This is an optimization exercise on Yosys and OpenROAD, whose aim is small area and a short achievable clock period, not a production implementation.
RTL that was checked went through simulation tests only; none was proved equivalent to the original.
Not every run is shown, and edits may drop behaviour that the tests do not exercise.
Function not checked in runs 4 to 7: the RTL went through the layout flow alone.
The flow treats the clock pin as an ideal source, which a real chip does not have.
Power and IR drop assume default switching activity.

**Run 1: finished layout with every layer on**

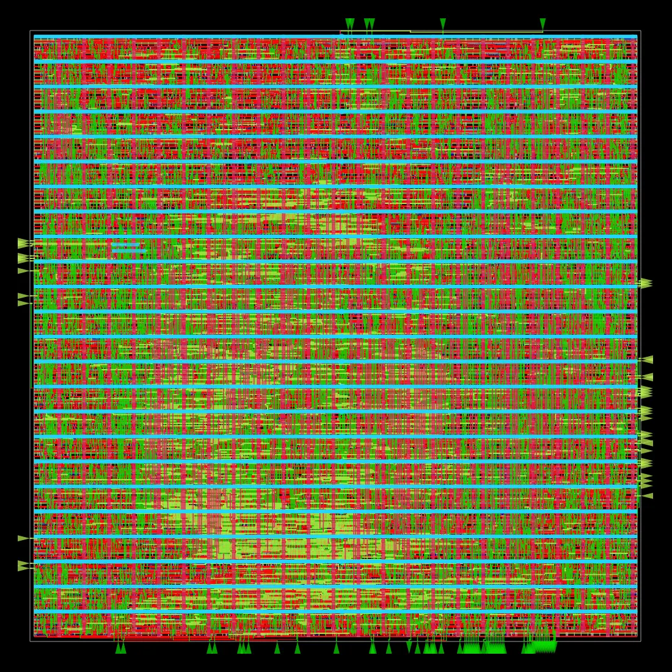
**Run 1: clock network drawn from the DEF**

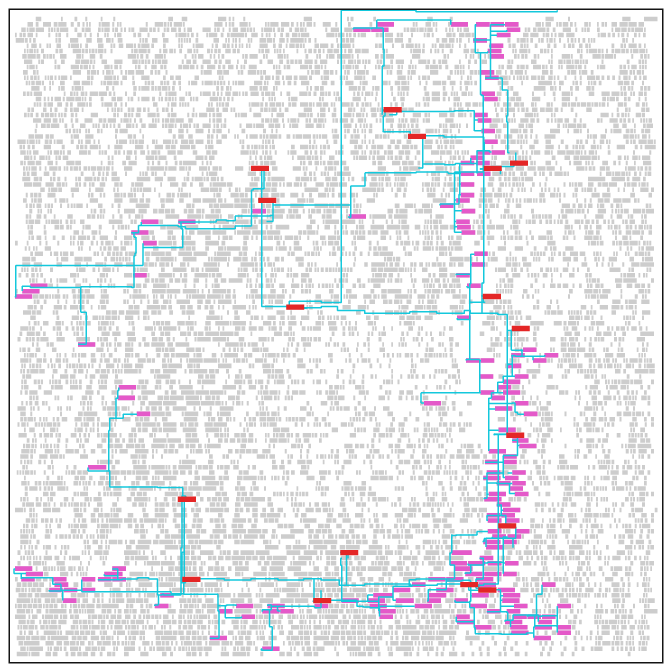
**Run 1: wiring by layer**

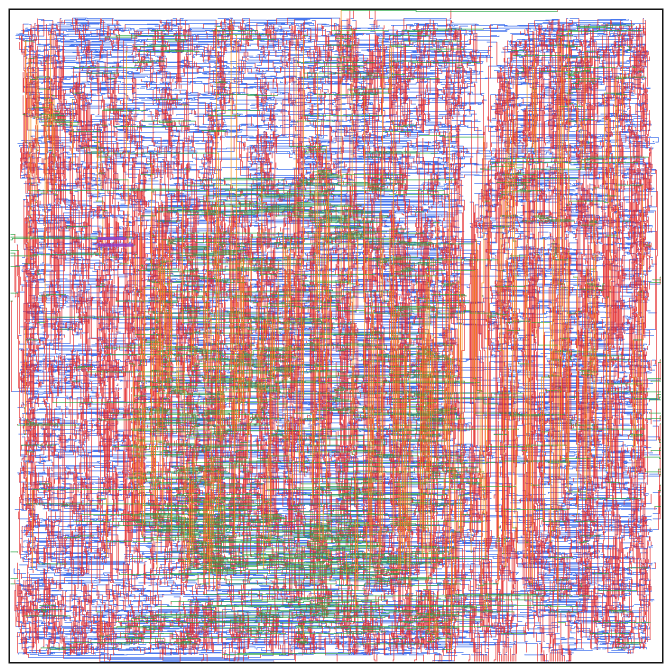
**Run 1: where the registers sit**

The bar under the picture is 100 um long.
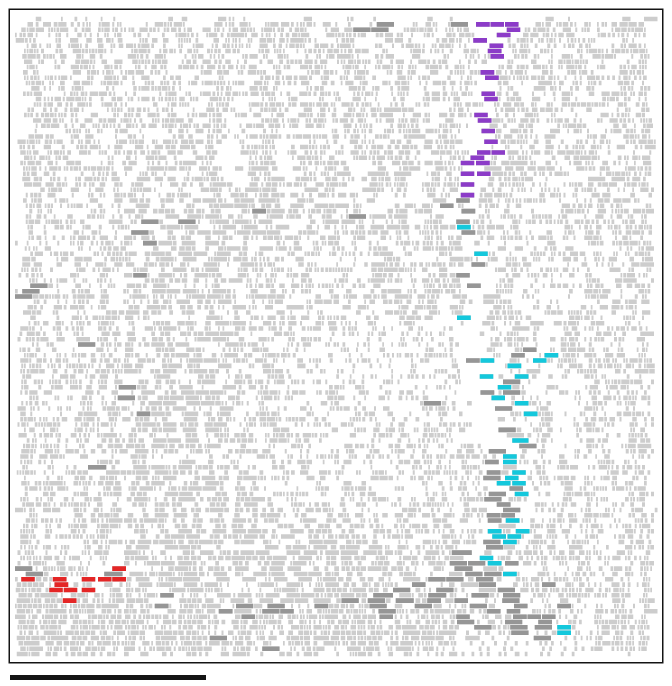
--- flow/design.v ---
module booth_mul (
    input  logic [31:0] x, y,
    output logic [31:0] p
);
    wire bo0_one = y[0] ^ 1'b0;
    wire bo0_two = (y[1] & ~y[0] & ~1'b0) | (~y[1] & y[0] & 1'b0);
    wire bo0_neg = y[1];
    wire [31:0] pp0;
    assign pp0[0] = ((bo0_one & x[0]) | (bo0_two & 1'b0)) ^ bo0_neg;
    assign pp0[1] = ((bo0_one & x[1]) | (bo0_two & x[0])) ^ bo0_neg;
    assign pp0[2] = ((bo0_one & x[2]) | (bo0_two & x[1])) ^ bo0_neg;
    assign pp0[3] = ((bo0_one & x[3]) | (bo0_two & x[2])) ^ bo0_neg;
    assign pp0[4] = ((bo0_one & x[4]) | (bo0_two & x[3])) ^ bo0_neg;
    assign pp0[5] = ((bo0_one & x[5]) | (bo0_two & x[4])) ^ bo0_neg;
    assign pp0[6] = ((bo0_one & x[6]) | (bo0_two & x[5])) ^ bo0_neg;
    assign pp0[7] = ((bo0_one & x[7]) | (bo0_two & x[6])) ^ bo0_neg;
    assign pp0[8] = ((bo0_one & x[8]) | (bo0_two & x[7])) ^ bo0_neg;
    assign pp0[9] = ((bo0_one & x[9]) | (bo0_two & x[8])) ^ bo0_neg;
    assign pp0[10] = ((bo0_one & x[10]) | (bo0_two & x[9])) ^ bo0_neg;
    assign pp0[11] = ((bo0_one & x[11]) | (bo0_two & x[10])) ^ bo0_neg;
    assign pp0[12] = ((bo0_one & x[12]) | (bo0_two & x[11])) ^ bo0_neg;
    assign pp0[13] = ((bo0_one & x[13]) | (bo0_two & x[12])) ^ bo0_neg;
    assign pp0[14] = ((bo0_one & x[14]) | (bo0_two & x[13])) ^ bo0_neg;
    assign pp0[15] = ((bo0_one & x[15]) | (bo0_two & x[14])) ^ bo0_neg;
    assign pp0[16] = ((bo0_one & x[16]) | (bo0_two & x[15])) ^ bo0_neg;
    assign pp0[17] = ((bo0_one & x[17]) | (bo0_two & x[16])) ^ bo0_neg;
    assign pp0[18] = ((bo0_one & x[18]) | (bo0_two & x[17])) ^ bo0_neg;
    assign pp0[19] = ((bo0_one & x[19]) | (bo0_two & x[18])) ^ bo0_neg;
    assign pp0[20] = ((bo0_one & x[20]) | (bo0_two & x[19])) ^ bo0_neg;
    assign pp0[21] = ((bo0_one & x[21]) | (bo0_two & x[20])) ^ bo0_neg;
    assign pp0[22] = ((bo0_one & x[22]) | (bo0_two & x[21])) ^ bo0_neg;
    assign pp0[23] = ((bo0_one & x[23]) | (bo0_two & x[22])) ^ bo0_neg;
    assign pp0[24] = ((bo0_one & x[24]) | (bo0_two & x[23])) ^ bo0_neg;
    assign pp0[25] = ((bo0_one & x[25]) | (bo0_two & x[24])) ^ bo0_neg;
    assign pp0[26] = ((bo0_one & x[26]) | (bo0_two & x[25])) ^ bo0_neg;
    assign pp0[27] = ((bo0_one & x[27]) | (bo0_two & x[26])) ^ bo0_neg;
    assign pp0[28] = ((bo0_one & x[28]) | (bo0_two & x[27])) ^ bo0_neg;
    assign pp0[29] = ((bo0_one & x[29]) | (bo0_two & x[28])) ^ bo0_neg;
    assign pp0[30] = ((bo0_one & x[30]) | (bo0_two & x[29])) ^ bo0_neg;
    assign pp0[31] = ((bo0_one & x[31]) | (bo0_two & x[30])) ^ bo0_neg;
    wire bo1_one = y[2] ^ y[1];
    wire bo1_two = (y[3] & ~y[2] & ~y[1]) | (~y[3] & y[2] & y[1]);
    wire bo1_neg = y[3];
    wire [29:0] pp1;
    assign pp1[0] = ((bo1_one & x[0]) | (bo1_two & 1'b0)) ^ bo1_neg;
    assign pp1[1] = ((bo1_one & x[1]) | (bo1_two & x[0])) ^ bo1_neg;
    assign pp1[2] = ((bo1_one & x[2]) | (bo1_two & x[1])) ^ bo1_neg;
    assign pp1[3] = ((bo1_one & x[3]) | (bo1_two & x[2])) ^ bo1_neg;
    assign pp1[4] = ((bo1_one & x[4]) | (bo1_two & x[3])) ^ bo1_neg;
    assign pp1[5] = ((bo1_one & x[5]) | (bo1_two & x[4])) ^ bo1_neg;
    assign pp1[6] = ((bo1_one & x[6]) | (bo1_two & x[5])) ^ bo1_neg;
    assign pp1[7] = ((bo1_one & x[7]) | (bo1_two & x[6])) ^ bo1_neg;
    assign pp1[8] = ((bo1_one & x[8]) | (bo1_two & x[7])) ^ bo1_neg;
    assign pp1[9] = ((bo1_one & x[9]) | (bo1_two & x[8])) ^ bo1_neg;
    assign pp1[10] = ((bo1_one & x[10]) | (bo1_two & x[9])) ^ bo1_neg;
    assign pp1[11] = ((bo1_one & x[11]) | (bo1_two & x[10])) ^ bo1_neg;
    assign pp1[12] = ((bo1_one & x[12]) | (bo1_two & x[11])) ^ bo1_neg;
    assign pp1[13] = ((bo1_one & x[13]) | (bo1_two & x[12])) ^ bo1_neg;
    assign pp1[14] = ((bo1_one & x[14]) | (bo1_two & x[13])) ^ bo1_neg;
    assign pp1[15] = ((bo1_one & x[15]) | (bo1_two & x[14])) ^ bo1_neg;
    assign pp1[16] = ((bo1_one & x[16]) | (bo1_two & x[15])) ^ bo1_neg;
    assign pp1[17] = ((bo1_one & x[17]) | (bo1_two & x[16])) ^ bo1_neg;
    assign pp1[18] = ((bo1_one & x[18]) | (bo1_two & x[17])) ^ bo1_neg;
    assign pp1[19] = ((bo1_one & x[19]) | (bo1_two & x[18])) ^ bo1_neg;
    assign pp1[20] = ((bo1_one & x[20]) | (bo1_two & x[19])) ^ bo1_neg;
    assign pp1[21] = ((bo1_one & x[21]) | (bo1_two & x[20])) ^ bo1_neg;
    assign pp1[22] = ((bo1_one & x[22]) | (bo1_two & x[21])) ^ bo1_neg;
    assign pp1[23] = ((bo1_one & x[23]) | (bo1_two & x[22])) ^ bo1_neg;
    assign pp1[24] = ((bo1_one & x[24]) | (bo1_two & x[23])) ^ bo1_neg;
    assign pp1[25] = ((bo1_one & x[25]) | (bo1_two & x[24])) ^ bo1_neg;
    assign pp1[26] = ((bo1_one & x[26]) | (bo1_two & x[25])) ^ bo1_neg;
    assign pp1[27] = ((bo1_one & x[27]) | (bo1_two & x[26])) ^ bo1_neg;
    assign pp1[28] = ((bo1_one & x[28]) | (bo1_two & x[27])) ^ bo1_neg;
    assign pp1[29] = ((bo1_one & x[29]) | (bo1_two & x[28])) ^ bo1_neg;
    wire bo2_one = y[4] ^ y[3];
    wire bo2_two = (y[5] & ~y[4] & ~y[3]) | (~y[5] & y[4] & y[3]);
    wire bo2_neg = y[5];
    wire [27:0] pp2;
    assign pp2[0] = ((bo2_one & x[0]) | (bo2_two & 1'b0)) ^ bo2_neg;
    assign pp2[1] = ((bo2_one & x[1]) | (bo2_two & x[0])) ^ bo2_neg;
    assign pp2[2] = ((bo2_one & x[2]) | (bo2_two & x[1])) ^ bo2_neg;
    assign pp2[3] = ((bo2_one & x[3]) | (bo2_two & x[2])) ^ bo2_neg;
    assign pp2[4] = ((bo2_one & x[4]) | (bo2_two & x[3])) ^ bo2_neg;
    assign pp2[5] = ((bo2_one & x[5]) | (bo2_two & x[4])) ^ bo2_neg;
    assign pp2[6] = ((bo2_one & x[6]) | (bo2_two & x[5])) ^ bo2_neg;
    assign pp2[7] = ((bo2_one & x[7]) | (bo2_two & x[6])) ^ bo2_neg;
    assign pp2[8] = ((bo2_one & x[8]) | (bo2_two & x[7])) ^ bo2_neg;
    assign pp2[9] = ((bo2_one & x[9]) | (bo2_two & x[8])) ^ bo2_neg;
    assign pp2[10] = ((bo2_one & x[10]) | (bo2_two & x[9])) ^ bo2_neg;
    assign pp2[11] = ((bo2_one & x[11]) | (bo2_two & x[10])) ^ bo2_neg;
    assign pp2[12] = ((bo2_one & x[12]) | (bo2_two & x[11])) ^ bo2_neg;
    assign pp2[13] = ((bo2_one & x[13]) | (bo2_two & x[12])) ^ bo2_neg;
    assign pp2[14] = ((bo2_one & x[14]) | (bo2_two & x[13])) ^ bo2_neg;
    assign pp2[15] = ((bo2_one & x[15]) | (bo2_two & x[14])) ^ bo2_neg;
    assign pp2[16] = ((bo2_one & x[16]) | (bo2_two & x[15])) ^ bo2_neg;
    assign pp2[17] = ((bo2_one & x[17]) | (bo2_two & x[16])) ^ bo2_neg;
    assign pp2[18] = ((bo2_one & x[18]) | (bo2_two & x[17])) ^ bo2_neg;
    assign pp2[19] = ((bo2_one & x[19]) | (bo2_two & x[18])) ^ bo2_neg;
    assign pp2[20] = ((bo2_one & x[20]) | (bo2_two & x[19])) ^ bo2_neg;
    assign pp2[21] = ((bo2_one & x[21]) | (bo2_two & x[20])) ^ bo2_neg;
    assign pp2[22] = ((bo2_one & x[22]) | (bo2_two & x[21])) ^ bo2_neg;
    assign pp2[23] = ((bo2_one & x[23]) | (bo2_two & x[22])) ^ bo2_neg;
    assign pp2[24] = ((bo2_one & x[24]) | (bo2_two & x[23])) ^ bo2_neg;
    assign pp2[25] = ((bo2_one & x[25]) | (bo2_two & x[24])) ^ bo2_neg;
    assign pp2[26] = ((bo2_one & x[26]) | (bo2_two & x[25])) ^ bo2_neg;
    assign pp2[27] = ((bo2_one & x[27]) | (bo2_two & x[26])) ^ bo2_neg;
    wire bo3_one = y[6] ^ y[5];
    wire bo3_two = (y[7] & ~y[6] & ~y[5]) | (~y[7] & y[6] & y[5]);
    wire bo3_neg = y[7];
    wire [25:0] pp3;
    assign pp3[0] = ((bo3_one & x[0]) | (bo3_two & 1'b0)) ^ bo3_neg;
    assign pp3[1] = ((bo3_one & x[1]) | (bo3_two & x[0])) ^ bo3_neg;
    assign pp3[2] = ((bo3_one & x[2]) | (bo3_two & x[1])) ^ bo3_neg;
    assign pp3[3] = ((bo3_one & x[3]) | (bo3_two & x[2])) ^ bo3_neg;
    assign pp3[4] = ((bo3_one & x[4]) | (bo3_two & x[3])) ^ bo3_neg;
    assign pp3[5] = ((bo3_one & x[5]) | (bo3_two & x[4])) ^ bo3_neg;
    assign pp3[6] = ((bo3_one & x[6]) | (bo3_two & x[5])) ^ bo3_neg;
    assign pp3[7] = ((bo3_one & x[7]) | (bo3_two & x[6])) ^ bo3_neg;
    assign pp3[8] = ((bo3_one & x[8]) | (bo3_two & x[7])) ^ bo3_neg;
    assign pp3[9] = ((bo3_one & x[9]) | (bo3_two & x[8])) ^ bo3_neg;
    assign pp3[10] = ((bo3_one & x[10]) | (bo3_two & x[9])) ^ bo3_neg;
    assign pp3[11] = ((bo3_one & x[11]) | (bo3_two & x[10])) ^ bo3_neg;
    assign pp3[12] = ((bo3_one & x[12]) | (bo3_two & x[11])) ^ bo3_neg;
    assign pp3[13] = ((bo3_one & x[13]) | (bo3_two & x[12])) ^ bo3_neg;
    assign pp3[14] = ((bo3_one & x[14]) | (bo3_two & x[13])) ^ bo3_neg;
    assign pp3[15] = ((bo3_one & x[15]) | (bo3_two & x[14])) ^ bo3_neg;
    assign pp3[16] = ((bo3_one & x[16]) | (bo3_two & x[15])) ^ bo3_neg;
    assign pp3[17] = ((bo3_one & x[17]) | (bo3_two & x[16])) ^ bo3_neg;
    assign pp3[18] = ((bo3_one & x[18]) | (bo3_two & x[17])) ^ bo3_neg;
    assign pp3[19] = ((bo3_one & x[19]) | (bo3_two & x[18])) ^ bo3_neg;
    assign pp3[20] = ((bo3_one & x[20]) | (bo3_two & x[19])) ^ bo3_neg;
    assign pp3[21] = ((bo3_one & x[21]) | (bo3_two & x[20])) ^ bo3_neg;
    assign pp3[22] = ((bo3_one & x[22]) | (bo3_two & x[21])) ^ bo3_neg;
    assign pp3[23] = ((bo3_one & x[23]) | (bo3_two & x[22])) ^ bo3_neg;
    assign pp3[24] = ((bo3_one & x[24]) | (bo3_two & x[23])) ^ bo3_neg;
    assign pp3[25] = ((bo3_one & x[25]) | (bo3_two & x[24])) ^ bo3_neg;
    wire bo4_one = y[8] ^ y[7];
    wire bo4_two = (y[9] & ~y[8] & ~y[7]) | (~y[9] & y[8] & y[7]);
    wire bo4_neg = y[9];
    wire [23:0] pp4;
    assign pp4[0] = ((bo4_one & x[0]) | (bo4_two & 1'b0)) ^ bo4_neg;
    assign pp4[1] = ((bo4_one & x[1]) | (bo4_two & x[0])) ^ bo4_neg;
    assign pp4[2] = ((bo4_one & x[2]) | (bo4_two & x[1])) ^ bo4_neg;
    assign pp4[3] = ((bo4_one & x[3]) | (bo4_two & x[2])) ^ bo4_neg;
    assign pp4[4] = ((bo4_one & x[4]) | (bo4_two & x[3])) ^ bo4_neg;
    assign pp4[5] = ((bo4_one & x[5]) | (bo4_two & x[4])) ^ bo4_neg;
    assign pp4[6] = ((bo4_one & x[6]) | (bo4_two & x[5])) ^ bo4_neg;
    assign pp4[7] = ((bo4_one & x[7]) | (bo4_two & x[6])) ^ bo4_neg;
    assign pp4[8] = ((bo4_one & x[8]) | (bo4_two & x[7])) ^ bo4_neg;
    assign pp4[9] = ((bo4_one & x[9]) | (bo4_two & x[8])) ^ bo4_neg;
    assign pp4[10] = ((bo4_one & x[10]) | (bo4_two & x[9])) ^ bo4_neg;
    assign pp4[11] = ((bo4_one & x[11]) | (bo4_two & x[10])) ^ bo4_neg;
    assign pp4[12] = ((bo4_one & x[12]) | (bo4_two & x[11])) ^ bo4_neg;
    assign pp4[13] = ((bo4_one & x[13]) | (bo4_two & x[12])) ^ bo4_neg;
    assign pp4[14] = ((bo4_one & x[14]) | (bo4_two & x[13])) ^ bo4_neg;
    assign pp4[15] = ((bo4_one & x[15]) | (bo4_two & x[14])) ^ bo4_neg;
    assign pp4[16] = ((bo4_one & x[16]) | (bo4_two & x[15])) ^ bo4_neg;
    assign pp4[17] = ((bo4_one & x[17]) | (bo4_two & x[16])) ^ bo4_neg;
    assign pp4[18] = ((bo4_one & x[18]) | (bo4_two & x[17])) ^ bo4_neg;
    assign pp4[19] = ((bo4_one & x[19]) | (bo4_two & x[18])) ^ bo4_neg;
    assign pp4[20] = ((bo4_one & x[20]) | (bo4_two & x[19])) ^ bo4_neg;
    assign pp4[21] = ((bo4_one & x[21]) | (bo4_two & x[20])) ^ bo4_neg;
    assign pp4[22] = ((bo4_one & x[22]) | (bo4_two & x[21])) ^ bo4_neg;
    assign pp4[23] = ((bo4_one & x[23]) | (bo4_two & x[22])) ^ bo4_neg;
    wire bo5_one = y[10] ^ y[9];
    wire bo5_two = (y[11] & ~y[10] & ~y[9]) | (~y[11] & y[10] & y[9]);
    wire bo5_neg = y[11];
    wire [21:0] pp5;
    assign pp5[0] = ((bo5_one & x[0]) | (bo5_two & 1'b0)) ^ bo5_neg;
    assign pp5[1] = ((bo5_one & x[1]) | (bo5_two & x[0])) ^ bo5_neg;
    assign pp5[2] = ((bo5_one & x[2]) | (bo5_two & x[1])) ^ bo5_neg;
    assign pp5[3] = ((bo5_one & x[3]) | (bo5_two & x[2])) ^ bo5_neg;
    assign pp5[4] = ((bo5_one & x[4]) | (bo5_two & x[3])) ^ bo5_neg;
    assign pp5[5] = ((bo5_one & x[5]) | (bo5_two & x[4])) ^ bo5_neg;
    assign pp5[6] = ((bo5_one & x[6]) | (bo5_two & x[5])) ^ bo5_neg;
    assign pp5[7] = ((bo5_one & x[7]) | (bo5_two & x[6])) ^ bo5_neg;
    assign pp5[8] = ((bo5_one & x[8]) | (bo5_two & x[7])) ^ bo5_neg;
    assign pp5[9] = ((bo5_one & x[9]) | (bo5_two & x[8])) ^ bo5_neg;
    assign pp5[10] = ((bo5_one & x[10]) | (bo5_two & x[9])) ^ bo5_neg;
    assign pp5[11] = ((bo5_one & x[11]) | (bo5_two & x[10])) ^ bo5_neg;
    assign pp5[12] = ((bo5_one & x[12]) | (bo5_two & x[11])) ^ bo5_neg;
    assign pp5[13] = ((bo5_one & x[13]) | (bo5_two & x[12])) ^ bo5_neg;
    assign pp5[14] = ((bo5_one & x[14]) | (bo5_two & x[13])) ^ bo5_neg;
    assign pp5[15] = ((bo5_one & x[15]) | (bo5_two & x[14])) ^ bo5_neg;
    assign pp5[16] = ((bo5_one & x[16]) | (bo5_two & x[15])) ^ bo5_neg;
    assign pp5[17] = ((bo5_one & x[17]) | (bo5_two & x[16])) ^ bo5_neg;
    assign pp5[18] = ((bo5_one & x[18]) | (bo5_two & x[17])) ^ bo5_neg;
    assign pp5[19] = ((bo5_one & x[19]) | (bo5_two & x[18])) ^ bo5_neg;
    assign pp5[20] = ((bo5_one & x[20]) | (bo5_two & x[19])) ^ bo5_neg;
    assign pp5[21] = ((bo5_one & x[21]) | (bo5_two & x[20])) ^ bo5_neg;
    wire bo6_one = y[12] ^ y[11];
    wire bo6_two = (y[13] & ~y[12] & ~y[11]) | (~y[13] & y[12] & y[11]);
    wire bo6_neg = y[13];
    wire [19:0] pp6;
    assign pp6[0] = ((bo6_one & x[0]) | (bo6_two & 1'b0)) ^ bo6_neg;
    assign pp6[1] = ((bo6_one & x[1]) | (bo6_two & x[0])) ^ bo6_neg;
    assign pp6[2] = ((bo6_one & x[2]) | (bo6_two & x[1])) ^ bo6_neg;
    assign pp6[3] = ((bo6_one & x[3]) | (bo6_two & x[2])) ^ bo6_neg;
    assign pp6[4] = ((bo6_one & x[4]) | (bo6_two & x[3])) ^ bo6_neg;
    assign pp6[5] = ((bo6_one & x[5]) | (bo6_two & x[4])) ^ bo6_neg;
    assign pp6[6] = ((bo6_one & x[6]) | (bo6_two & x[5])) ^ bo6_neg;
    assign pp6[7] = ((bo6_one & x[7]) | (bo6_two & x[6])) ^ bo6_neg;
    assign pp6[8] = ((bo6_one & x[8]) | (bo6_two & x[7])) ^ bo6_neg;
    assign pp6[9] = ((bo6_one & x[9]) | (bo6_two & x[8])) ^ bo6_neg;
    assign pp6[10] = ((bo6_one & x[10]) | (bo6_two & x[9])) ^ bo6_neg;
    assign pp6[11] = ((bo6_one & x[11]) | (bo6_two & x[10])) ^ bo6_neg;
    assign pp6[12] = ((bo6_one & x[12]) | (bo6_two & x[11])) ^ bo6_neg;
    assign pp6[13] = ((bo6_one & x[13]) | (bo6_two & x[12])) ^ bo6_neg;
    assign pp6[14] = ((bo6_one & x[14]) | (bo6_two & x[13])) ^ bo6_neg;
    assign pp6[15] = ((bo6_one & x[15]) | (bo6_two & x[14])) ^ bo6_neg;
    assign pp6[16] = ((bo6_one & x[16]) | (bo6_two & x[15])) ^ bo6_neg;
    assign pp6[17] = ((bo6_one & x[17]) | (bo6_two & x[16])) ^ bo6_neg;
    assign pp6[18] = ((bo6_one & x[18]) | (bo6_two & x[17])) ^ bo6_neg;
    assign pp6[19] = ((bo6_one & x[19]) | (bo6_two & x[18])) ^ bo6_neg;
    wire bo7_one = y[14] ^ y[13];
    wire bo7_two = (y[15] & ~y[14] & ~y[13]) | (~y[15] & y[14] & y[13]);
    wire bo7_neg = y[15];
    wire [17:0] pp7;
    assign pp7[0] = ((bo7_one & x[0]) | (bo7_two & 1'b0)) ^ bo7_neg;
    assign pp7[1] = ((bo7_one & x[1]) | (bo7_two & x[0])) ^ bo7_neg;
    assign pp7[2] = ((bo7_one & x[2]) | (bo7_two & x[1])) ^ bo7_neg;
    assign pp7[3] = ((bo7_one & x[3]) | (bo7_two & x[2])) ^ bo7_neg;
    assign pp7[4] = ((bo7_one & x[4]) | (bo7_two & x[3])) ^ bo7_neg;
    assign pp7[5] = ((bo7_one & x[5]) | (bo7_two & x[4])) ^ bo7_neg;
    assign pp7[6] = ((bo7_one & x[6]) | (bo7_two & x[5])) ^ bo7_neg;
    assign pp7[7] = ((bo7_one & x[7]) | (bo7_two & x[6])) ^ bo7_neg;
    assign pp7[8] = ((bo7_one & x[8]) | (bo7_two & x[7])) ^ bo7_neg;
    assign pp7[9] = ((bo7_one & x[9]) | (bo7_two & x[8])) ^ bo7_neg;
    assign pp7[10] = ((bo7_one & x[10]) | (bo7_two & x[9])) ^ bo7_neg;
    assign pp7[11] = ((bo7_one & x[11]) | (bo7_two & x[10])) ^ bo7_neg;
    assign pp7[12] = ((bo7_one & x[12]) | (bo7_two & x[11])) ^ bo7_neg;
    assign pp7[13] = ((bo7_one & x[13]) | (bo7_two & x[12])) ^ bo7_neg;
    assign pp7[14] = ((bo7_one & x[14]) | (bo7_two & x[13])) ^ bo7_neg;
    assign pp7[15] = ((bo7_one & x[15]) | (bo7_two & x[14])) ^ bo7_neg;
    assign pp7[16] = ((bo7_one & x[16]) | (bo7_two & x[15])) ^ bo7_neg;
    assign pp7[17] = ((bo7_one & x[17]) | (bo7_two & x[16])) ^ bo7_neg;
    wire bo8_one = y[16] ^ y[15];
    wire bo8_two = (y[17] & ~y[16] & ~y[15]) | (~y[17] & y[16] & y[15]);
    wire bo8_neg = y[17];
    wire [15:0] pp8;
    assign pp8[0] = ((bo8_one & x[0]) | (bo8_two & 1'b0)) ^ bo8_neg;
    assign pp8[1] = ((bo8_one & x[1]) | (bo8_two & x[0])) ^ bo8_neg;
    assign pp8[2] = ((bo8_one & x[2]) | (bo8_two & x[1])) ^ bo8_neg;
    assign pp8[3] = ((bo8_one & x[3]) | (bo8_two & x[2])) ^ bo8_neg;
    assign pp8[4] = ((bo8_one & x[4]) | (bo8_two & x[3])) ^ bo8_neg;
    assign pp8[5] = ((bo8_one & x[5]) | (bo8_two & x[4])) ^ bo8_neg;
    assign pp8[6] = ((bo8_one & x[6]) | (bo8_two & x[5])) ^ bo8_neg;
    assign pp8[7] = ((bo8_one & x[7]) | (bo8_two & x[6])) ^ bo8_neg;
    assign pp8[8] = ((bo8_one & x[8]) | (bo8_two & x[7])) ^ bo8_neg;
    assign pp8[9] = ((bo8_one & x[9]) | (bo8_two & x[8])) ^ bo8_neg;
    assign pp8[10] = ((bo8_one & x[10]) | (bo8_two & x[9])) ^ bo8_neg;
    assign pp8[11] = ((bo8_one & x[11]) | (bo8_two & x[10])) ^ bo8_neg;
    assign pp8[12] = ((bo8_one & x[12]) | (bo8_two & x[11])) ^ bo8_neg;
    assign pp8[13] = ((bo8_one & x[13]) | (bo8_two & x[12])) ^ bo8_neg;
    assign pp8[14] = ((bo8_one & x[14]) | (bo8_two & x[13])) ^ bo8_neg;
    assign pp8[15] = ((bo8_one & x[15]) | (bo8_two & x[14])) ^ bo8_neg;
    wire bo9_one = y[18] ^ y[17];
    wire bo9_two = (y[19] & ~y[18] & ~y[17]) | (~y[19] & y[18] & y[17]);
    wire bo9_neg = y[19];
    wire [13:0] pp9;
    assign pp9[0] = ((bo9_one & x[0]) | (bo9_two & 1'b0)) ^ bo9_neg;
    assign pp9[1] = ((bo9_one & x[1]) | (bo9_two & x[0])) ^ bo9_neg;
    assign pp9[2] = ((bo9_one & x[2]) | (bo9_two & x[1])) ^ bo9_neg;
    assign pp9[3] = ((bo9_one & x[3]) | (bo9_two & x[2])) ^ bo9_neg;
    assign pp9[4] = ((bo9_one & x[4]) | (bo9_two & x[3])) ^ bo9_neg;
    assign pp9[5] = ((bo9_one & x[5]) | (bo9_two & x[4])) ^ bo9_neg;
    assign pp9[6] = ((bo9_one & x[6]) | (bo9_two & x[5])) ^ bo9_neg;
    assign pp9[7] = ((bo9_one & x[7]) | (bo9_two & x[6])) ^ bo9_neg;
    assign pp9[8] = ((bo9_one & x[8]) | (bo9_two & x[7])) ^ bo9_neg;
    assign pp9[9] = ((bo9_one & x[9]) | (bo9_two & x[8])) ^ bo9_neg;
    assign pp9[10] = ((bo9_one & x[10]) | (bo9_two & x[9])) ^ bo9_neg;
    assign pp9[11] = ((bo9_one & x[11]) | (bo9_two & x[10])) ^ bo9_neg;
    assign pp9[12] = ((bo9_one & x[12]) | (bo9_two & x[11])) ^ bo9_neg;
    assign pp9[13] = ((bo9_one & x[13]) | (bo9_two & x[12])) ^ bo9_neg;
    wire bo10_one = y[20] ^ y[19];
    wire bo10_two = (y[21] & ~y[20] & ~y[19]) | (~y[21] & y[20] & y[19]);
    wire bo10_neg = y[21];
    wire [11:0] pp10;
    assign pp10[0] = ((bo10_one & x[0]) | (bo10_two & 1'b0)) ^ bo10_neg;
    assign pp10[1] = ((bo10_one & x[1]) | (bo10_two & x[0])) ^ bo10_neg;
    assign pp10[2] = ((bo10_one & x[2]) | (bo10_two & x[1])) ^ bo10_neg;
    assign pp10[3] = ((bo10_one & x[3]) | (bo10_two & x[2])) ^ bo10_neg;
    assign pp10[4] = ((bo10_one & x[4]) | (bo10_two & x[3])) ^ bo10_neg;
    assign pp10[5] = ((bo10_one & x[5]) | (bo10_two & x[4])) ^ bo10_neg;
    assign pp10[6] = ((bo10_one & x[6]) | (bo10_two & x[5])) ^ bo10_neg;
    assign pp10[7] = ((bo10_one & x[7]) | (bo10_two & x[6])) ^ bo10_neg;
    assign pp10[8] = ((bo10_one & x[8]) | (bo10_two & x[7])) ^ bo10_neg;
    assign pp10[9] = ((bo10_one & x[9]) | (bo10_two & x[8])) ^ bo10_neg;
    assign pp10[10] = ((bo10_one & x[10]) | (bo10_two & x[9])) ^ bo10_neg;
    assign pp10[11] = ((bo10_one & x[11]) | (bo10_two & x[10])) ^ bo10_neg;
    wire bo11_one = y[22] ^ y[21];
    wire bo11_two = (y[23] & ~y[22] & ~y[21]) | (~y[23] & y[22] & y[21]);
    wire bo11_neg = y[23];
    wire [9:0] pp11;
    assign pp11[0] = ((bo11_one & x[0]) | (bo11_two & 1'b0)) ^ bo11_neg;
    assign pp11[1] = ((bo11_one & x[1]) | (bo11_two & x[0])) ^ bo11_neg;
    assign pp11[2] = ((bo11_one & x[2]) | (bo11_two & x[1])) ^ bo11_neg;
    assign pp11[3] = ((bo11_one & x[3]) | (bo11_two & x[2])) ^ bo11_neg;
    assign pp11[4] = ((bo11_one & x[4]) | (bo11_two & x[3])) ^ bo11_neg;
    assign pp11[5] = ((bo11_one & x[5]) | (bo11_two & x[4])) ^ bo11_neg;
    assign pp11[6] = ((bo11_one & x[6]) | (bo11_two & x[5])) ^ bo11_neg;
    assign pp11[7] = ((bo11_one & x[7]) | (bo11_two & x[6])) ^ bo11_neg;
    assign pp11[8] = ((bo11_one & x[8]) | (bo11_two & x[7])) ^ bo11_neg;
    assign pp11[9] = ((bo11_one & x[9]) | (bo11_two & x[8])) ^ bo11_neg;
    wire bo12_one = y[24] ^ y[23];
    wire bo12_two = (y[25] & ~y[24] & ~y[23]) | (~y[25] & y[24] & y[23]);
    wire bo12_neg = y[25];
    wire [7:0] pp12;
    assign pp12[0] = ((bo12_one & x[0]) | (bo12_two & 1'b0)) ^ bo12_neg;
    assign pp12[1] = ((bo12_one & x[1]) | (bo12_two & x[0])) ^ bo12_neg;
    assign pp12[2] = ((bo12_one & x[2]) | (bo12_two & x[1])) ^ bo12_neg;
    assign pp12[3] = ((bo12_one & x[3]) | (bo12_two & x[2])) ^ bo12_neg;
    assign pp12[4] = ((bo12_one & x[4]) | (bo12_two & x[3])) ^ bo12_neg;
    assign pp12[5] = ((bo12_one & x[5]) | (bo12_two & x[4])) ^ bo12_neg;
    assign pp12[6] = ((bo12_one & x[6]) | (bo12_two & x[5])) ^ bo12_neg;
    assign pp12[7] = ((bo12_one & x[7]) | (bo12_two & x[6])) ^ bo12_neg;
    wire bo13_one = y[26] ^ y[25];
    wire bo13_two = (y[27] & ~y[26] & ~y[25]) | (~y[27] & y[26] & y[25]);
    wire bo13_neg = y[27];
    wire [5:0] pp13;
    assign pp13[0] = ((bo13_one & x[0]) | (bo13_two & 1'b0)) ^ bo13_neg;
    assign pp13[1] = ((bo13_one & x[1]) | (bo13_two & x[0])) ^ bo13_neg;
    assign pp13[2] = ((bo13_one & x[2]) | (bo13_two & x[1])) ^ bo13_neg;
    assign pp13[3] = ((bo13_one & x[3]) | (bo13_two & x[2])) ^ bo13_neg;
    assign pp13[4] = ((bo13_one & x[4]) | (bo13_two & x[3])) ^ bo13_neg;
    assign pp13[5] = ((bo13_one & x[5]) | (bo13_two & x[4])) ^ bo13_neg;
    wire bo14_one = y[28] ^ y[27];
    wire bo14_two = (y[29] & ~y[28] & ~y[27]) | (~y[29] & y[28] & y[27]);
    wire bo14_neg = y[29];
    wire [3:0] pp14;
    assign pp14[0] = ((bo14_one & x[0]) | (bo14_two & 1'b0)) ^ bo14_neg;
    assign pp14[1] = ((bo14_one & x[1]) | (bo14_two & x[0])) ^ bo14_neg;
    assign pp14[2] = ((bo14_one & x[2]) | (bo14_two & x[1])) ^ bo14_neg;
    assign pp14[3] = ((bo14_one & x[3]) | (bo14_two & x[2])) ^ bo14_neg;
    wire bo15_one = y[30] ^ y[29];
    wire bo15_two = (y[31] & ~y[30] & ~y[29]) | (~y[31] & y[30] & y[29]);
    wire bo15_neg = y[31];
    wire [1:0] pp15;
    assign pp15[0] = ((bo15_one & x[0]) | (bo15_two & 1'b0)) ^ bo15_neg;
    assign pp15[1] = ((bo15_one & x[1]) | (bo15_two & x[0])) ^ bo15_neg;
    wire cs0_s = bo1_neg ^ pp0[2] ^ pp1[0];
    wire cs0_c = (bo1_neg & pp0[2]) | (bo1_neg & pp1[0]) | (pp0[2] & pp1[0]);
    wire cs1_s = pp0[3] ^ pp1[1] ^ cs0_c;
    wire cs1_c = (pp0[3] & pp1[1]) | (pp0[3] & cs0_c) | (pp1[1] & cs0_c);
    wire cs2_s = bo2_neg ^ pp0[4] ^ pp1[2];
    wire cs2_c = (bo2_neg & pp0[4]) | (bo2_neg & pp1[2]) | (pp0[4] & pp1[2]);
    wire cs3_s = pp2[0] ^ cs2_s ^ cs1_c;
    wire cs3_c = (pp2[0] & cs2_s) | (pp2[0] & cs1_c) | (cs2_s & cs1_c);
    wire cs4_s = pp0[5] ^ pp1[3] ^ pp2[1];
    wire cs4_c = (pp0[5] & pp1[3]) | (pp0[5] & pp2[1]) | (pp1[3] & pp2[1]);
    wire cs5_s = cs2_c ^ cs4_s ^ cs3_c;
    wire cs5_c = (cs2_c & cs4_s) | (cs2_c & cs3_c) | (cs4_s & cs3_c);
    wire cs6_s = bo3_neg ^ pp0[6] ^ pp1[4];
    wire cs6_c = (bo3_neg & pp0[6]) | (bo3_neg & pp1[4]) | (pp0[6] & pp1[4]);
    wire cs7_s = pp2[2] ^ pp3[0] ^ cs4_c;
    wire cs7_c = (pp2[2] & pp3[0]) | (pp2[2] & cs4_c) | (pp3[0] & cs4_c);
    wire cs8_s = cs6_s ^ cs7_s ^ cs5_c;
    wire cs8_c = (cs6_s & cs7_s) | (cs6_s & cs5_c) | (cs7_s & cs5_c);
    wire cs9_s = pp0[7] ^ pp1[5] ^ pp2[3];
    wire cs9_c = (pp0[7] & pp1[5]) | (pp0[7] & pp2[3]) | (pp1[5] & pp2[3]);
    wire cs10_s = pp3[1] ^ cs6_c ^ cs9_s;
    wire cs10_c = (pp3[1] & cs6_c) | (pp3[1] & cs9_s) | (cs6_c & cs9_s);
    wire cs11_s = cs7_c ^ cs10_s ^ cs8_c;
    wire cs11_c = (cs7_c & cs10_s) | (cs7_c & cs8_c) | (cs10_s & cs8_c);
    wire cs12_s = bo4_neg ^ pp0[8] ^ pp1[6];
    wire cs12_c = (bo4_neg & pp0[8]) | (bo4_neg & pp1[6]) | (pp0[8] & pp1[6]);
    wire cs13_s = pp2[4] ^ pp3[2] ^ pp4[0];
    wire cs13_c = (pp2[4] & pp3[2]) | (pp2[4] & pp4[0]) | (pp3[2] & pp4[0]);
    wire cs14_s = cs9_c ^ cs12_s ^ cs13_s;
    wire cs14_c = (cs9_c & cs12_s) | (cs9_c & cs13_s) | (cs12_s & cs13_s);
    wire cs15_s = cs10_c ^ cs14_s ^ cs11_c;
    wire cs15_c = (cs10_c & cs14_s) | (cs10_c & cs11_c) | (cs14_s & cs11_c);
    wire cs16_s = pp0[9] ^ pp1[7] ^ pp2[5];
    wire cs16_c = (pp0[9] & pp1[7]) | (pp0[9] & pp2[5]) | (pp1[7] & pp2[5]);
    wire cs17_s = pp3[3] ^ pp4[1] ^ cs12_c;
    wire cs17_c = (pp3[3] & pp4[1]) | (pp3[3] & cs12_c) | (pp4[1] & cs12_c);
    wire cs18_s = cs13_c ^ cs16_s ^ cs14_c;
    wire cs18_c = (cs13_c & cs16_s) | (cs13_c & cs14_c) | (cs16_s & cs14_c);
    wire cs19_s = cs17_s ^ cs18_s ^ cs15_c;
    wire cs19_c = (cs17_s & cs18_s) | (cs17_s & cs15_c) | (cs18_s & cs15_c);
    wire cs20_s = bo5_neg ^ pp0[10] ^ pp1[8];
    wire cs20_c = (bo5_neg & pp0[10]) | (bo5_neg & pp1[8]) | (pp0[10] & pp1[8]);
    wire cs21_s = pp2[6] ^ pp3[4] ^ pp4[2];
    wire cs21_c = (pp2[6] & pp3[4]) | (pp2[6] & pp4[2]) | (pp3[4] & pp4[2]);
    wire cs22_s = pp5[0] ^ cs16_c ^ cs20_s;
    wire cs22_c = (pp5[0] & cs16_c) | (pp5[0] & cs20_s) | (cs16_c & cs20_s);
    wire cs23_s = cs21_s ^ cs17_c ^ cs22_s;
    wire cs23_c = (cs21_s & cs17_c) | (cs21_s & cs22_s) | (cs17_c & cs22_s);
    wire cs24_s = cs18_c ^ cs23_s ^ cs19_c;
    wire cs24_c = (cs18_c & cs23_s) | (cs18_c & cs19_c) | (cs23_s & cs19_c);
    wire cs25_s = pp0[11] ^ pp1[9] ^ pp2[7];
    wire cs25_c = (pp0[11] & pp1[9]) | (pp0[11] & pp2[7]) | (pp1[9] & pp2[7]);
    wire cs26_s = pp3[5] ^ pp4[3] ^ pp5[1];
    wire cs26_c = (pp3[5] & pp4[3]) | (pp3[5] & pp5[1]) | (pp4[3] & pp5[1]);
    wire cs27_s = cs20_c ^ cs21_c ^ cs25_s;
    wire cs27_c = (cs20_c & cs21_c) | (cs20_c & cs25_s) | (cs21_c & cs25_s);
    wire cs28_s = cs26_s ^ cs22_c ^ cs27_s;
    wire cs28_c = (cs26_s & cs22_c) | (cs26_s & cs27_s) | (cs22_c & cs27_s);
    wire cs29_s = cs23_c ^ cs28_s ^ cs24_c;
    wire cs29_c = (cs23_c & cs28_s) | (cs23_c & cs24_c) | (cs28_s & cs24_c);
    wire cs30_s = bo6_neg ^ pp0[12] ^ pp1[10];
    wire cs30_c = (bo6_neg & pp0[12]) | (bo6_neg & pp1[10]) | (pp0[12] & pp1[10]);
    wire cs31_s = pp2[8] ^ pp3[6] ^ pp4[4];
    wire cs31_c = (pp2[8] & pp3[6]) | (pp2[8] & pp4[4]) | (pp3[6] & pp4[4]);
    wire cs32_s = pp5[2] ^ pp6[0] ^ cs25_c;
    wire cs32_c = (pp5[2] & pp6[0]) | (pp5[2] & cs25_c) | (pp6[0] & cs25_c);
    wire cs33_s = cs26_c ^ cs30_s ^ cs31_s;
    wire cs33_c = (cs26_c & cs30_s) | (cs26_c & cs31_s) | (cs30_s & cs31_s);
    wire cs34_s = cs27_c ^ cs32_s ^ cs33_s;
    wire cs34_c = (cs27_c & cs32_s) | (cs27_c & cs33_s) | (cs32_s & cs33_s);
    wire cs35_s = cs28_c ^ cs34_s ^ cs29_c;
    wire cs35_c = (cs28_c & cs34_s) | (cs28_c & cs29_c) | (cs34_s & cs29_c);
    wire cs36_s = pp0[13] ^ pp1[11] ^ pp2[9];
    wire cs36_c = (pp0[13] & pp1[11]) | (pp0[13] & pp2[9]) | (pp1[11] & pp2[9]);
    wire cs37_s = pp3[7] ^ pp4[5] ^ pp5[3];
    wire cs37_c = (pp3[7] & pp4[5]) | (pp3[7] & pp5[3]) | (pp4[5] & pp5[3]);
    wire cs38_s = pp6[1] ^ cs30_c ^ cs31_c;
    wire cs38_c = (pp6[1] & cs30_c) | (pp6[1] & cs31_c) | (cs30_c & cs31_c);
    wire cs39_s = cs36_s ^ cs37_s ^ cs32_c;
    wire cs39_c = (cs36_s & cs37_s) | (cs36_s & cs32_c) | (cs37_s & cs32_c);
    wire cs40_s = cs33_c ^ cs38_s ^ cs34_c;
    wire cs40_c = (cs33_c & cs38_s) | (cs33_c & cs34_c) | (cs38_s & cs34_c);
    wire cs41_s = cs39_s ^ cs40_s ^ cs35_c;
    wire cs41_c = (cs39_s & cs40_s) | (cs39_s & cs35_c) | (cs40_s & cs35_c);
    wire cs42_s = bo7_neg ^ pp0[14] ^ pp1[12];
    wire cs42_c = (bo7_neg & pp0[14]) | (bo7_neg & pp1[12]) | (pp0[14] & pp1[12]);
    wire cs43_s = pp2[10] ^ pp3[8] ^ pp4[6];
    wire cs43_c = (pp2[10] & pp3[8]) | (pp2[10] & pp4[6]) | (pp3[8] & pp4[6]);
    wire cs44_s = pp5[4] ^ pp6[2] ^ pp7[0];
    wire cs44_c = (pp5[4] & pp6[2]) | (pp5[4] & pp7[0]) | (pp6[2] & pp7[0]);
    wire cs45_s = cs36_c ^ cs37_c ^ cs42_s;
    wire cs45_c = (cs36_c & cs37_c) | (cs36_c & cs42_s) | (cs37_c & cs42_s);
    wire cs46_s = cs43_s ^ cs44_s ^ cs38_c;
    wire cs46_c = (cs43_s & cs44_s) | (cs43_s & cs38_c) | (cs44_s & cs38_c);
    wire cs47_s = cs45_s ^ cs39_c ^ cs46_s;
    wire cs47_c = (cs45_s & cs39_c) | (cs45_s & cs46_s) | (cs39_c & cs46_s);
    wire cs48_s = cs40_c ^ cs47_s ^ cs41_c;
    wire cs48_c = (cs40_c & cs47_s) | (cs40_c & cs41_c) | (cs47_s & cs41_c);
    wire cs49_s = pp0[15] ^ pp1[13] ^ pp2[11];
    wire cs49_c = (pp0[15] & pp1[13]) | (pp0[15] & pp2[11]) | (pp1[13] & pp2[11]);
    wire cs50_s = pp3[9] ^ pp4[7] ^ pp5[5];
    wire cs50_c = (pp3[9] & pp4[7]) | (pp3[9] & pp5[5]) | (pp4[7] & pp5[5]);
    wire cs51_s = pp6[3] ^ pp7[1] ^ cs42_c;
    wire cs51_c = (pp6[3] & pp7[1]) | (pp6[3] & cs42_c) | (pp7[1] & cs42_c);
    wire cs52_s = cs43_c ^ cs44_c ^ cs49_s;
    wire cs52_c = (cs43_c & cs44_c) | (cs43_c & cs49_s) | (cs44_c & cs49_s);
    wire cs53_s = cs50_s ^ cs45_c ^ cs51_s;
    wire cs53_c = (cs50_s & cs45_c) | (cs50_s & cs51_s) | (cs45_c & cs51_s);
    wire cs54_s = cs52_s ^ cs46_c ^ cs53_s;
    wire cs54_c = (cs52_s & cs46_c) | (cs52_s & cs53_s) | (cs46_c & cs53_s);
    wire cs55_s = cs47_c ^ cs54_s ^ cs48_c;
    wire cs55_c = (cs47_c & cs54_s) | (cs47_c & cs48_c) | (cs54_s & cs48_c);
    wire cs56_s = bo8_neg ^ pp0[16] ^ pp1[14];
    wire cs56_c = (bo8_neg & pp0[16]) | (bo8_neg & pp1[14]) | (pp0[16] & pp1[14]);
    wire cs57_s = pp2[12] ^ pp3[10] ^ pp4[8];
    wire cs57_c = (pp2[12] & pp3[10]) | (pp2[12] & pp4[8]) | (pp3[10] & pp4[8]);
    wire cs58_s = pp5[6] ^ pp6[4] ^ pp7[2];
    wire cs58_c = (pp5[6] & pp6[4]) | (pp5[6] & pp7[2]) | (pp6[4] & pp7[2]);
    wire cs59_s = pp8[0] ^ cs49_c ^ cs50_c;
    wire cs59_c = (pp8[0] & cs49_c) | (pp8[0] & cs50_c) | (cs49_c & cs50_c);
    wire cs60_s = cs56_s ^ cs57_s ^ cs58_s;
    wire cs60_c = (cs56_s & cs57_s) | (cs56_s & cs58_s) | (cs57_s & cs58_s);
    wire cs61_s = cs51_c ^ cs52_c ^ cs59_s;
    wire cs61_c = (cs51_c & cs52_c) | (cs51_c & cs59_s) | (cs52_c & cs59_s);
    wire cs62_s = cs60_s ^ cs53_c ^ cs61_s;
    wire cs62_c = (cs60_s & cs53_c) | (cs60_s & cs61_s) | (cs53_c & cs61_s);
    wire cs63_s = cs54_c ^ cs62_s ^ cs55_c;
    wire cs63_c = (cs54_c & cs62_s) | (cs54_c & cs55_c) | (cs62_s & cs55_c);
    wire cs64_s = pp0[17] ^ pp1[15] ^ pp2[13];
    wire cs64_c = (pp0[17] & pp1[15]) | (pp0[17] & pp2[13]) | (pp1[15] & pp2[13]);
    wire cs65_s = pp3[11] ^ pp4[9] ^ pp5[7];
    wire cs65_c = (pp3[11] & pp4[9]) | (pp3[11] & pp5[7]) | (pp4[9] & pp5[7]);
    wire cs66_s = pp6[5] ^ pp7[3] ^ pp8[1];
    wire cs66_c = (pp6[5] & pp7[3]) | (pp6[5] & pp8[1]) | (pp7[3] & pp8[1]);
    wire cs67_s = cs56_c ^ cs57_c ^ cs58_c;
    wire cs67_c = (cs56_c & cs57_c) | (cs56_c & cs58_c) | (cs57_c & cs58_c);
    wire cs68_s = cs64_s ^ cs65_s ^ cs66_s;
    wire cs68_c = (cs64_s & cs65_s) | (cs64_s & cs66_s) | (cs65_s & cs66_s);
    wire cs69_s = cs59_c ^ cs60_c ^ cs67_s;
    wire cs69_c = (cs59_c & cs60_c) | (cs59_c & cs67_s) | (cs60_c & cs67_s);
    wire cs70_s = cs68_s ^ cs61_c ^ cs69_s;
    wire cs70_c = (cs68_s & cs61_c) | (cs68_s & cs69_s) | (cs61_c & cs69_s);
    wire cs71_s = cs62_c ^ cs70_s ^ cs63_c;
    wire cs71_c = (cs62_c & cs70_s) | (cs62_c & cs63_c) | (cs70_s & cs63_c);
    wire cs72_s = bo9_neg ^ pp0[18] ^ pp1[16];
    wire cs72_c = (bo9_neg & pp0[18]) | (bo9_neg & pp1[16]) | (pp0[18] & pp1[16]);
    wire cs73_s = pp2[14] ^ pp3[12] ^ pp4[10];
    wire cs73_c = (pp2[14] & pp3[12]) | (pp2[14] & pp4[10]) | (pp3[12] & pp4[10]);
    wire cs74_s = pp5[8] ^ pp6[6] ^ pp7[4];
    wire cs74_c = (pp5[8] & pp6[6]) | (pp5[8] & pp7[4]) | (pp6[6] & pp7[4]);
    wire cs75_s = pp8[2] ^ pp9[0] ^ cs64_c;
    wire cs75_c = (pp8[2] & pp9[0]) | (pp8[2] & cs64_c) | (pp9[0] & cs64_c);
    wire cs76_s = cs65_c ^ cs66_c ^ cs72_s;
    wire cs76_c = (cs65_c & cs66_c) | (cs65_c & cs72_s) | (cs66_c & cs72_s);
    wire cs77_s = cs73_s ^ cs74_s ^ cs67_c;
    wire cs77_c = (cs73_s & cs74_s) | (cs73_s & cs67_c) | (cs74_s & cs67_c);
    wire cs78_s = cs68_c ^ cs75_s ^ cs76_s;
    wire cs78_c = (cs68_c & cs75_s) | (cs68_c & cs76_s) | (cs75_s & cs76_s);
    wire cs79_s = cs69_c ^ cs77_s ^ cs78_s;
    wire cs79_c = (cs69_c & cs77_s) | (cs69_c & cs78_s) | (cs77_s & cs78_s);
    wire cs80_s = cs70_c ^ cs79_s ^ cs71_c;
    wire cs80_c = (cs70_c & cs79_s) | (cs70_c & cs71_c) | (cs79_s & cs71_c);
    wire cs81_s = pp0[19] ^ pp1[17] ^ pp2[15];
    wire cs81_c = (pp0[19] & pp1[17]) | (pp0[19] & pp2[15]) | (pp1[17] & pp2[15]);
    wire cs82_s = pp3[13] ^ pp4[11] ^ pp5[9];
    wire cs82_c = (pp3[13] & pp4[11]) | (pp3[13] & pp5[9]) | (pp4[11] & pp5[9]);
    wire cs83_s = pp6[7] ^ pp7[5] ^ pp8[3];
    wire cs83_c = (pp6[7] & pp7[5]) | (pp6[7] & pp8[3]) | (pp7[5] & pp8[3]);
    wire cs84_s = pp9[1] ^ cs72_c ^ cs73_c;
    wire cs84_c = (pp9[1] & cs72_c) | (pp9[1] & cs73_c) | (cs72_c & cs73_c);
    wire cs85_s = cs74_c ^ cs81_s ^ cs82_s;
    wire cs85_c = (cs74_c & cs81_s) | (cs74_c & cs82_s) | (cs81_s & cs82_s);
    wire cs86_s = cs83_s ^ cs75_c ^ cs76_c;
    wire cs86_c = (cs83_s & cs75_c) | (cs83_s & cs76_c) | (cs75_c & cs76_c);
    wire cs87_s = cs84_s ^ cs85_s ^ cs77_c;
    wire cs87_c = (cs84_s & cs85_s) | (cs84_s & cs77_c) | (cs85_s & cs77_c);
    wire cs88_s = cs78_c ^ cs86_s ^ cs79_c;
    wire cs88_c = (cs78_c & cs86_s) | (cs78_c & cs79_c) | (cs86_s & cs79_c);
    wire cs89_s = cs87_s ^ cs88_s ^ cs80_c;
    wire cs89_c = (cs87_s & cs88_s) | (cs87_s & cs80_c) | (cs88_s & cs80_c);
    wire cs90_s = bo10_neg ^ pp0[20] ^ pp1[18];
    wire cs90_c = (bo10_neg & pp0[20]) | (bo10_neg & pp1[18]) | (pp0[20] & pp1[18]);
    wire cs91_s = pp2[16] ^ pp3[14] ^ pp4[12];
    wire cs91_c = (pp2[16] & pp3[14]) | (pp2[16] & pp4[12]) | (pp3[14] & pp4[12]);
    wire cs92_s = pp5[10] ^ pp6[8] ^ pp7[6];
    wire cs92_c = (pp5[10] & pp6[8]) | (pp5[10] & pp7[6]) | (pp6[8] & pp7[6]);
    wire cs93_s = pp8[4] ^ pp9[2] ^ pp10[0];
    wire cs93_c = (pp8[4] & pp9[2]) | (pp8[4] & pp10[0]) | (pp9[2] & pp10[0]);
    wire cs94_s = cs81_c ^ cs82_c ^ cs83_c;
    wire cs94_c = (cs81_c & cs82_c) | (cs81_c & cs83_c) | (cs82_c & cs83_c);
    wire cs95_s = cs90_s ^ cs91_s ^ cs92_s;
    wire cs95_c = (cs90_s & cs91_s) | (cs90_s & cs92_s) | (cs91_s & cs92_s);
    wire cs96_s = cs93_s ^ cs84_c ^ cs85_c;
    wire cs96_c = (cs93_s & cs84_c) | (cs93_s & cs85_c) | (cs84_c & cs85_c);
    wire cs97_s = cs94_s ^ cs95_s ^ cs86_c;
    wire cs97_c = (cs94_s & cs95_s) | (cs94_s & cs86_c) | (cs95_s & cs86_c);
    wire cs98_s = cs96_s ^ cs87_c ^ cs97_s;
    wire cs98_c = (cs96_s & cs87_c) | (cs96_s & cs97_s) | (cs87_c & cs97_s);
    wire cs99_s = cs88_c ^ cs98_s ^ cs89_c;
    wire cs99_c = (cs88_c & cs98_s) | (cs88_c & cs89_c) | (cs98_s & cs89_c);
    wire cs100_s = pp0[21] ^ pp1[19] ^ pp2[17];
    wire cs100_c = (pp0[21] & pp1[19]) | (pp0[21] & pp2[17]) | (pp1[19] & pp2[17]);
    wire cs101_s = pp3[15] ^ pp4[13] ^ pp5[11];
    wire cs101_c = (pp3[15] & pp4[13]) | (pp3[15] & pp5[11]) | (pp4[13] & pp5[11]);
    wire cs102_s = pp6[9] ^ pp7[7] ^ pp8[5];
    wire cs102_c = (pp6[9] & pp7[7]) | (pp6[9] & pp8[5]) | (pp7[7] & pp8[5]);
    wire cs103_s = pp9[3] ^ pp10[1] ^ cs90_c;
    wire cs103_c = (pp9[3] & pp10[1]) | (pp9[3] & cs90_c) | (pp10[1] & cs90_c);
    wire cs104_s = cs91_c ^ cs92_c ^ cs93_c;
    wire cs104_c = (cs91_c & cs92_c) | (cs91_c & cs93_c) | (cs92_c & cs93_c);
    wire cs105_s = cs100_s ^ cs101_s ^ cs102_s;
    wire cs105_c = (cs100_s & cs101_s) | (cs100_s & cs102_s) | (cs101_s & cs102_s);
    wire cs106_s = cs94_c ^ cs95_c ^ cs103_s;
    wire cs106_c = (cs94_c & cs95_c) | (cs94_c & cs103_s) | (cs95_c & cs103_s);
    wire cs107_s = cs104_s ^ cs105_s ^ cs96_c;
    wire cs107_c = (cs104_s & cs105_s) | (cs104_s & cs96_c) | (cs105_s & cs96_c);
    wire cs108_s = cs106_s ^ cs97_c ^ cs107_s;
    wire cs108_c = (cs106_s & cs97_c) | (cs106_s & cs107_s) | (cs97_c & cs107_s);
    wire cs109_s = cs98_c ^ cs108_s ^ cs99_c;
    wire cs109_c = (cs98_c & cs108_s) | (cs98_c & cs99_c) | (cs108_s & cs99_c);
    wire cs110_s = bo11_neg ^ pp0[22] ^ pp1[20];
    wire cs110_c = (bo11_neg & pp0[22]) | (bo11_neg & pp1[20]) | (pp0[22] & pp1[20]);
    wire cs111_s = pp2[18] ^ pp3[16] ^ pp4[14];
    wire cs111_c = (pp2[18] & pp3[16]) | (pp2[18] & pp4[14]) | (pp3[16] & pp4[14]);
    wire cs112_s = pp5[12] ^ pp6[10] ^ pp7[8];
    wire cs112_c = (pp5[12] & pp6[10]) | (pp5[12] & pp7[8]) | (pp6[10] & pp7[8]);
    wire cs113_s = pp8[6] ^ pp9[4] ^ pp10[2];
    wire cs113_c = (pp8[6] & pp9[4]) | (pp8[6] & pp10[2]) | (pp9[4] & pp10[2]);
    wire cs114_s = pp11[0] ^ cs100_c ^ cs101_c;
    wire cs114_c = (pp11[0] & cs100_c) | (pp11[0] & cs101_c) | (cs100_c & cs101_c);
    wire cs115_s = cs102_c ^ cs110_s ^ cs111_s;
    wire cs115_c = (cs102_c & cs110_s) | (cs102_c & cs111_s) | (cs110_s & cs111_s);
    wire cs116_s = cs112_s ^ cs113_s ^ cs103_c;
    wire cs116_c = (cs112_s & cs113_s) | (cs112_s & cs103_c) | (cs113_s & cs103_c);
    wire cs117_s = cs104_c ^ cs105_c ^ cs114_s;
    wire cs117_c = (cs104_c & cs105_c) | (cs104_c & cs114_s) | (cs105_c & cs114_s);
    wire cs118_s = cs115_s ^ cs106_c ^ cs116_s;
    wire cs118_c = (cs115_s & cs106_c) | (cs115_s & cs116_s) | (cs106_c & cs116_s);
    wire cs119_s = cs117_s ^ cs107_c ^ cs118_s;
    wire cs119_c = (cs117_s & cs107_c) | (cs117_s & cs118_s) | (cs107_c & cs118_s);
    wire cs120_s = cs108_c ^ cs119_s ^ cs109_c;
    wire cs120_c = (cs108_c & cs119_s) | (cs108_c & cs109_c) | (cs119_s & cs109_c);
    wire cs121_s = pp0[23] ^ pp1[21] ^ pp2[19];
    wire cs121_c = (pp0[23] & pp1[21]) | (pp0[23] & pp2[19]) | (pp1[21] & pp2[19]);
    wire cs122_s = pp3[17] ^ pp4[15] ^ pp5[13];
    wire cs122_c = (pp3[17] & pp4[15]) | (pp3[17] & pp5[13]) | (pp4[15] & pp5[13]);
    wire cs123_s = pp6[11] ^ pp7[9] ^ pp8[7];
    wire cs123_c = (pp6[11] & pp7[9]) | (pp6[11] & pp8[7]) | (pp7[9] & pp8[7]);
    wire cs124_s = pp9[5] ^ pp10[3] ^ pp11[1];
    wire cs124_c = (pp9[5] & pp10[3]) | (pp9[5] & pp11[1]) | (pp10[3] & pp11[1]);
    wire cs125_s = cs110_c ^ cs111_c ^ cs112_c;
    wire cs125_c = (cs110_c & cs111_c) | (cs110_c & cs112_c) | (cs111_c & cs112_c);
    wire cs126_s = cs113_c ^ cs121_s ^ cs122_s;
    wire cs126_c = (cs113_c & cs121_s) | (cs113_c & cs122_s) | (cs121_s & cs122_s);
    wire cs127_s = cs123_s ^ cs124_s ^ cs114_c;
    wire cs127_c = (cs123_s & cs124_s) | (cs123_s & cs114_c) | (cs124_s & cs114_c);
    wire cs128_s = cs115_c ^ cs125_s ^ cs126_s;
    wire cs128_c = (cs115_c & cs125_s) | (cs115_c & cs126_s) | (cs125_s & cs126_s);
    wire cs129_s = cs116_c ^ cs117_c ^ cs127_s;
    wire cs129_c = (cs116_c & cs117_c) | (cs116_c & cs127_s) | (cs117_c & cs127_s);
    wire cs130_s = cs128_s ^ cs118_c ^ cs129_s;
    wire cs130_c = (cs128_s & cs118_c) | (cs128_s & cs129_s) | (cs118_c & cs129_s);
    wire cs131_s = cs119_c ^ cs130_s ^ cs120_c;
    wire cs131_c = (cs119_c & cs130_s) | (cs119_c & cs120_c) | (cs130_s & cs120_c);
    wire cs132_s = bo12_neg ^ pp0[24] ^ pp1[22];
    wire cs132_c = (bo12_neg & pp0[24]) | (bo12_neg & pp1[22]) | (pp0[24] & pp1[22]);
    wire cs133_s = pp2[20] ^ pp3[18] ^ pp4[16];
    wire cs133_c = (pp2[20] & pp3[18]) | (pp2[20] & pp4[16]) | (pp3[18] & pp4[16]);
    wire cs134_s = pp5[14] ^ pp6[12] ^ pp7[10];
    wire cs134_c = (pp5[14] & pp6[12]) | (pp5[14] & pp7[10]) | (pp6[12] & pp7[10]);
    wire cs135_s = pp8[8] ^ pp9[6] ^ pp10[4];
    wire cs135_c = (pp8[8] & pp9[6]) | (pp8[8] & pp10[4]) | (pp9[6] & pp10[4]);
    wire cs136_s = pp11[2] ^ pp12[0] ^ cs121_c;
    wire cs136_c = (pp11[2] & pp12[0]) | (pp11[2] & cs121_c) | (pp12[0] & cs121_c);
    wire cs137_s = cs122_c ^ cs123_c ^ cs124_c;
    wire cs137_c = (cs122_c & cs123_c) | (cs122_c & cs124_c) | (cs123_c & cs124_c);
    wire cs138_s = cs132_s ^ cs133_s ^ cs134_s;
    wire cs138_c = (cs132_s & cs133_s) | (cs132_s & cs134_s) | (cs133_s & cs134_s);
    wire cs139_s = cs135_s ^ cs125_c ^ cs126_c;
    wire cs139_c = (cs135_s & cs125_c) | (cs135_s & cs126_c) | (cs125_c & cs126_c);
    wire cs140_s = cs136_s ^ cs137_s ^ cs138_s;
    wire cs140_c = (cs136_s & cs137_s) | (cs136_s & cs138_s) | (cs137_s & cs138_s);
    wire cs141_s = cs127_c ^ cs128_c ^ cs139_s;
    wire cs141_c = (cs127_c & cs128_c) | (cs127_c & cs139_s) | (cs128_c & cs139_s);
    wire cs142_s = cs140_s ^ cs129_c ^ cs141_s;
    wire cs142_c = (cs140_s & cs129_c) | (cs140_s & cs141_s) | (cs129_c & cs141_s);
    wire cs143_s = cs130_c ^ cs142_s ^ cs131_c;
    wire cs143_c = (cs130_c & cs142_s) | (cs130_c & cs131_c) | (cs142_s & cs131_c);
    wire cs144_s = pp0[25] ^ pp1[23] ^ pp2[21];
    wire cs144_c = (pp0[25] & pp1[23]) | (pp0[25] & pp2[21]) | (pp1[23] & pp2[21]);
    wire cs145_s = pp3[19] ^ pp4[17] ^ pp5[15];
    wire cs145_c = (pp3[19] & pp4[17]) | (pp3[19] & pp5[15]) | (pp4[17] & pp5[15]);
    wire cs146_s = pp6[13] ^ pp7[11] ^ pp8[9];
    wire cs146_c = (pp6[13] & pp7[11]) | (pp6[13] & pp8[9]) | (pp7[11] & pp8[9]);
    wire cs147_s = pp9[7] ^ pp10[5] ^ pp11[3];
    wire cs147_c = (pp9[7] & pp10[5]) | (pp9[7] & pp11[3]) | (pp10[5] & pp11[3]);
    wire cs148_s = pp12[1] ^ cs132_c ^ cs133_c;
    wire cs148_c = (pp12[1] & cs132_c) | (pp12[1] & cs133_c) | (cs132_c & cs133_c);
    wire cs149_s = cs134_c ^ cs135_c ^ cs144_s;
    wire cs149_c = (cs134_c & cs135_c) | (cs134_c & cs144_s) | (cs135_c & cs144_s);
    wire cs150_s = cs145_s ^ cs146_s ^ cs147_s;
    wire cs150_c = (cs145_s & cs146_s) | (cs145_s & cs147_s) | (cs146_s & cs147_s);
    wire cs151_s = cs136_c ^ cs137_c ^ cs138_c;
    wire cs151_c = (cs136_c & cs137_c) | (cs136_c & cs138_c) | (cs137_c & cs138_c);
    wire cs152_s = cs148_s ^ cs149_s ^ cs150_s;
    wire cs152_c = (cs148_s & cs149_s) | (cs148_s & cs150_s) | (cs149_s & cs150_s);
    wire cs153_s = cs139_c ^ cs140_c ^ cs151_s;
    wire cs153_c = (cs139_c & cs140_c) | (cs139_c & cs151_s) | (cs140_c & cs151_s);
    wire cs154_s = cs152_s ^ cs141_c ^ cs153_s;
    wire cs154_c = (cs152_s & cs141_c) | (cs152_s & cs153_s) | (cs141_c & cs153_s);
    wire cs155_s = cs142_c ^ cs154_s ^ cs143_c;
    wire cs155_c = (cs142_c & cs154_s) | (cs142_c & cs143_c) | (cs154_s & cs143_c);
    wire cs156_s = bo13_neg ^ pp0[26] ^ pp1[24];
    wire cs156_c = (bo13_neg & pp0[26]) | (bo13_neg & pp1[24]) | (pp0[26] & pp1[24]);
    wire cs157_s = pp2[22] ^ pp3[20] ^ pp4[18];
    wire cs157_c = (pp2[22] & pp3[20]) | (pp2[22] & pp4[18]) | (pp3[20] & pp4[18]);
    wire cs158_s = pp5[16] ^ pp6[14] ^ pp7[12];
    wire cs158_c = (pp5[16] & pp6[14]) | (pp5[16] & pp7[12]) | (pp6[14] & pp7[12]);
    wire cs159_s = pp8[10] ^ pp9[8] ^ pp10[6];
    wire cs159_c = (pp8[10] & pp9[8]) | (pp8[10] & pp10[6]) | (pp9[8] & pp10[6]);
    wire cs160_s = pp11[4] ^ pp12[2] ^ pp13[0];
    wire cs160_c = (pp11[4] & pp12[2]) | (pp11[4] & pp13[0]) | (pp12[2] & pp13[0]);
    wire cs161_s = cs144_c ^ cs145_c ^ cs146_c;
    wire cs161_c = (cs144_c & cs145_c) | (cs144_c & cs146_c) | (cs145_c & cs146_c);
    wire cs162_s = cs147_c ^ cs156_s ^ cs157_s;
    wire cs162_c = (cs147_c & cs156_s) | (cs147_c & cs157_s) | (cs156_s & cs157_s);
    wire cs163_s = cs158_s ^ cs159_s ^ cs160_s;
    wire cs163_c = (cs158_s & cs159_s) | (cs158_s & cs160_s) | (cs159_s & cs160_s);
    wire cs164_s = cs148_c ^ cs149_c ^ cs150_c;
    wire cs164_c = (cs148_c & cs149_c) | (cs148_c & cs150_c) | (cs149_c & cs150_c);
    wire cs165_s = cs161_s ^ cs162_s ^ cs163_s;
    wire cs165_c = (cs161_s & cs162_s) | (cs161_s & cs163_s) | (cs162_s & cs163_s);
    wire cs166_s = cs151_c ^ cs152_c ^ cs164_s;
    wire cs166_c = (cs151_c & cs152_c) | (cs151_c & cs164_s) | (cs152_c & cs164_s);
    wire cs167_s = cs165_s ^ cs153_c ^ cs166_s;
    wire cs167_c = (cs165_s & cs153_c) | (cs165_s & cs166_s) | (cs153_c & cs166_s);
    wire cs168_s = cs154_c ^ cs167_s ^ cs155_c;
    wire cs168_c = (cs154_c & cs167_s) | (cs154_c & cs155_c) | (cs167_s & cs155_c);
    wire cs169_s = pp0[27] ^ pp1[25] ^ pp2[23];
    wire cs169_c = (pp0[27] & pp1[25]) | (pp0[27] & pp2[23]) | (pp1[25] & pp2[23]);
    wire cs170_s = pp3[21] ^ pp4[19] ^ pp5[17];
    wire cs170_c = (pp3[21] & pp4[19]) | (pp3[21] & pp5[17]) | (pp4[19] & pp5[17]);
    wire cs171_s = pp6[15] ^ pp7[13] ^ pp8[11];
    wire cs171_c = (pp6[15] & pp7[13]) | (pp6[15] & pp8[11]) | (pp7[13] & pp8[11]);
    wire cs172_s = pp9[9] ^ pp10[7] ^ pp11[5];
    wire cs172_c = (pp9[9] & pp10[7]) | (pp9[9] & pp11[5]) | (pp10[7] & pp11[5]);
    wire cs173_s = pp12[3] ^ pp13[1] ^ cs156_c;
    wire cs173_c = (pp12[3] & pp13[1]) | (pp12[3] & cs156_c) | (pp13[1] & cs156_c);
    wire cs174_s = cs157_c ^ cs158_c ^ cs159_c;
    wire cs174_c = (cs157_c & cs158_c) | (cs157_c & cs159_c) | (cs158_c & cs159_c);
    wire cs175_s = cs160_c ^ cs169_s ^ cs170_s;
    wire cs175_c = (cs160_c & cs169_s) | (cs160_c & cs170_s) | (cs169_s & cs170_s);
    wire cs176_s = cs171_s ^ cs172_s ^ cs161_c;
    wire cs176_c = (cs171_s & cs172_s) | (cs171_s & cs161_c) | (cs172_s & cs161_c);
    wire cs177_s = cs162_c ^ cs163_c ^ cs173_s;
    wire cs177_c = (cs162_c & cs163_c) | (cs162_c & cs173_s) | (cs163_c & cs173_s);
    wire cs178_s = cs174_s ^ cs175_s ^ cs164_c;
    wire cs178_c = (cs174_s & cs175_s) | (cs174_s & cs164_c) | (cs175_s & cs164_c);
    wire cs179_s = cs165_c ^ cs176_s ^ cs177_s;
    wire cs179_c = (cs165_c & cs176_s) | (cs165_c & cs177_s) | (cs176_s & cs177_s);
    wire cs180_s = cs166_c ^ cs178_s ^ cs179_s;
    wire cs180_c = (cs166_c & cs178_s) | (cs166_c & cs179_s) | (cs178_s & cs179_s);
    wire cs181_s = cs167_c ^ cs180_s ^ cs168_c;
    wire cs181_c = (cs167_c & cs180_s) | (cs167_c & cs168_c) | (cs180_s & cs168_c);
    wire cs182_s = bo14_neg ^ pp0[28] ^ pp1[26];
    wire cs182_c = (bo14_neg & pp0[28]) | (bo14_neg & pp1[26]) | (pp0[28] & pp1[26]);
    wire cs183_s = pp2[24] ^ pp3[22] ^ pp4[20];
    wire cs183_c = (pp2[24] & pp3[22]) | (pp2[24] & pp4[20]) | (pp3[22] & pp4[20]);
    wire cs184_s = pp5[18] ^ pp6[16] ^ pp7[14];
    wire cs184_c = (pp5[18] & pp6[16]) | (pp5[18] & pp7[14]) | (pp6[16] & pp7[14]);
    wire cs185_s = pp8[12] ^ pp9[10] ^ pp10[8];
    wire cs185_c = (pp8[12] & pp9[10]) | (pp8[12] & pp10[8]) | (pp9[10] & pp10[8]);
    wire cs186_s = pp11[6] ^ pp12[4] ^ pp13[2];
    wire cs186_c = (pp11[6] & pp12[4]) | (pp11[6] & pp13[2]) | (pp12[4] & pp13[2]);
    wire cs187_s = pp14[0] ^ cs169_c ^ cs170_c;
    wire cs187_c = (pp14[0] & cs169_c) | (pp14[0] & cs170_c) | (cs169_c & cs170_c);
    wire cs188_s = cs171_c ^ cs172_c ^ cs182_s;
    wire cs188_c = (cs171_c & cs172_c) | (cs171_c & cs182_s) | (cs172_c & cs182_s);
    wire cs189_s = cs183_s ^ cs184_s ^ cs185_s;
    wire cs189_c = (cs183_s & cs184_s) | (cs183_s & cs185_s) | (cs184_s & cs185_s);
    wire cs190_s = cs186_s ^ cs173_c ^ cs174_c;
    wire cs190_c = (cs186_s & cs173_c) | (cs186_s & cs174_c) | (cs173_c & cs174_c);
    wire cs191_s = cs175_c ^ cs187_s ^ cs188_s;
    wire cs191_c = (cs175_c & cs187_s) | (cs175_c & cs188_s) | (cs187_s & cs188_s);
    wire cs192_s = cs189_s ^ cs176_c ^ cs177_c;
    wire cs192_c = (cs189_s & cs176_c) | (cs189_s & cs177_c) | (cs176_c & cs177_c);
    wire cs193_s = cs190_s ^ cs191_s ^ cs178_c;
    wire cs193_c = (cs190_s & cs191_s) | (cs190_s & cs178_c) | (cs191_s & cs178_c);
    wire cs194_s = cs179_c ^ cs192_s ^ cs180_c;
    wire cs194_c = (cs179_c & cs192_s) | (cs179_c & cs180_c) | (cs192_s & cs180_c);
    wire cs195_s = cs193_s ^ cs194_s ^ cs181_c;
    wire cs195_c = (cs193_s & cs194_s) | (cs193_s & cs181_c) | (cs194_s & cs181_c);
    wire cs196_s = pp0[29] ^ pp1[27] ^ pp2[25];
    wire cs196_c = (pp0[29] & pp1[27]) | (pp0[29] & pp2[25]) | (pp1[27] & pp2[25]);
    wire cs197_s = pp3[23] ^ pp4[21] ^ pp5[19];
    wire cs197_c = (pp3[23] & pp4[21]) | (pp3[23] & pp5[19]) | (pp4[21] & pp5[19]);
    wire cs198_s = pp6[17] ^ pp7[15] ^ pp8[13];
    wire cs198_c = (pp6[17] & pp7[15]) | (pp6[17] & pp8[13]) | (pp7[15] & pp8[13]);
    wire cs199_s = pp9[11] ^ pp10[9] ^ pp11[7];
    wire cs199_c = (pp9[11] & pp10[9]) | (pp9[11] & pp11[7]) | (pp10[9] & pp11[7]);
    wire cs200_s = pp12[5] ^ pp13[3] ^ pp14[1];
    wire cs200_c = (pp12[5] & pp13[3]) | (pp12[5] & pp14[1]) | (pp13[3] & pp14[1]);
    wire cs201_s = cs182_c ^ cs183_c ^ cs184_c;
    wire cs201_c = (cs182_c & cs183_c) | (cs182_c & cs184_c) | (cs183_c & cs184_c);
    wire cs202_s = cs185_c ^ cs186_c ^ cs196_s;
    wire cs202_c = (cs185_c & cs186_c) | (cs185_c & cs196_s) | (cs186_c & cs196_s);
    wire cs203_s = cs197_s ^ cs198_s ^ cs199_s;
    wire cs203_c = (cs197_s & cs198_s) | (cs197_s & cs199_s) | (cs198_s & cs199_s);
    wire cs204_s = cs200_s ^ cs187_c ^ cs188_c;
    wire cs204_c = (cs200_s & cs187_c) | (cs200_s & cs188_c) | (cs187_c & cs188_c);
    wire cs205_s = cs189_c ^ cs201_s ^ cs202_s;
    wire cs205_c = (cs189_c & cs201_s) | (cs189_c & cs202_s) | (cs201_s & cs202_s);
    wire cs206_s = cs203_s ^ cs190_c ^ cs191_c;
    wire cs206_c = (cs203_s & cs190_c) | (cs203_s & cs191_c) | (cs190_c & cs191_c);
    wire cs207_s = cs204_s ^ cs205_s ^ cs192_c;
    wire cs207_c = (cs204_s & cs205_s) | (cs204_s & cs192_c) | (cs205_s & cs192_c);
    wire cs208_s = cs206_s ^ cs193_c ^ cs207_s;
    wire cs208_c = (cs206_s & cs193_c) | (cs206_s & cs207_s) | (cs193_c & cs207_s);
    wire cs209_s = cs194_c ^ cs208_s ^ cs195_c;
    wire cs209_c = (cs194_c & cs208_s) | (cs194_c & cs195_c) | (cs208_s & cs195_c);
    wire cs210_s = bo15_neg ^ pp0[30] ^ pp1[28];
    wire cs210_c = (bo15_neg & pp0[30]) | (bo15_neg & pp1[28]) | (pp0[30] & pp1[28]);
    wire cs211_s = pp2[26] ^ pp3[24] ^ pp4[22];
    wire cs211_c = (pp2[26] & pp3[24]) | (pp2[26] & pp4[22]) | (pp3[24] & pp4[22]);
    wire cs212_s = pp5[20] ^ pp6[18] ^ pp7[16];
    wire cs212_c = (pp5[20] & pp6[18]) | (pp5[20] & pp7[16]) | (pp6[18] & pp7[16]);
    wire cs213_s = pp8[14] ^ pp9[12] ^ pp10[10];
    wire cs213_c = (pp8[14] & pp9[12]) | (pp8[14] & pp10[10]) | (pp9[12] & pp10[10]);
    wire cs214_s = pp11[8] ^ pp12[6] ^ pp13[4];
    wire cs214_c = (pp11[8] & pp12[6]) | (pp11[8] & pp13[4]) | (pp12[6] & pp13[4]);
    wire cs215_s = pp14[2] ^ pp15[0] ^ cs196_c;
    wire cs215_c = (pp14[2] & pp15[0]) | (pp14[2] & cs196_c) | (pp15[0] & cs196_c);
    wire cs216_s = cs197_c ^ cs198_c ^ cs199_c;
    wire cs216_c = (cs197_c & cs198_c) | (cs197_c & cs199_c) | (cs198_c & cs199_c);
    wire cs217_s = cs200_c ^ cs210_s ^ cs211_s;
    wire cs217_c = (cs200_c & cs210_s) | (cs200_c & cs211_s) | (cs210_s & cs211_s);
    wire cs218_s = cs212_s ^ cs213_s ^ cs214_s;
    wire cs218_c = (cs212_s & cs213_s) | (cs212_s & cs214_s) | (cs213_s & cs214_s);
    wire cs219_s = cs201_c ^ cs202_c ^ cs203_c;
    wire cs219_c = (cs201_c & cs202_c) | (cs201_c & cs203_c) | (cs202_c & cs203_c);
    wire cs220_s = cs215_s ^ cs216_s ^ cs217_s;
    wire cs220_c = (cs215_s & cs216_s) | (cs215_s & cs217_s) | (cs216_s & cs217_s);
    wire cs221_s = cs218_s ^ cs204_c ^ cs205_c;
    wire cs221_c = (cs218_s & cs204_c) | (cs218_s & cs205_c) | (cs204_c & cs205_c);
    wire cs222_s = cs219_s ^ cs220_s ^ cs206_c;
    wire cs222_c = (cs219_s & cs220_s) | (cs219_s & cs206_c) | (cs220_s & cs206_c);
    wire cs223_s = cs221_s ^ cs207_c ^ cs222_s;
    wire cs223_c = (cs221_s & cs207_c) | (cs221_s & cs222_s) | (cs207_c & cs222_s);
    wire cs224_s = cs208_c ^ cs223_s ^ cs209_c;
    wire cs224_c = (cs208_c & cs223_s) | (cs208_c & cs209_c) | (cs223_s & cs209_c);
    wire cs225_s = pp0[31] ^ pp1[29] ^ pp2[27];
    wire cs226_s = pp3[25] ^ pp4[23] ^ pp5[21];
    wire cs227_s = pp6[19] ^ pp7[17] ^ pp8[15];
    wire cs228_s = pp9[13] ^ pp10[11] ^ pp11[9];
    wire cs229_s = pp12[7] ^ pp13[5] ^ pp14[3];
    wire cs230_s = pp15[1] ^ cs210_c ^ cs211_c;
    wire cs231_s = cs212_c ^ cs213_c ^ cs214_c;
    wire cs232_s = cs225_s ^ cs226_s ^ cs227_s;
    wire cs233_s = cs228_s ^ cs229_s ^ cs215_c;
    wire cs234_s = cs216_c ^ cs217_c ^ cs218_c;
    wire cs235_s = cs230_s ^ cs231_s ^ cs232_s;
    wire cs236_s = cs219_c ^ cs220_c ^ cs233_s;
    wire cs237_s = cs234_s ^ cs235_s ^ cs221_c;
    wire cs238_s = cs236_s ^ cs222_c ^ cs237_s;
    wire cs239_s = cs223_c ^ cs238_s ^ cs224_c;
    wire [31:0] mr0 = {cs239_s, cs224_s, cs209_s, cs195_s, cs181_s, cs168_s, cs155_s, cs143_s, cs131_s, cs120_s, cs109_s, cs99_s, cs89_s, cs80_s, cs71_s, cs63_s, cs55_s, cs48_s, cs41_s, cs35_s, cs29_s, cs24_s, cs19_s, cs15_s, cs11_s, cs8_s, cs5_s, cs3_s, cs1_s, cs0_s, pp0[1], pp0[0]};
    wire [31:0] mr1 = {1'b0, 1'b0, 1'b0, 1'b0, 1'b0, 1'b0, 1'b0, 1'b0, 1'b0, 1'b0, 1'b0, 1'b0, 1'b0, 1'b0, 1'b0, 1'b0, 1'b0, 1'b0, 1'b0, 1'b0, 1'b0, 1'b0, 1'b0, 1'b0, 1'b0, 1'b0, 1'b0, 1'b0, 1'b0, 1'b0, 1'b0, bo0_neg};
    assign p = mr0 + mr1;
endmodule
module frequency_measurement #(
    parameter WIDTH = 32
)(
    input  logic clk,
    input  logic reset,
    input  logic [WIDTH-1:0] a, b,
    input  logic [3:0] opcode,
    output logic [WIDTH-1:0] result,
    output logic N, Z, C, V
);
    wire [0:0] a_t31 = a[31];
    wire [1:0] a_d31 = {1'b0, a_t31} - {1'b0, b[0:0]};
    wire qa31 = (~|b[31:1]) & ~a_d31[1];
    wire [0:0] a_r31 = qa31 ? a_d31[0:0] : a_t31;
    wire [1:0] a_t30 = {a_r31, a[30]};
    wire [2:0] a_d30 = {1'b0, a_t30} - {1'b0, b[1:0]};
    wire qa30 = (~|b[31:2]) & ~a_d30[2];
    wire [1:0] a_r30 = qa30 ? a_d30[1:0] : a_t30;
    wire [2:0] a_t29 = {a_r30, a[29]};
    wire [3:0] a_d29 = {1'b0, a_t29} - {1'b0, b[2:0]};
    wire qa29 = (~|b[31:3]) & ~a_d29[3];
    wire [2:0] a_r29 = qa29 ? a_d29[2:0] : a_t29;
    wire [3:0] a_t28 = {a_r29, a[28]};
    wire [4:0] a_d28 = {1'b0, a_t28} - {1'b0, b[3:0]};
    wire qa28 = (~|b[31:4]) & ~a_d28[4];
    wire [3:0] a_r28 = qa28 ? a_d28[3:0] : a_t28;
    wire [4:0] a_t27 = {a_r28, a[27]};
    wire [5:0] a_d27 = {1'b0, a_t27} - {1'b0, b[4:0]};
    wire qa27 = (~|b[31:5]) & ~a_d27[5];
    wire [4:0] a_r27 = qa27 ? a_d27[4:0] : a_t27;
    wire [5:0] a_t26 = {a_r27, a[26]};
    wire [6:0] a_d26 = {1'b0, a_t26} - {1'b0, b[5:0]};
    wire qa26 = (~|b[31:6]) & ~a_d26[6];
    wire [5:0] a_r26 = qa26 ? a_d26[5:0] : a_t26;
    wire [6:0] a_t25 = {a_r26, a[25]};
    wire [7:0] a_d25 = {1'b0, a_t25} - {1'b0, b[6:0]};
    wire qa25 = (~|b[31:7]) & ~a_d25[7];
    wire [6:0] a_r25 = qa25 ? a_d25[6:0] : a_t25;
    wire [7:0] a_t24 = {a_r25, a[24]};
    wire [8:0] a_d24 = {1'b0, a_t24} - {1'b0, b[7:0]};
    wire qa24 = (~|b[31:8]) & ~a_d24[8];
    wire [7:0] a_r24 = qa24 ? a_d24[7:0] : a_t24;
    wire [8:0] a_t23 = {a_r24, a[23]};
    wire [9:0] a_d23 = {1'b0, a_t23} - {1'b0, b[8:0]};
    wire qa23 = (~|b[31:9]) & ~a_d23[9];
    wire [8:0] a_r23 = qa23 ? a_d23[8:0] : a_t23;
    wire [9:0] a_t22 = {a_r23, a[22]};
    wire [10:0] a_d22 = {1'b0, a_t22} - {1'b0, b[9:0]};
    wire qa22 = (~|b[31:10]) & ~a_d22[10];
    wire [9:0] a_r22 = qa22 ? a_d22[9:0] : a_t22;
    wire [10:0] a_t21 = {a_r22, a[21]};
    wire [11:0] a_d21 = {1'b0, a_t21} - {1'b0, b[10:0]};
    wire qa21 = (~|b[31:11]) & ~a_d21[11];
    wire [10:0] a_r21 = qa21 ? a_d21[10:0] : a_t21;
    logic [31:0] ra, rb;
    logic [10:0] rq, rc;
    always_ff @(posedge clk or posedge reset)
        if (reset) begin ra <= '0; rb <= '0; end
        else begin ra <= a; rb <= b; end
    always_ff @(posedge clk) begin
        rq <= {qa31, qa30, qa29, qa28, qa27, qa26, qa25, qa24, qa23, qa22, qa21};
        rc <= a_r21;
    end
    wire [11:0] b_t20 = {rc, ra[20]};
    wire [12:0] b_d20 = {1'b0, b_t20} - {1'b0, rb[11:0]};
    wire qb20 = (~|rb[31:12]) & ~b_d20[12];
    wire [11:0] b_r20 = qb20 ? b_d20[11:0] : b_t20;
    wire [12:0] b_t19 = {b_r20, ra[19]};
    wire [13:0] b_d19 = {1'b0, b_t19} - {1'b0, rb[12:0]};
    wire qb19 = (~|rb[31:13]) & ~b_d19[13];
    wire [12:0] b_r19 = qb19 ? b_d19[12:0] : b_t19;
    wire [13:0] b_t18 = {b_r19, ra[18]};
    wire [14:0] b_d18 = {1'b0, b_t18} - {1'b0, rb[13:0]};
    wire qb18 = (~|rb[31:14]) & ~b_d18[14];
    wire [13:0] b_r18 = qb18 ? b_d18[13:0] : b_t18;
    wire [14:0] b_t17 = {b_r18, ra[17]};
    wire [15:0] b_d17 = {1'b0, b_t17} - {1'b0, rb[14:0]};
    wire qb17 = (~|rb[31:15]) & ~b_d17[15];
    wire [14:0] b_r17 = qb17 ? b_d17[14:0] : b_t17;
    wire [15:0] b_t16 = {b_r17, ra[16]};
    wire [16:0] b_d16 = {1'b0, b_t16} - {1'b0, rb[15:0]};
    wire qb16 = (~|rb[31:16]) & ~b_d16[16];
    wire [15:0] b_r16 = qb16 ? b_d16[15:0] : b_t16;
    wire [16:0] b_t15 = {b_r16, ra[15]};
    wire [17:0] b_d15 = {1'b0, b_t15} - {1'b0, rb[16:0]};
    wire qb15 = (~|rb[31:17]) & ~b_d15[17];
    wire [16:0] b_r15 = qb15 ? b_d15[16:0] : b_t15;
    wire [17:0] b_t14 = {b_r15, ra[14]};
    wire [18:0] b_d14 = {1'b0, b_t14} - {1'b0, rb[17:0]};
    wire qb14 = (~|rb[31:18]) & ~b_d14[18];
    wire [17:0] b_r14 = qb14 ? b_d14[17:0] : b_t14;
    wire [18:0] b_t13 = {b_r14, ra[13]};
    wire [19:0] b_d13 = {1'b0, b_t13} - {1'b0, rb[18:0]};
    wire qb13 = (~|rb[31:19]) & ~b_d13[19];
    wire [18:0] b_r13 = qb13 ? b_d13[18:0] : b_t13;
    wire [19:0] b_t12 = {b_r13, ra[12]};
    wire [20:0] b_d12 = {1'b0, b_t12} - {1'b0, rb[19:0]};
    wire qb12 = (~|rb[31:20]) & ~b_d12[20];
    wire [19:0] b_r12 = qb12 ? b_d12[19:0] : b_t12;
    wire [20:0] b_t11 = {b_r12, ra[11]};
    wire [21:0] b_d11 = {1'b0, b_t11} - {1'b0, rb[20:0]};
    wire qb11 = (~|rb[31:21]) & ~b_d11[21];
    wire [20:0] b_r11 = qb11 ? b_d11[20:0] : b_t11;
    wire [21:0] b_t10 = {b_r11, ra[10]};
    wire [22:0] b_d10 = {1'b0, b_t10} - {1'b0, rb[21:0]};
    wire qb10 = (~|rb[31:22]) & ~b_d10[22];
    wire [21:0] b_r10 = qb10 ? b_d10[21:0] : b_t10;
    wire [22:0] b_t9 = {b_r10, ra[9]};
    wire [23:0] b_d9 = {1'b0, b_t9} - {1'b0, rb[22:0]};
    wire qb9 = (~|rb[31:23]) & ~b_d9[23];
    wire [22:0] b_r9 = qb9 ? b_d9[22:0] : b_t9;
    wire [23:0] b_t8 = {b_r9, ra[8]};
    wire [24:0] b_d8 = {1'b0, b_t8} - {1'b0, rb[23:0]};
    wire qb8 = (~|rb[31:24]) & ~b_d8[24];
    wire [23:0] b_r8 = qb8 ? b_d8[23:0] : b_t8;
    wire [24:0] b_t7 = {b_r8, ra[7]};
    wire [25:0] b_d7 = {1'b0, b_t7} - {1'b0, rb[24:0]};
    wire qb7 = (~|rb[31:25]) & ~b_d7[25];
    wire [24:0] b_r7 = qb7 ? b_d7[24:0] : b_t7;
    wire [25:0] b_t6 = {b_r7, ra[6]};
    wire [26:0] b_d6 = {1'b0, b_t6} - {1'b0, rb[25:0]};
    wire qb6 = (~|rb[31:26]) & ~b_d6[26];
    wire [25:0] b_r6 = qb6 ? b_d6[25:0] : b_t6;
    wire bnz = |rb;
    wire sub = (opcode == 4'd1);
    wire [32:0] addr = {1'b0, ra} + {1'b0, rb ^ {32{sub}}} + {32'd0, sub};
    wire [31:0] prod;
    booth_mul mul_unit (.x(ra), .y(rb), .p(prod));
    wire big = |rb[31:5];
    wire right = opcode[0];
    wire [31:0] sh_in, sh_rev, sh_out, sh_res;
    genvar gi;
    for (gi = 0; gi < 32; gi = gi + 1) begin : rev
        assign sh_rev[gi] = ra[31-gi];
        assign sh_res[gi] = right ? sh_out[31-gi] : sh_out[gi];
    end
    assign sh_in = right ? sh_rev : ra;
    assign sh_out = big ? 32'd0 : (sh_in << rb[4:0]);
    wire m31 = rb[31] ^ (|rb[30:0]);
    wire [25:0] qhi = {rq, qb20, qb19, qb18, qb17, qb16, qb15, qb14, qb13, qb12, qb11, qb10, qb9, qb8, qb7, qb6};
    wire [31:0] dstate = {qhi, ra[5:0]};
    logic [31:0] oth;
    logic c_n, v_n;
    logic [1:0] sel;
    always_comb begin
        c_n = 1'b0;
        v_n = 1'b0;
        sel = 2'd3;
        oth = 32'd0;
        case (opcode)
            4'd0: begin oth = addr[31:0]; c_n = addr[32]; v_n = (ra[31] == rb[31]) && (addr[31] != ra[31]); end
            4'd1: begin oth = addr[31:0]; v_n = (ra[31] == m31) && (addr[31] != ra[31]); end
            4'd2: oth = prod;
            4'd3: sel = bnz ? 2'd1 : 2'd3;
            4'd4: sel = bnz ? 2'd2 : 2'd3;
            4'd5: oth = ra & rb;
            4'd6: oth = ra | rb;
            4'd7: oth = ra ^ rb;
            4'd8: begin oth = sh_res; c_n = ra[31]; end
            4'd9: begin oth = sh_res; c_n = ra[0]; end
            default: ;
        endcase
    end
    wire [31:0] othz = oth;
    wire [31:0] othd = (sel == 2'd1 || sel == 2'd2) ? dstate : oth;
    logic [31:0] roth;
    logic [1:0] rsel;
    logic rzo;
    always_ff @(posedge clk or posedge reset)
        if (reset) begin rsel <= 2'd0; C <= 1'b0; V <= 1'b0; end
        else begin rsel <= sel; C <= c_n; V <= v_n; end
    always_ff @(posedge clk) begin roth <= othd; rzo <= (othz == 32'd0); end
    logic [31:0] cb;
    logic [25:0] cr;
    always_ff @(posedge clk) begin
        cb <= rb;
        cr <= b_r6;
    end
    wire [25:0] cq = roth[31:6];
    wire [5:0] ca = roth[5:0];
    wire [26:0] c_t5 = {cr, ca[5]};
    wire [27:0] c_d5 = {1'b0, c_t5} - {1'b0, cb[26:0]};
    wire qc5 = (~|cb[31:27]) & ~c_d5[27];
    wire [26:0] c_r5 = qc5 ? c_d5[26:0] : c_t5;
    wire [27:0] c_t4 = {c_r5, ca[4]};
    wire [28:0] c_d4 = {1'b0, c_t4} - {1'b0, cb[27:0]};
    wire qc4 = (~|cb[31:28]) & ~c_d4[28];
    wire [27:0] c_r4 = qc4 ? c_d4[27:0] : c_t4;
    wire [28:0] c_t3 = {c_r4, ca[3]};
    wire [29:0] c_d3 = {1'b0, c_t3} - {1'b0, cb[28:0]};
    wire qc3 = (~|cb[31:29]) & ~c_d3[29];
    wire [28:0] c_r3 = qc3 ? c_d3[28:0] : c_t3;
    wire [29:0] c_t2 = {c_r3, ca[2]};
    wire [30:0] c_d2 = {1'b0, c_t2} - {1'b0, cb[29:0]};
    wire qc2 = (~|cb[31:30]) & ~c_d2[30];
    wire [29:0] c_r2 = qc2 ? c_d2[29:0] : c_t2;
    wire [30:0] c_t1 = {c_r2, ca[1]};
    wire [31:0] c_d1 = {1'b0, c_t1} - {1'b0, cb[30:0]};
    wire qc1 = (~|cb[31:31]) & ~c_d1[31];
    wire [30:0] c_r1 = qc1 ? c_d1[30:0] : c_t1;
    wire [31:0] c_t0 = {c_r1, ca[0]};
    wire [32:0] c_d0 = {1'b0, c_t0} - {1'b0, cb[31:0]};
    wire qc0 = (1'b1) & ~c_d0[32];
    wire [31:0] c_r0 = qc0 ? c_d0[31:0] : c_t0;
    wire [31:0] quo = {cq, qc5, qc4, qc3, qc2, qc1, qc0};
    wire [31:0] rem = c_r0;
    wire zrem = qc0 ? (c_t0 == cb) : (c_t0 == 32'd0);
    always_comb begin
        case (rsel)
            2'd1: begin result = quo; Z = (quo == 32'd0); end
            2'd2: begin result = rem; Z = zrem; end
            2'd3: begin result = roth; Z = rzo; end
            default: begin result = 32'd0; Z = 1'b0; end
        endcase
        N = result[31];
    end
endmodule
--- flow/flow/run.sh ---
#!/bin/bash
set -euo pipefail
MARGIN=$(cat flow/margin.txt)
MARGIN_CTS=$(cat flow/margin_cts.txt)
SEQ="-sequence unbuffer,sizeup,swap,buffer"
R=$PWD/orfs/results/sky130hd/frequency_measurement/base
bash standard.sh place > std_place.log 2>&1
PORTBUF=buf_2 RTARGS="$SEQ" ODB_IN=$R/3_place.odb ODB_OUT=$R/3_place.odb SDC=$R/3_place.sdc MARGIN=$MARGIN TNS=0 PROPAGATED=0 \
  openroad -no_splash -exit flow/repair.tcl > repair_place.log 2>&1
bash standard.sh cts > std_cts.log 2>&1
RTARGS="$SEQ" ODB_IN=$R/4_cts.odb ODB_OUT=$R/4_cts.odb SDC=$R/4_cts.sdc MARGIN=$MARGIN_CTS TNS=0 PROPAGATED=1 \
  openroad -no_splash -exit flow/repair.tcl > repair_cts.log 2>&1
bash standard.sh finish > std_finish.log 2>&1
--- flow/flow/margin.txt ---
46.4
--- flow/flow/margin_cts.txt ---
45.3
--- flow/flow/repair.tcl ---
read_liberty $::env(FLOW_HOME)/platforms/sky130hd/lib/sky130_fd_sc_hd__tt_025C_1v80.lib
read_db $::env(ODB_IN)
read_sdc $::env(SDC)
if {$::env(PROPAGATED)} { set_propagated_clock [all_clocks] }
source $::env(FLOW_HOME)/platforms/sky130hd/setRC.tcl
set_dont_use [get_lib_cells {sky130_fd_sc_hd__probe* sky130_fd_sc_hd__lpflow*}]
# the port buffers the standard flow inserts are slow delay cells; use plain buffers
if {[info exists ::env(PORTBUF)]} {
  foreach inst [get_cells {input* output*}] {
    if {[get_property $inst ref_name] == "sky130_fd_sc_hd__clkdlybuf4s50_1"} {
      replace_cell $inst [get_lib_cells sky130_fd_sc_hd__$::env(PORTBUF)]
    }
  }
}
estimate_parasitics -placement
puts "before: worst slack [sta::worst_slack_cmd max] area [rsz::design_area]"
set reps 1
if {[info exists ::env(REPEAT)]} { set reps $::env(REPEAT) }
for {set i 0} {$i < $reps} {incr i} {
  repair_timing -setup -setup_margin $::env(MARGIN) -repair_tns $::env(TNS) {*}$::env(RTARGS) -verbose
}
detailed_placement
check_placement -verbose
estimate_parasitics -placement
puts "after: worst slack [sta::worst_slack_cmd max] area [rsz::design_area]"
report_worst_slack -max
report_worst_slack -min
write_db $::env(ODB_OUT)
--- flow/standard.sh ---
#!/bin/bash
# synth_recipe.tcl (not shown) runs the flow's synth.tcl, then flattens the netlist and writes it again
# the make line also repeats each setting of config.mk as NAME=value (left out here)
make -C /OpenROAD-flow-scripts/flow DESIGN_CONFIG=/design/flow/config.mk WORK_HOME=/design/flow/orfs CLKGATE_MAP_FILE= SYNTH_SCRIPT=/design/flow/synth_recipe.tcl "${@:-finish}"
--- flow/config.mk ---
export PLATFORM = sky130hd
export DESIGN_NAME = frequency_measurement
export DESIGN_NICKNAME = frequency_measurement
export VERILOG_FILES = /design/flow/design.v
export SDC_FILE = /design/flow/constraint.sdc
export NUM_CORES = 4
export LEC_CHECK = 0
export ABC_AREA = 1
export CAP_MARGIN = 20
export CORE_MARGIN = 2
export CORE_UTILIZATION = 50
export CTS_CLUSTER_DIAMETER = 40
export CTS_CLUSTER_SIZE = 10
export SLEW_MARGIN = 20
--- flow/constraint.sdc ---
create_clock -name core_clock -period 75.0 [get_ports {clk}]
set_input_delay 15.0000 -clock core_clock [delete_from_list [all_inputs] [get_ports {clk}]]
set_output_delay 15.0000 -clock core_clock [all_outputs]
set_load 0.01 [all_outputs]
==> summary.txt, run 1 <==
Clock Sinks 181; setup violators final 0; status no timing/DRC/antenna violations; WP buf/inv 28; slowest cell delay on critical path 0.45 ns; Core Footprint 107000 um^2; mux share of post-synthesis cell area 0.00520; max-capacitance violation count 0; HPWL after DPL 179000 um; layout cells sized above 1 0.121; Nets 9330; Final GP Congestion 1.05; pin count of the biggest net entering global routing 60; starting DRC count in detailed routing 5469; number of remaining DRC errors 0; # hold bufs at CTS 0; Final Skew 0.0339 ns; Post-synth top cells 1872 x nand2_1, 995 x inv_1, 652 x ha_1, 644 x a21oi_1, 539 x xor2_1; sequential element share of the synthesized area 0.0735; Crit Path Class input port to flop; asr flop ratio synth 0.376; worst hold path stage count 2; clock latency (worst-skew pair) 0.55 ns; Fmax achieved 0.0323 GHz; Yosys cell types 80; Synth area leader ha_1; fin crit share 0.413; Final min period 30.96 ns; first-pass GRT wire length 342000 um; Post-CTS Resized 0; Crit. End Element flop; r2r endpoint cr[20]; global route total overflow 0; RR Startpoint rb[8]; I/O Buffers 105; number of synthesis warnings 1; initial antenna violation count 14; placed inst area 56200 um^2; number of global-route vias before repair 55800; 1st-pass router iterations 8; area delta synth->final 9.51%; ANT nets after route 0; Post-synth EDFFs 0; Mapped Nets 9158; met1 GRT Util 0.497; clock root cell clkbuf_16; Synth Area in XOR/XNOR 0.115; GR Util met2 0.647
-- 'finished layout with every layer on' (at the start) --
die footprint: 110000 um^2
Final Instance Count excl. Fillers: 9777
# rows: 120
Boundary Pins: 106

-- 'clock network drawn from the DEF' (at the start) --
Key: red = clock-net drivers [count 17]; cyan = clock wires [length 3750 um]; magenta = flip-flops [count 181]
There are 18 routed clock nets.

-- 'wiring by layer' (at the start) --
Key: blue = M1 [wire length 91.8 mm]; red = M2 [wire length 100 mm]; orange = M4 [wire length 17400 um]; purple = M5 [wire length 29.4 um]; green = M3 [wire length 20.8 mm]

-- 'where the registers sit' (at the start) --
Key: red = `rc` [sequential cells 11, where bottom left]; cyan = `cb` [sequential cells 32]; purple = `cr` [sequential cells 26, where top right]

==> run 1: flip-flops by register name (all words and copies together), names as in the netlist <==
name	count
ra	32
rb	32
cr	26
cb	32
V	1
C	1
rq	11
rc	11
rzo	1
rsel	2
roth	32
==> run 1: cells by family after synthesis <==
kind of cell	after synthesis
AOI/OAI and AO/OA	1890
xor gates and xnor gates	709
adders and majority gates	908
buffers and inverters	1353
DFF	181
muxes	28
and+or+nand+nor	3111
==> run 1: through the flow <==
step	std cells	worst slack [ns]
final	9777	44.04
after global routing	9769	41.30
after CTS	9717	43.52
after detailed placement	9536	38.42
after global placement	9536	39.52
after floorplan	8180	44.08
==> run 1: per-layer routing <==
metal / vias to the layer above / share of wire
li1: 27600 / -
met1: 26900 / 0.40
met2: 2789 / 0.44
met3: 727 / 0.090
met4: 4 / 0.076
met5: - / 0.00013
==> run 1: layout by cell type, fill, tap and decap left out, types with 61 or more instances in the layout <==
| cell | n |
|---|---|
| inv_1 | 960 |
| nand2_2 | 85 |
| nor3_1 | 67 |
| o21ai_1 | 122 |
| o22ai_1 | 252 |
| nand3_1 | 377 |
| nor2_1 | 407 |
| xnor2_1 | 170 |
| fa_1 | 251 |
| a21oi_1 | 618 |
| dfrtp_1 | 61 |
| o21ai_2 | 109 |
| buf_2 | 104 |
| ha_1 | 639 |
| o21ai_0 | 374 |
| buf_4 | 298 |
| nand2_1 | 1844 |
| xor2_1 | 539 |
| dfxtp_1 | 112 |
| inv_2 | 61 |
==> run 1: worst min-delay path by stage <==
stage | start | to | slack (ns)
after floorplan | rb[5] | cb[5] | 0.37
after global placement | rq[10] | roth[31] | 0.51
after detailed placement | rq[9] | roth[30] | 0.51
after CTS | rq[9] | roth[30] | 0.52
after global routing | rq[9] | roth[30] | 0.55
final | rq[9] | roth[30] | 0.53
==> run 1: where the power goes <==
| group | switching, W | internal [W] |
|---|---|---|
| clock network | 0.0000616 | 0.0000483 |
| registers | 0.0000160 | 0.000107 |
| logic | 0.00109 | 0.000617 |
| total | 0.00117 | 0.000772 |
==> run 1: layout make-up <==
class	instances	area, um^2
clock buffer	17	425
tap	1403	1760
sequential	181	3980
timing repair buffer	423	3050
fill	10900	48000
multi-input combinational	6646	45300
antenna	9	22.5
clock inverter	15	233
inverter	1083	4260
**Run 1: selected gate families**

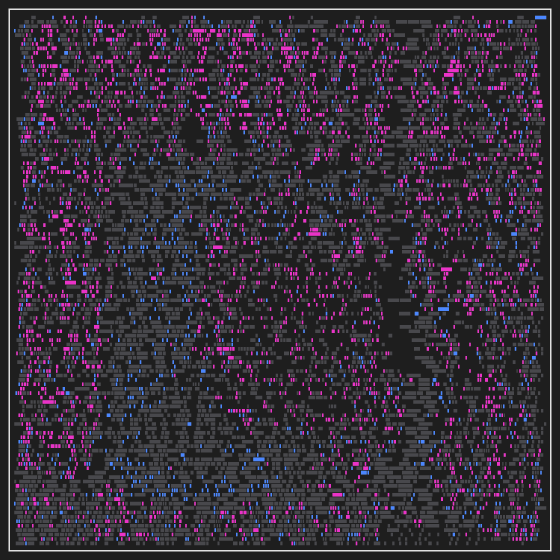

==> inputs of run 2 (changes only) <==
==> flow/flow/margin.txt (replaced) <==
45
==> flow/flow/margin_cts.txt (replaced) <==
44.3
**Run 2: selected gate families**

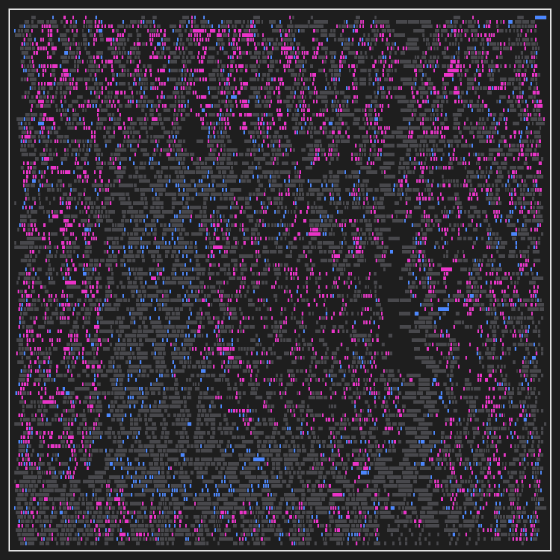
Key: magenta = nand cells [cells 2445, most used nand2_1, where all over the die]; blue = inv cells [cells 1083, most used inv_1, where all over the die]
fraction of area in multi-input gates: 0.771
most common cell after layout, fill and taps aside: nand2_1
Final Instance Count excl. Fillers: 9738

**Run 2: clock network drawn from the DEF**

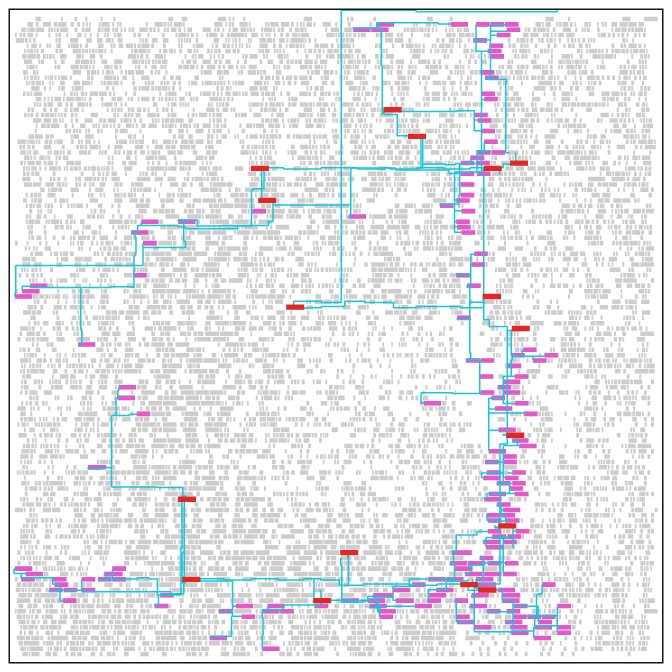
Key: cyan = clock wires [length 3740 um]; magenta = flip-flops [count 181]; red = clock-net drivers [count 17]
Position of the flops: all over the die. There are 18 routed clock nets.

==> run 2 against run 1 <==
Largest cell class unchanged; still clean; core utilization decreased by 0.51 points; worst setup slack worse by 0.16 ns; largest power group unchanged; clock-buffer cell count unchanged; die area unchanged; fmax down 0.52%; synthesized cell count unchanged; critical endpoint is now rc[7]; global-route usage decreased by 0.22 points; combinational power about the same; routed wire length is 0.56% lower; non-clock buffer count down 38; power is 0.68% lower.
==> summary.txt, run 2 <==
Hold EP roth[30] (unchanged); 1st-pass router iterations 6 (was 8); placed inst area 56200 um^2 (unchanged); Met2 Routed Length 100000 um (about the same); Synth area leader ha_1 (unchanged); sequential element share of the synthesized area 0.0735 (unchanged); Post-synth top cells 1872 x nand2_1, 995 x inv_1, 652 x ha_1, 644 x a21oi_1, 539 x xor2_1 (unchanged); Final GP Congestion 1.05 (unchanged); Final min period 31.12 ns (was 30.96 ns); Fmax achieved 0.0321 GHz (was 0.0323 GHz); first-pass GRT wire length 340000 um (was 342000 um); CTS Buf Count 17 (unchanged); flop2flop setup slack 44.00 ns (was 44.45 ns); Mapped Nets 9158 (unchanged); area delta synth->final 8.49% (was 9.51%); ANT nets after route 0 (unchanged); RR Startpoint rb[7] (was rb[8]); register area 3980 um^2 (unchanged); hold_sp rq[9] (unchanged); number of synthesis warnings 1 (unchanged); number of global-route vias before repair 55500 (was 55800); Post-synth EDFFs 0 (unchanged); Boundary Pins 106 (unchanged); Initial Util 0.504 (unchanged); setup violators final 0 (unchanged); layout cells sized above 1 0.111 (was 0.121); asr flop ratio synth 0.376 (unchanged); pin count of the biggest net entering global routing 60 (unchanged); multi-input logic area 45100 um^2 (was 45300 um^2); Clock Sinks 181 (unchanged); slowest cell delay on critical path 0.36 ns (was 0.45 ns); clock latency (worst-skew pair) 0.56 ns (was 0.55 ns); Crit. End Element flop (unchanged); r2r endpoint cr[17] (was cr[20]); die footprint 110000 um^2 (unchanged); initial antenna violation count 14 (unchanged); status no timing/DRC/antenna violations (unchanged); Fillers 11000 (was 10900); number of remaining DRC errors 0 (unchanged); max-capacitance violation count 0 (unchanged); HPWL after DPL 179000 um (unchanged); I/O Buffers 105 (unchanged); WP buf/inv 13 (was 28); uppermost layer routed met5 (unchanged); fin crit share 0.415 (was 0.413); most frequent cells in the layout 1850 x nand2_1, 967 x inv_1, 644 x ha_1 (was 1844 x nand2_1, 960 x inv_1, 639 x ha_1); # hold bufs at CTS 0 (unchanged); clock root cell clkbuf_16 (unchanged); met1 wire length 91300 um (was 91800 um); Core Footprint 107000 um^2 (unchanged); Met3 Routed Length 20700 um (was 20800 um); Final Skew 0.0384 ns (was 0.0339 ns); starting DRC count in detailed routing 5378 (was 5469); Placed Cells 9536 (unchanged); Crit Path Class input port to flop (unchanged); global route total overflow 0 (unchanged); # rows 120 (unchanged); worst hold path stage count 2 (unchanged)
**Run 2: wiring by layer**

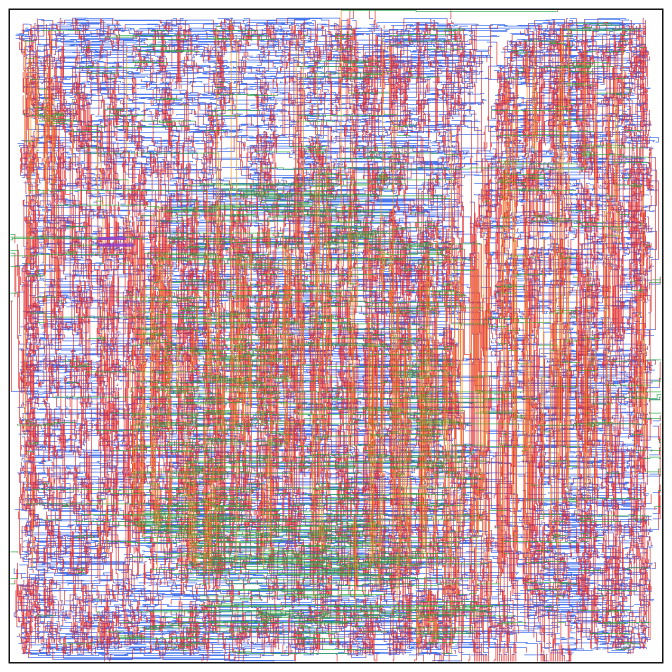
Key: orange = M4 [wire length 17300 um]; blue = M1 [wire length 91.3 mm]; red = M2 [wire length 100 mm]; purple = M5 [wire length 29.4 um]; green = M3 [wire length 20.7 mm]

==> run 2: cell counts after synthesis <==
Identical to the previous run, type by type.
==> run 2: cell families after synthesis <==
family / Yosys count / synth area share
flops: 181 / 0.0735
xor+xnor: 709 / 0.115
buf+inv: 1353 / 0.102
simple gates: 3111 / 0.251
mux: 28 / 0.00520
compound gates: 1890 / 0.207
fa+ha+maj: 908 / 0.246
==> run 2: worst min-delay path, stage by stage (launching register included) <==
cell and delay (ns):
dfxtp_1 0.31, nor2_1 0.09, nor2_1 0.08
==> run 2: layout make-up <==
type / count / share of cell area
Clock inverter: 15 / 0.00398
Sequential cell: 181 / 0.0681
Multi-Input combinational cell: 6646 / 0.771
Inverter: 1083 / 0.0727
Antenna cell: 8 / 0.000342
Clock buffer: 17 / 0.00727
Tap cell: 1403 / 0.0300
Timing Repair Buffer: 385 / 0.0470
==> run 2: stage by stage <==
stage	worst slack, ns	power, W	utilization	hold slack, ns
floorplan	44.08	0.00127	-	0.366
global placement	39.52	0.00175	0.525	0.506
detailed placement	38.42	0.00176	0.525	0.511
CTS	43.52	0.00189	0.544	0.525
global route	40.82	0.00208	0.546	0.548
finish	43.88	0.00193	0.546	0.536
==> run 2: layer usage <==
layer	vias to the layer above	track usage
met5	-	0
met4	4	0.256
met3	725	0.0890
met2	2760	0.642
met1	26800	0.497
li1	27600	-
==> run 2: how the worst max path moves through the flow <==
stage	from	to	cells after the start
floorplan	b[24]	rc[7]	124
global placement	rb[5]	cr[25]	213
detailed placement	rb[5]	cr[25]	213
CTS	cb[1]	result[13]	88
global route	rb[7]	cr[25]	210
finish	b[25]	rc[7]	127
==> run 2: where the power goes <==
| group | internal (W) | switching, W |
|---|---|---|
| clock | 0.0000483 | 0.0000616 |
| combinational | 0.000614 | 0.00108 |
| sequential | 0.000107 | 0.0000161 |
==> inputs of run 3 (changes only) <==
==> flow/flow/margin.txt (replaced) <==
45.7
==> flow/flow/margin_cts.txt (replaced) <==
44.8
==> run 3 against run 2 <==
Combinational power about the same; largest cell class unchanged; clock power hardly changed; register-to-register slack better by 0.45 ns.
==> summary.txt, run 3 <==
Fmax achieved 0.0323 GHz (was 0.0321 GHz); placed inst area 56200 um^2 (unchanged); Core Footprint 107000 um^2 (unchanged); Mapped Nets 9158 (unchanged); Crit Path Class input port to flop (unchanged); RR Startpoint rb[8] (was rb[7]); # rows 120 (unchanged); flop2flop setup slack 44.45 ns (was 44.00 ns); Clock Sinks 181 (unchanged); area delta synth->final 9.51% (was 8.49%); Final Skew 0.0339 ns (was 0.0384 ns); global route total overflow 0 (unchanged); Crit. End Element flop (unchanged); Nets 9330 (was 9292); number of synthesis warnings 1 (unchanged); Post-synth top cells 1872 x nand2_1, 995 x inv_1, 652 x ha_1, 644 x a21oi_1, 539 x xor2_1 (unchanged); Placed Cells 9536 (unchanged); total power 0.00194 W (was 0.00193 W); pin count of the biggest net entering global routing 60 (unchanged); max-capacitance violation count 0 (unchanged); clock root cell clkbuf_16 (unchanged); Synth area leader ha_1 (unchanged); Slew @ Worst Pin 1.15 ns (about the same); # hold bufs at CTS 0 (unchanged); Post-synth EDFFs 0 (unchanged); die footprint 110000 um^2 (unchanged); sequential element share of the synthesized area 0.0735 (unchanged); number of remaining DRC errors 0 (unchanged); H-tree depth 4 (unchanged); Final GP Congestion 1.05 (unchanged); number of global-route vias before repair 55800 (was 55500); Hold EP roth[30] (unchanged); worst hold path stage count 2 (unchanged); status no timing/DRC/antenna violations (unchanged); initial antenna violation count 14 (unchanged); Initial Util 0.504 (unchanged); I/O Buffers 105 (unchanged); most frequent cells in the layout 1844 x nand2_1, 960 x inv_1, 639 x ha_1 (was 1850 x nand2_1, 967 x inv_1, 644 x ha_1); hold_sp rq[9] (unchanged); ANT nets after route 0 (unchanged); first-pass GRT wire length 342000 um (was 340000 um); Final min period 30.96 ns (was 31.12 ns); r2r endpoint cr[20] (was cr[17]); clock latency (worst-skew pair) 0.55 ns (was 0.56 ns); fin crit share 0.413 (was 0.415); layout cells sized above 1 0.121 (was 0.111); Final Instance Count excl. Fillers 9777 (was 9738); CTS Buf Count 17 (unchanged)
run 3: changes by cell type in the layout (fill, tap and decap cells not counted), moves of 5 or more:
cell	change
a21oi_2	+13
nand2_2	+6
inv_1	-7
ha_1	-5
o21ai_1	-8
o21ai_2	+8
nand2_1	-6
a21oi_1	-15
buf_4	+36
run 3: worst max path at each step:
stage | start | endpoint | slack [ns] | cells past startpoint
6_report | b[24] | rc[1] | 44.04 | 131
5_1_grt | rb[9] | cr[25] | 41.30 | 213
4_1_cts | cb[1] | result[13] | 43.52 | 88
3_5_place_dp | rb[5] | cr[25] | 38.42 | 213
3_3_place_gp | rb[5] | cr[25] | 39.52 | 213
2_1_floorplan | b[24] | rc[7] | 44.08 | 124
run 3: per-stage QoR:
stage | hold WS [ns] | utilization | setup WS [ns]
floorplan | 0.366 | - | 44.08
global placement | 0.506 | 0.525 | 39.52
detailed placement | 0.511 | 0.525 | 38.42
CTS | 0.525 | 0.544 | 43.52
global route | 0.548 | 0.551 | 41.30
finish | 0.529 | 0.551 | 44.04
run 3: layer usage:
metal	track usage	wire [um]	vias to the layer above
li1	-	-	27600
met1	0.497	91800	26900
met2	0.647	100000	2789
met3	0.0886	20800	727
met4	0.262	17400	4
met5	0	29	-
run 3: final cells by class:
class | count | area (um^2)
clock buffers | 17 | 425
diodes | 9 | 22.5
clock inverters | 15 | 233
well taps | 1403 | 1760
repair buffers | 423 | 3050
fillers | 10900 | 48000
inverters | 1083 | 4260
multi-input cells | 6646 | 45300
flip-flops and latches | 181 | 3980
run 3: kinds of logic (layout without fill, tap and decap cells):
group / after synthesis / after routing / share of synthesized area
flip-flops: 181 / 181 / 0.0735
AO/OA/AOI/OAI: 1890 / 1890 / 0.207
XOR/XNOR: 709 / 709 / 0.115
multiplexers: 28 / 28 / 0.00520
adder cells (fa/ha/maj): 908 / 908 / 0.246
AND/OR/NAND/NOR: 3111 / 3111 / 0.251
other: 0 / 9 / 0
buffers and inverters: 1353 / 1538 / 0.102
run 3: critical path: cells and delay by family:
kind,cells,cell delay [ns]
simple gates,63,6.81
buf+inv,28,3.06
compound gates,31,3.68
fa+ha+maj,9,2.83
run 3: where the power goes:
group          internal, W  total, W  switching (W)  leakage (nW)
clock            0.0000483  0.000110      0.0000616         0.320
combinational     0.000617   0.00171        0.00109          27.9
sequential        0.000107  0.000123      0.0000160          1.73
==> inputs of run 4 (changes only) <==
--- a/flow/design.v
+++ b/flow/design.v
@@ -936,6 +936,6 @@
     wire [31:0] prod;
-    booth_mul mul_unit (.x(ra), .y(rb), .p(prod));
     wire big = |rb[31:5];
+    wire is_sh = opcode[3] & ~opcode[2] & ~opcode[1];
     wire right = opcode[0];
-    wire [31:0] sh_in, sh_rev, sh_out, sh_res;
+    wire [31:0] sh_rev, sh_res, pow2, mx, my;
     genvar gi;
@@ -943,6 +943,8 @@
         assign sh_rev[gi] = ra[31-gi];
-        assign sh_res[gi] = right ? sh_out[31-gi] : sh_out[gi];
+        assign sh_res[gi] = right ? prod[31-gi] : prod[gi];
+        assign pow2[gi] = ~big & (rb[4:0] == gi);
     end
-    assign sh_in = right ? sh_rev : ra;
-    assign sh_out = big ? 32'd0 : (sh_in << rb[4:0]);
+    assign mx = (is_sh & right) ? sh_rev : ra;
+    assign my = is_sh ? pow2 : rb;
+    booth_mul mul_unit (.x(mx), .y(my), .p(prod));
     wire m31 = rb[31] ^ (|rb[30:0]);
**Run 4: finished layout with every layer on**

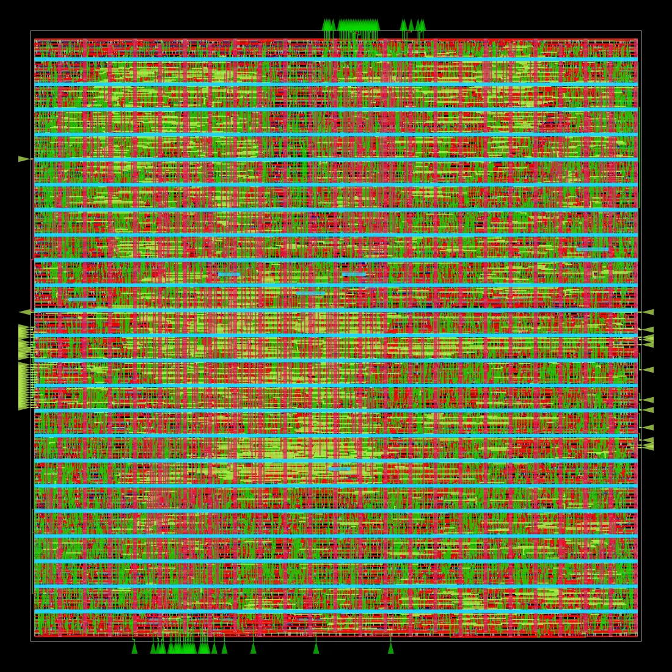
die footprint: 110000 um^2
Final Instance Count excl. Fillers: 10200

**Run 4: where the registers sit**

The bar under the picture is 100 um long.
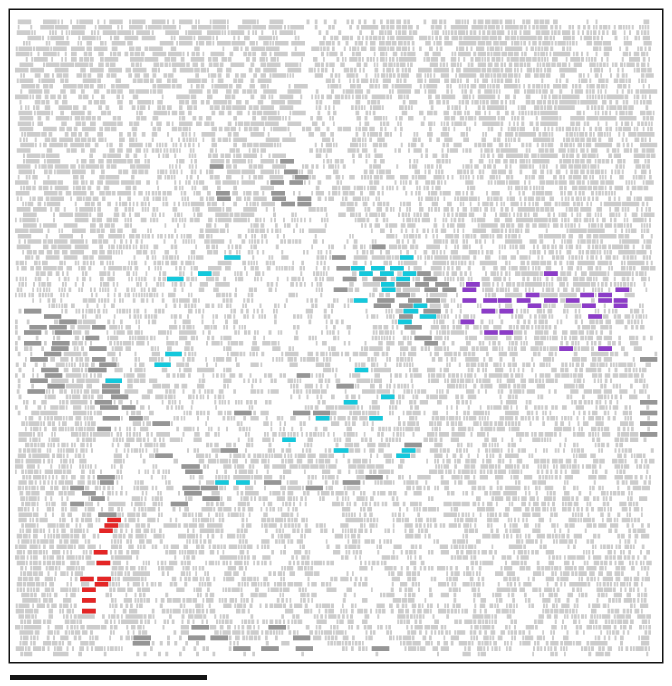
Key: red = `rc` [sequential cells 11, where bottom left]; cyan = `cb` [sequential cells 32, where middle]; purple = `cr` [sequential cells 26, where right middle]
Another 112 sequential cells are not colored.

**Run 4: selected gate families**

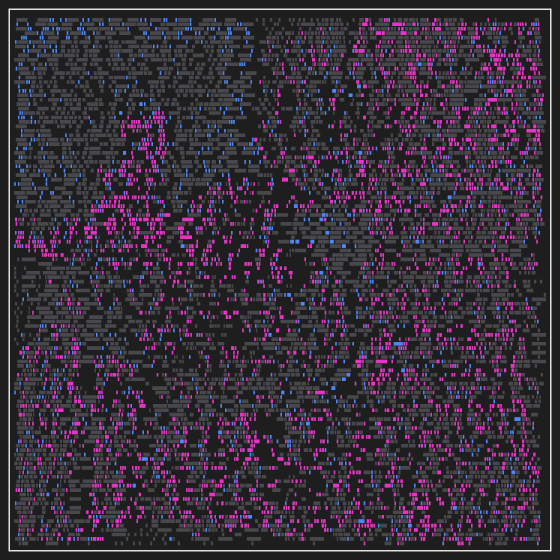
Key: blue = inv cells [cells 1229, most used inv_1, where all over the die]; magenta = nand cells [cells 2867, most used nand2_1, where all over the die]
fraction of area in multi-input gates: 0.760

==> run 4 against run 3 <==
Cell count up 4.0%; power up 53%; core utilization up 2.6 points; critical path type is now flop to flop; largest power group unchanged; highest routed layer unchanged; synthesized cell count up 3.9%; critical endpoint is now cr[25]; cell area up 3.4%; sequential power about the same; die area down 0.77%.
==> summary.txt, run 4 <==
Min Hold Slack 0.436 ns (was 0.529 ns); ANT nets after route 0 (unchanged); slowest cell delay on critical path 0.67 ns (was 0.45 ns); number of global-route vias before repair 57400 (was 55800); fin util 0.577 (was 0.551); Boundary Pins 106 (unchanged); 1st-pass router iterations 6 (was 8); multi-input logic area 46400 um^2 (was 45300 um^2); Mapped Nets 9445 (was 9158); starting DRC count in detailed routing 6626 (was 5469); CTS Buf Count 17 (unchanged); final worst slack 43.23 ns (was 44.04 ns); Clk pwr share 0.033 (was 0.057); Placed Cells 9865 (was 9536); fin crit share 0.424 (was 0.413); H-tree depth 4 (unchanged); GRT met3 Usage 0.0886 (about the same); Clock Sinks 181 (unchanged); number of remaining DRC errors 0 (unchanged); Synth Area in Compound Gates 0.178 (was 0.207); Slew @ Worst Pin 1.32 ns (was 1.15 ns); Sw Pwr 0.00195 W (was 0.00117 W); mux share of post-synthesis cell area 0 (was 0.00520); HPWL after DPL 177000 um (was 179000 um); max-capacitance violation count 0 (unchanged); Yosys cell types 66 (was 80); clock root cell clkbuf_16 (unchanged); Synth area leader nand2_1 (was ha_1); Nets 9710 (was 9330); largest family of logic cells by synthesized area simple AND/OR/NAND/NOR gates (unchanged); Synth Area in XOR/XNOR 0.109 (was 0.115); Synth Area in Simple Gates 0.295 (was 0.251); Post-CTS Resized 0 (unchanged); global route total overflow 0 (unchanged); layout cells sized above 1 0.129 (was 0.121); Place WS 33.97 ns (was 38.42 ns); Final GP Congestion 1.07 (was 1.05); I/O Buffers 105 (unchanged); status no timing/DRC/antenna violations (unchanged)
-- run 4: power by group through the flow --
stage / Sequential [W] / Combinational [W] / Clock (W)
6_report: 0.000125 / 0.00274 / 0.0000975
5_1_grt: 0.000125 / 0.00290 / 0.000101
4_1_cts: 0.000124 / 0.00265 / 0.0000980
3_5_place_dp: 0.000125 / 0.00260 / 0
3_3_place_gp: 0.000125 / 0.00258 / 0
2_1_floorplan: 0.000117 / 0.00155 / 0
-- run 4: layout make-up --
| type | count | share of cell area |
|---|---|---|
| multi-input cells | 6868 | 0.760 |
| clock buffers | 18 | 0.00719 |
| flip-flops and latches | 181 | 0.0655 |
| diodes | 3 | 0.000123 |
| well taps | 1391 | 0.0285 |
| inverters | 1229 | 0.0785 |
| repair buffers | 463 | 0.0576 |
| clock inverters | 14 | 0.00258 |
-- run 4: worst paths after layout --
kind	from	endpoint	cells past startpoint	slack, ns
setup / recovery	rb[21]	cr[25]	204	43.23
hold / removal	rb[5]	cb[5]	0	0.44
setup reg to reg	rb[21]	cr[25]	204	43.23
hold reg to reg	rb[5]	cb[5]	0	0.44
max in group asynchronous	reset	rb[2]	3	59.35
min in group asynchronous	reset	ra[12]	2	14.38
-- run 4: metrics by stage --
stage	total power, W	cell area [um^2]
global placement	0.00271	56100
global route	0.00313	61000
floorplan	0.00167	53500
CTS	0.00287	59900
detailed placement	0.00272	56100
finish	0.00296	61000
-- run 4: worst max-delay path: cells and delay by family (launching register included) --
| family | cells | cell delay [ns] |
|---|---|---|
| buffers and inverters | 28 | 3.99 |
| flip-flops | 1 | 0.67 |
| adder cells (fa/ha/maj) | 14 | 4.43 |
| AND/OR/NAND/NOR | 94 | 11.65 |
| AO/OA/AOI/OAI | 67 | 10.60 |
| XOR/XNOR | 1 | 0.15 |
-- run 4: routing by layer --
metal	up-vias	wire, um
li1	28600	-
met1	28300	93700
met2	3073	97700
met3	695	23300
met4	12	14700
met5	-	73
-- run 4: logic make-up after synthesis --
family	Yosys count
and+or+nand+nor	3662
AOI/OAI and AO/OA	1662
buffers and inverters	1446
adders and majority gates	880
xor gates and xnor gates	664
DFF	181
**Run 4: wiring by layer**

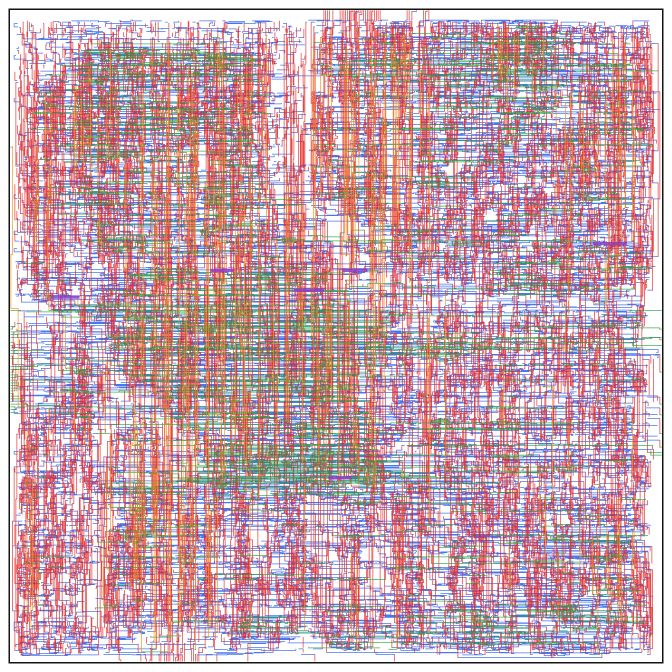

==> inputs of run 5 (changes only) <==
--- a/flow/design.v
+++ b/flow/design.v
@@ -932,2 +932,6 @@
     wire [25:0] b_r6 = qb6 ? b_d6[25:0] : b_t6;
+    wire [26:0] b_t5 = {b_r6, ra[5]};
+    wire [27:0] b_d5 = {1'b0, b_t5} - {1'b0, rb[26:0]};
+    wire qb5 = (~|rb[31:27]) & ~b_d5[27];
+    wire [26:0] b_r5 = qb5 ? b_d5[26:0] : b_t5;
     wire bnz = |rb;
@@ -936,6 +940,6 @@
     wire [31:0] prod;
+    booth_mul mul_unit (.x(ra), .y(rb), .p(prod));
     wire big = |rb[31:5];
-    wire is_sh = opcode[3] & ~opcode[2] & ~opcode[1];
     wire right = opcode[0];
-    wire [31:0] sh_rev, sh_res, pow2, mx, my;
+    wire [31:0] sh_in, sh_rev, sh_out, sh_res;
     genvar gi;
@@ -943,11 +947,9 @@
         assign sh_rev[gi] = ra[31-gi];
-        assign sh_res[gi] = right ? prod[31-gi] : prod[gi];
-        assign pow2[gi] = ~big & (rb[4:0] == gi);
+        assign sh_res[gi] = right ? sh_out[31-gi] : sh_out[gi];
     end
-    assign mx = (is_sh & right) ? sh_rev : ra;
-    assign my = is_sh ? pow2 : rb;
-    booth_mul mul_unit (.x(mx), .y(my), .p(prod));
+    assign sh_in = right ? sh_rev : ra;
+    assign sh_out = big ? 32'd0 : (sh_in << rb[4:0]);
     wire m31 = rb[31] ^ (|rb[30:0]);
-    wire [25:0] qhi = {rq, qb20, qb19, qb18, qb17, qb16, qb15, qb14, qb13, qb12, qb11, qb10, qb9, qb8, qb7, qb6};
-    wire [31:0] dstate = {qhi, ra[5:0]};
+    wire [26:0] qhi = {rq, qb20, qb19, qb18, qb17, qb16, qb15, qb14, qb13, qb12, qb11, qb10, qb9, qb8, qb7, qb6, qb5};
+    wire [31:0] dstate = {qhi, ra[4:0]};
     logic [31:0] oth;
@@ -984,14 +986,10 @@
     logic [31:0] cb;
-    logic [25:0] cr;
+    logic [26:0] cr;
     always_ff @(posedge clk) begin
         cb <= rb;
-        cr <= b_r6;
+        cr <= b_r5;
     end
-    wire [25:0] cq = roth[31:6];
-    wire [5:0] ca = roth[5:0];
-    wire [26:0] c_t5 = {cr, ca[5]};
-    wire [27:0] c_d5 = {1'b0, c_t5} - {1'b0, cb[26:0]};
-    wire qc5 = (~|cb[31:27]) & ~c_d5[27];
-    wire [26:0] c_r5 = qc5 ? c_d5[26:0] : c_t5;
-    wire [27:0] c_t4 = {c_r5, ca[4]};
+    wire [26:0] cq = roth[31:5];
+    wire [4:0] ca = roth[4:0];
+    wire [27:0] c_t4 = {cr, ca[4]};
     wire [28:0] c_d4 = {1'b0, c_t4} - {1'b0, cb[27:0]};
@@ -1015,3 +1013,3 @@
     wire [31:0] c_r0 = qc0 ? c_d0[31:0] : c_t0;
-    wire [31:0] quo = {cq, qc5, qc4, qc3, qc2, qc1, qc0};
+    wire [31:0] quo = {cq, qc4, qc3, qc2, qc1, qc0};
     wire [31:0] rem = c_r0;
==> flow/flow/margin.txt (replaced) <==
45
==> flow/flow/margin_cts.txt (replaced) <==
44.3
**Run 5: wiring by layer**

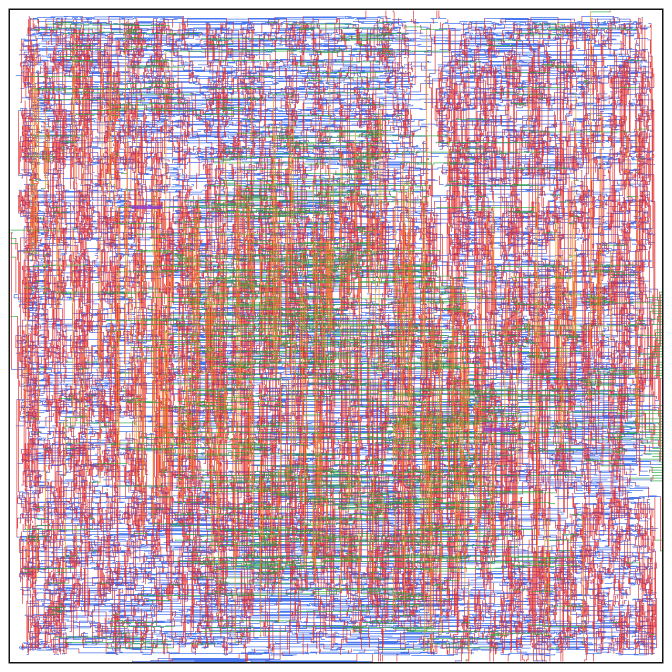
Key: green = M3 [wire length 20.5 mm]; blue = M1 [wire length 93.5 mm]; red = M2 [wire length 98.8 mm]; purple = M5 [wire length 25.8 um]; orange = M4 [wire length 14800 um]
wire length per cell: 23.8 um
final WL: 228000 um
Via Count: 57500
total track usage: 0.412

**Run 5: clock network drawn from the DEF**

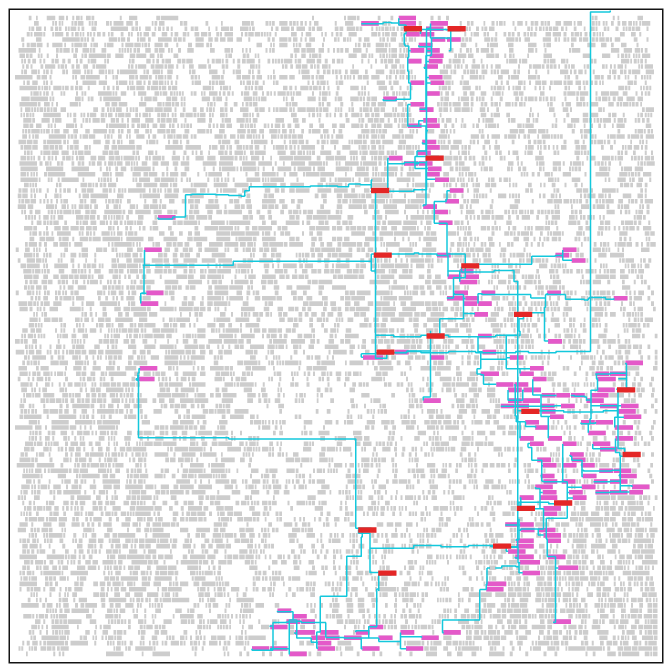
Key: cyan = clock wires [length 3440 um]; red = clock-net drivers [count 17]; magenta = flip-flops [count 182]
There are 18 routed clock nets.
Clk pwr share: 0.048
Clk power: 0.0000999 W
Final Skew: 0.0420 ns
clock latency (worst-skew pair): 0.53 ns

**Run 5: selected gate families**

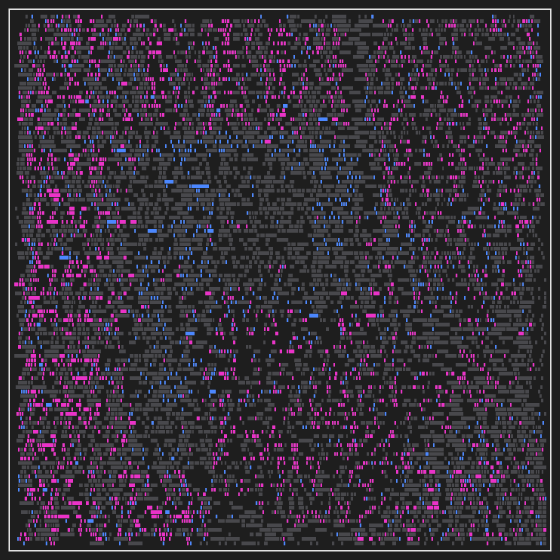
Key: blue = inv cells [cells 1023, most used inv_1, where all over the die]; magenta = nand cells [cells 2327, most used nand2_1, where all over the die]
fraction of area in multi-input gates: 0.770
Final Instance Count excl. Fillers: 9557

==> run 5 against run 4 <==
Still clean on timing, DRC and antenna; combinational power is 32% lower; sequential share of layout area rose by 0.14 points; global-route usage increased by 0.35 points; first-iteration DRC count is 11% lower; sequential cell count grew 1; core utilization down 0.67 points; critical path type unchanged.
==> summary.txt, run 5 <==
Nets 9122 (was 9710); cell internal pwr 0.000796 W (was 0.00101 W); Final GP Congestion 1.03 (was 1.07); area delta synth->final 13.5% (was 14.1%); Initial Util 0.503 (was 0.506); clock root cell clkbuf_16 (unchanged); Post-synth top cells 1837 x nand2_1, 954 x inv_1, 653 x ha_1, 624 x a21oi_1, 563 x xor2_1 (was 2115 x nand2_1, 1184 x inv_1, 624 x ha_1, 616 x nand3_1, 592 x a21oi_1); status no timing/DRC/antenna violations (unchanged); initial antenna violation count 13 (was 11); Crit Path Class flop to flop (unchanged); # hold bufs at CTS 0 (unchanged); Fillers 10400 (was 10600); Post-synth EDFFs 0 (unchanged); register area 4010 um^2 (was 4000 um^2); Switching Fraction 0.615 (was 0.659); 1st-pass router iterations 6 (unchanged); number of synthesis warnings 1 (unchanged); most common cell after layout, fill and taps aside nand2_1 (unchanged); multi-input logic area 46200 um^2 (was 46400 um^2); Yosys cell types 79 (was 66); I/O Buffers 105 (unchanged); Logic pwr share 0.893 (was 0.925); global route total overflow 0 (unchanged); H-tree depth 4 (unchanged); CP Capture Point cr[5] (was cr[25]); asr flop ratio synth 0.374 (was 0.376); slowest cell delay on critical path 0.38 ns (was 0.67 ns)
## run 5: layout make-up
type	instances	area share
multi-input cells	6460	0.770
inverters	1023	0.0675
well taps	1391	0.0290
diodes	10	0.000417
clock buffers	20	0.00797
repair buffers	459	0.0557
clock inverters	12	0.00213
flip-flops and latches	182	0.0668
## run 5: cell families after synthesis
family / after synthesis / share of synthesized area
AO/OA/AOI/OAI: 1858 / 0.204
multiplexers: 36 / 0.00682
adder cells (fa/ha/maj): 909 / 0.252
flip-flops: 182 / 0.0754
XOR/XNOR: 733 / 0.121
AND/OR/NAND/NOR: 2924 / 0.240
buffers and inverters: 1292 / 0.101
## run 5: critical path, delay by kind of cell, from the launching register on
kind / cells / cell delay (ns)
AOI/OAI and AO/OA: 59 / 8.48
xor gates and xnor gates: 3 / 0.45
adders and majority gates: 15 / 4.65
buffers and inverters: 39 / 4.89
DFF: 1 / 0.36
and+or+nand+nor: 98 / 11.97
## run 5: worst min-delay path by stage
stage / to / slack [ns] / cells after the start
finish: roth[28] / 0.45 / 2
global route: roth[22] / 0.47 / 2
CTS: roth[28] / 0.44 / 2
detailed placement: roth[28] / 0.41 / 2
global placement: roth[21] / 0.42 / 2
floorplan: cb[11] / 0.37 / 0
## run 5: power groups by stage
stage                     logic (W)  clock network (W)  registers [W]
after floorplan             0.00115                  0       0.000114
final                       0.00185          0.0000999       0.000121
after global placement      0.00175                  0       0.000122
after global routing        0.00199           0.000104       0.000121
after CTS                   0.00178           0.000100       0.000120
after detailed placement    0.00175                  0       0.000122
## run 5: metrics by stage
| step | area [um^2] | hold slack [ns] | utilization | worst slack, ns | cells |
|---|---|---|---|---|---|
| finish | 60000 | 0.446 | 0.571 | 43.85 | 9557 |
| global route | 60000 | 0.467 | 0.571 | 40.89 | 9549 |
| CTS | 59300 | 0.444 | 0.564 | 43.54 | 9507 |
| detailed placement | 55000 | 0.412 | 0.523 | 37.06 | 9270 |
| global placement | 55000 | 0.419 | 0.523 | 38.27 | 9270 |
| floorplan | 52800 | 0.366 | - | 43.74 | 7934 |
## run 5: metal layers
metal / track usage / part of all wire
met1: 0.531 / 0.41
met2: 0.648 / 0.43
met3: 0.0758 / 0.090
met4: 0.232 / 0.065
met5: 0 / 0.00011
**Run 5: finished layout with every layer on**

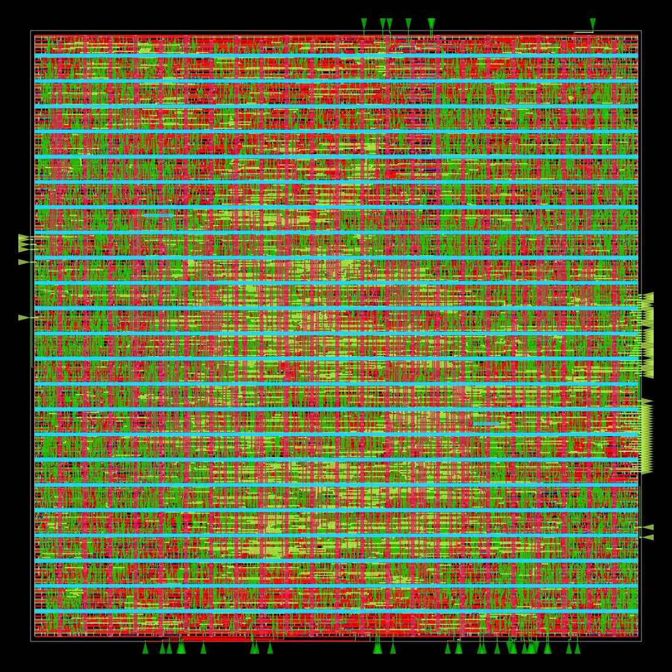

==> inputs of run 6 (changes only) <==
--- a/flow/design.v
+++ b/flow/design.v
@@ -863,4 +863,8 @@
     wire [10:0] a_r21 = qa21 ? a_d21[10:0] : a_t21;
+    wire [11:0] a_t20 = {a_r21, a[20]};
+    wire [12:0] a_d20 = {1'b0, a_t20} - {1'b0, b[11:0]};
+    wire qa20 = (~|b[31:12]) & ~a_d20[12];
+    wire [11:0] a_r20 = qa20 ? a_d20[11:0] : a_t20;
     logic [31:0] ra, rb;
-    logic [10:0] rq, rc;
+    logic [11:0] rq, rc;
     always_ff @(posedge clk or posedge reset)
@@ -869,10 +873,6 @@
     always_ff @(posedge clk) begin
-        rq <= {qa31, qa30, qa29, qa28, qa27, qa26, qa25, qa24, qa23, qa22, qa21};
-        rc <= a_r21;
+        rq <= {qa31, qa30, qa29, qa28, qa27, qa26, qa25, qa24, qa23, qa22, qa21, qa20};
+        rc <= a_r20;
     end
-    wire [11:0] b_t20 = {rc, ra[20]};
-    wire [12:0] b_d20 = {1'b0, b_t20} - {1'b0, rb[11:0]};
-    wire qb20 = (~|rb[31:12]) & ~b_d20[12];
-    wire [11:0] b_r20 = qb20 ? b_d20[11:0] : b_t20;
-    wire [12:0] b_t19 = {b_r20, ra[19]};
+    wire [12:0] b_t19 = {rc, ra[19]};
     wire [13:0] b_d19 = {1'b0, b_t19} - {1'b0, rb[12:0]};
@@ -952,3 +952,3 @@
     wire m31 = rb[31] ^ (|rb[30:0]);
-    wire [26:0] qhi = {rq, qb20, qb19, qb18, qb17, qb16, qb15, qb14, qb13, qb12, qb11, qb10, qb9, qb8, qb7, qb6, qb5};
+    wire [26:0] qhi = {rq, qb19, qb18, qb17, qb16, qb15, qb14, qb13, qb12, qb11, qb10, qb9, qb8, qb7, qb6, qb5};
     wire [31:0] dstate = {qhi, ra[4:0]};
**Run 6: finished layout with every layer on**

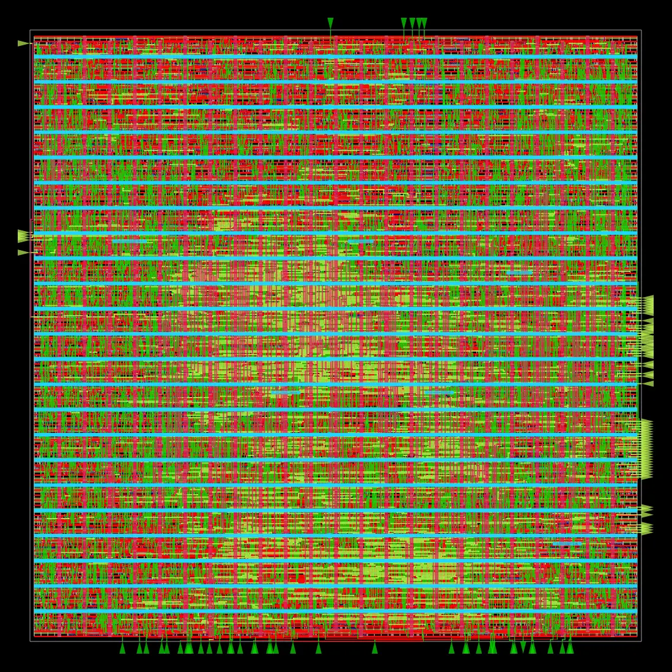
Final Cell Area: 58000 um^2
fin util: 0.551
die footprint: 109000 um^2
Final Instance Count excl. Fillers: 9688
final WL: 229000 um

**Run 6: selected gate families**

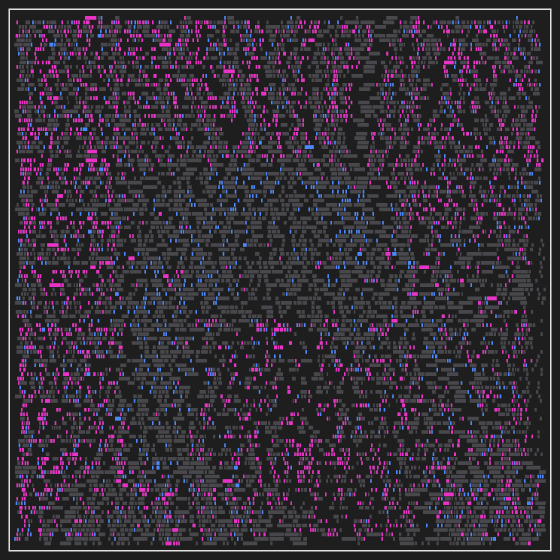
Key: blue = inv cells [cells 1084, most used inv_1, where all over the die]; magenta = nand cells [cells 2499, most used nand2_1, where all over the die]

**Run 6: clock network drawn from the DEF**

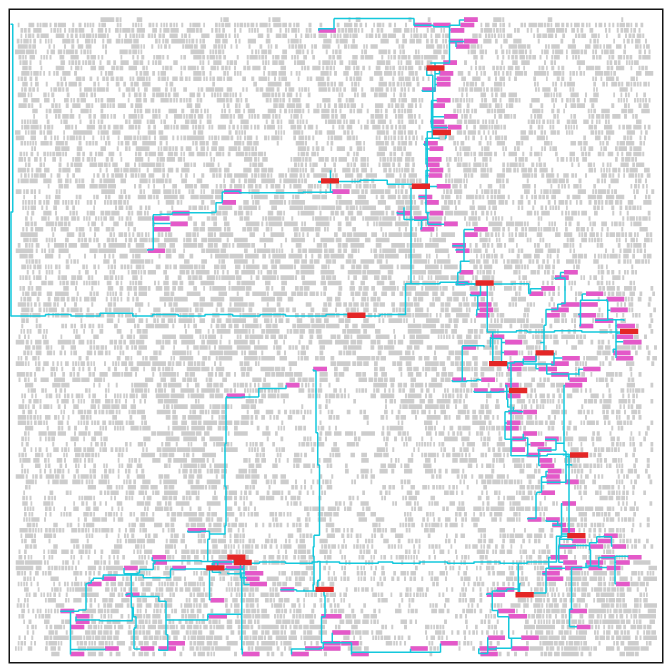
Key: red = clock-net drivers [count 17]; cyan = clock wires [length 3480 um]; magenta = flip-flops [count 184]
Position of the flops: all over the die.

==> run 6 against run 5 <==
Largest cell class unchanged; register-to-register slack got worse by 0.84 ns; worst hold slack got worse by 0.0027 ns; clock skew decreased by 0.0017 ns; critical path type is now input port to flop; die area increased by 0.50%; cell count increased by 1.4%.
==> summary.txt, run 6 <==
1st-pass router iterations 9 (was 6); r2r endpoint cr[26] (was cr[5]); Final min period 32.62 ns (was 31.15 ns); Via Count 57500 (about the same); Fmax achieved 0.0307 GHz (was 0.0321 GHz); Nets 9259 (was 9122); ANT nets after route 0 (unchanged); Placed Cells 9521 (was 9270); CP delay by family, top simple AND/OR/NAND/NOR gates (unchanged); Post-synth top cells 1983 x nand2_1, 1034 x inv_1, 652 x ha_1, 620 x a21oi_1, 521 x xor2_1 (was 1837 x nand2_1, 954 x inv_1, 653 x ha_1, 624 x a21oi_1, 563 x xor2_1); Crit Path Class input port to flop (was flop to flop); Slew @ Worst Pin 1.25 ns (was 1.18 ns); Boundary Pins 106 (unchanged); number of global-route vias before repair 54600 (was 55300); status no timing/DRC/antenna violations (unchanged); Initial Util 0.504 (was 0.503); pin count of the biggest net entering global routing 62 (was 80); Synth area leader ha_1 (unchanged); Yosys cell types 77 (was 79); slowest cell delay on critical path 0.34 ns (was 0.38 ns); clock root cell clkbuf_16 (unchanged); CTS Buf Count 17 (unchanged); first-pass GRT wire length 339000 um (was 338000 um); Crit. End Element flop (unchanged); HPWL after DPL 177000 um (was 173000 um); starting DRC count in detailed routing 6282 (was 5902); Seq cells post-synth 184 (was 182); Synth top area share 0.154 (was 0.155); most frequent cells in the layout 1943 x nand2_1, 1004 x inv_1, 624 x ha_1 (was 1744 x nand2_1, 935 x inv_1, 580 x a21oi_1); wire length per cell 23.7 um (was 23.8 um); initial antenna violation count 14 (was 13); flop2flop setup slack 43.01 ns (was 43.85 ns); CP Capture Point rc[10] (was cr[5]); fin crit share 0.435 (was 0.415); Clock Sinks 184 (was 182); number of synthesis warnings 1 (unchanged); RSZ-0062 raised after global routing false (unchanged); most common cell after layout, fill and taps aside nand2_1 (unchanged); asr flop ratio synth 0.370 (was 0.374); total track usage 0.414 (was 0.412); Final GP Congestion 1.06 (was 1.03); R2R depth 218 (was 214); # hold bufs at CTS 0 (unchanged); clock latency (worst-skew pair) 0.54 ns (was 0.53 ns); H-tree depth 4 (unchanged); global route total overflow 0 (unchanged); number of cells on the critical path 132 (was 214); CP startpoint b[30] (was rb[13]); area delta synth->final 9.25% (was 13.5%); setup violators final 0 (unchanged); RR Startpoint rb[21] (was rb[13]); sequential element share of the synthesized area 0.0758 (was 0.0754); Post-CTS Resized 0 (unchanged); Final Skew 0.0403 ns (was 0.0420 ns); WP buf/inv 13 (was 39); I/O Buffers 105 (unchanged); layout cells sized above 1 0.100 (was 0.148); # rows 119 (unchanged); Post-synth EDFFs 0 (unchanged)
[run 6: logic make-up (layout without fill, tap and decap cells)]
logic type	count (synthesis)	in the layout	share of synthesized area
multiplexers	26	26	0.00490
other	0	3	0
buffers and inverters	1354	1471	0.100
adder cells (fa/ha/maj)	908	908	0.250
XOR/XNOR	707	707	0.117
AO/OA/AOI/OAI	1862	1862	0.202
AND/OR/NAND/NOR	3136	3136	0.250
flip-flops	184	184	0.0758
[run 6: how the worst min path moves through the flow]
stage / cells after the start / start / endpoint
after floorplan: 0 / rb[11] / cb[11]
after global placement: 2 / rq[10] / roth[30]
after detailed placement: 2 / rq[8] / roth[28]
after CTS: 2 / rq[10] / roth[30]
after global routing: 2 / rq[10] / roth[30]
final: 2 / rq[7] / roth[27]
[run 6: cell type report]
type	instances	area, um^2
clock buffers	17	425
fillers	10800	47300
multi-input cells	6639	44900
repair buffers	355	2570
flip-flops and latches	184	4050
well taps	1391	1740
diodes	3	7.51
clock inverters	15	171
inverters	1084	4160
[run 6: through the flow]
stage / total power (W) / cell area, um^2 / setup slack, ns
global placement: 0.00189 / 55500 / 37.02
finish: 0.00208 / 58000 / 42.38
floorplan: 0.00131 / 53100 / 42.70
CTS: 0.00201 / 56200 / 41.09
global route: 0.00222 / 58000 / 39.81
detailed placement: 0.00190 / 55600 / 35.96
[run 6: tightest hold or removal path, stage by stage (launching register included)]
cell and delay, ns:
dfxtp_1 0.32, nand2_1 0.05, nand2_1 0.05
[run 6: layer usage]
layer  share of wire  GRT usage  up-vias  wire (um)
li1                -          -    27300          -
met1            0.41      0.543    26500      94900
met2            0.41      0.626     2892      94600
met3            0.11     0.0961      748      24200
met4           0.067      0.231       12      15400
met5         0.00035          0        -         81
[run 6: report_power, final]
group / internal, W / leakage (nW) / total [W] / switching (W)
clock network: 0.0000452 / 0.293 / 0.0000994 / 0.0000542
logic: 0.000658 / 27.5 / 0.00185 / 0.00120
registers: 0.000109 / 1.75 / 0.000122 / 0.0000134
**Run 6: wiring by layer**

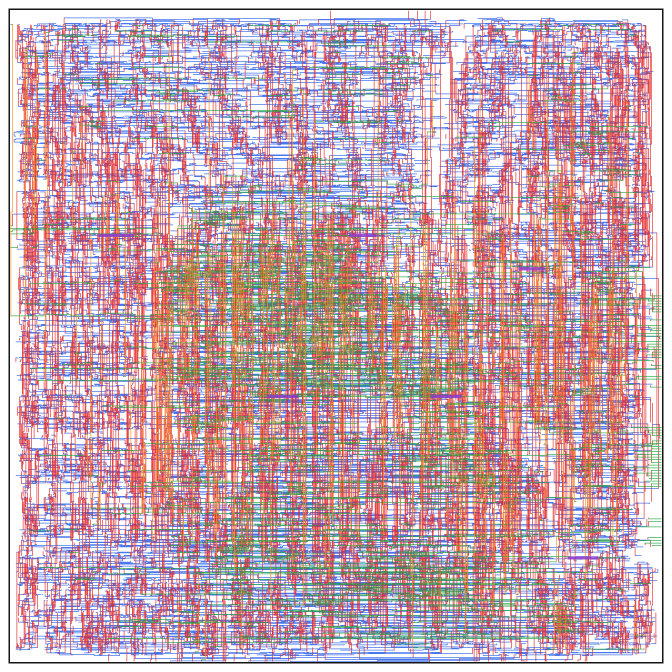

==> inputs of run 7 (changes only) <==
--- a/flow/design.v
+++ b/flow/design.v
@@ -807,3 +807,68 @@
     wire [31:0] mr1 = {1'b0, 1'b0, 1'b0, 1'b0, 1'b0, 1'b0, 1'b0, 1'b0, 1'b0, 1'b0, 1'b0, 1'b0, 1'b0, 1'b0, 1'b0, 1'b0, 1'b0, 1'b0, 1'b0, 1'b0, 1'b0, 1'b0, 1'b0, 1'b0, 1'b0, 1'b0, 1'b0, 1'b0, 1'b0, 1'b0, 1'b0, bo0_neg};
-    assign p = mr0 + mr1;
+    wire [32:0] mc;
+    assign mc[0] = 1'b0;
+    assign p[0] = mr0[0] ^ mr1[0] ^ mc[0];
+    assign mc[1] = (mr0[0] & mr1[0]) | (mr0[0] & mc[0]) | (mr1[0] & mc[0]);
+    assign p[1] = mr0[1] ^ mr1[1] ^ mc[1];
+    assign mc[2] = (mr0[1] & mr1[1]) | (mr0[1] & mc[1]) | (mr1[1] & mc[1]);
+    assign p[2] = mr0[2] ^ mr1[2] ^ mc[2];
+    assign mc[3] = (mr0[2] & mr1[2]) | (mr0[2] & mc[2]) | (mr1[2] & mc[2]);
+    assign p[3] = mr0[3] ^ mr1[3] ^ mc[3];
+    assign mc[4] = (mr0[3] & mr1[3]) | (mr0[3] & mc[3]) | (mr1[3] & mc[3]);
+    assign p[4] = mr0[4] ^ mr1[4] ^ mc[4];
+    assign mc[5] = (mr0[4] & mr1[4]) | (mr0[4] & mc[4]) | (mr1[4] & mc[4]);
+    assign p[5] = mr0[5] ^ mr1[5] ^ mc[5];
+    assign mc[6] = (mr0[5] & mr1[5]) | (mr0[5] & mc[5]) | (mr1[5] & mc[5]);
+    assign p[6] = mr0[6] ^ mr1[6] ^ mc[6];
+    assign mc[7] = (mr0[6] & mr1[6]) | (mr0[6] & mc[6]) | (mr1[6] & mc[6]);
+    assign p[7] = mr0[7] ^ mr1[7] ^ mc[7];
+    assign mc[8] = (mr0[7] & mr1[7]) | (mr0[7] & mc[7]) | (mr1[7] & mc[7]);
+    assign p[8] = mr0[8] ^ mr1[8] ^ mc[8];
+    assign mc[9] = (mr0[8] & mr1[8]) | (mr0[8] & mc[8]) | (mr1[8] & mc[8]);
+    assign p[9] = mr0[9] ^ mr1[9] ^ mc[9];
+    assign mc[10] = (mr0[9] & mr1[9]) | (mr0[9] & mc[9]) | (mr1[9] & mc[9]);
+    assign p[10] = mr0[10] ^ mr1[10] ^ mc[10];
+    assign mc[11] = (mr0[10] & mr1[10]) | (mr0[10] & mc[10]) | (mr1[10] & mc[10]);
+    assign p[11] = mr0[11] ^ mr1[11] ^ mc[11];
+    assign mc[12] = (mr0[11] & mr1[11]) | (mr0[11] & mc[11]) | (mr1[11] & mc[11]);
+    assign p[12] = mr0[12] ^ mr1[12] ^ mc[12];
+    assign mc[13] = (mr0[12] & mr1[12]) | (mr0[12] & mc[12]) | (mr1[12] & mc[12]);
+    assign p[13] = mr0[13] ^ mr1[13] ^ mc[13];
+    assign mc[14] = (mr0[13] & mr1[13]) | (mr0[13] & mc[13]) | (mr1[13] & mc[13]);
+    assign p[14] = mr0[14] ^ mr1[14] ^ mc[14];
+    assign mc[15] = (mr0[14] & mr1[14]) | (mr0[14] & mc[14]) | (mr1[14] & mc[14]);
+    assign p[15] = mr0[15] ^ mr1[15] ^ mc[15];
+    assign mc[16] = (mr0[15] & mr1[15]) | (mr0[15] & mc[15]) | (mr1[15] & mc[15]);
+    assign p[16] = mr0[16] ^ mr1[16] ^ mc[16];
+    assign mc[17] = (mr0[16] & mr1[16]) | (mr0[16] & mc[16]) | (mr1[16] & mc[16]);
+    assign p[17] = mr0[17] ^ mr1[17] ^ mc[17];
+    assign mc[18] = (mr0[17] & mr1[17]) | (mr0[17] & mc[17]) | (mr1[17] & mc[17]);
+    assign p[18] = mr0[18] ^ mr1[18] ^ mc[18];
+    assign mc[19] = (mr0[18] & mr1[18]) | (mr0[18] & mc[18]) | (mr1[18] & mc[18]);
+    assign p[19] = mr0[19] ^ mr1[19] ^ mc[19];
+    assign mc[20] = (mr0[19] & mr1[19]) | (mr0[19] & mc[19]) | (mr1[19] & mc[19]);
+    assign p[20] = mr0[20] ^ mr1[20] ^ mc[20];
+    assign mc[21] = (mr0[20] & mr1[20]) | (mr0[20] & mc[20]) | (mr1[20] & mc[20]);
+    assign p[21] = mr0[21] ^ mr1[21] ^ mc[21];
+    assign mc[22] = (mr0[21] & mr1[21]) | (mr0[21] & mc[21]) | (mr1[21] & mc[21]);
+    assign p[22] = mr0[22] ^ mr1[22] ^ mc[22];
+    assign mc[23] = (mr0[22] & mr1[22]) | (mr0[22] & mc[22]) | (mr1[22] & mc[22]);
+    assign p[23] = mr0[23] ^ mr1[23] ^ mc[23];
+    assign mc[24] = (mr0[23] & mr1[23]) | (mr0[23] & mc[23]) | (mr1[23] & mc[23]);
+    assign p[24] = mr0[24] ^ mr1[24] ^ mc[24];
+    assign mc[25] = (mr0[24] & mr1[24]) | (mr0[24] & mc[24]) | (mr1[24] & mc[24]);
+    assign p[25] = mr0[25] ^ mr1[25] ^ mc[25];
+    assign mc[26] = (mr0[25] & mr1[25]) | (mr0[25] & mc[25]) | (mr1[25] & mc[25]);
+    assign p[26] = mr0[26] ^ mr1[26] ^ mc[26];
+    assign mc[27] = (mr0[26] & mr1[26]) | (mr0[26] & mc[26]) | (mr1[26] & mc[26]);
+    assign p[27] = mr0[27] ^ mr1[27] ^ mc[27];
+    assign mc[28] = (mr0[27] & mr1[27]) | (mr0[27] & mc[27]) | (mr1[27] & mc[27]);
+    assign p[28] = mr0[28] ^ mr1[28] ^ mc[28];
+    assign mc[29] = (mr0[28] & mr1[28]) | (mr0[28] & mc[28]) | (mr1[28] & mc[28]);
+    assign p[29] = mr0[29] ^ mr1[29] ^ mc[29];
+    assign mc[30] = (mr0[29] & mr1[29]) | (mr0[29] & mc[29]) | (mr1[29] & mc[29]);
+    assign p[30] = mr0[30] ^ mr1[30] ^ mc[30];
+    assign mc[31] = (mr0[30] & mr1[30]) | (mr0[30] & mc[30]) | (mr1[30] & mc[30]);
+    assign p[31] = mr0[31] ^ mr1[31] ^ mc[31];
+    assign mc[32] = (mr0[31] & mr1[31]) | (mr0[31] & mc[31]) | (mr1[31] & mc[31]);
 endmodule
@@ -859,12 +924,4 @@
     wire [9:0] a_r22 = qa22 ? a_d22[9:0] : a_t22;
-    wire [10:0] a_t21 = {a_r22, a[21]};
-    wire [11:0] a_d21 = {1'b0, a_t21} - {1'b0, b[10:0]};
-    wire qa21 = (~|b[31:11]) & ~a_d21[11];
-    wire [10:0] a_r21 = qa21 ? a_d21[10:0] : a_t21;
-    wire [11:0] a_t20 = {a_r21, a[20]};
-    wire [12:0] a_d20 = {1'b0, a_t20} - {1'b0, b[11:0]};
-    wire qa20 = (~|b[31:12]) & ~a_d20[12];
-    wire [11:0] a_r20 = qa20 ? a_d20[11:0] : a_t20;
     logic [31:0] ra, rb;
-    logic [11:0] rq, rc;
+    logic [9:0] rq, rc;
     always_ff @(posedge clk or posedge reset)
@@ -873,6 +930,14 @@
     always_ff @(posedge clk) begin
-        rq <= {qa31, qa30, qa29, qa28, qa27, qa26, qa25, qa24, qa23, qa22, qa21, qa20};
-        rc <= a_r20;
+        rq <= {qa31, qa30, qa29, qa28, qa27, qa26, qa25, qa24, qa23, qa22};
+        rc <= a_r22;
     end
-    wire [12:0] b_t19 = {rc, ra[19]};
+    wire [10:0] b_t21 = {rc, ra[21]};
+    wire [11:0] b_d21 = {1'b0, b_t21} - {1'b0, rb[10:0]};
+    wire qb21 = (~|rb[31:11]) & ~b_d21[11];
+    wire [10:0] b_r21 = qb21 ? b_d21[10:0] : b_t21;
+    wire [11:0] b_t20 = {b_r21, ra[20]};
+    wire [12:0] b_d20 = {1'b0, b_t20} - {1'b0, rb[11:0]};
+    wire qb20 = (~|rb[31:12]) & ~b_d20[12];
+    wire [11:0] b_r20 = qb20 ? b_d20[11:0] : b_t20;
+    wire [12:0] b_t19 = {b_r20, ra[19]};
     wire [13:0] b_d19 = {1'b0, b_t19} - {1'b0, rb[12:0]};
@@ -932,6 +997,2 @@
     wire [25:0] b_r6 = qb6 ? b_d6[25:0] : b_t6;
-    wire [26:0] b_t5 = {b_r6, ra[5]};
-    wire [27:0] b_d5 = {1'b0, b_t5} - {1'b0, rb[26:0]};
-    wire qb5 = (~|rb[31:27]) & ~b_d5[27];
-    wire [26:0] b_r5 = qb5 ? b_d5[26:0] : b_t5;
     wire bnz = |rb;
@@ -952,4 +1013,4 @@
     wire m31 = rb[31] ^ (|rb[30:0]);
-    wire [26:0] qhi = {rq, qb19, qb18, qb17, qb16, qb15, qb14, qb13, qb12, qb11, qb10, qb9, qb8, qb7, qb6, qb5};
-    wire [31:0] dstate = {qhi, ra[4:0]};
+    wire [25:0] qhi = {rq, qb21, qb20, qb19, qb18, qb17, qb16, qb15, qb14, qb13, qb12, qb11, qb10, qb9, qb8, qb7, qb6};
+    wire [31:0] dstate = {qhi, ra[5:0]};
     logic [31:0] oth;
@@ -986,10 +1047,14 @@
     logic [31:0] cb;
-    logic [26:0] cr;
+    logic [25:0] cr;
     always_ff @(posedge clk) begin
         cb <= rb;
-        cr <= b_r5;
+        cr <= b_r6;
     end
-    wire [26:0] cq = roth[31:5];
-    wire [4:0] ca = roth[4:0];
-    wire [27:0] c_t4 = {cr, ca[4]};
+    wire [25:0] cq = roth[31:6];
+    wire [5:0] ca = roth[5:0];
+    wire [26:0] c_t5 = {cr, ca[5]};
+    wire [27:0] c_d5 = {1'b0, c_t5} - {1'b0, cb[26:0]};
+    wire qc5 = (~|cb[31:27]) & ~c_d5[27];
+    wire [26:0] c_r5 = qc5 ? c_d5[26:0] : c_t5;
+    wire [27:0] c_t4 = {c_r5, ca[4]};
     wire [28:0] c_d4 = {1'b0, c_t4} - {1'b0, cb[27:0]};
@@ -1013,3 +1078,3 @@
     wire [31:0] c_r0 = qc0 ? c_d0[31:0] : c_t0;
-    wire [31:0] quo = {cq, qc4, qc3, qc2, qc1, qc0};
+    wire [31:0] quo = {cq, qc5, qc4, qc3, qc2, qc1, qc0};
     wire [31:0] rem = c_r0;
==> flow/flow/margin.txt (replaced) <==
45.7
==> flow/flow/margin_cts.txt (replaced) <==
44.8
**Run 7: wiring by layer**

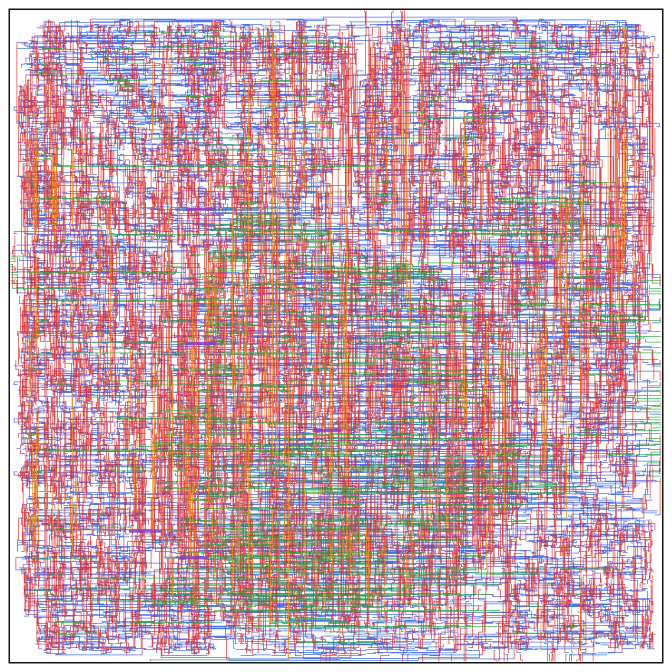
Key: orange = M4 [wire length 12900 um]; red = M2 [wire length 96.9 mm]; purple = M5 [wire length 89.2 um]; green = M3 [wire length 21.0 mm]; blue = M1 [wire length 92.9 mm]
wire length per cell: 23.2 um
final WL: 224000 um
Via Count: 57300

**Run 7: selected gate families**

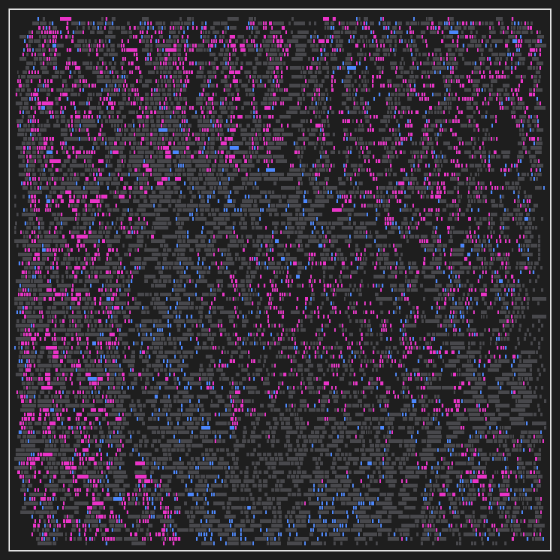
Key: blue = inv cells [cells 1049, most used inv_1, where all over the die]; magenta = nand cells [cells 2396, most used nand2_1, where all over the die]

==> run 7 against run 6 <==
Still clean on timing, DRC and antenna; sequential power is essentially flat; cell area grew 5.3%; clock-buffer cell count grew 1; sequential share of layout area shrank 0.52 points; power shrank 23%; fmax grew 4.6%; clock skew grew 0.010 ns; die area grew 0.37%; critical path depth grew 89; cell count shrank 0.45%; first-iteration DRC count shrank 7.9%.
==> summary.txt, run 7 <==
Mapped Nets 9028 (was 9155); ANT nets after route 0 (unchanged); clock root cell clkbuf_16 (unchanged); HPWL after DPL 168000 um (was 177000 um); die footprint 109000 um^2 (about the same); I/O Buffers 105 (unchanged); area delta synth->final 14.6% (was 9.25%); Placed Cells 9344 (was 9521); fin crit share 0.416 (was 0.435); clock latency (worst-skew pair) 0.54 ns (about the same); 1st-pass router iterations 7 (was 9); most common cell after layout, fill and taps aside nand2_1 (unchanged); CTS Buf Count 17 (unchanged); Core Footprint 106000 um^2 (was 105000 um^2); Final GP Congestion 1.03 (was 1.06); Synth area leader ha_1 (unchanged); fin util 0.579 (was 0.551); initial antenna violation count 11 (was 14); Final Skew 0.0507 ns (was 0.0403 ns); number of remaining DRC errors 0 (unchanged); asr flop ratio synth 0.380 (was 0.370); # hold bufs at CTS 0 (unchanged); status no timing/DRC/antenna violations (unchanged); Synth top area share 0.160 (was 0.154); H-tree depth 4 (unchanged); placed inst area 55400 um^2 (was 55600 um^2); # rows 119 (unchanged); RSZ-0062 raised after global routing false (unchanged); Seq cells post-synth 179 (was 184); layout cells sized above 1 0.159 (was 0.100); Post-synth EDFFs 0 (unchanged); Final Instance Count excl. Fillers 9644 (was 9688); Fmax achieved 0.0321 GHz (was 0.0307 GHz); number of global-route vias before repair 54800 (was 54600); most frequent cells in the layout 1779 x nand2_1, 939 x inv_1, 568 x ha_1 (was 1943 x nand2_1, 1004 x inv_1, 624 x ha_1); Final min period 31.20 ns (was 32.62 ns); slowest cell delay on critical path 0.43 ns (was 0.34 ns); Crit Path Class flop to flop (was input port to flop); first-pass GRT wire length 333000 um (was 339000 um); number of synthesis warnings 1 (unchanged); Slew @ Worst Pin 1.23 ns (was 1.25 ns); Initial Util 0.505 (was 0.504); Crit. End Element flop (unchanged); total track usage 0.402 (was 0.414); max-capacitance violation count 0 (unchanged); pin count of the biggest net entering global routing 100 (was 62); setup violators final 0 (unchanged); Boundary Pins 106 (unchanged); final worst slack 43.80 ns (was 42.38 ns); Place WS 35.89 ns (was 35.96 ns); Final Cell Area 61100 um^2 (was 58000 um^2); Clock Sinks 179 (was 184)
**Run 7: where the registers sit**

The bar under the picture is 100 um long.
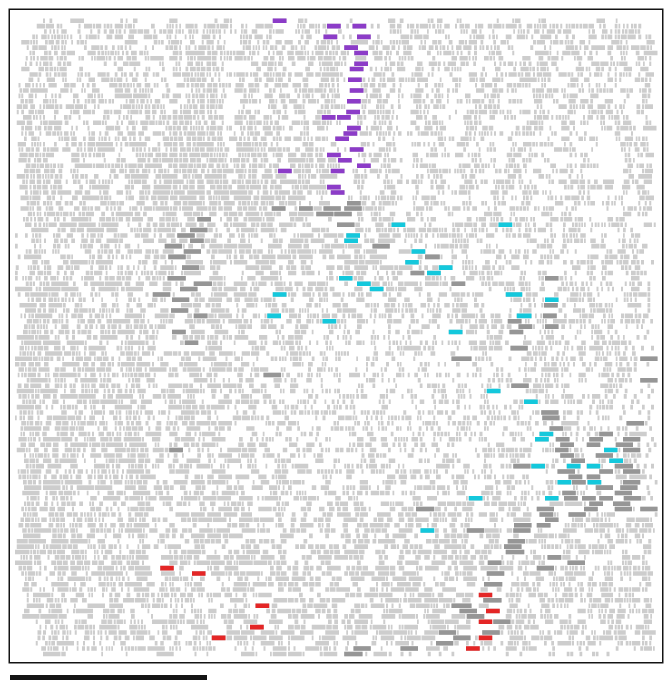
Key: cyan = `cb` [sequential cells 32]; purple = `cr` [sequential cells 26, where top middle]; red = `rc` [sequential cells 10]
Another 111 sequential cells are not colored.

[run 7: cell types whose count changed after synthesis, moves of 22 or more]
cell     delta
nand2_1   -102
o21ai_2    +54
inv_1      -51
nor2_1     -47
o21ai_1    -43
o21ai_0    -42
nand2_2    +31
ha_1       +30
xor2_1     +30
nand4_1    -23
nand3_2    +22
[run 7: worst paths after layout]
check / from / endpoint / slack (ns) / cells after the start
max reg2reg: rb[25] / cr[25] / 43.80 / 221
max in group asynchronous: reset / rb[10] / 59.28 / 3
min in group asynchronous: reset / ra[22] / 14.46 / 2
min reg2reg: rq[5] / roth[27] / 0.45 / 2
max: rb[25] / cr[25] / 43.80 / 221
min: rq[5] / roth[27] / 0.45 / 2
[run 7: area by class of cell]
type                       count  area (um^2)  area share
clock inverter                14          198     0.00324
sequential                   179         3950      0.0646
antenna                        5         12.5    0.000205
clock buffer                  18          450     0.00737
tap                         1391         1740      0.0285
inverter                    1049         4160      0.0681
timing repair buffer         469         3450      0.0565
multi-input combinational   6519        47100       0.771
[run 7: routing by layer]
layer	up-vias	global-route usage	routed length, um
li1	27200	-	-
met1	26800	0.520	92900
met2	2628	0.635	96900
met3	618	0.0838	21000
met4	12	0.196	12900
met5	-	0	89
[run 7: cell families after synthesis]
family	Yosys count	share of synthesized area
simple gates	2979	0.239
flops	179	0.0736
mux	22	0.00413
fa+ha+maj	938	0.256
buf+inv	1322	0.101
compound gates	1862	0.207
xor+xnor	718	0.118
[run 7: power breakdown]
part	internal [W]	switching, W
combinational	0.000556	0.000826
clock	0.0000479	0.0000542
sequential	0.000106	0.0000169
[run 7: worst max-delay path, delay by kind of cell, from the launching register on]
kind                     cells  cell delay (ns)
XOR/XNOR                     5             0.83
AND/OR/NAND/NOR             89            10.19
adder cells (fa/ha/maj)     16             4.68
AO/OA/AOI/OAI               59             8.49
buffers and inverters       52             6.41
flip-flops                   1             0.38
[run 7: stage by stage]
step                      power [W]  hold WS (ns)
after floorplan            0.000986         0.366
after global placement      0.00142         0.434
after detailed placement    0.00142         0.428
after CTS                   0.00157         0.460
after global routing        0.00175         0.474
final                       0.00161         0.453
**Run 7: clock network drawn from the DEF**

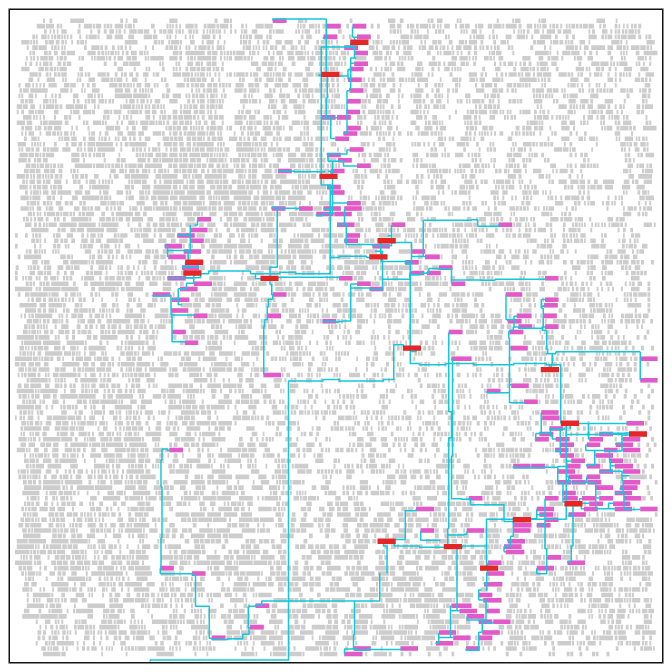

==> inputs of run 8 (changes only) <==
--- a/flow/design.v
+++ b/flow/design.v
@@ -924,4 +924,8 @@
     wire [9:0] a_r22 = qa22 ? a_d22[9:0] : a_t22;
+    wire [10:0] a_t21 = {a_r22, a[21]};
+    wire [11:0] a_d21 = {1'b0, a_t21} - {1'b0, b[10:0]};
+    wire qa21 = (~|b[31:11]) & ~a_d21[11];
+    wire [10:0] a_r21 = qa21 ? a_d21[10:0] : a_t21;
     logic [31:0] ra, rb;
-    logic [9:0] rq, rc;
+    logic [10:0] rq, rc;
     always_ff @(posedge clk or posedge reset)
@@ -930,10 +934,6 @@
     always_ff @(posedge clk) begin
-        rq <= {qa31, qa30, qa29, qa28, qa27, qa26, qa25, qa24, qa23, qa22};
-        rc <= a_r22;
+        rq <= {qa31, qa30, qa29, qa28, qa27, qa26, qa25, qa24, qa23, qa22, qa21};
+        rc <= a_r21;
     end
-    wire [10:0] b_t21 = {rc, ra[21]};
-    wire [11:0] b_d21 = {1'b0, b_t21} - {1'b0, rb[10:0]};
-    wire qb21 = (~|rb[31:11]) & ~b_d21[11];
-    wire [10:0] b_r21 = qb21 ? b_d21[10:0] : b_t21;
-    wire [11:0] b_t20 = {b_r21, ra[20]};
+    wire [11:0] b_t20 = {rc, ra[20]};
     wire [12:0] b_d20 = {1'b0, b_t20} - {1'b0, rb[11:0]};
@@ -1013,3 +1013,3 @@
     wire m31 = rb[31] ^ (|rb[30:0]);
-    wire [25:0] qhi = {rq, qb21, qb20, qb19, qb18, qb17, qb16, qb15, qb14, qb13, qb12, qb11, qb10, qb9, qb8, qb7, qb6};
+    wire [25:0] qhi = {rq, qb20, qb19, qb18, qb17, qb16, qb15, qb14, qb13, qb12, qb11, qb10, qb9, qb8, qb7, qb6};
     wire [31:0] dstate = {qhi, ra[5:0]};
**Run 8: clock network drawn from the DEF**

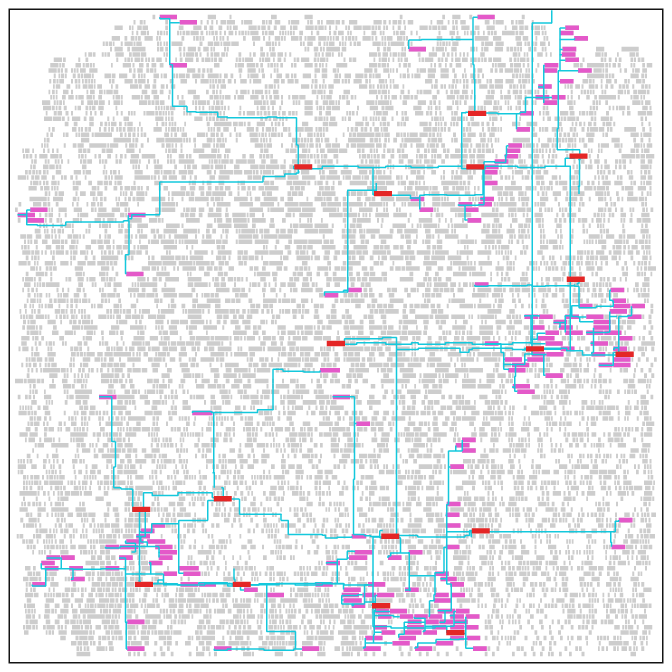
Key: magenta = flip-flops [count 181]; red = clock-net drivers [count 17]; cyan = clock wires [length 4040 um]
There are 18 routed clock nets. Position of the flops: all over the die.

**Run 8: where the registers sit**

The bar under the picture is 100 um long.
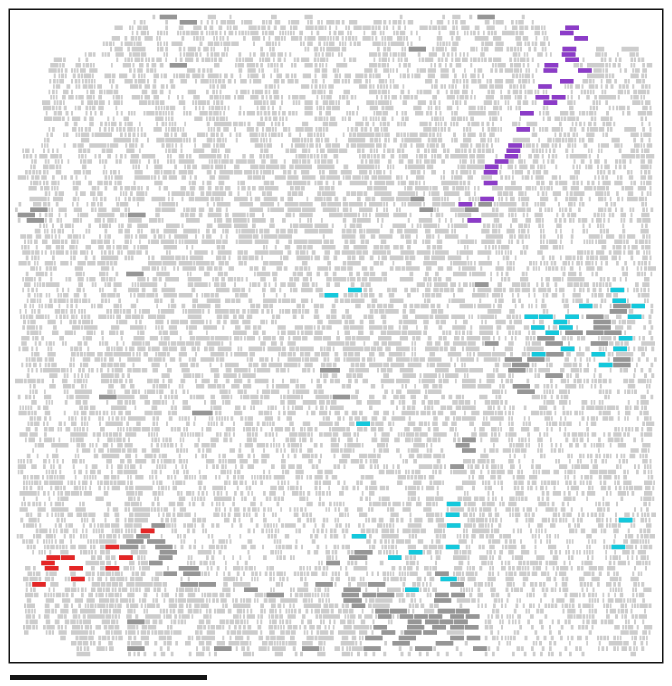
Key: red = `rc` [sequential cells 11, where bottom left]; cyan = `cb` [sequential cells 32, where right middle]; purple = `cr` [sequential cells 26, where top right]
Another 112 sequential cells are not colored.

==> run 8 against run 7 <==
Cell count rose by 0.36%; highest routed layer unchanged; worst setup slack better by 0.75 ns; largest power group unchanged; synthesized area grew 0.50%; sequential share of layout area increased by 0.27 points; synthesized cell count up 1.4%; fmax increased by 2.5%; critical path depth shrank 3; largest cell class unchanged; global-route usage down 1.8 points; core utilization shrank 2.3 points.
==> summary.txt, run 8 <==
Post-synth top cells 1951 x nand2_1, 1029 x inv_1, 681 x ha_1, 609 x a21oi_1, 530 x xor2_1 (was 1881 x nand2_1, 983 x inv_1, 682 x ha_1, 619 x a21oi_1, 551 x xor2_1); most common cell after layout, fill and taps aside nand2_1 (unchanged); Yosys cell types 82 (was 81); slowest cell delay on critical path 0.82 ns (was 0.43 ns); die footprint 110000 um^2 (was 109000 um^2); Slew @ Worst Pin 1.27 ns (was 1.23 ns); clock latency (worst-skew pair) 0.57 ns (was 0.54 ns); Final min period 30.45 ns (was 31.20 ns); number of synthesis warnings 1 (unchanged); # rows 120 (was 119); ANT nets after route 0 (unchanged); Place WS 36.95 ns (was 35.89 ns); I/O Buffers 105 (unchanged); Boundary Pins 106 (unchanged); Mapped Nets 9143 (was 9028); Clock Sinks 181 (was 179); number of remaining DRC errors 0 (unchanged); starting DRC count in detailed routing 5170 (was 5786); layout cells sized above 1 0.121 (was 0.159); sequential element share of the synthesized area 0.0740 (was 0.0736); most frequent cells in the layout 1900 x nand2_1, 999 x inv_1, 628 x ha_1 (was 1779 x nand2_1, 939 x inv_1, 568 x ha_1); H-tree depth 4 (unchanged); Nets 9259 (was 9243); total track usage 0.383 (was 0.402); Post-synth EDFFs 0 (unchanged); Synth area leader ha_1 (unchanged); asr flop ratio synth 0.376 (was 0.380); setup violators final 0 (unchanged); status no timing/DRC/antenna violations (unchanged); initial antenna violation count 12 (was 11); Post-CTS Resized 0 (unchanged); Crit Path Class flop to flop (unchanged); final worst slack 44.55 ns (was 43.80 ns); Final Skew 0.0431 ns (was 0.0507 ns); max-capacitance violation count 0 (unchanged); clock root cell clkbuf_16 (unchanged)
**Run 8: finished layout with every layer on**

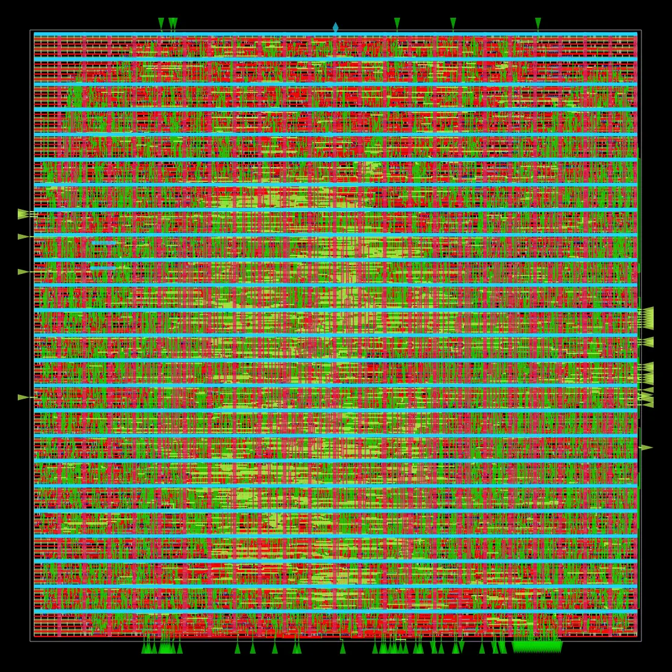
fin util: 0.555
Final Cell Area: 59200 um^2

[run 8: cell types whose count changed after synthesis, sizes merged, moves of 8 or more]
cell | before | now
xor2 | 551 | 530
a21boi | 48 | 36
clkbuf | 144 | 134
nor2 | 362 | 379
nand3b | 9 | 17
nand2 | 1937 | 1995
buf | 129 | 138
inv | 1024 | 1086
xnor2 | 167 | 183
[run 8: worst paths after layout]
path / slack [ns] / start / cells after the start / endpoint
worst max-delay path: 44.55 / rb[1] / 218 / roth[6]
worst min-delay path: 0.44 / rq[6] / 2 / roth[27]
max in group asynchronous: 59.24 / reset / 3 / rb[9]
worst min register to register: 0.44 / rq[6] / 2 / roth[27]
min in group asynchronous: 14.52 / reset / 2 / ra[9]
worst max register to register: 44.55 / rb[1] / 218 / roth[6]
[run 8: kinds of logic after synthesis]
| family | after synthesis | synth area share |
|---|---|---|
| compound gates | 1833 | 0.200 |
| xor+xnor | 713 | 0.117 |
| fa+ha+maj | 937 | 0.255 |
| buf+inv | 1385 | 0.104 |
| flops | 181 | 0.0740 |
| mux | 19 | 0.00355 |
| simple gates | 3068 | 0.246 |
[run 8: layout make-up]
class,count,area (um^2)
diodes,11,27.5
repair buffers,370,2700
flip-flops and latches,181,3990
clock buffers,19,464
clock inverters,13,154
multi-input cells,6570,45700
well taps,1403,1760
fillers,10800,47400
inverters,1112,4440
[run 8: report_power, final]
group | switching (W) | internal [W] | leakage (nW)
Combinational | 0.000913 | 0.000572 | 28.0
Sequential | 0.0000156 | 0.000107 | 1.73
Clock | 0.0000573 | 0.0000476 | 0.296
[run 8: worst reg2reg max path, delay by kind of cell, from the launching register on]
| family | cells | cell delay [ns] |
|---|---|---|
| xor gates and xnor gates | 1 | 0.19 |
| AOI/OAI and AO/OA | 71 | 9.99 |
| DFF | 1 | 0.82 |
| buffers and inverters | 27 | 3.00 |
| and+or+nand+nor | 104 | 11.56 |
| adders and majority gates | 15 | 4.75 |
[run 8: layer usage]
metal,wire length [um],GRT usage,vias to the layer above
li1,-,-,27200
met1,87700,0.478,26200
met2,94500,0.612,2597
met3,18400,0.0726,685
met4,15300,0.235,4
met5,23,0,-
[run 8: through the flow]
step	power [W]	util	cells
6_report	0.00171	0.555	9679
5_1_grt	0.00184	0.555	9668
4_1_cts	0.00168	0.546	9628
3_5_place_dp	0.00156	0.524	9478
3_3_place_gp	0.00155	0.524	9478
2_1_floorplan	0.000997	-	8136

-- separate check: timing with driven ports --
How much do the figures lean on ideal ports? The routed layouts below were timed once more, with nothing changed but the port constraints. Step 1: set_driving_cell puts a clkbuf_16 on clk and a buf_2 on each other input, an assumption about the parent block. Step 2 also shifts input and output timing later by t, the mid clock arrival at the registers, as if the neighbouring blocks saw the same clock. Three values: ideal, step 1, step 2; two values: the first two.
run	shift t [ns]	setup WS [ns]	latest minus earliest clock arrival (ns)
run 1	0.601	44.038 / 44.079 / 43.478	0.034 / 0.034
run 2	0.605	43.876 / 43.922 / 43.318	0.039 / 0.039
run 3	0.601	44.038 / 44.079 / 43.478	0.034 / 0.034
run 4	0.581	43.235 / 43.224 / 43.235	0.028 / 0.028
run 5	0.589	43.850 / 43.850 / 43.850	0.042 / 0.042
run 6	0.593	42.379 / 42.429 / 41.836	0.041 / 0.040
run 7	0.586	43.802 / 43.802 / 43.802	0.050 / 0.051
run 8	0.627	44.549 / 44.540 / 43.985	0.043 / 0.043
After both steps every run listed still meets setup and hold. The setup slack of run 8, which loses most, moves by -0.009 ns with the drivers and by -0.564 ns with both steps.
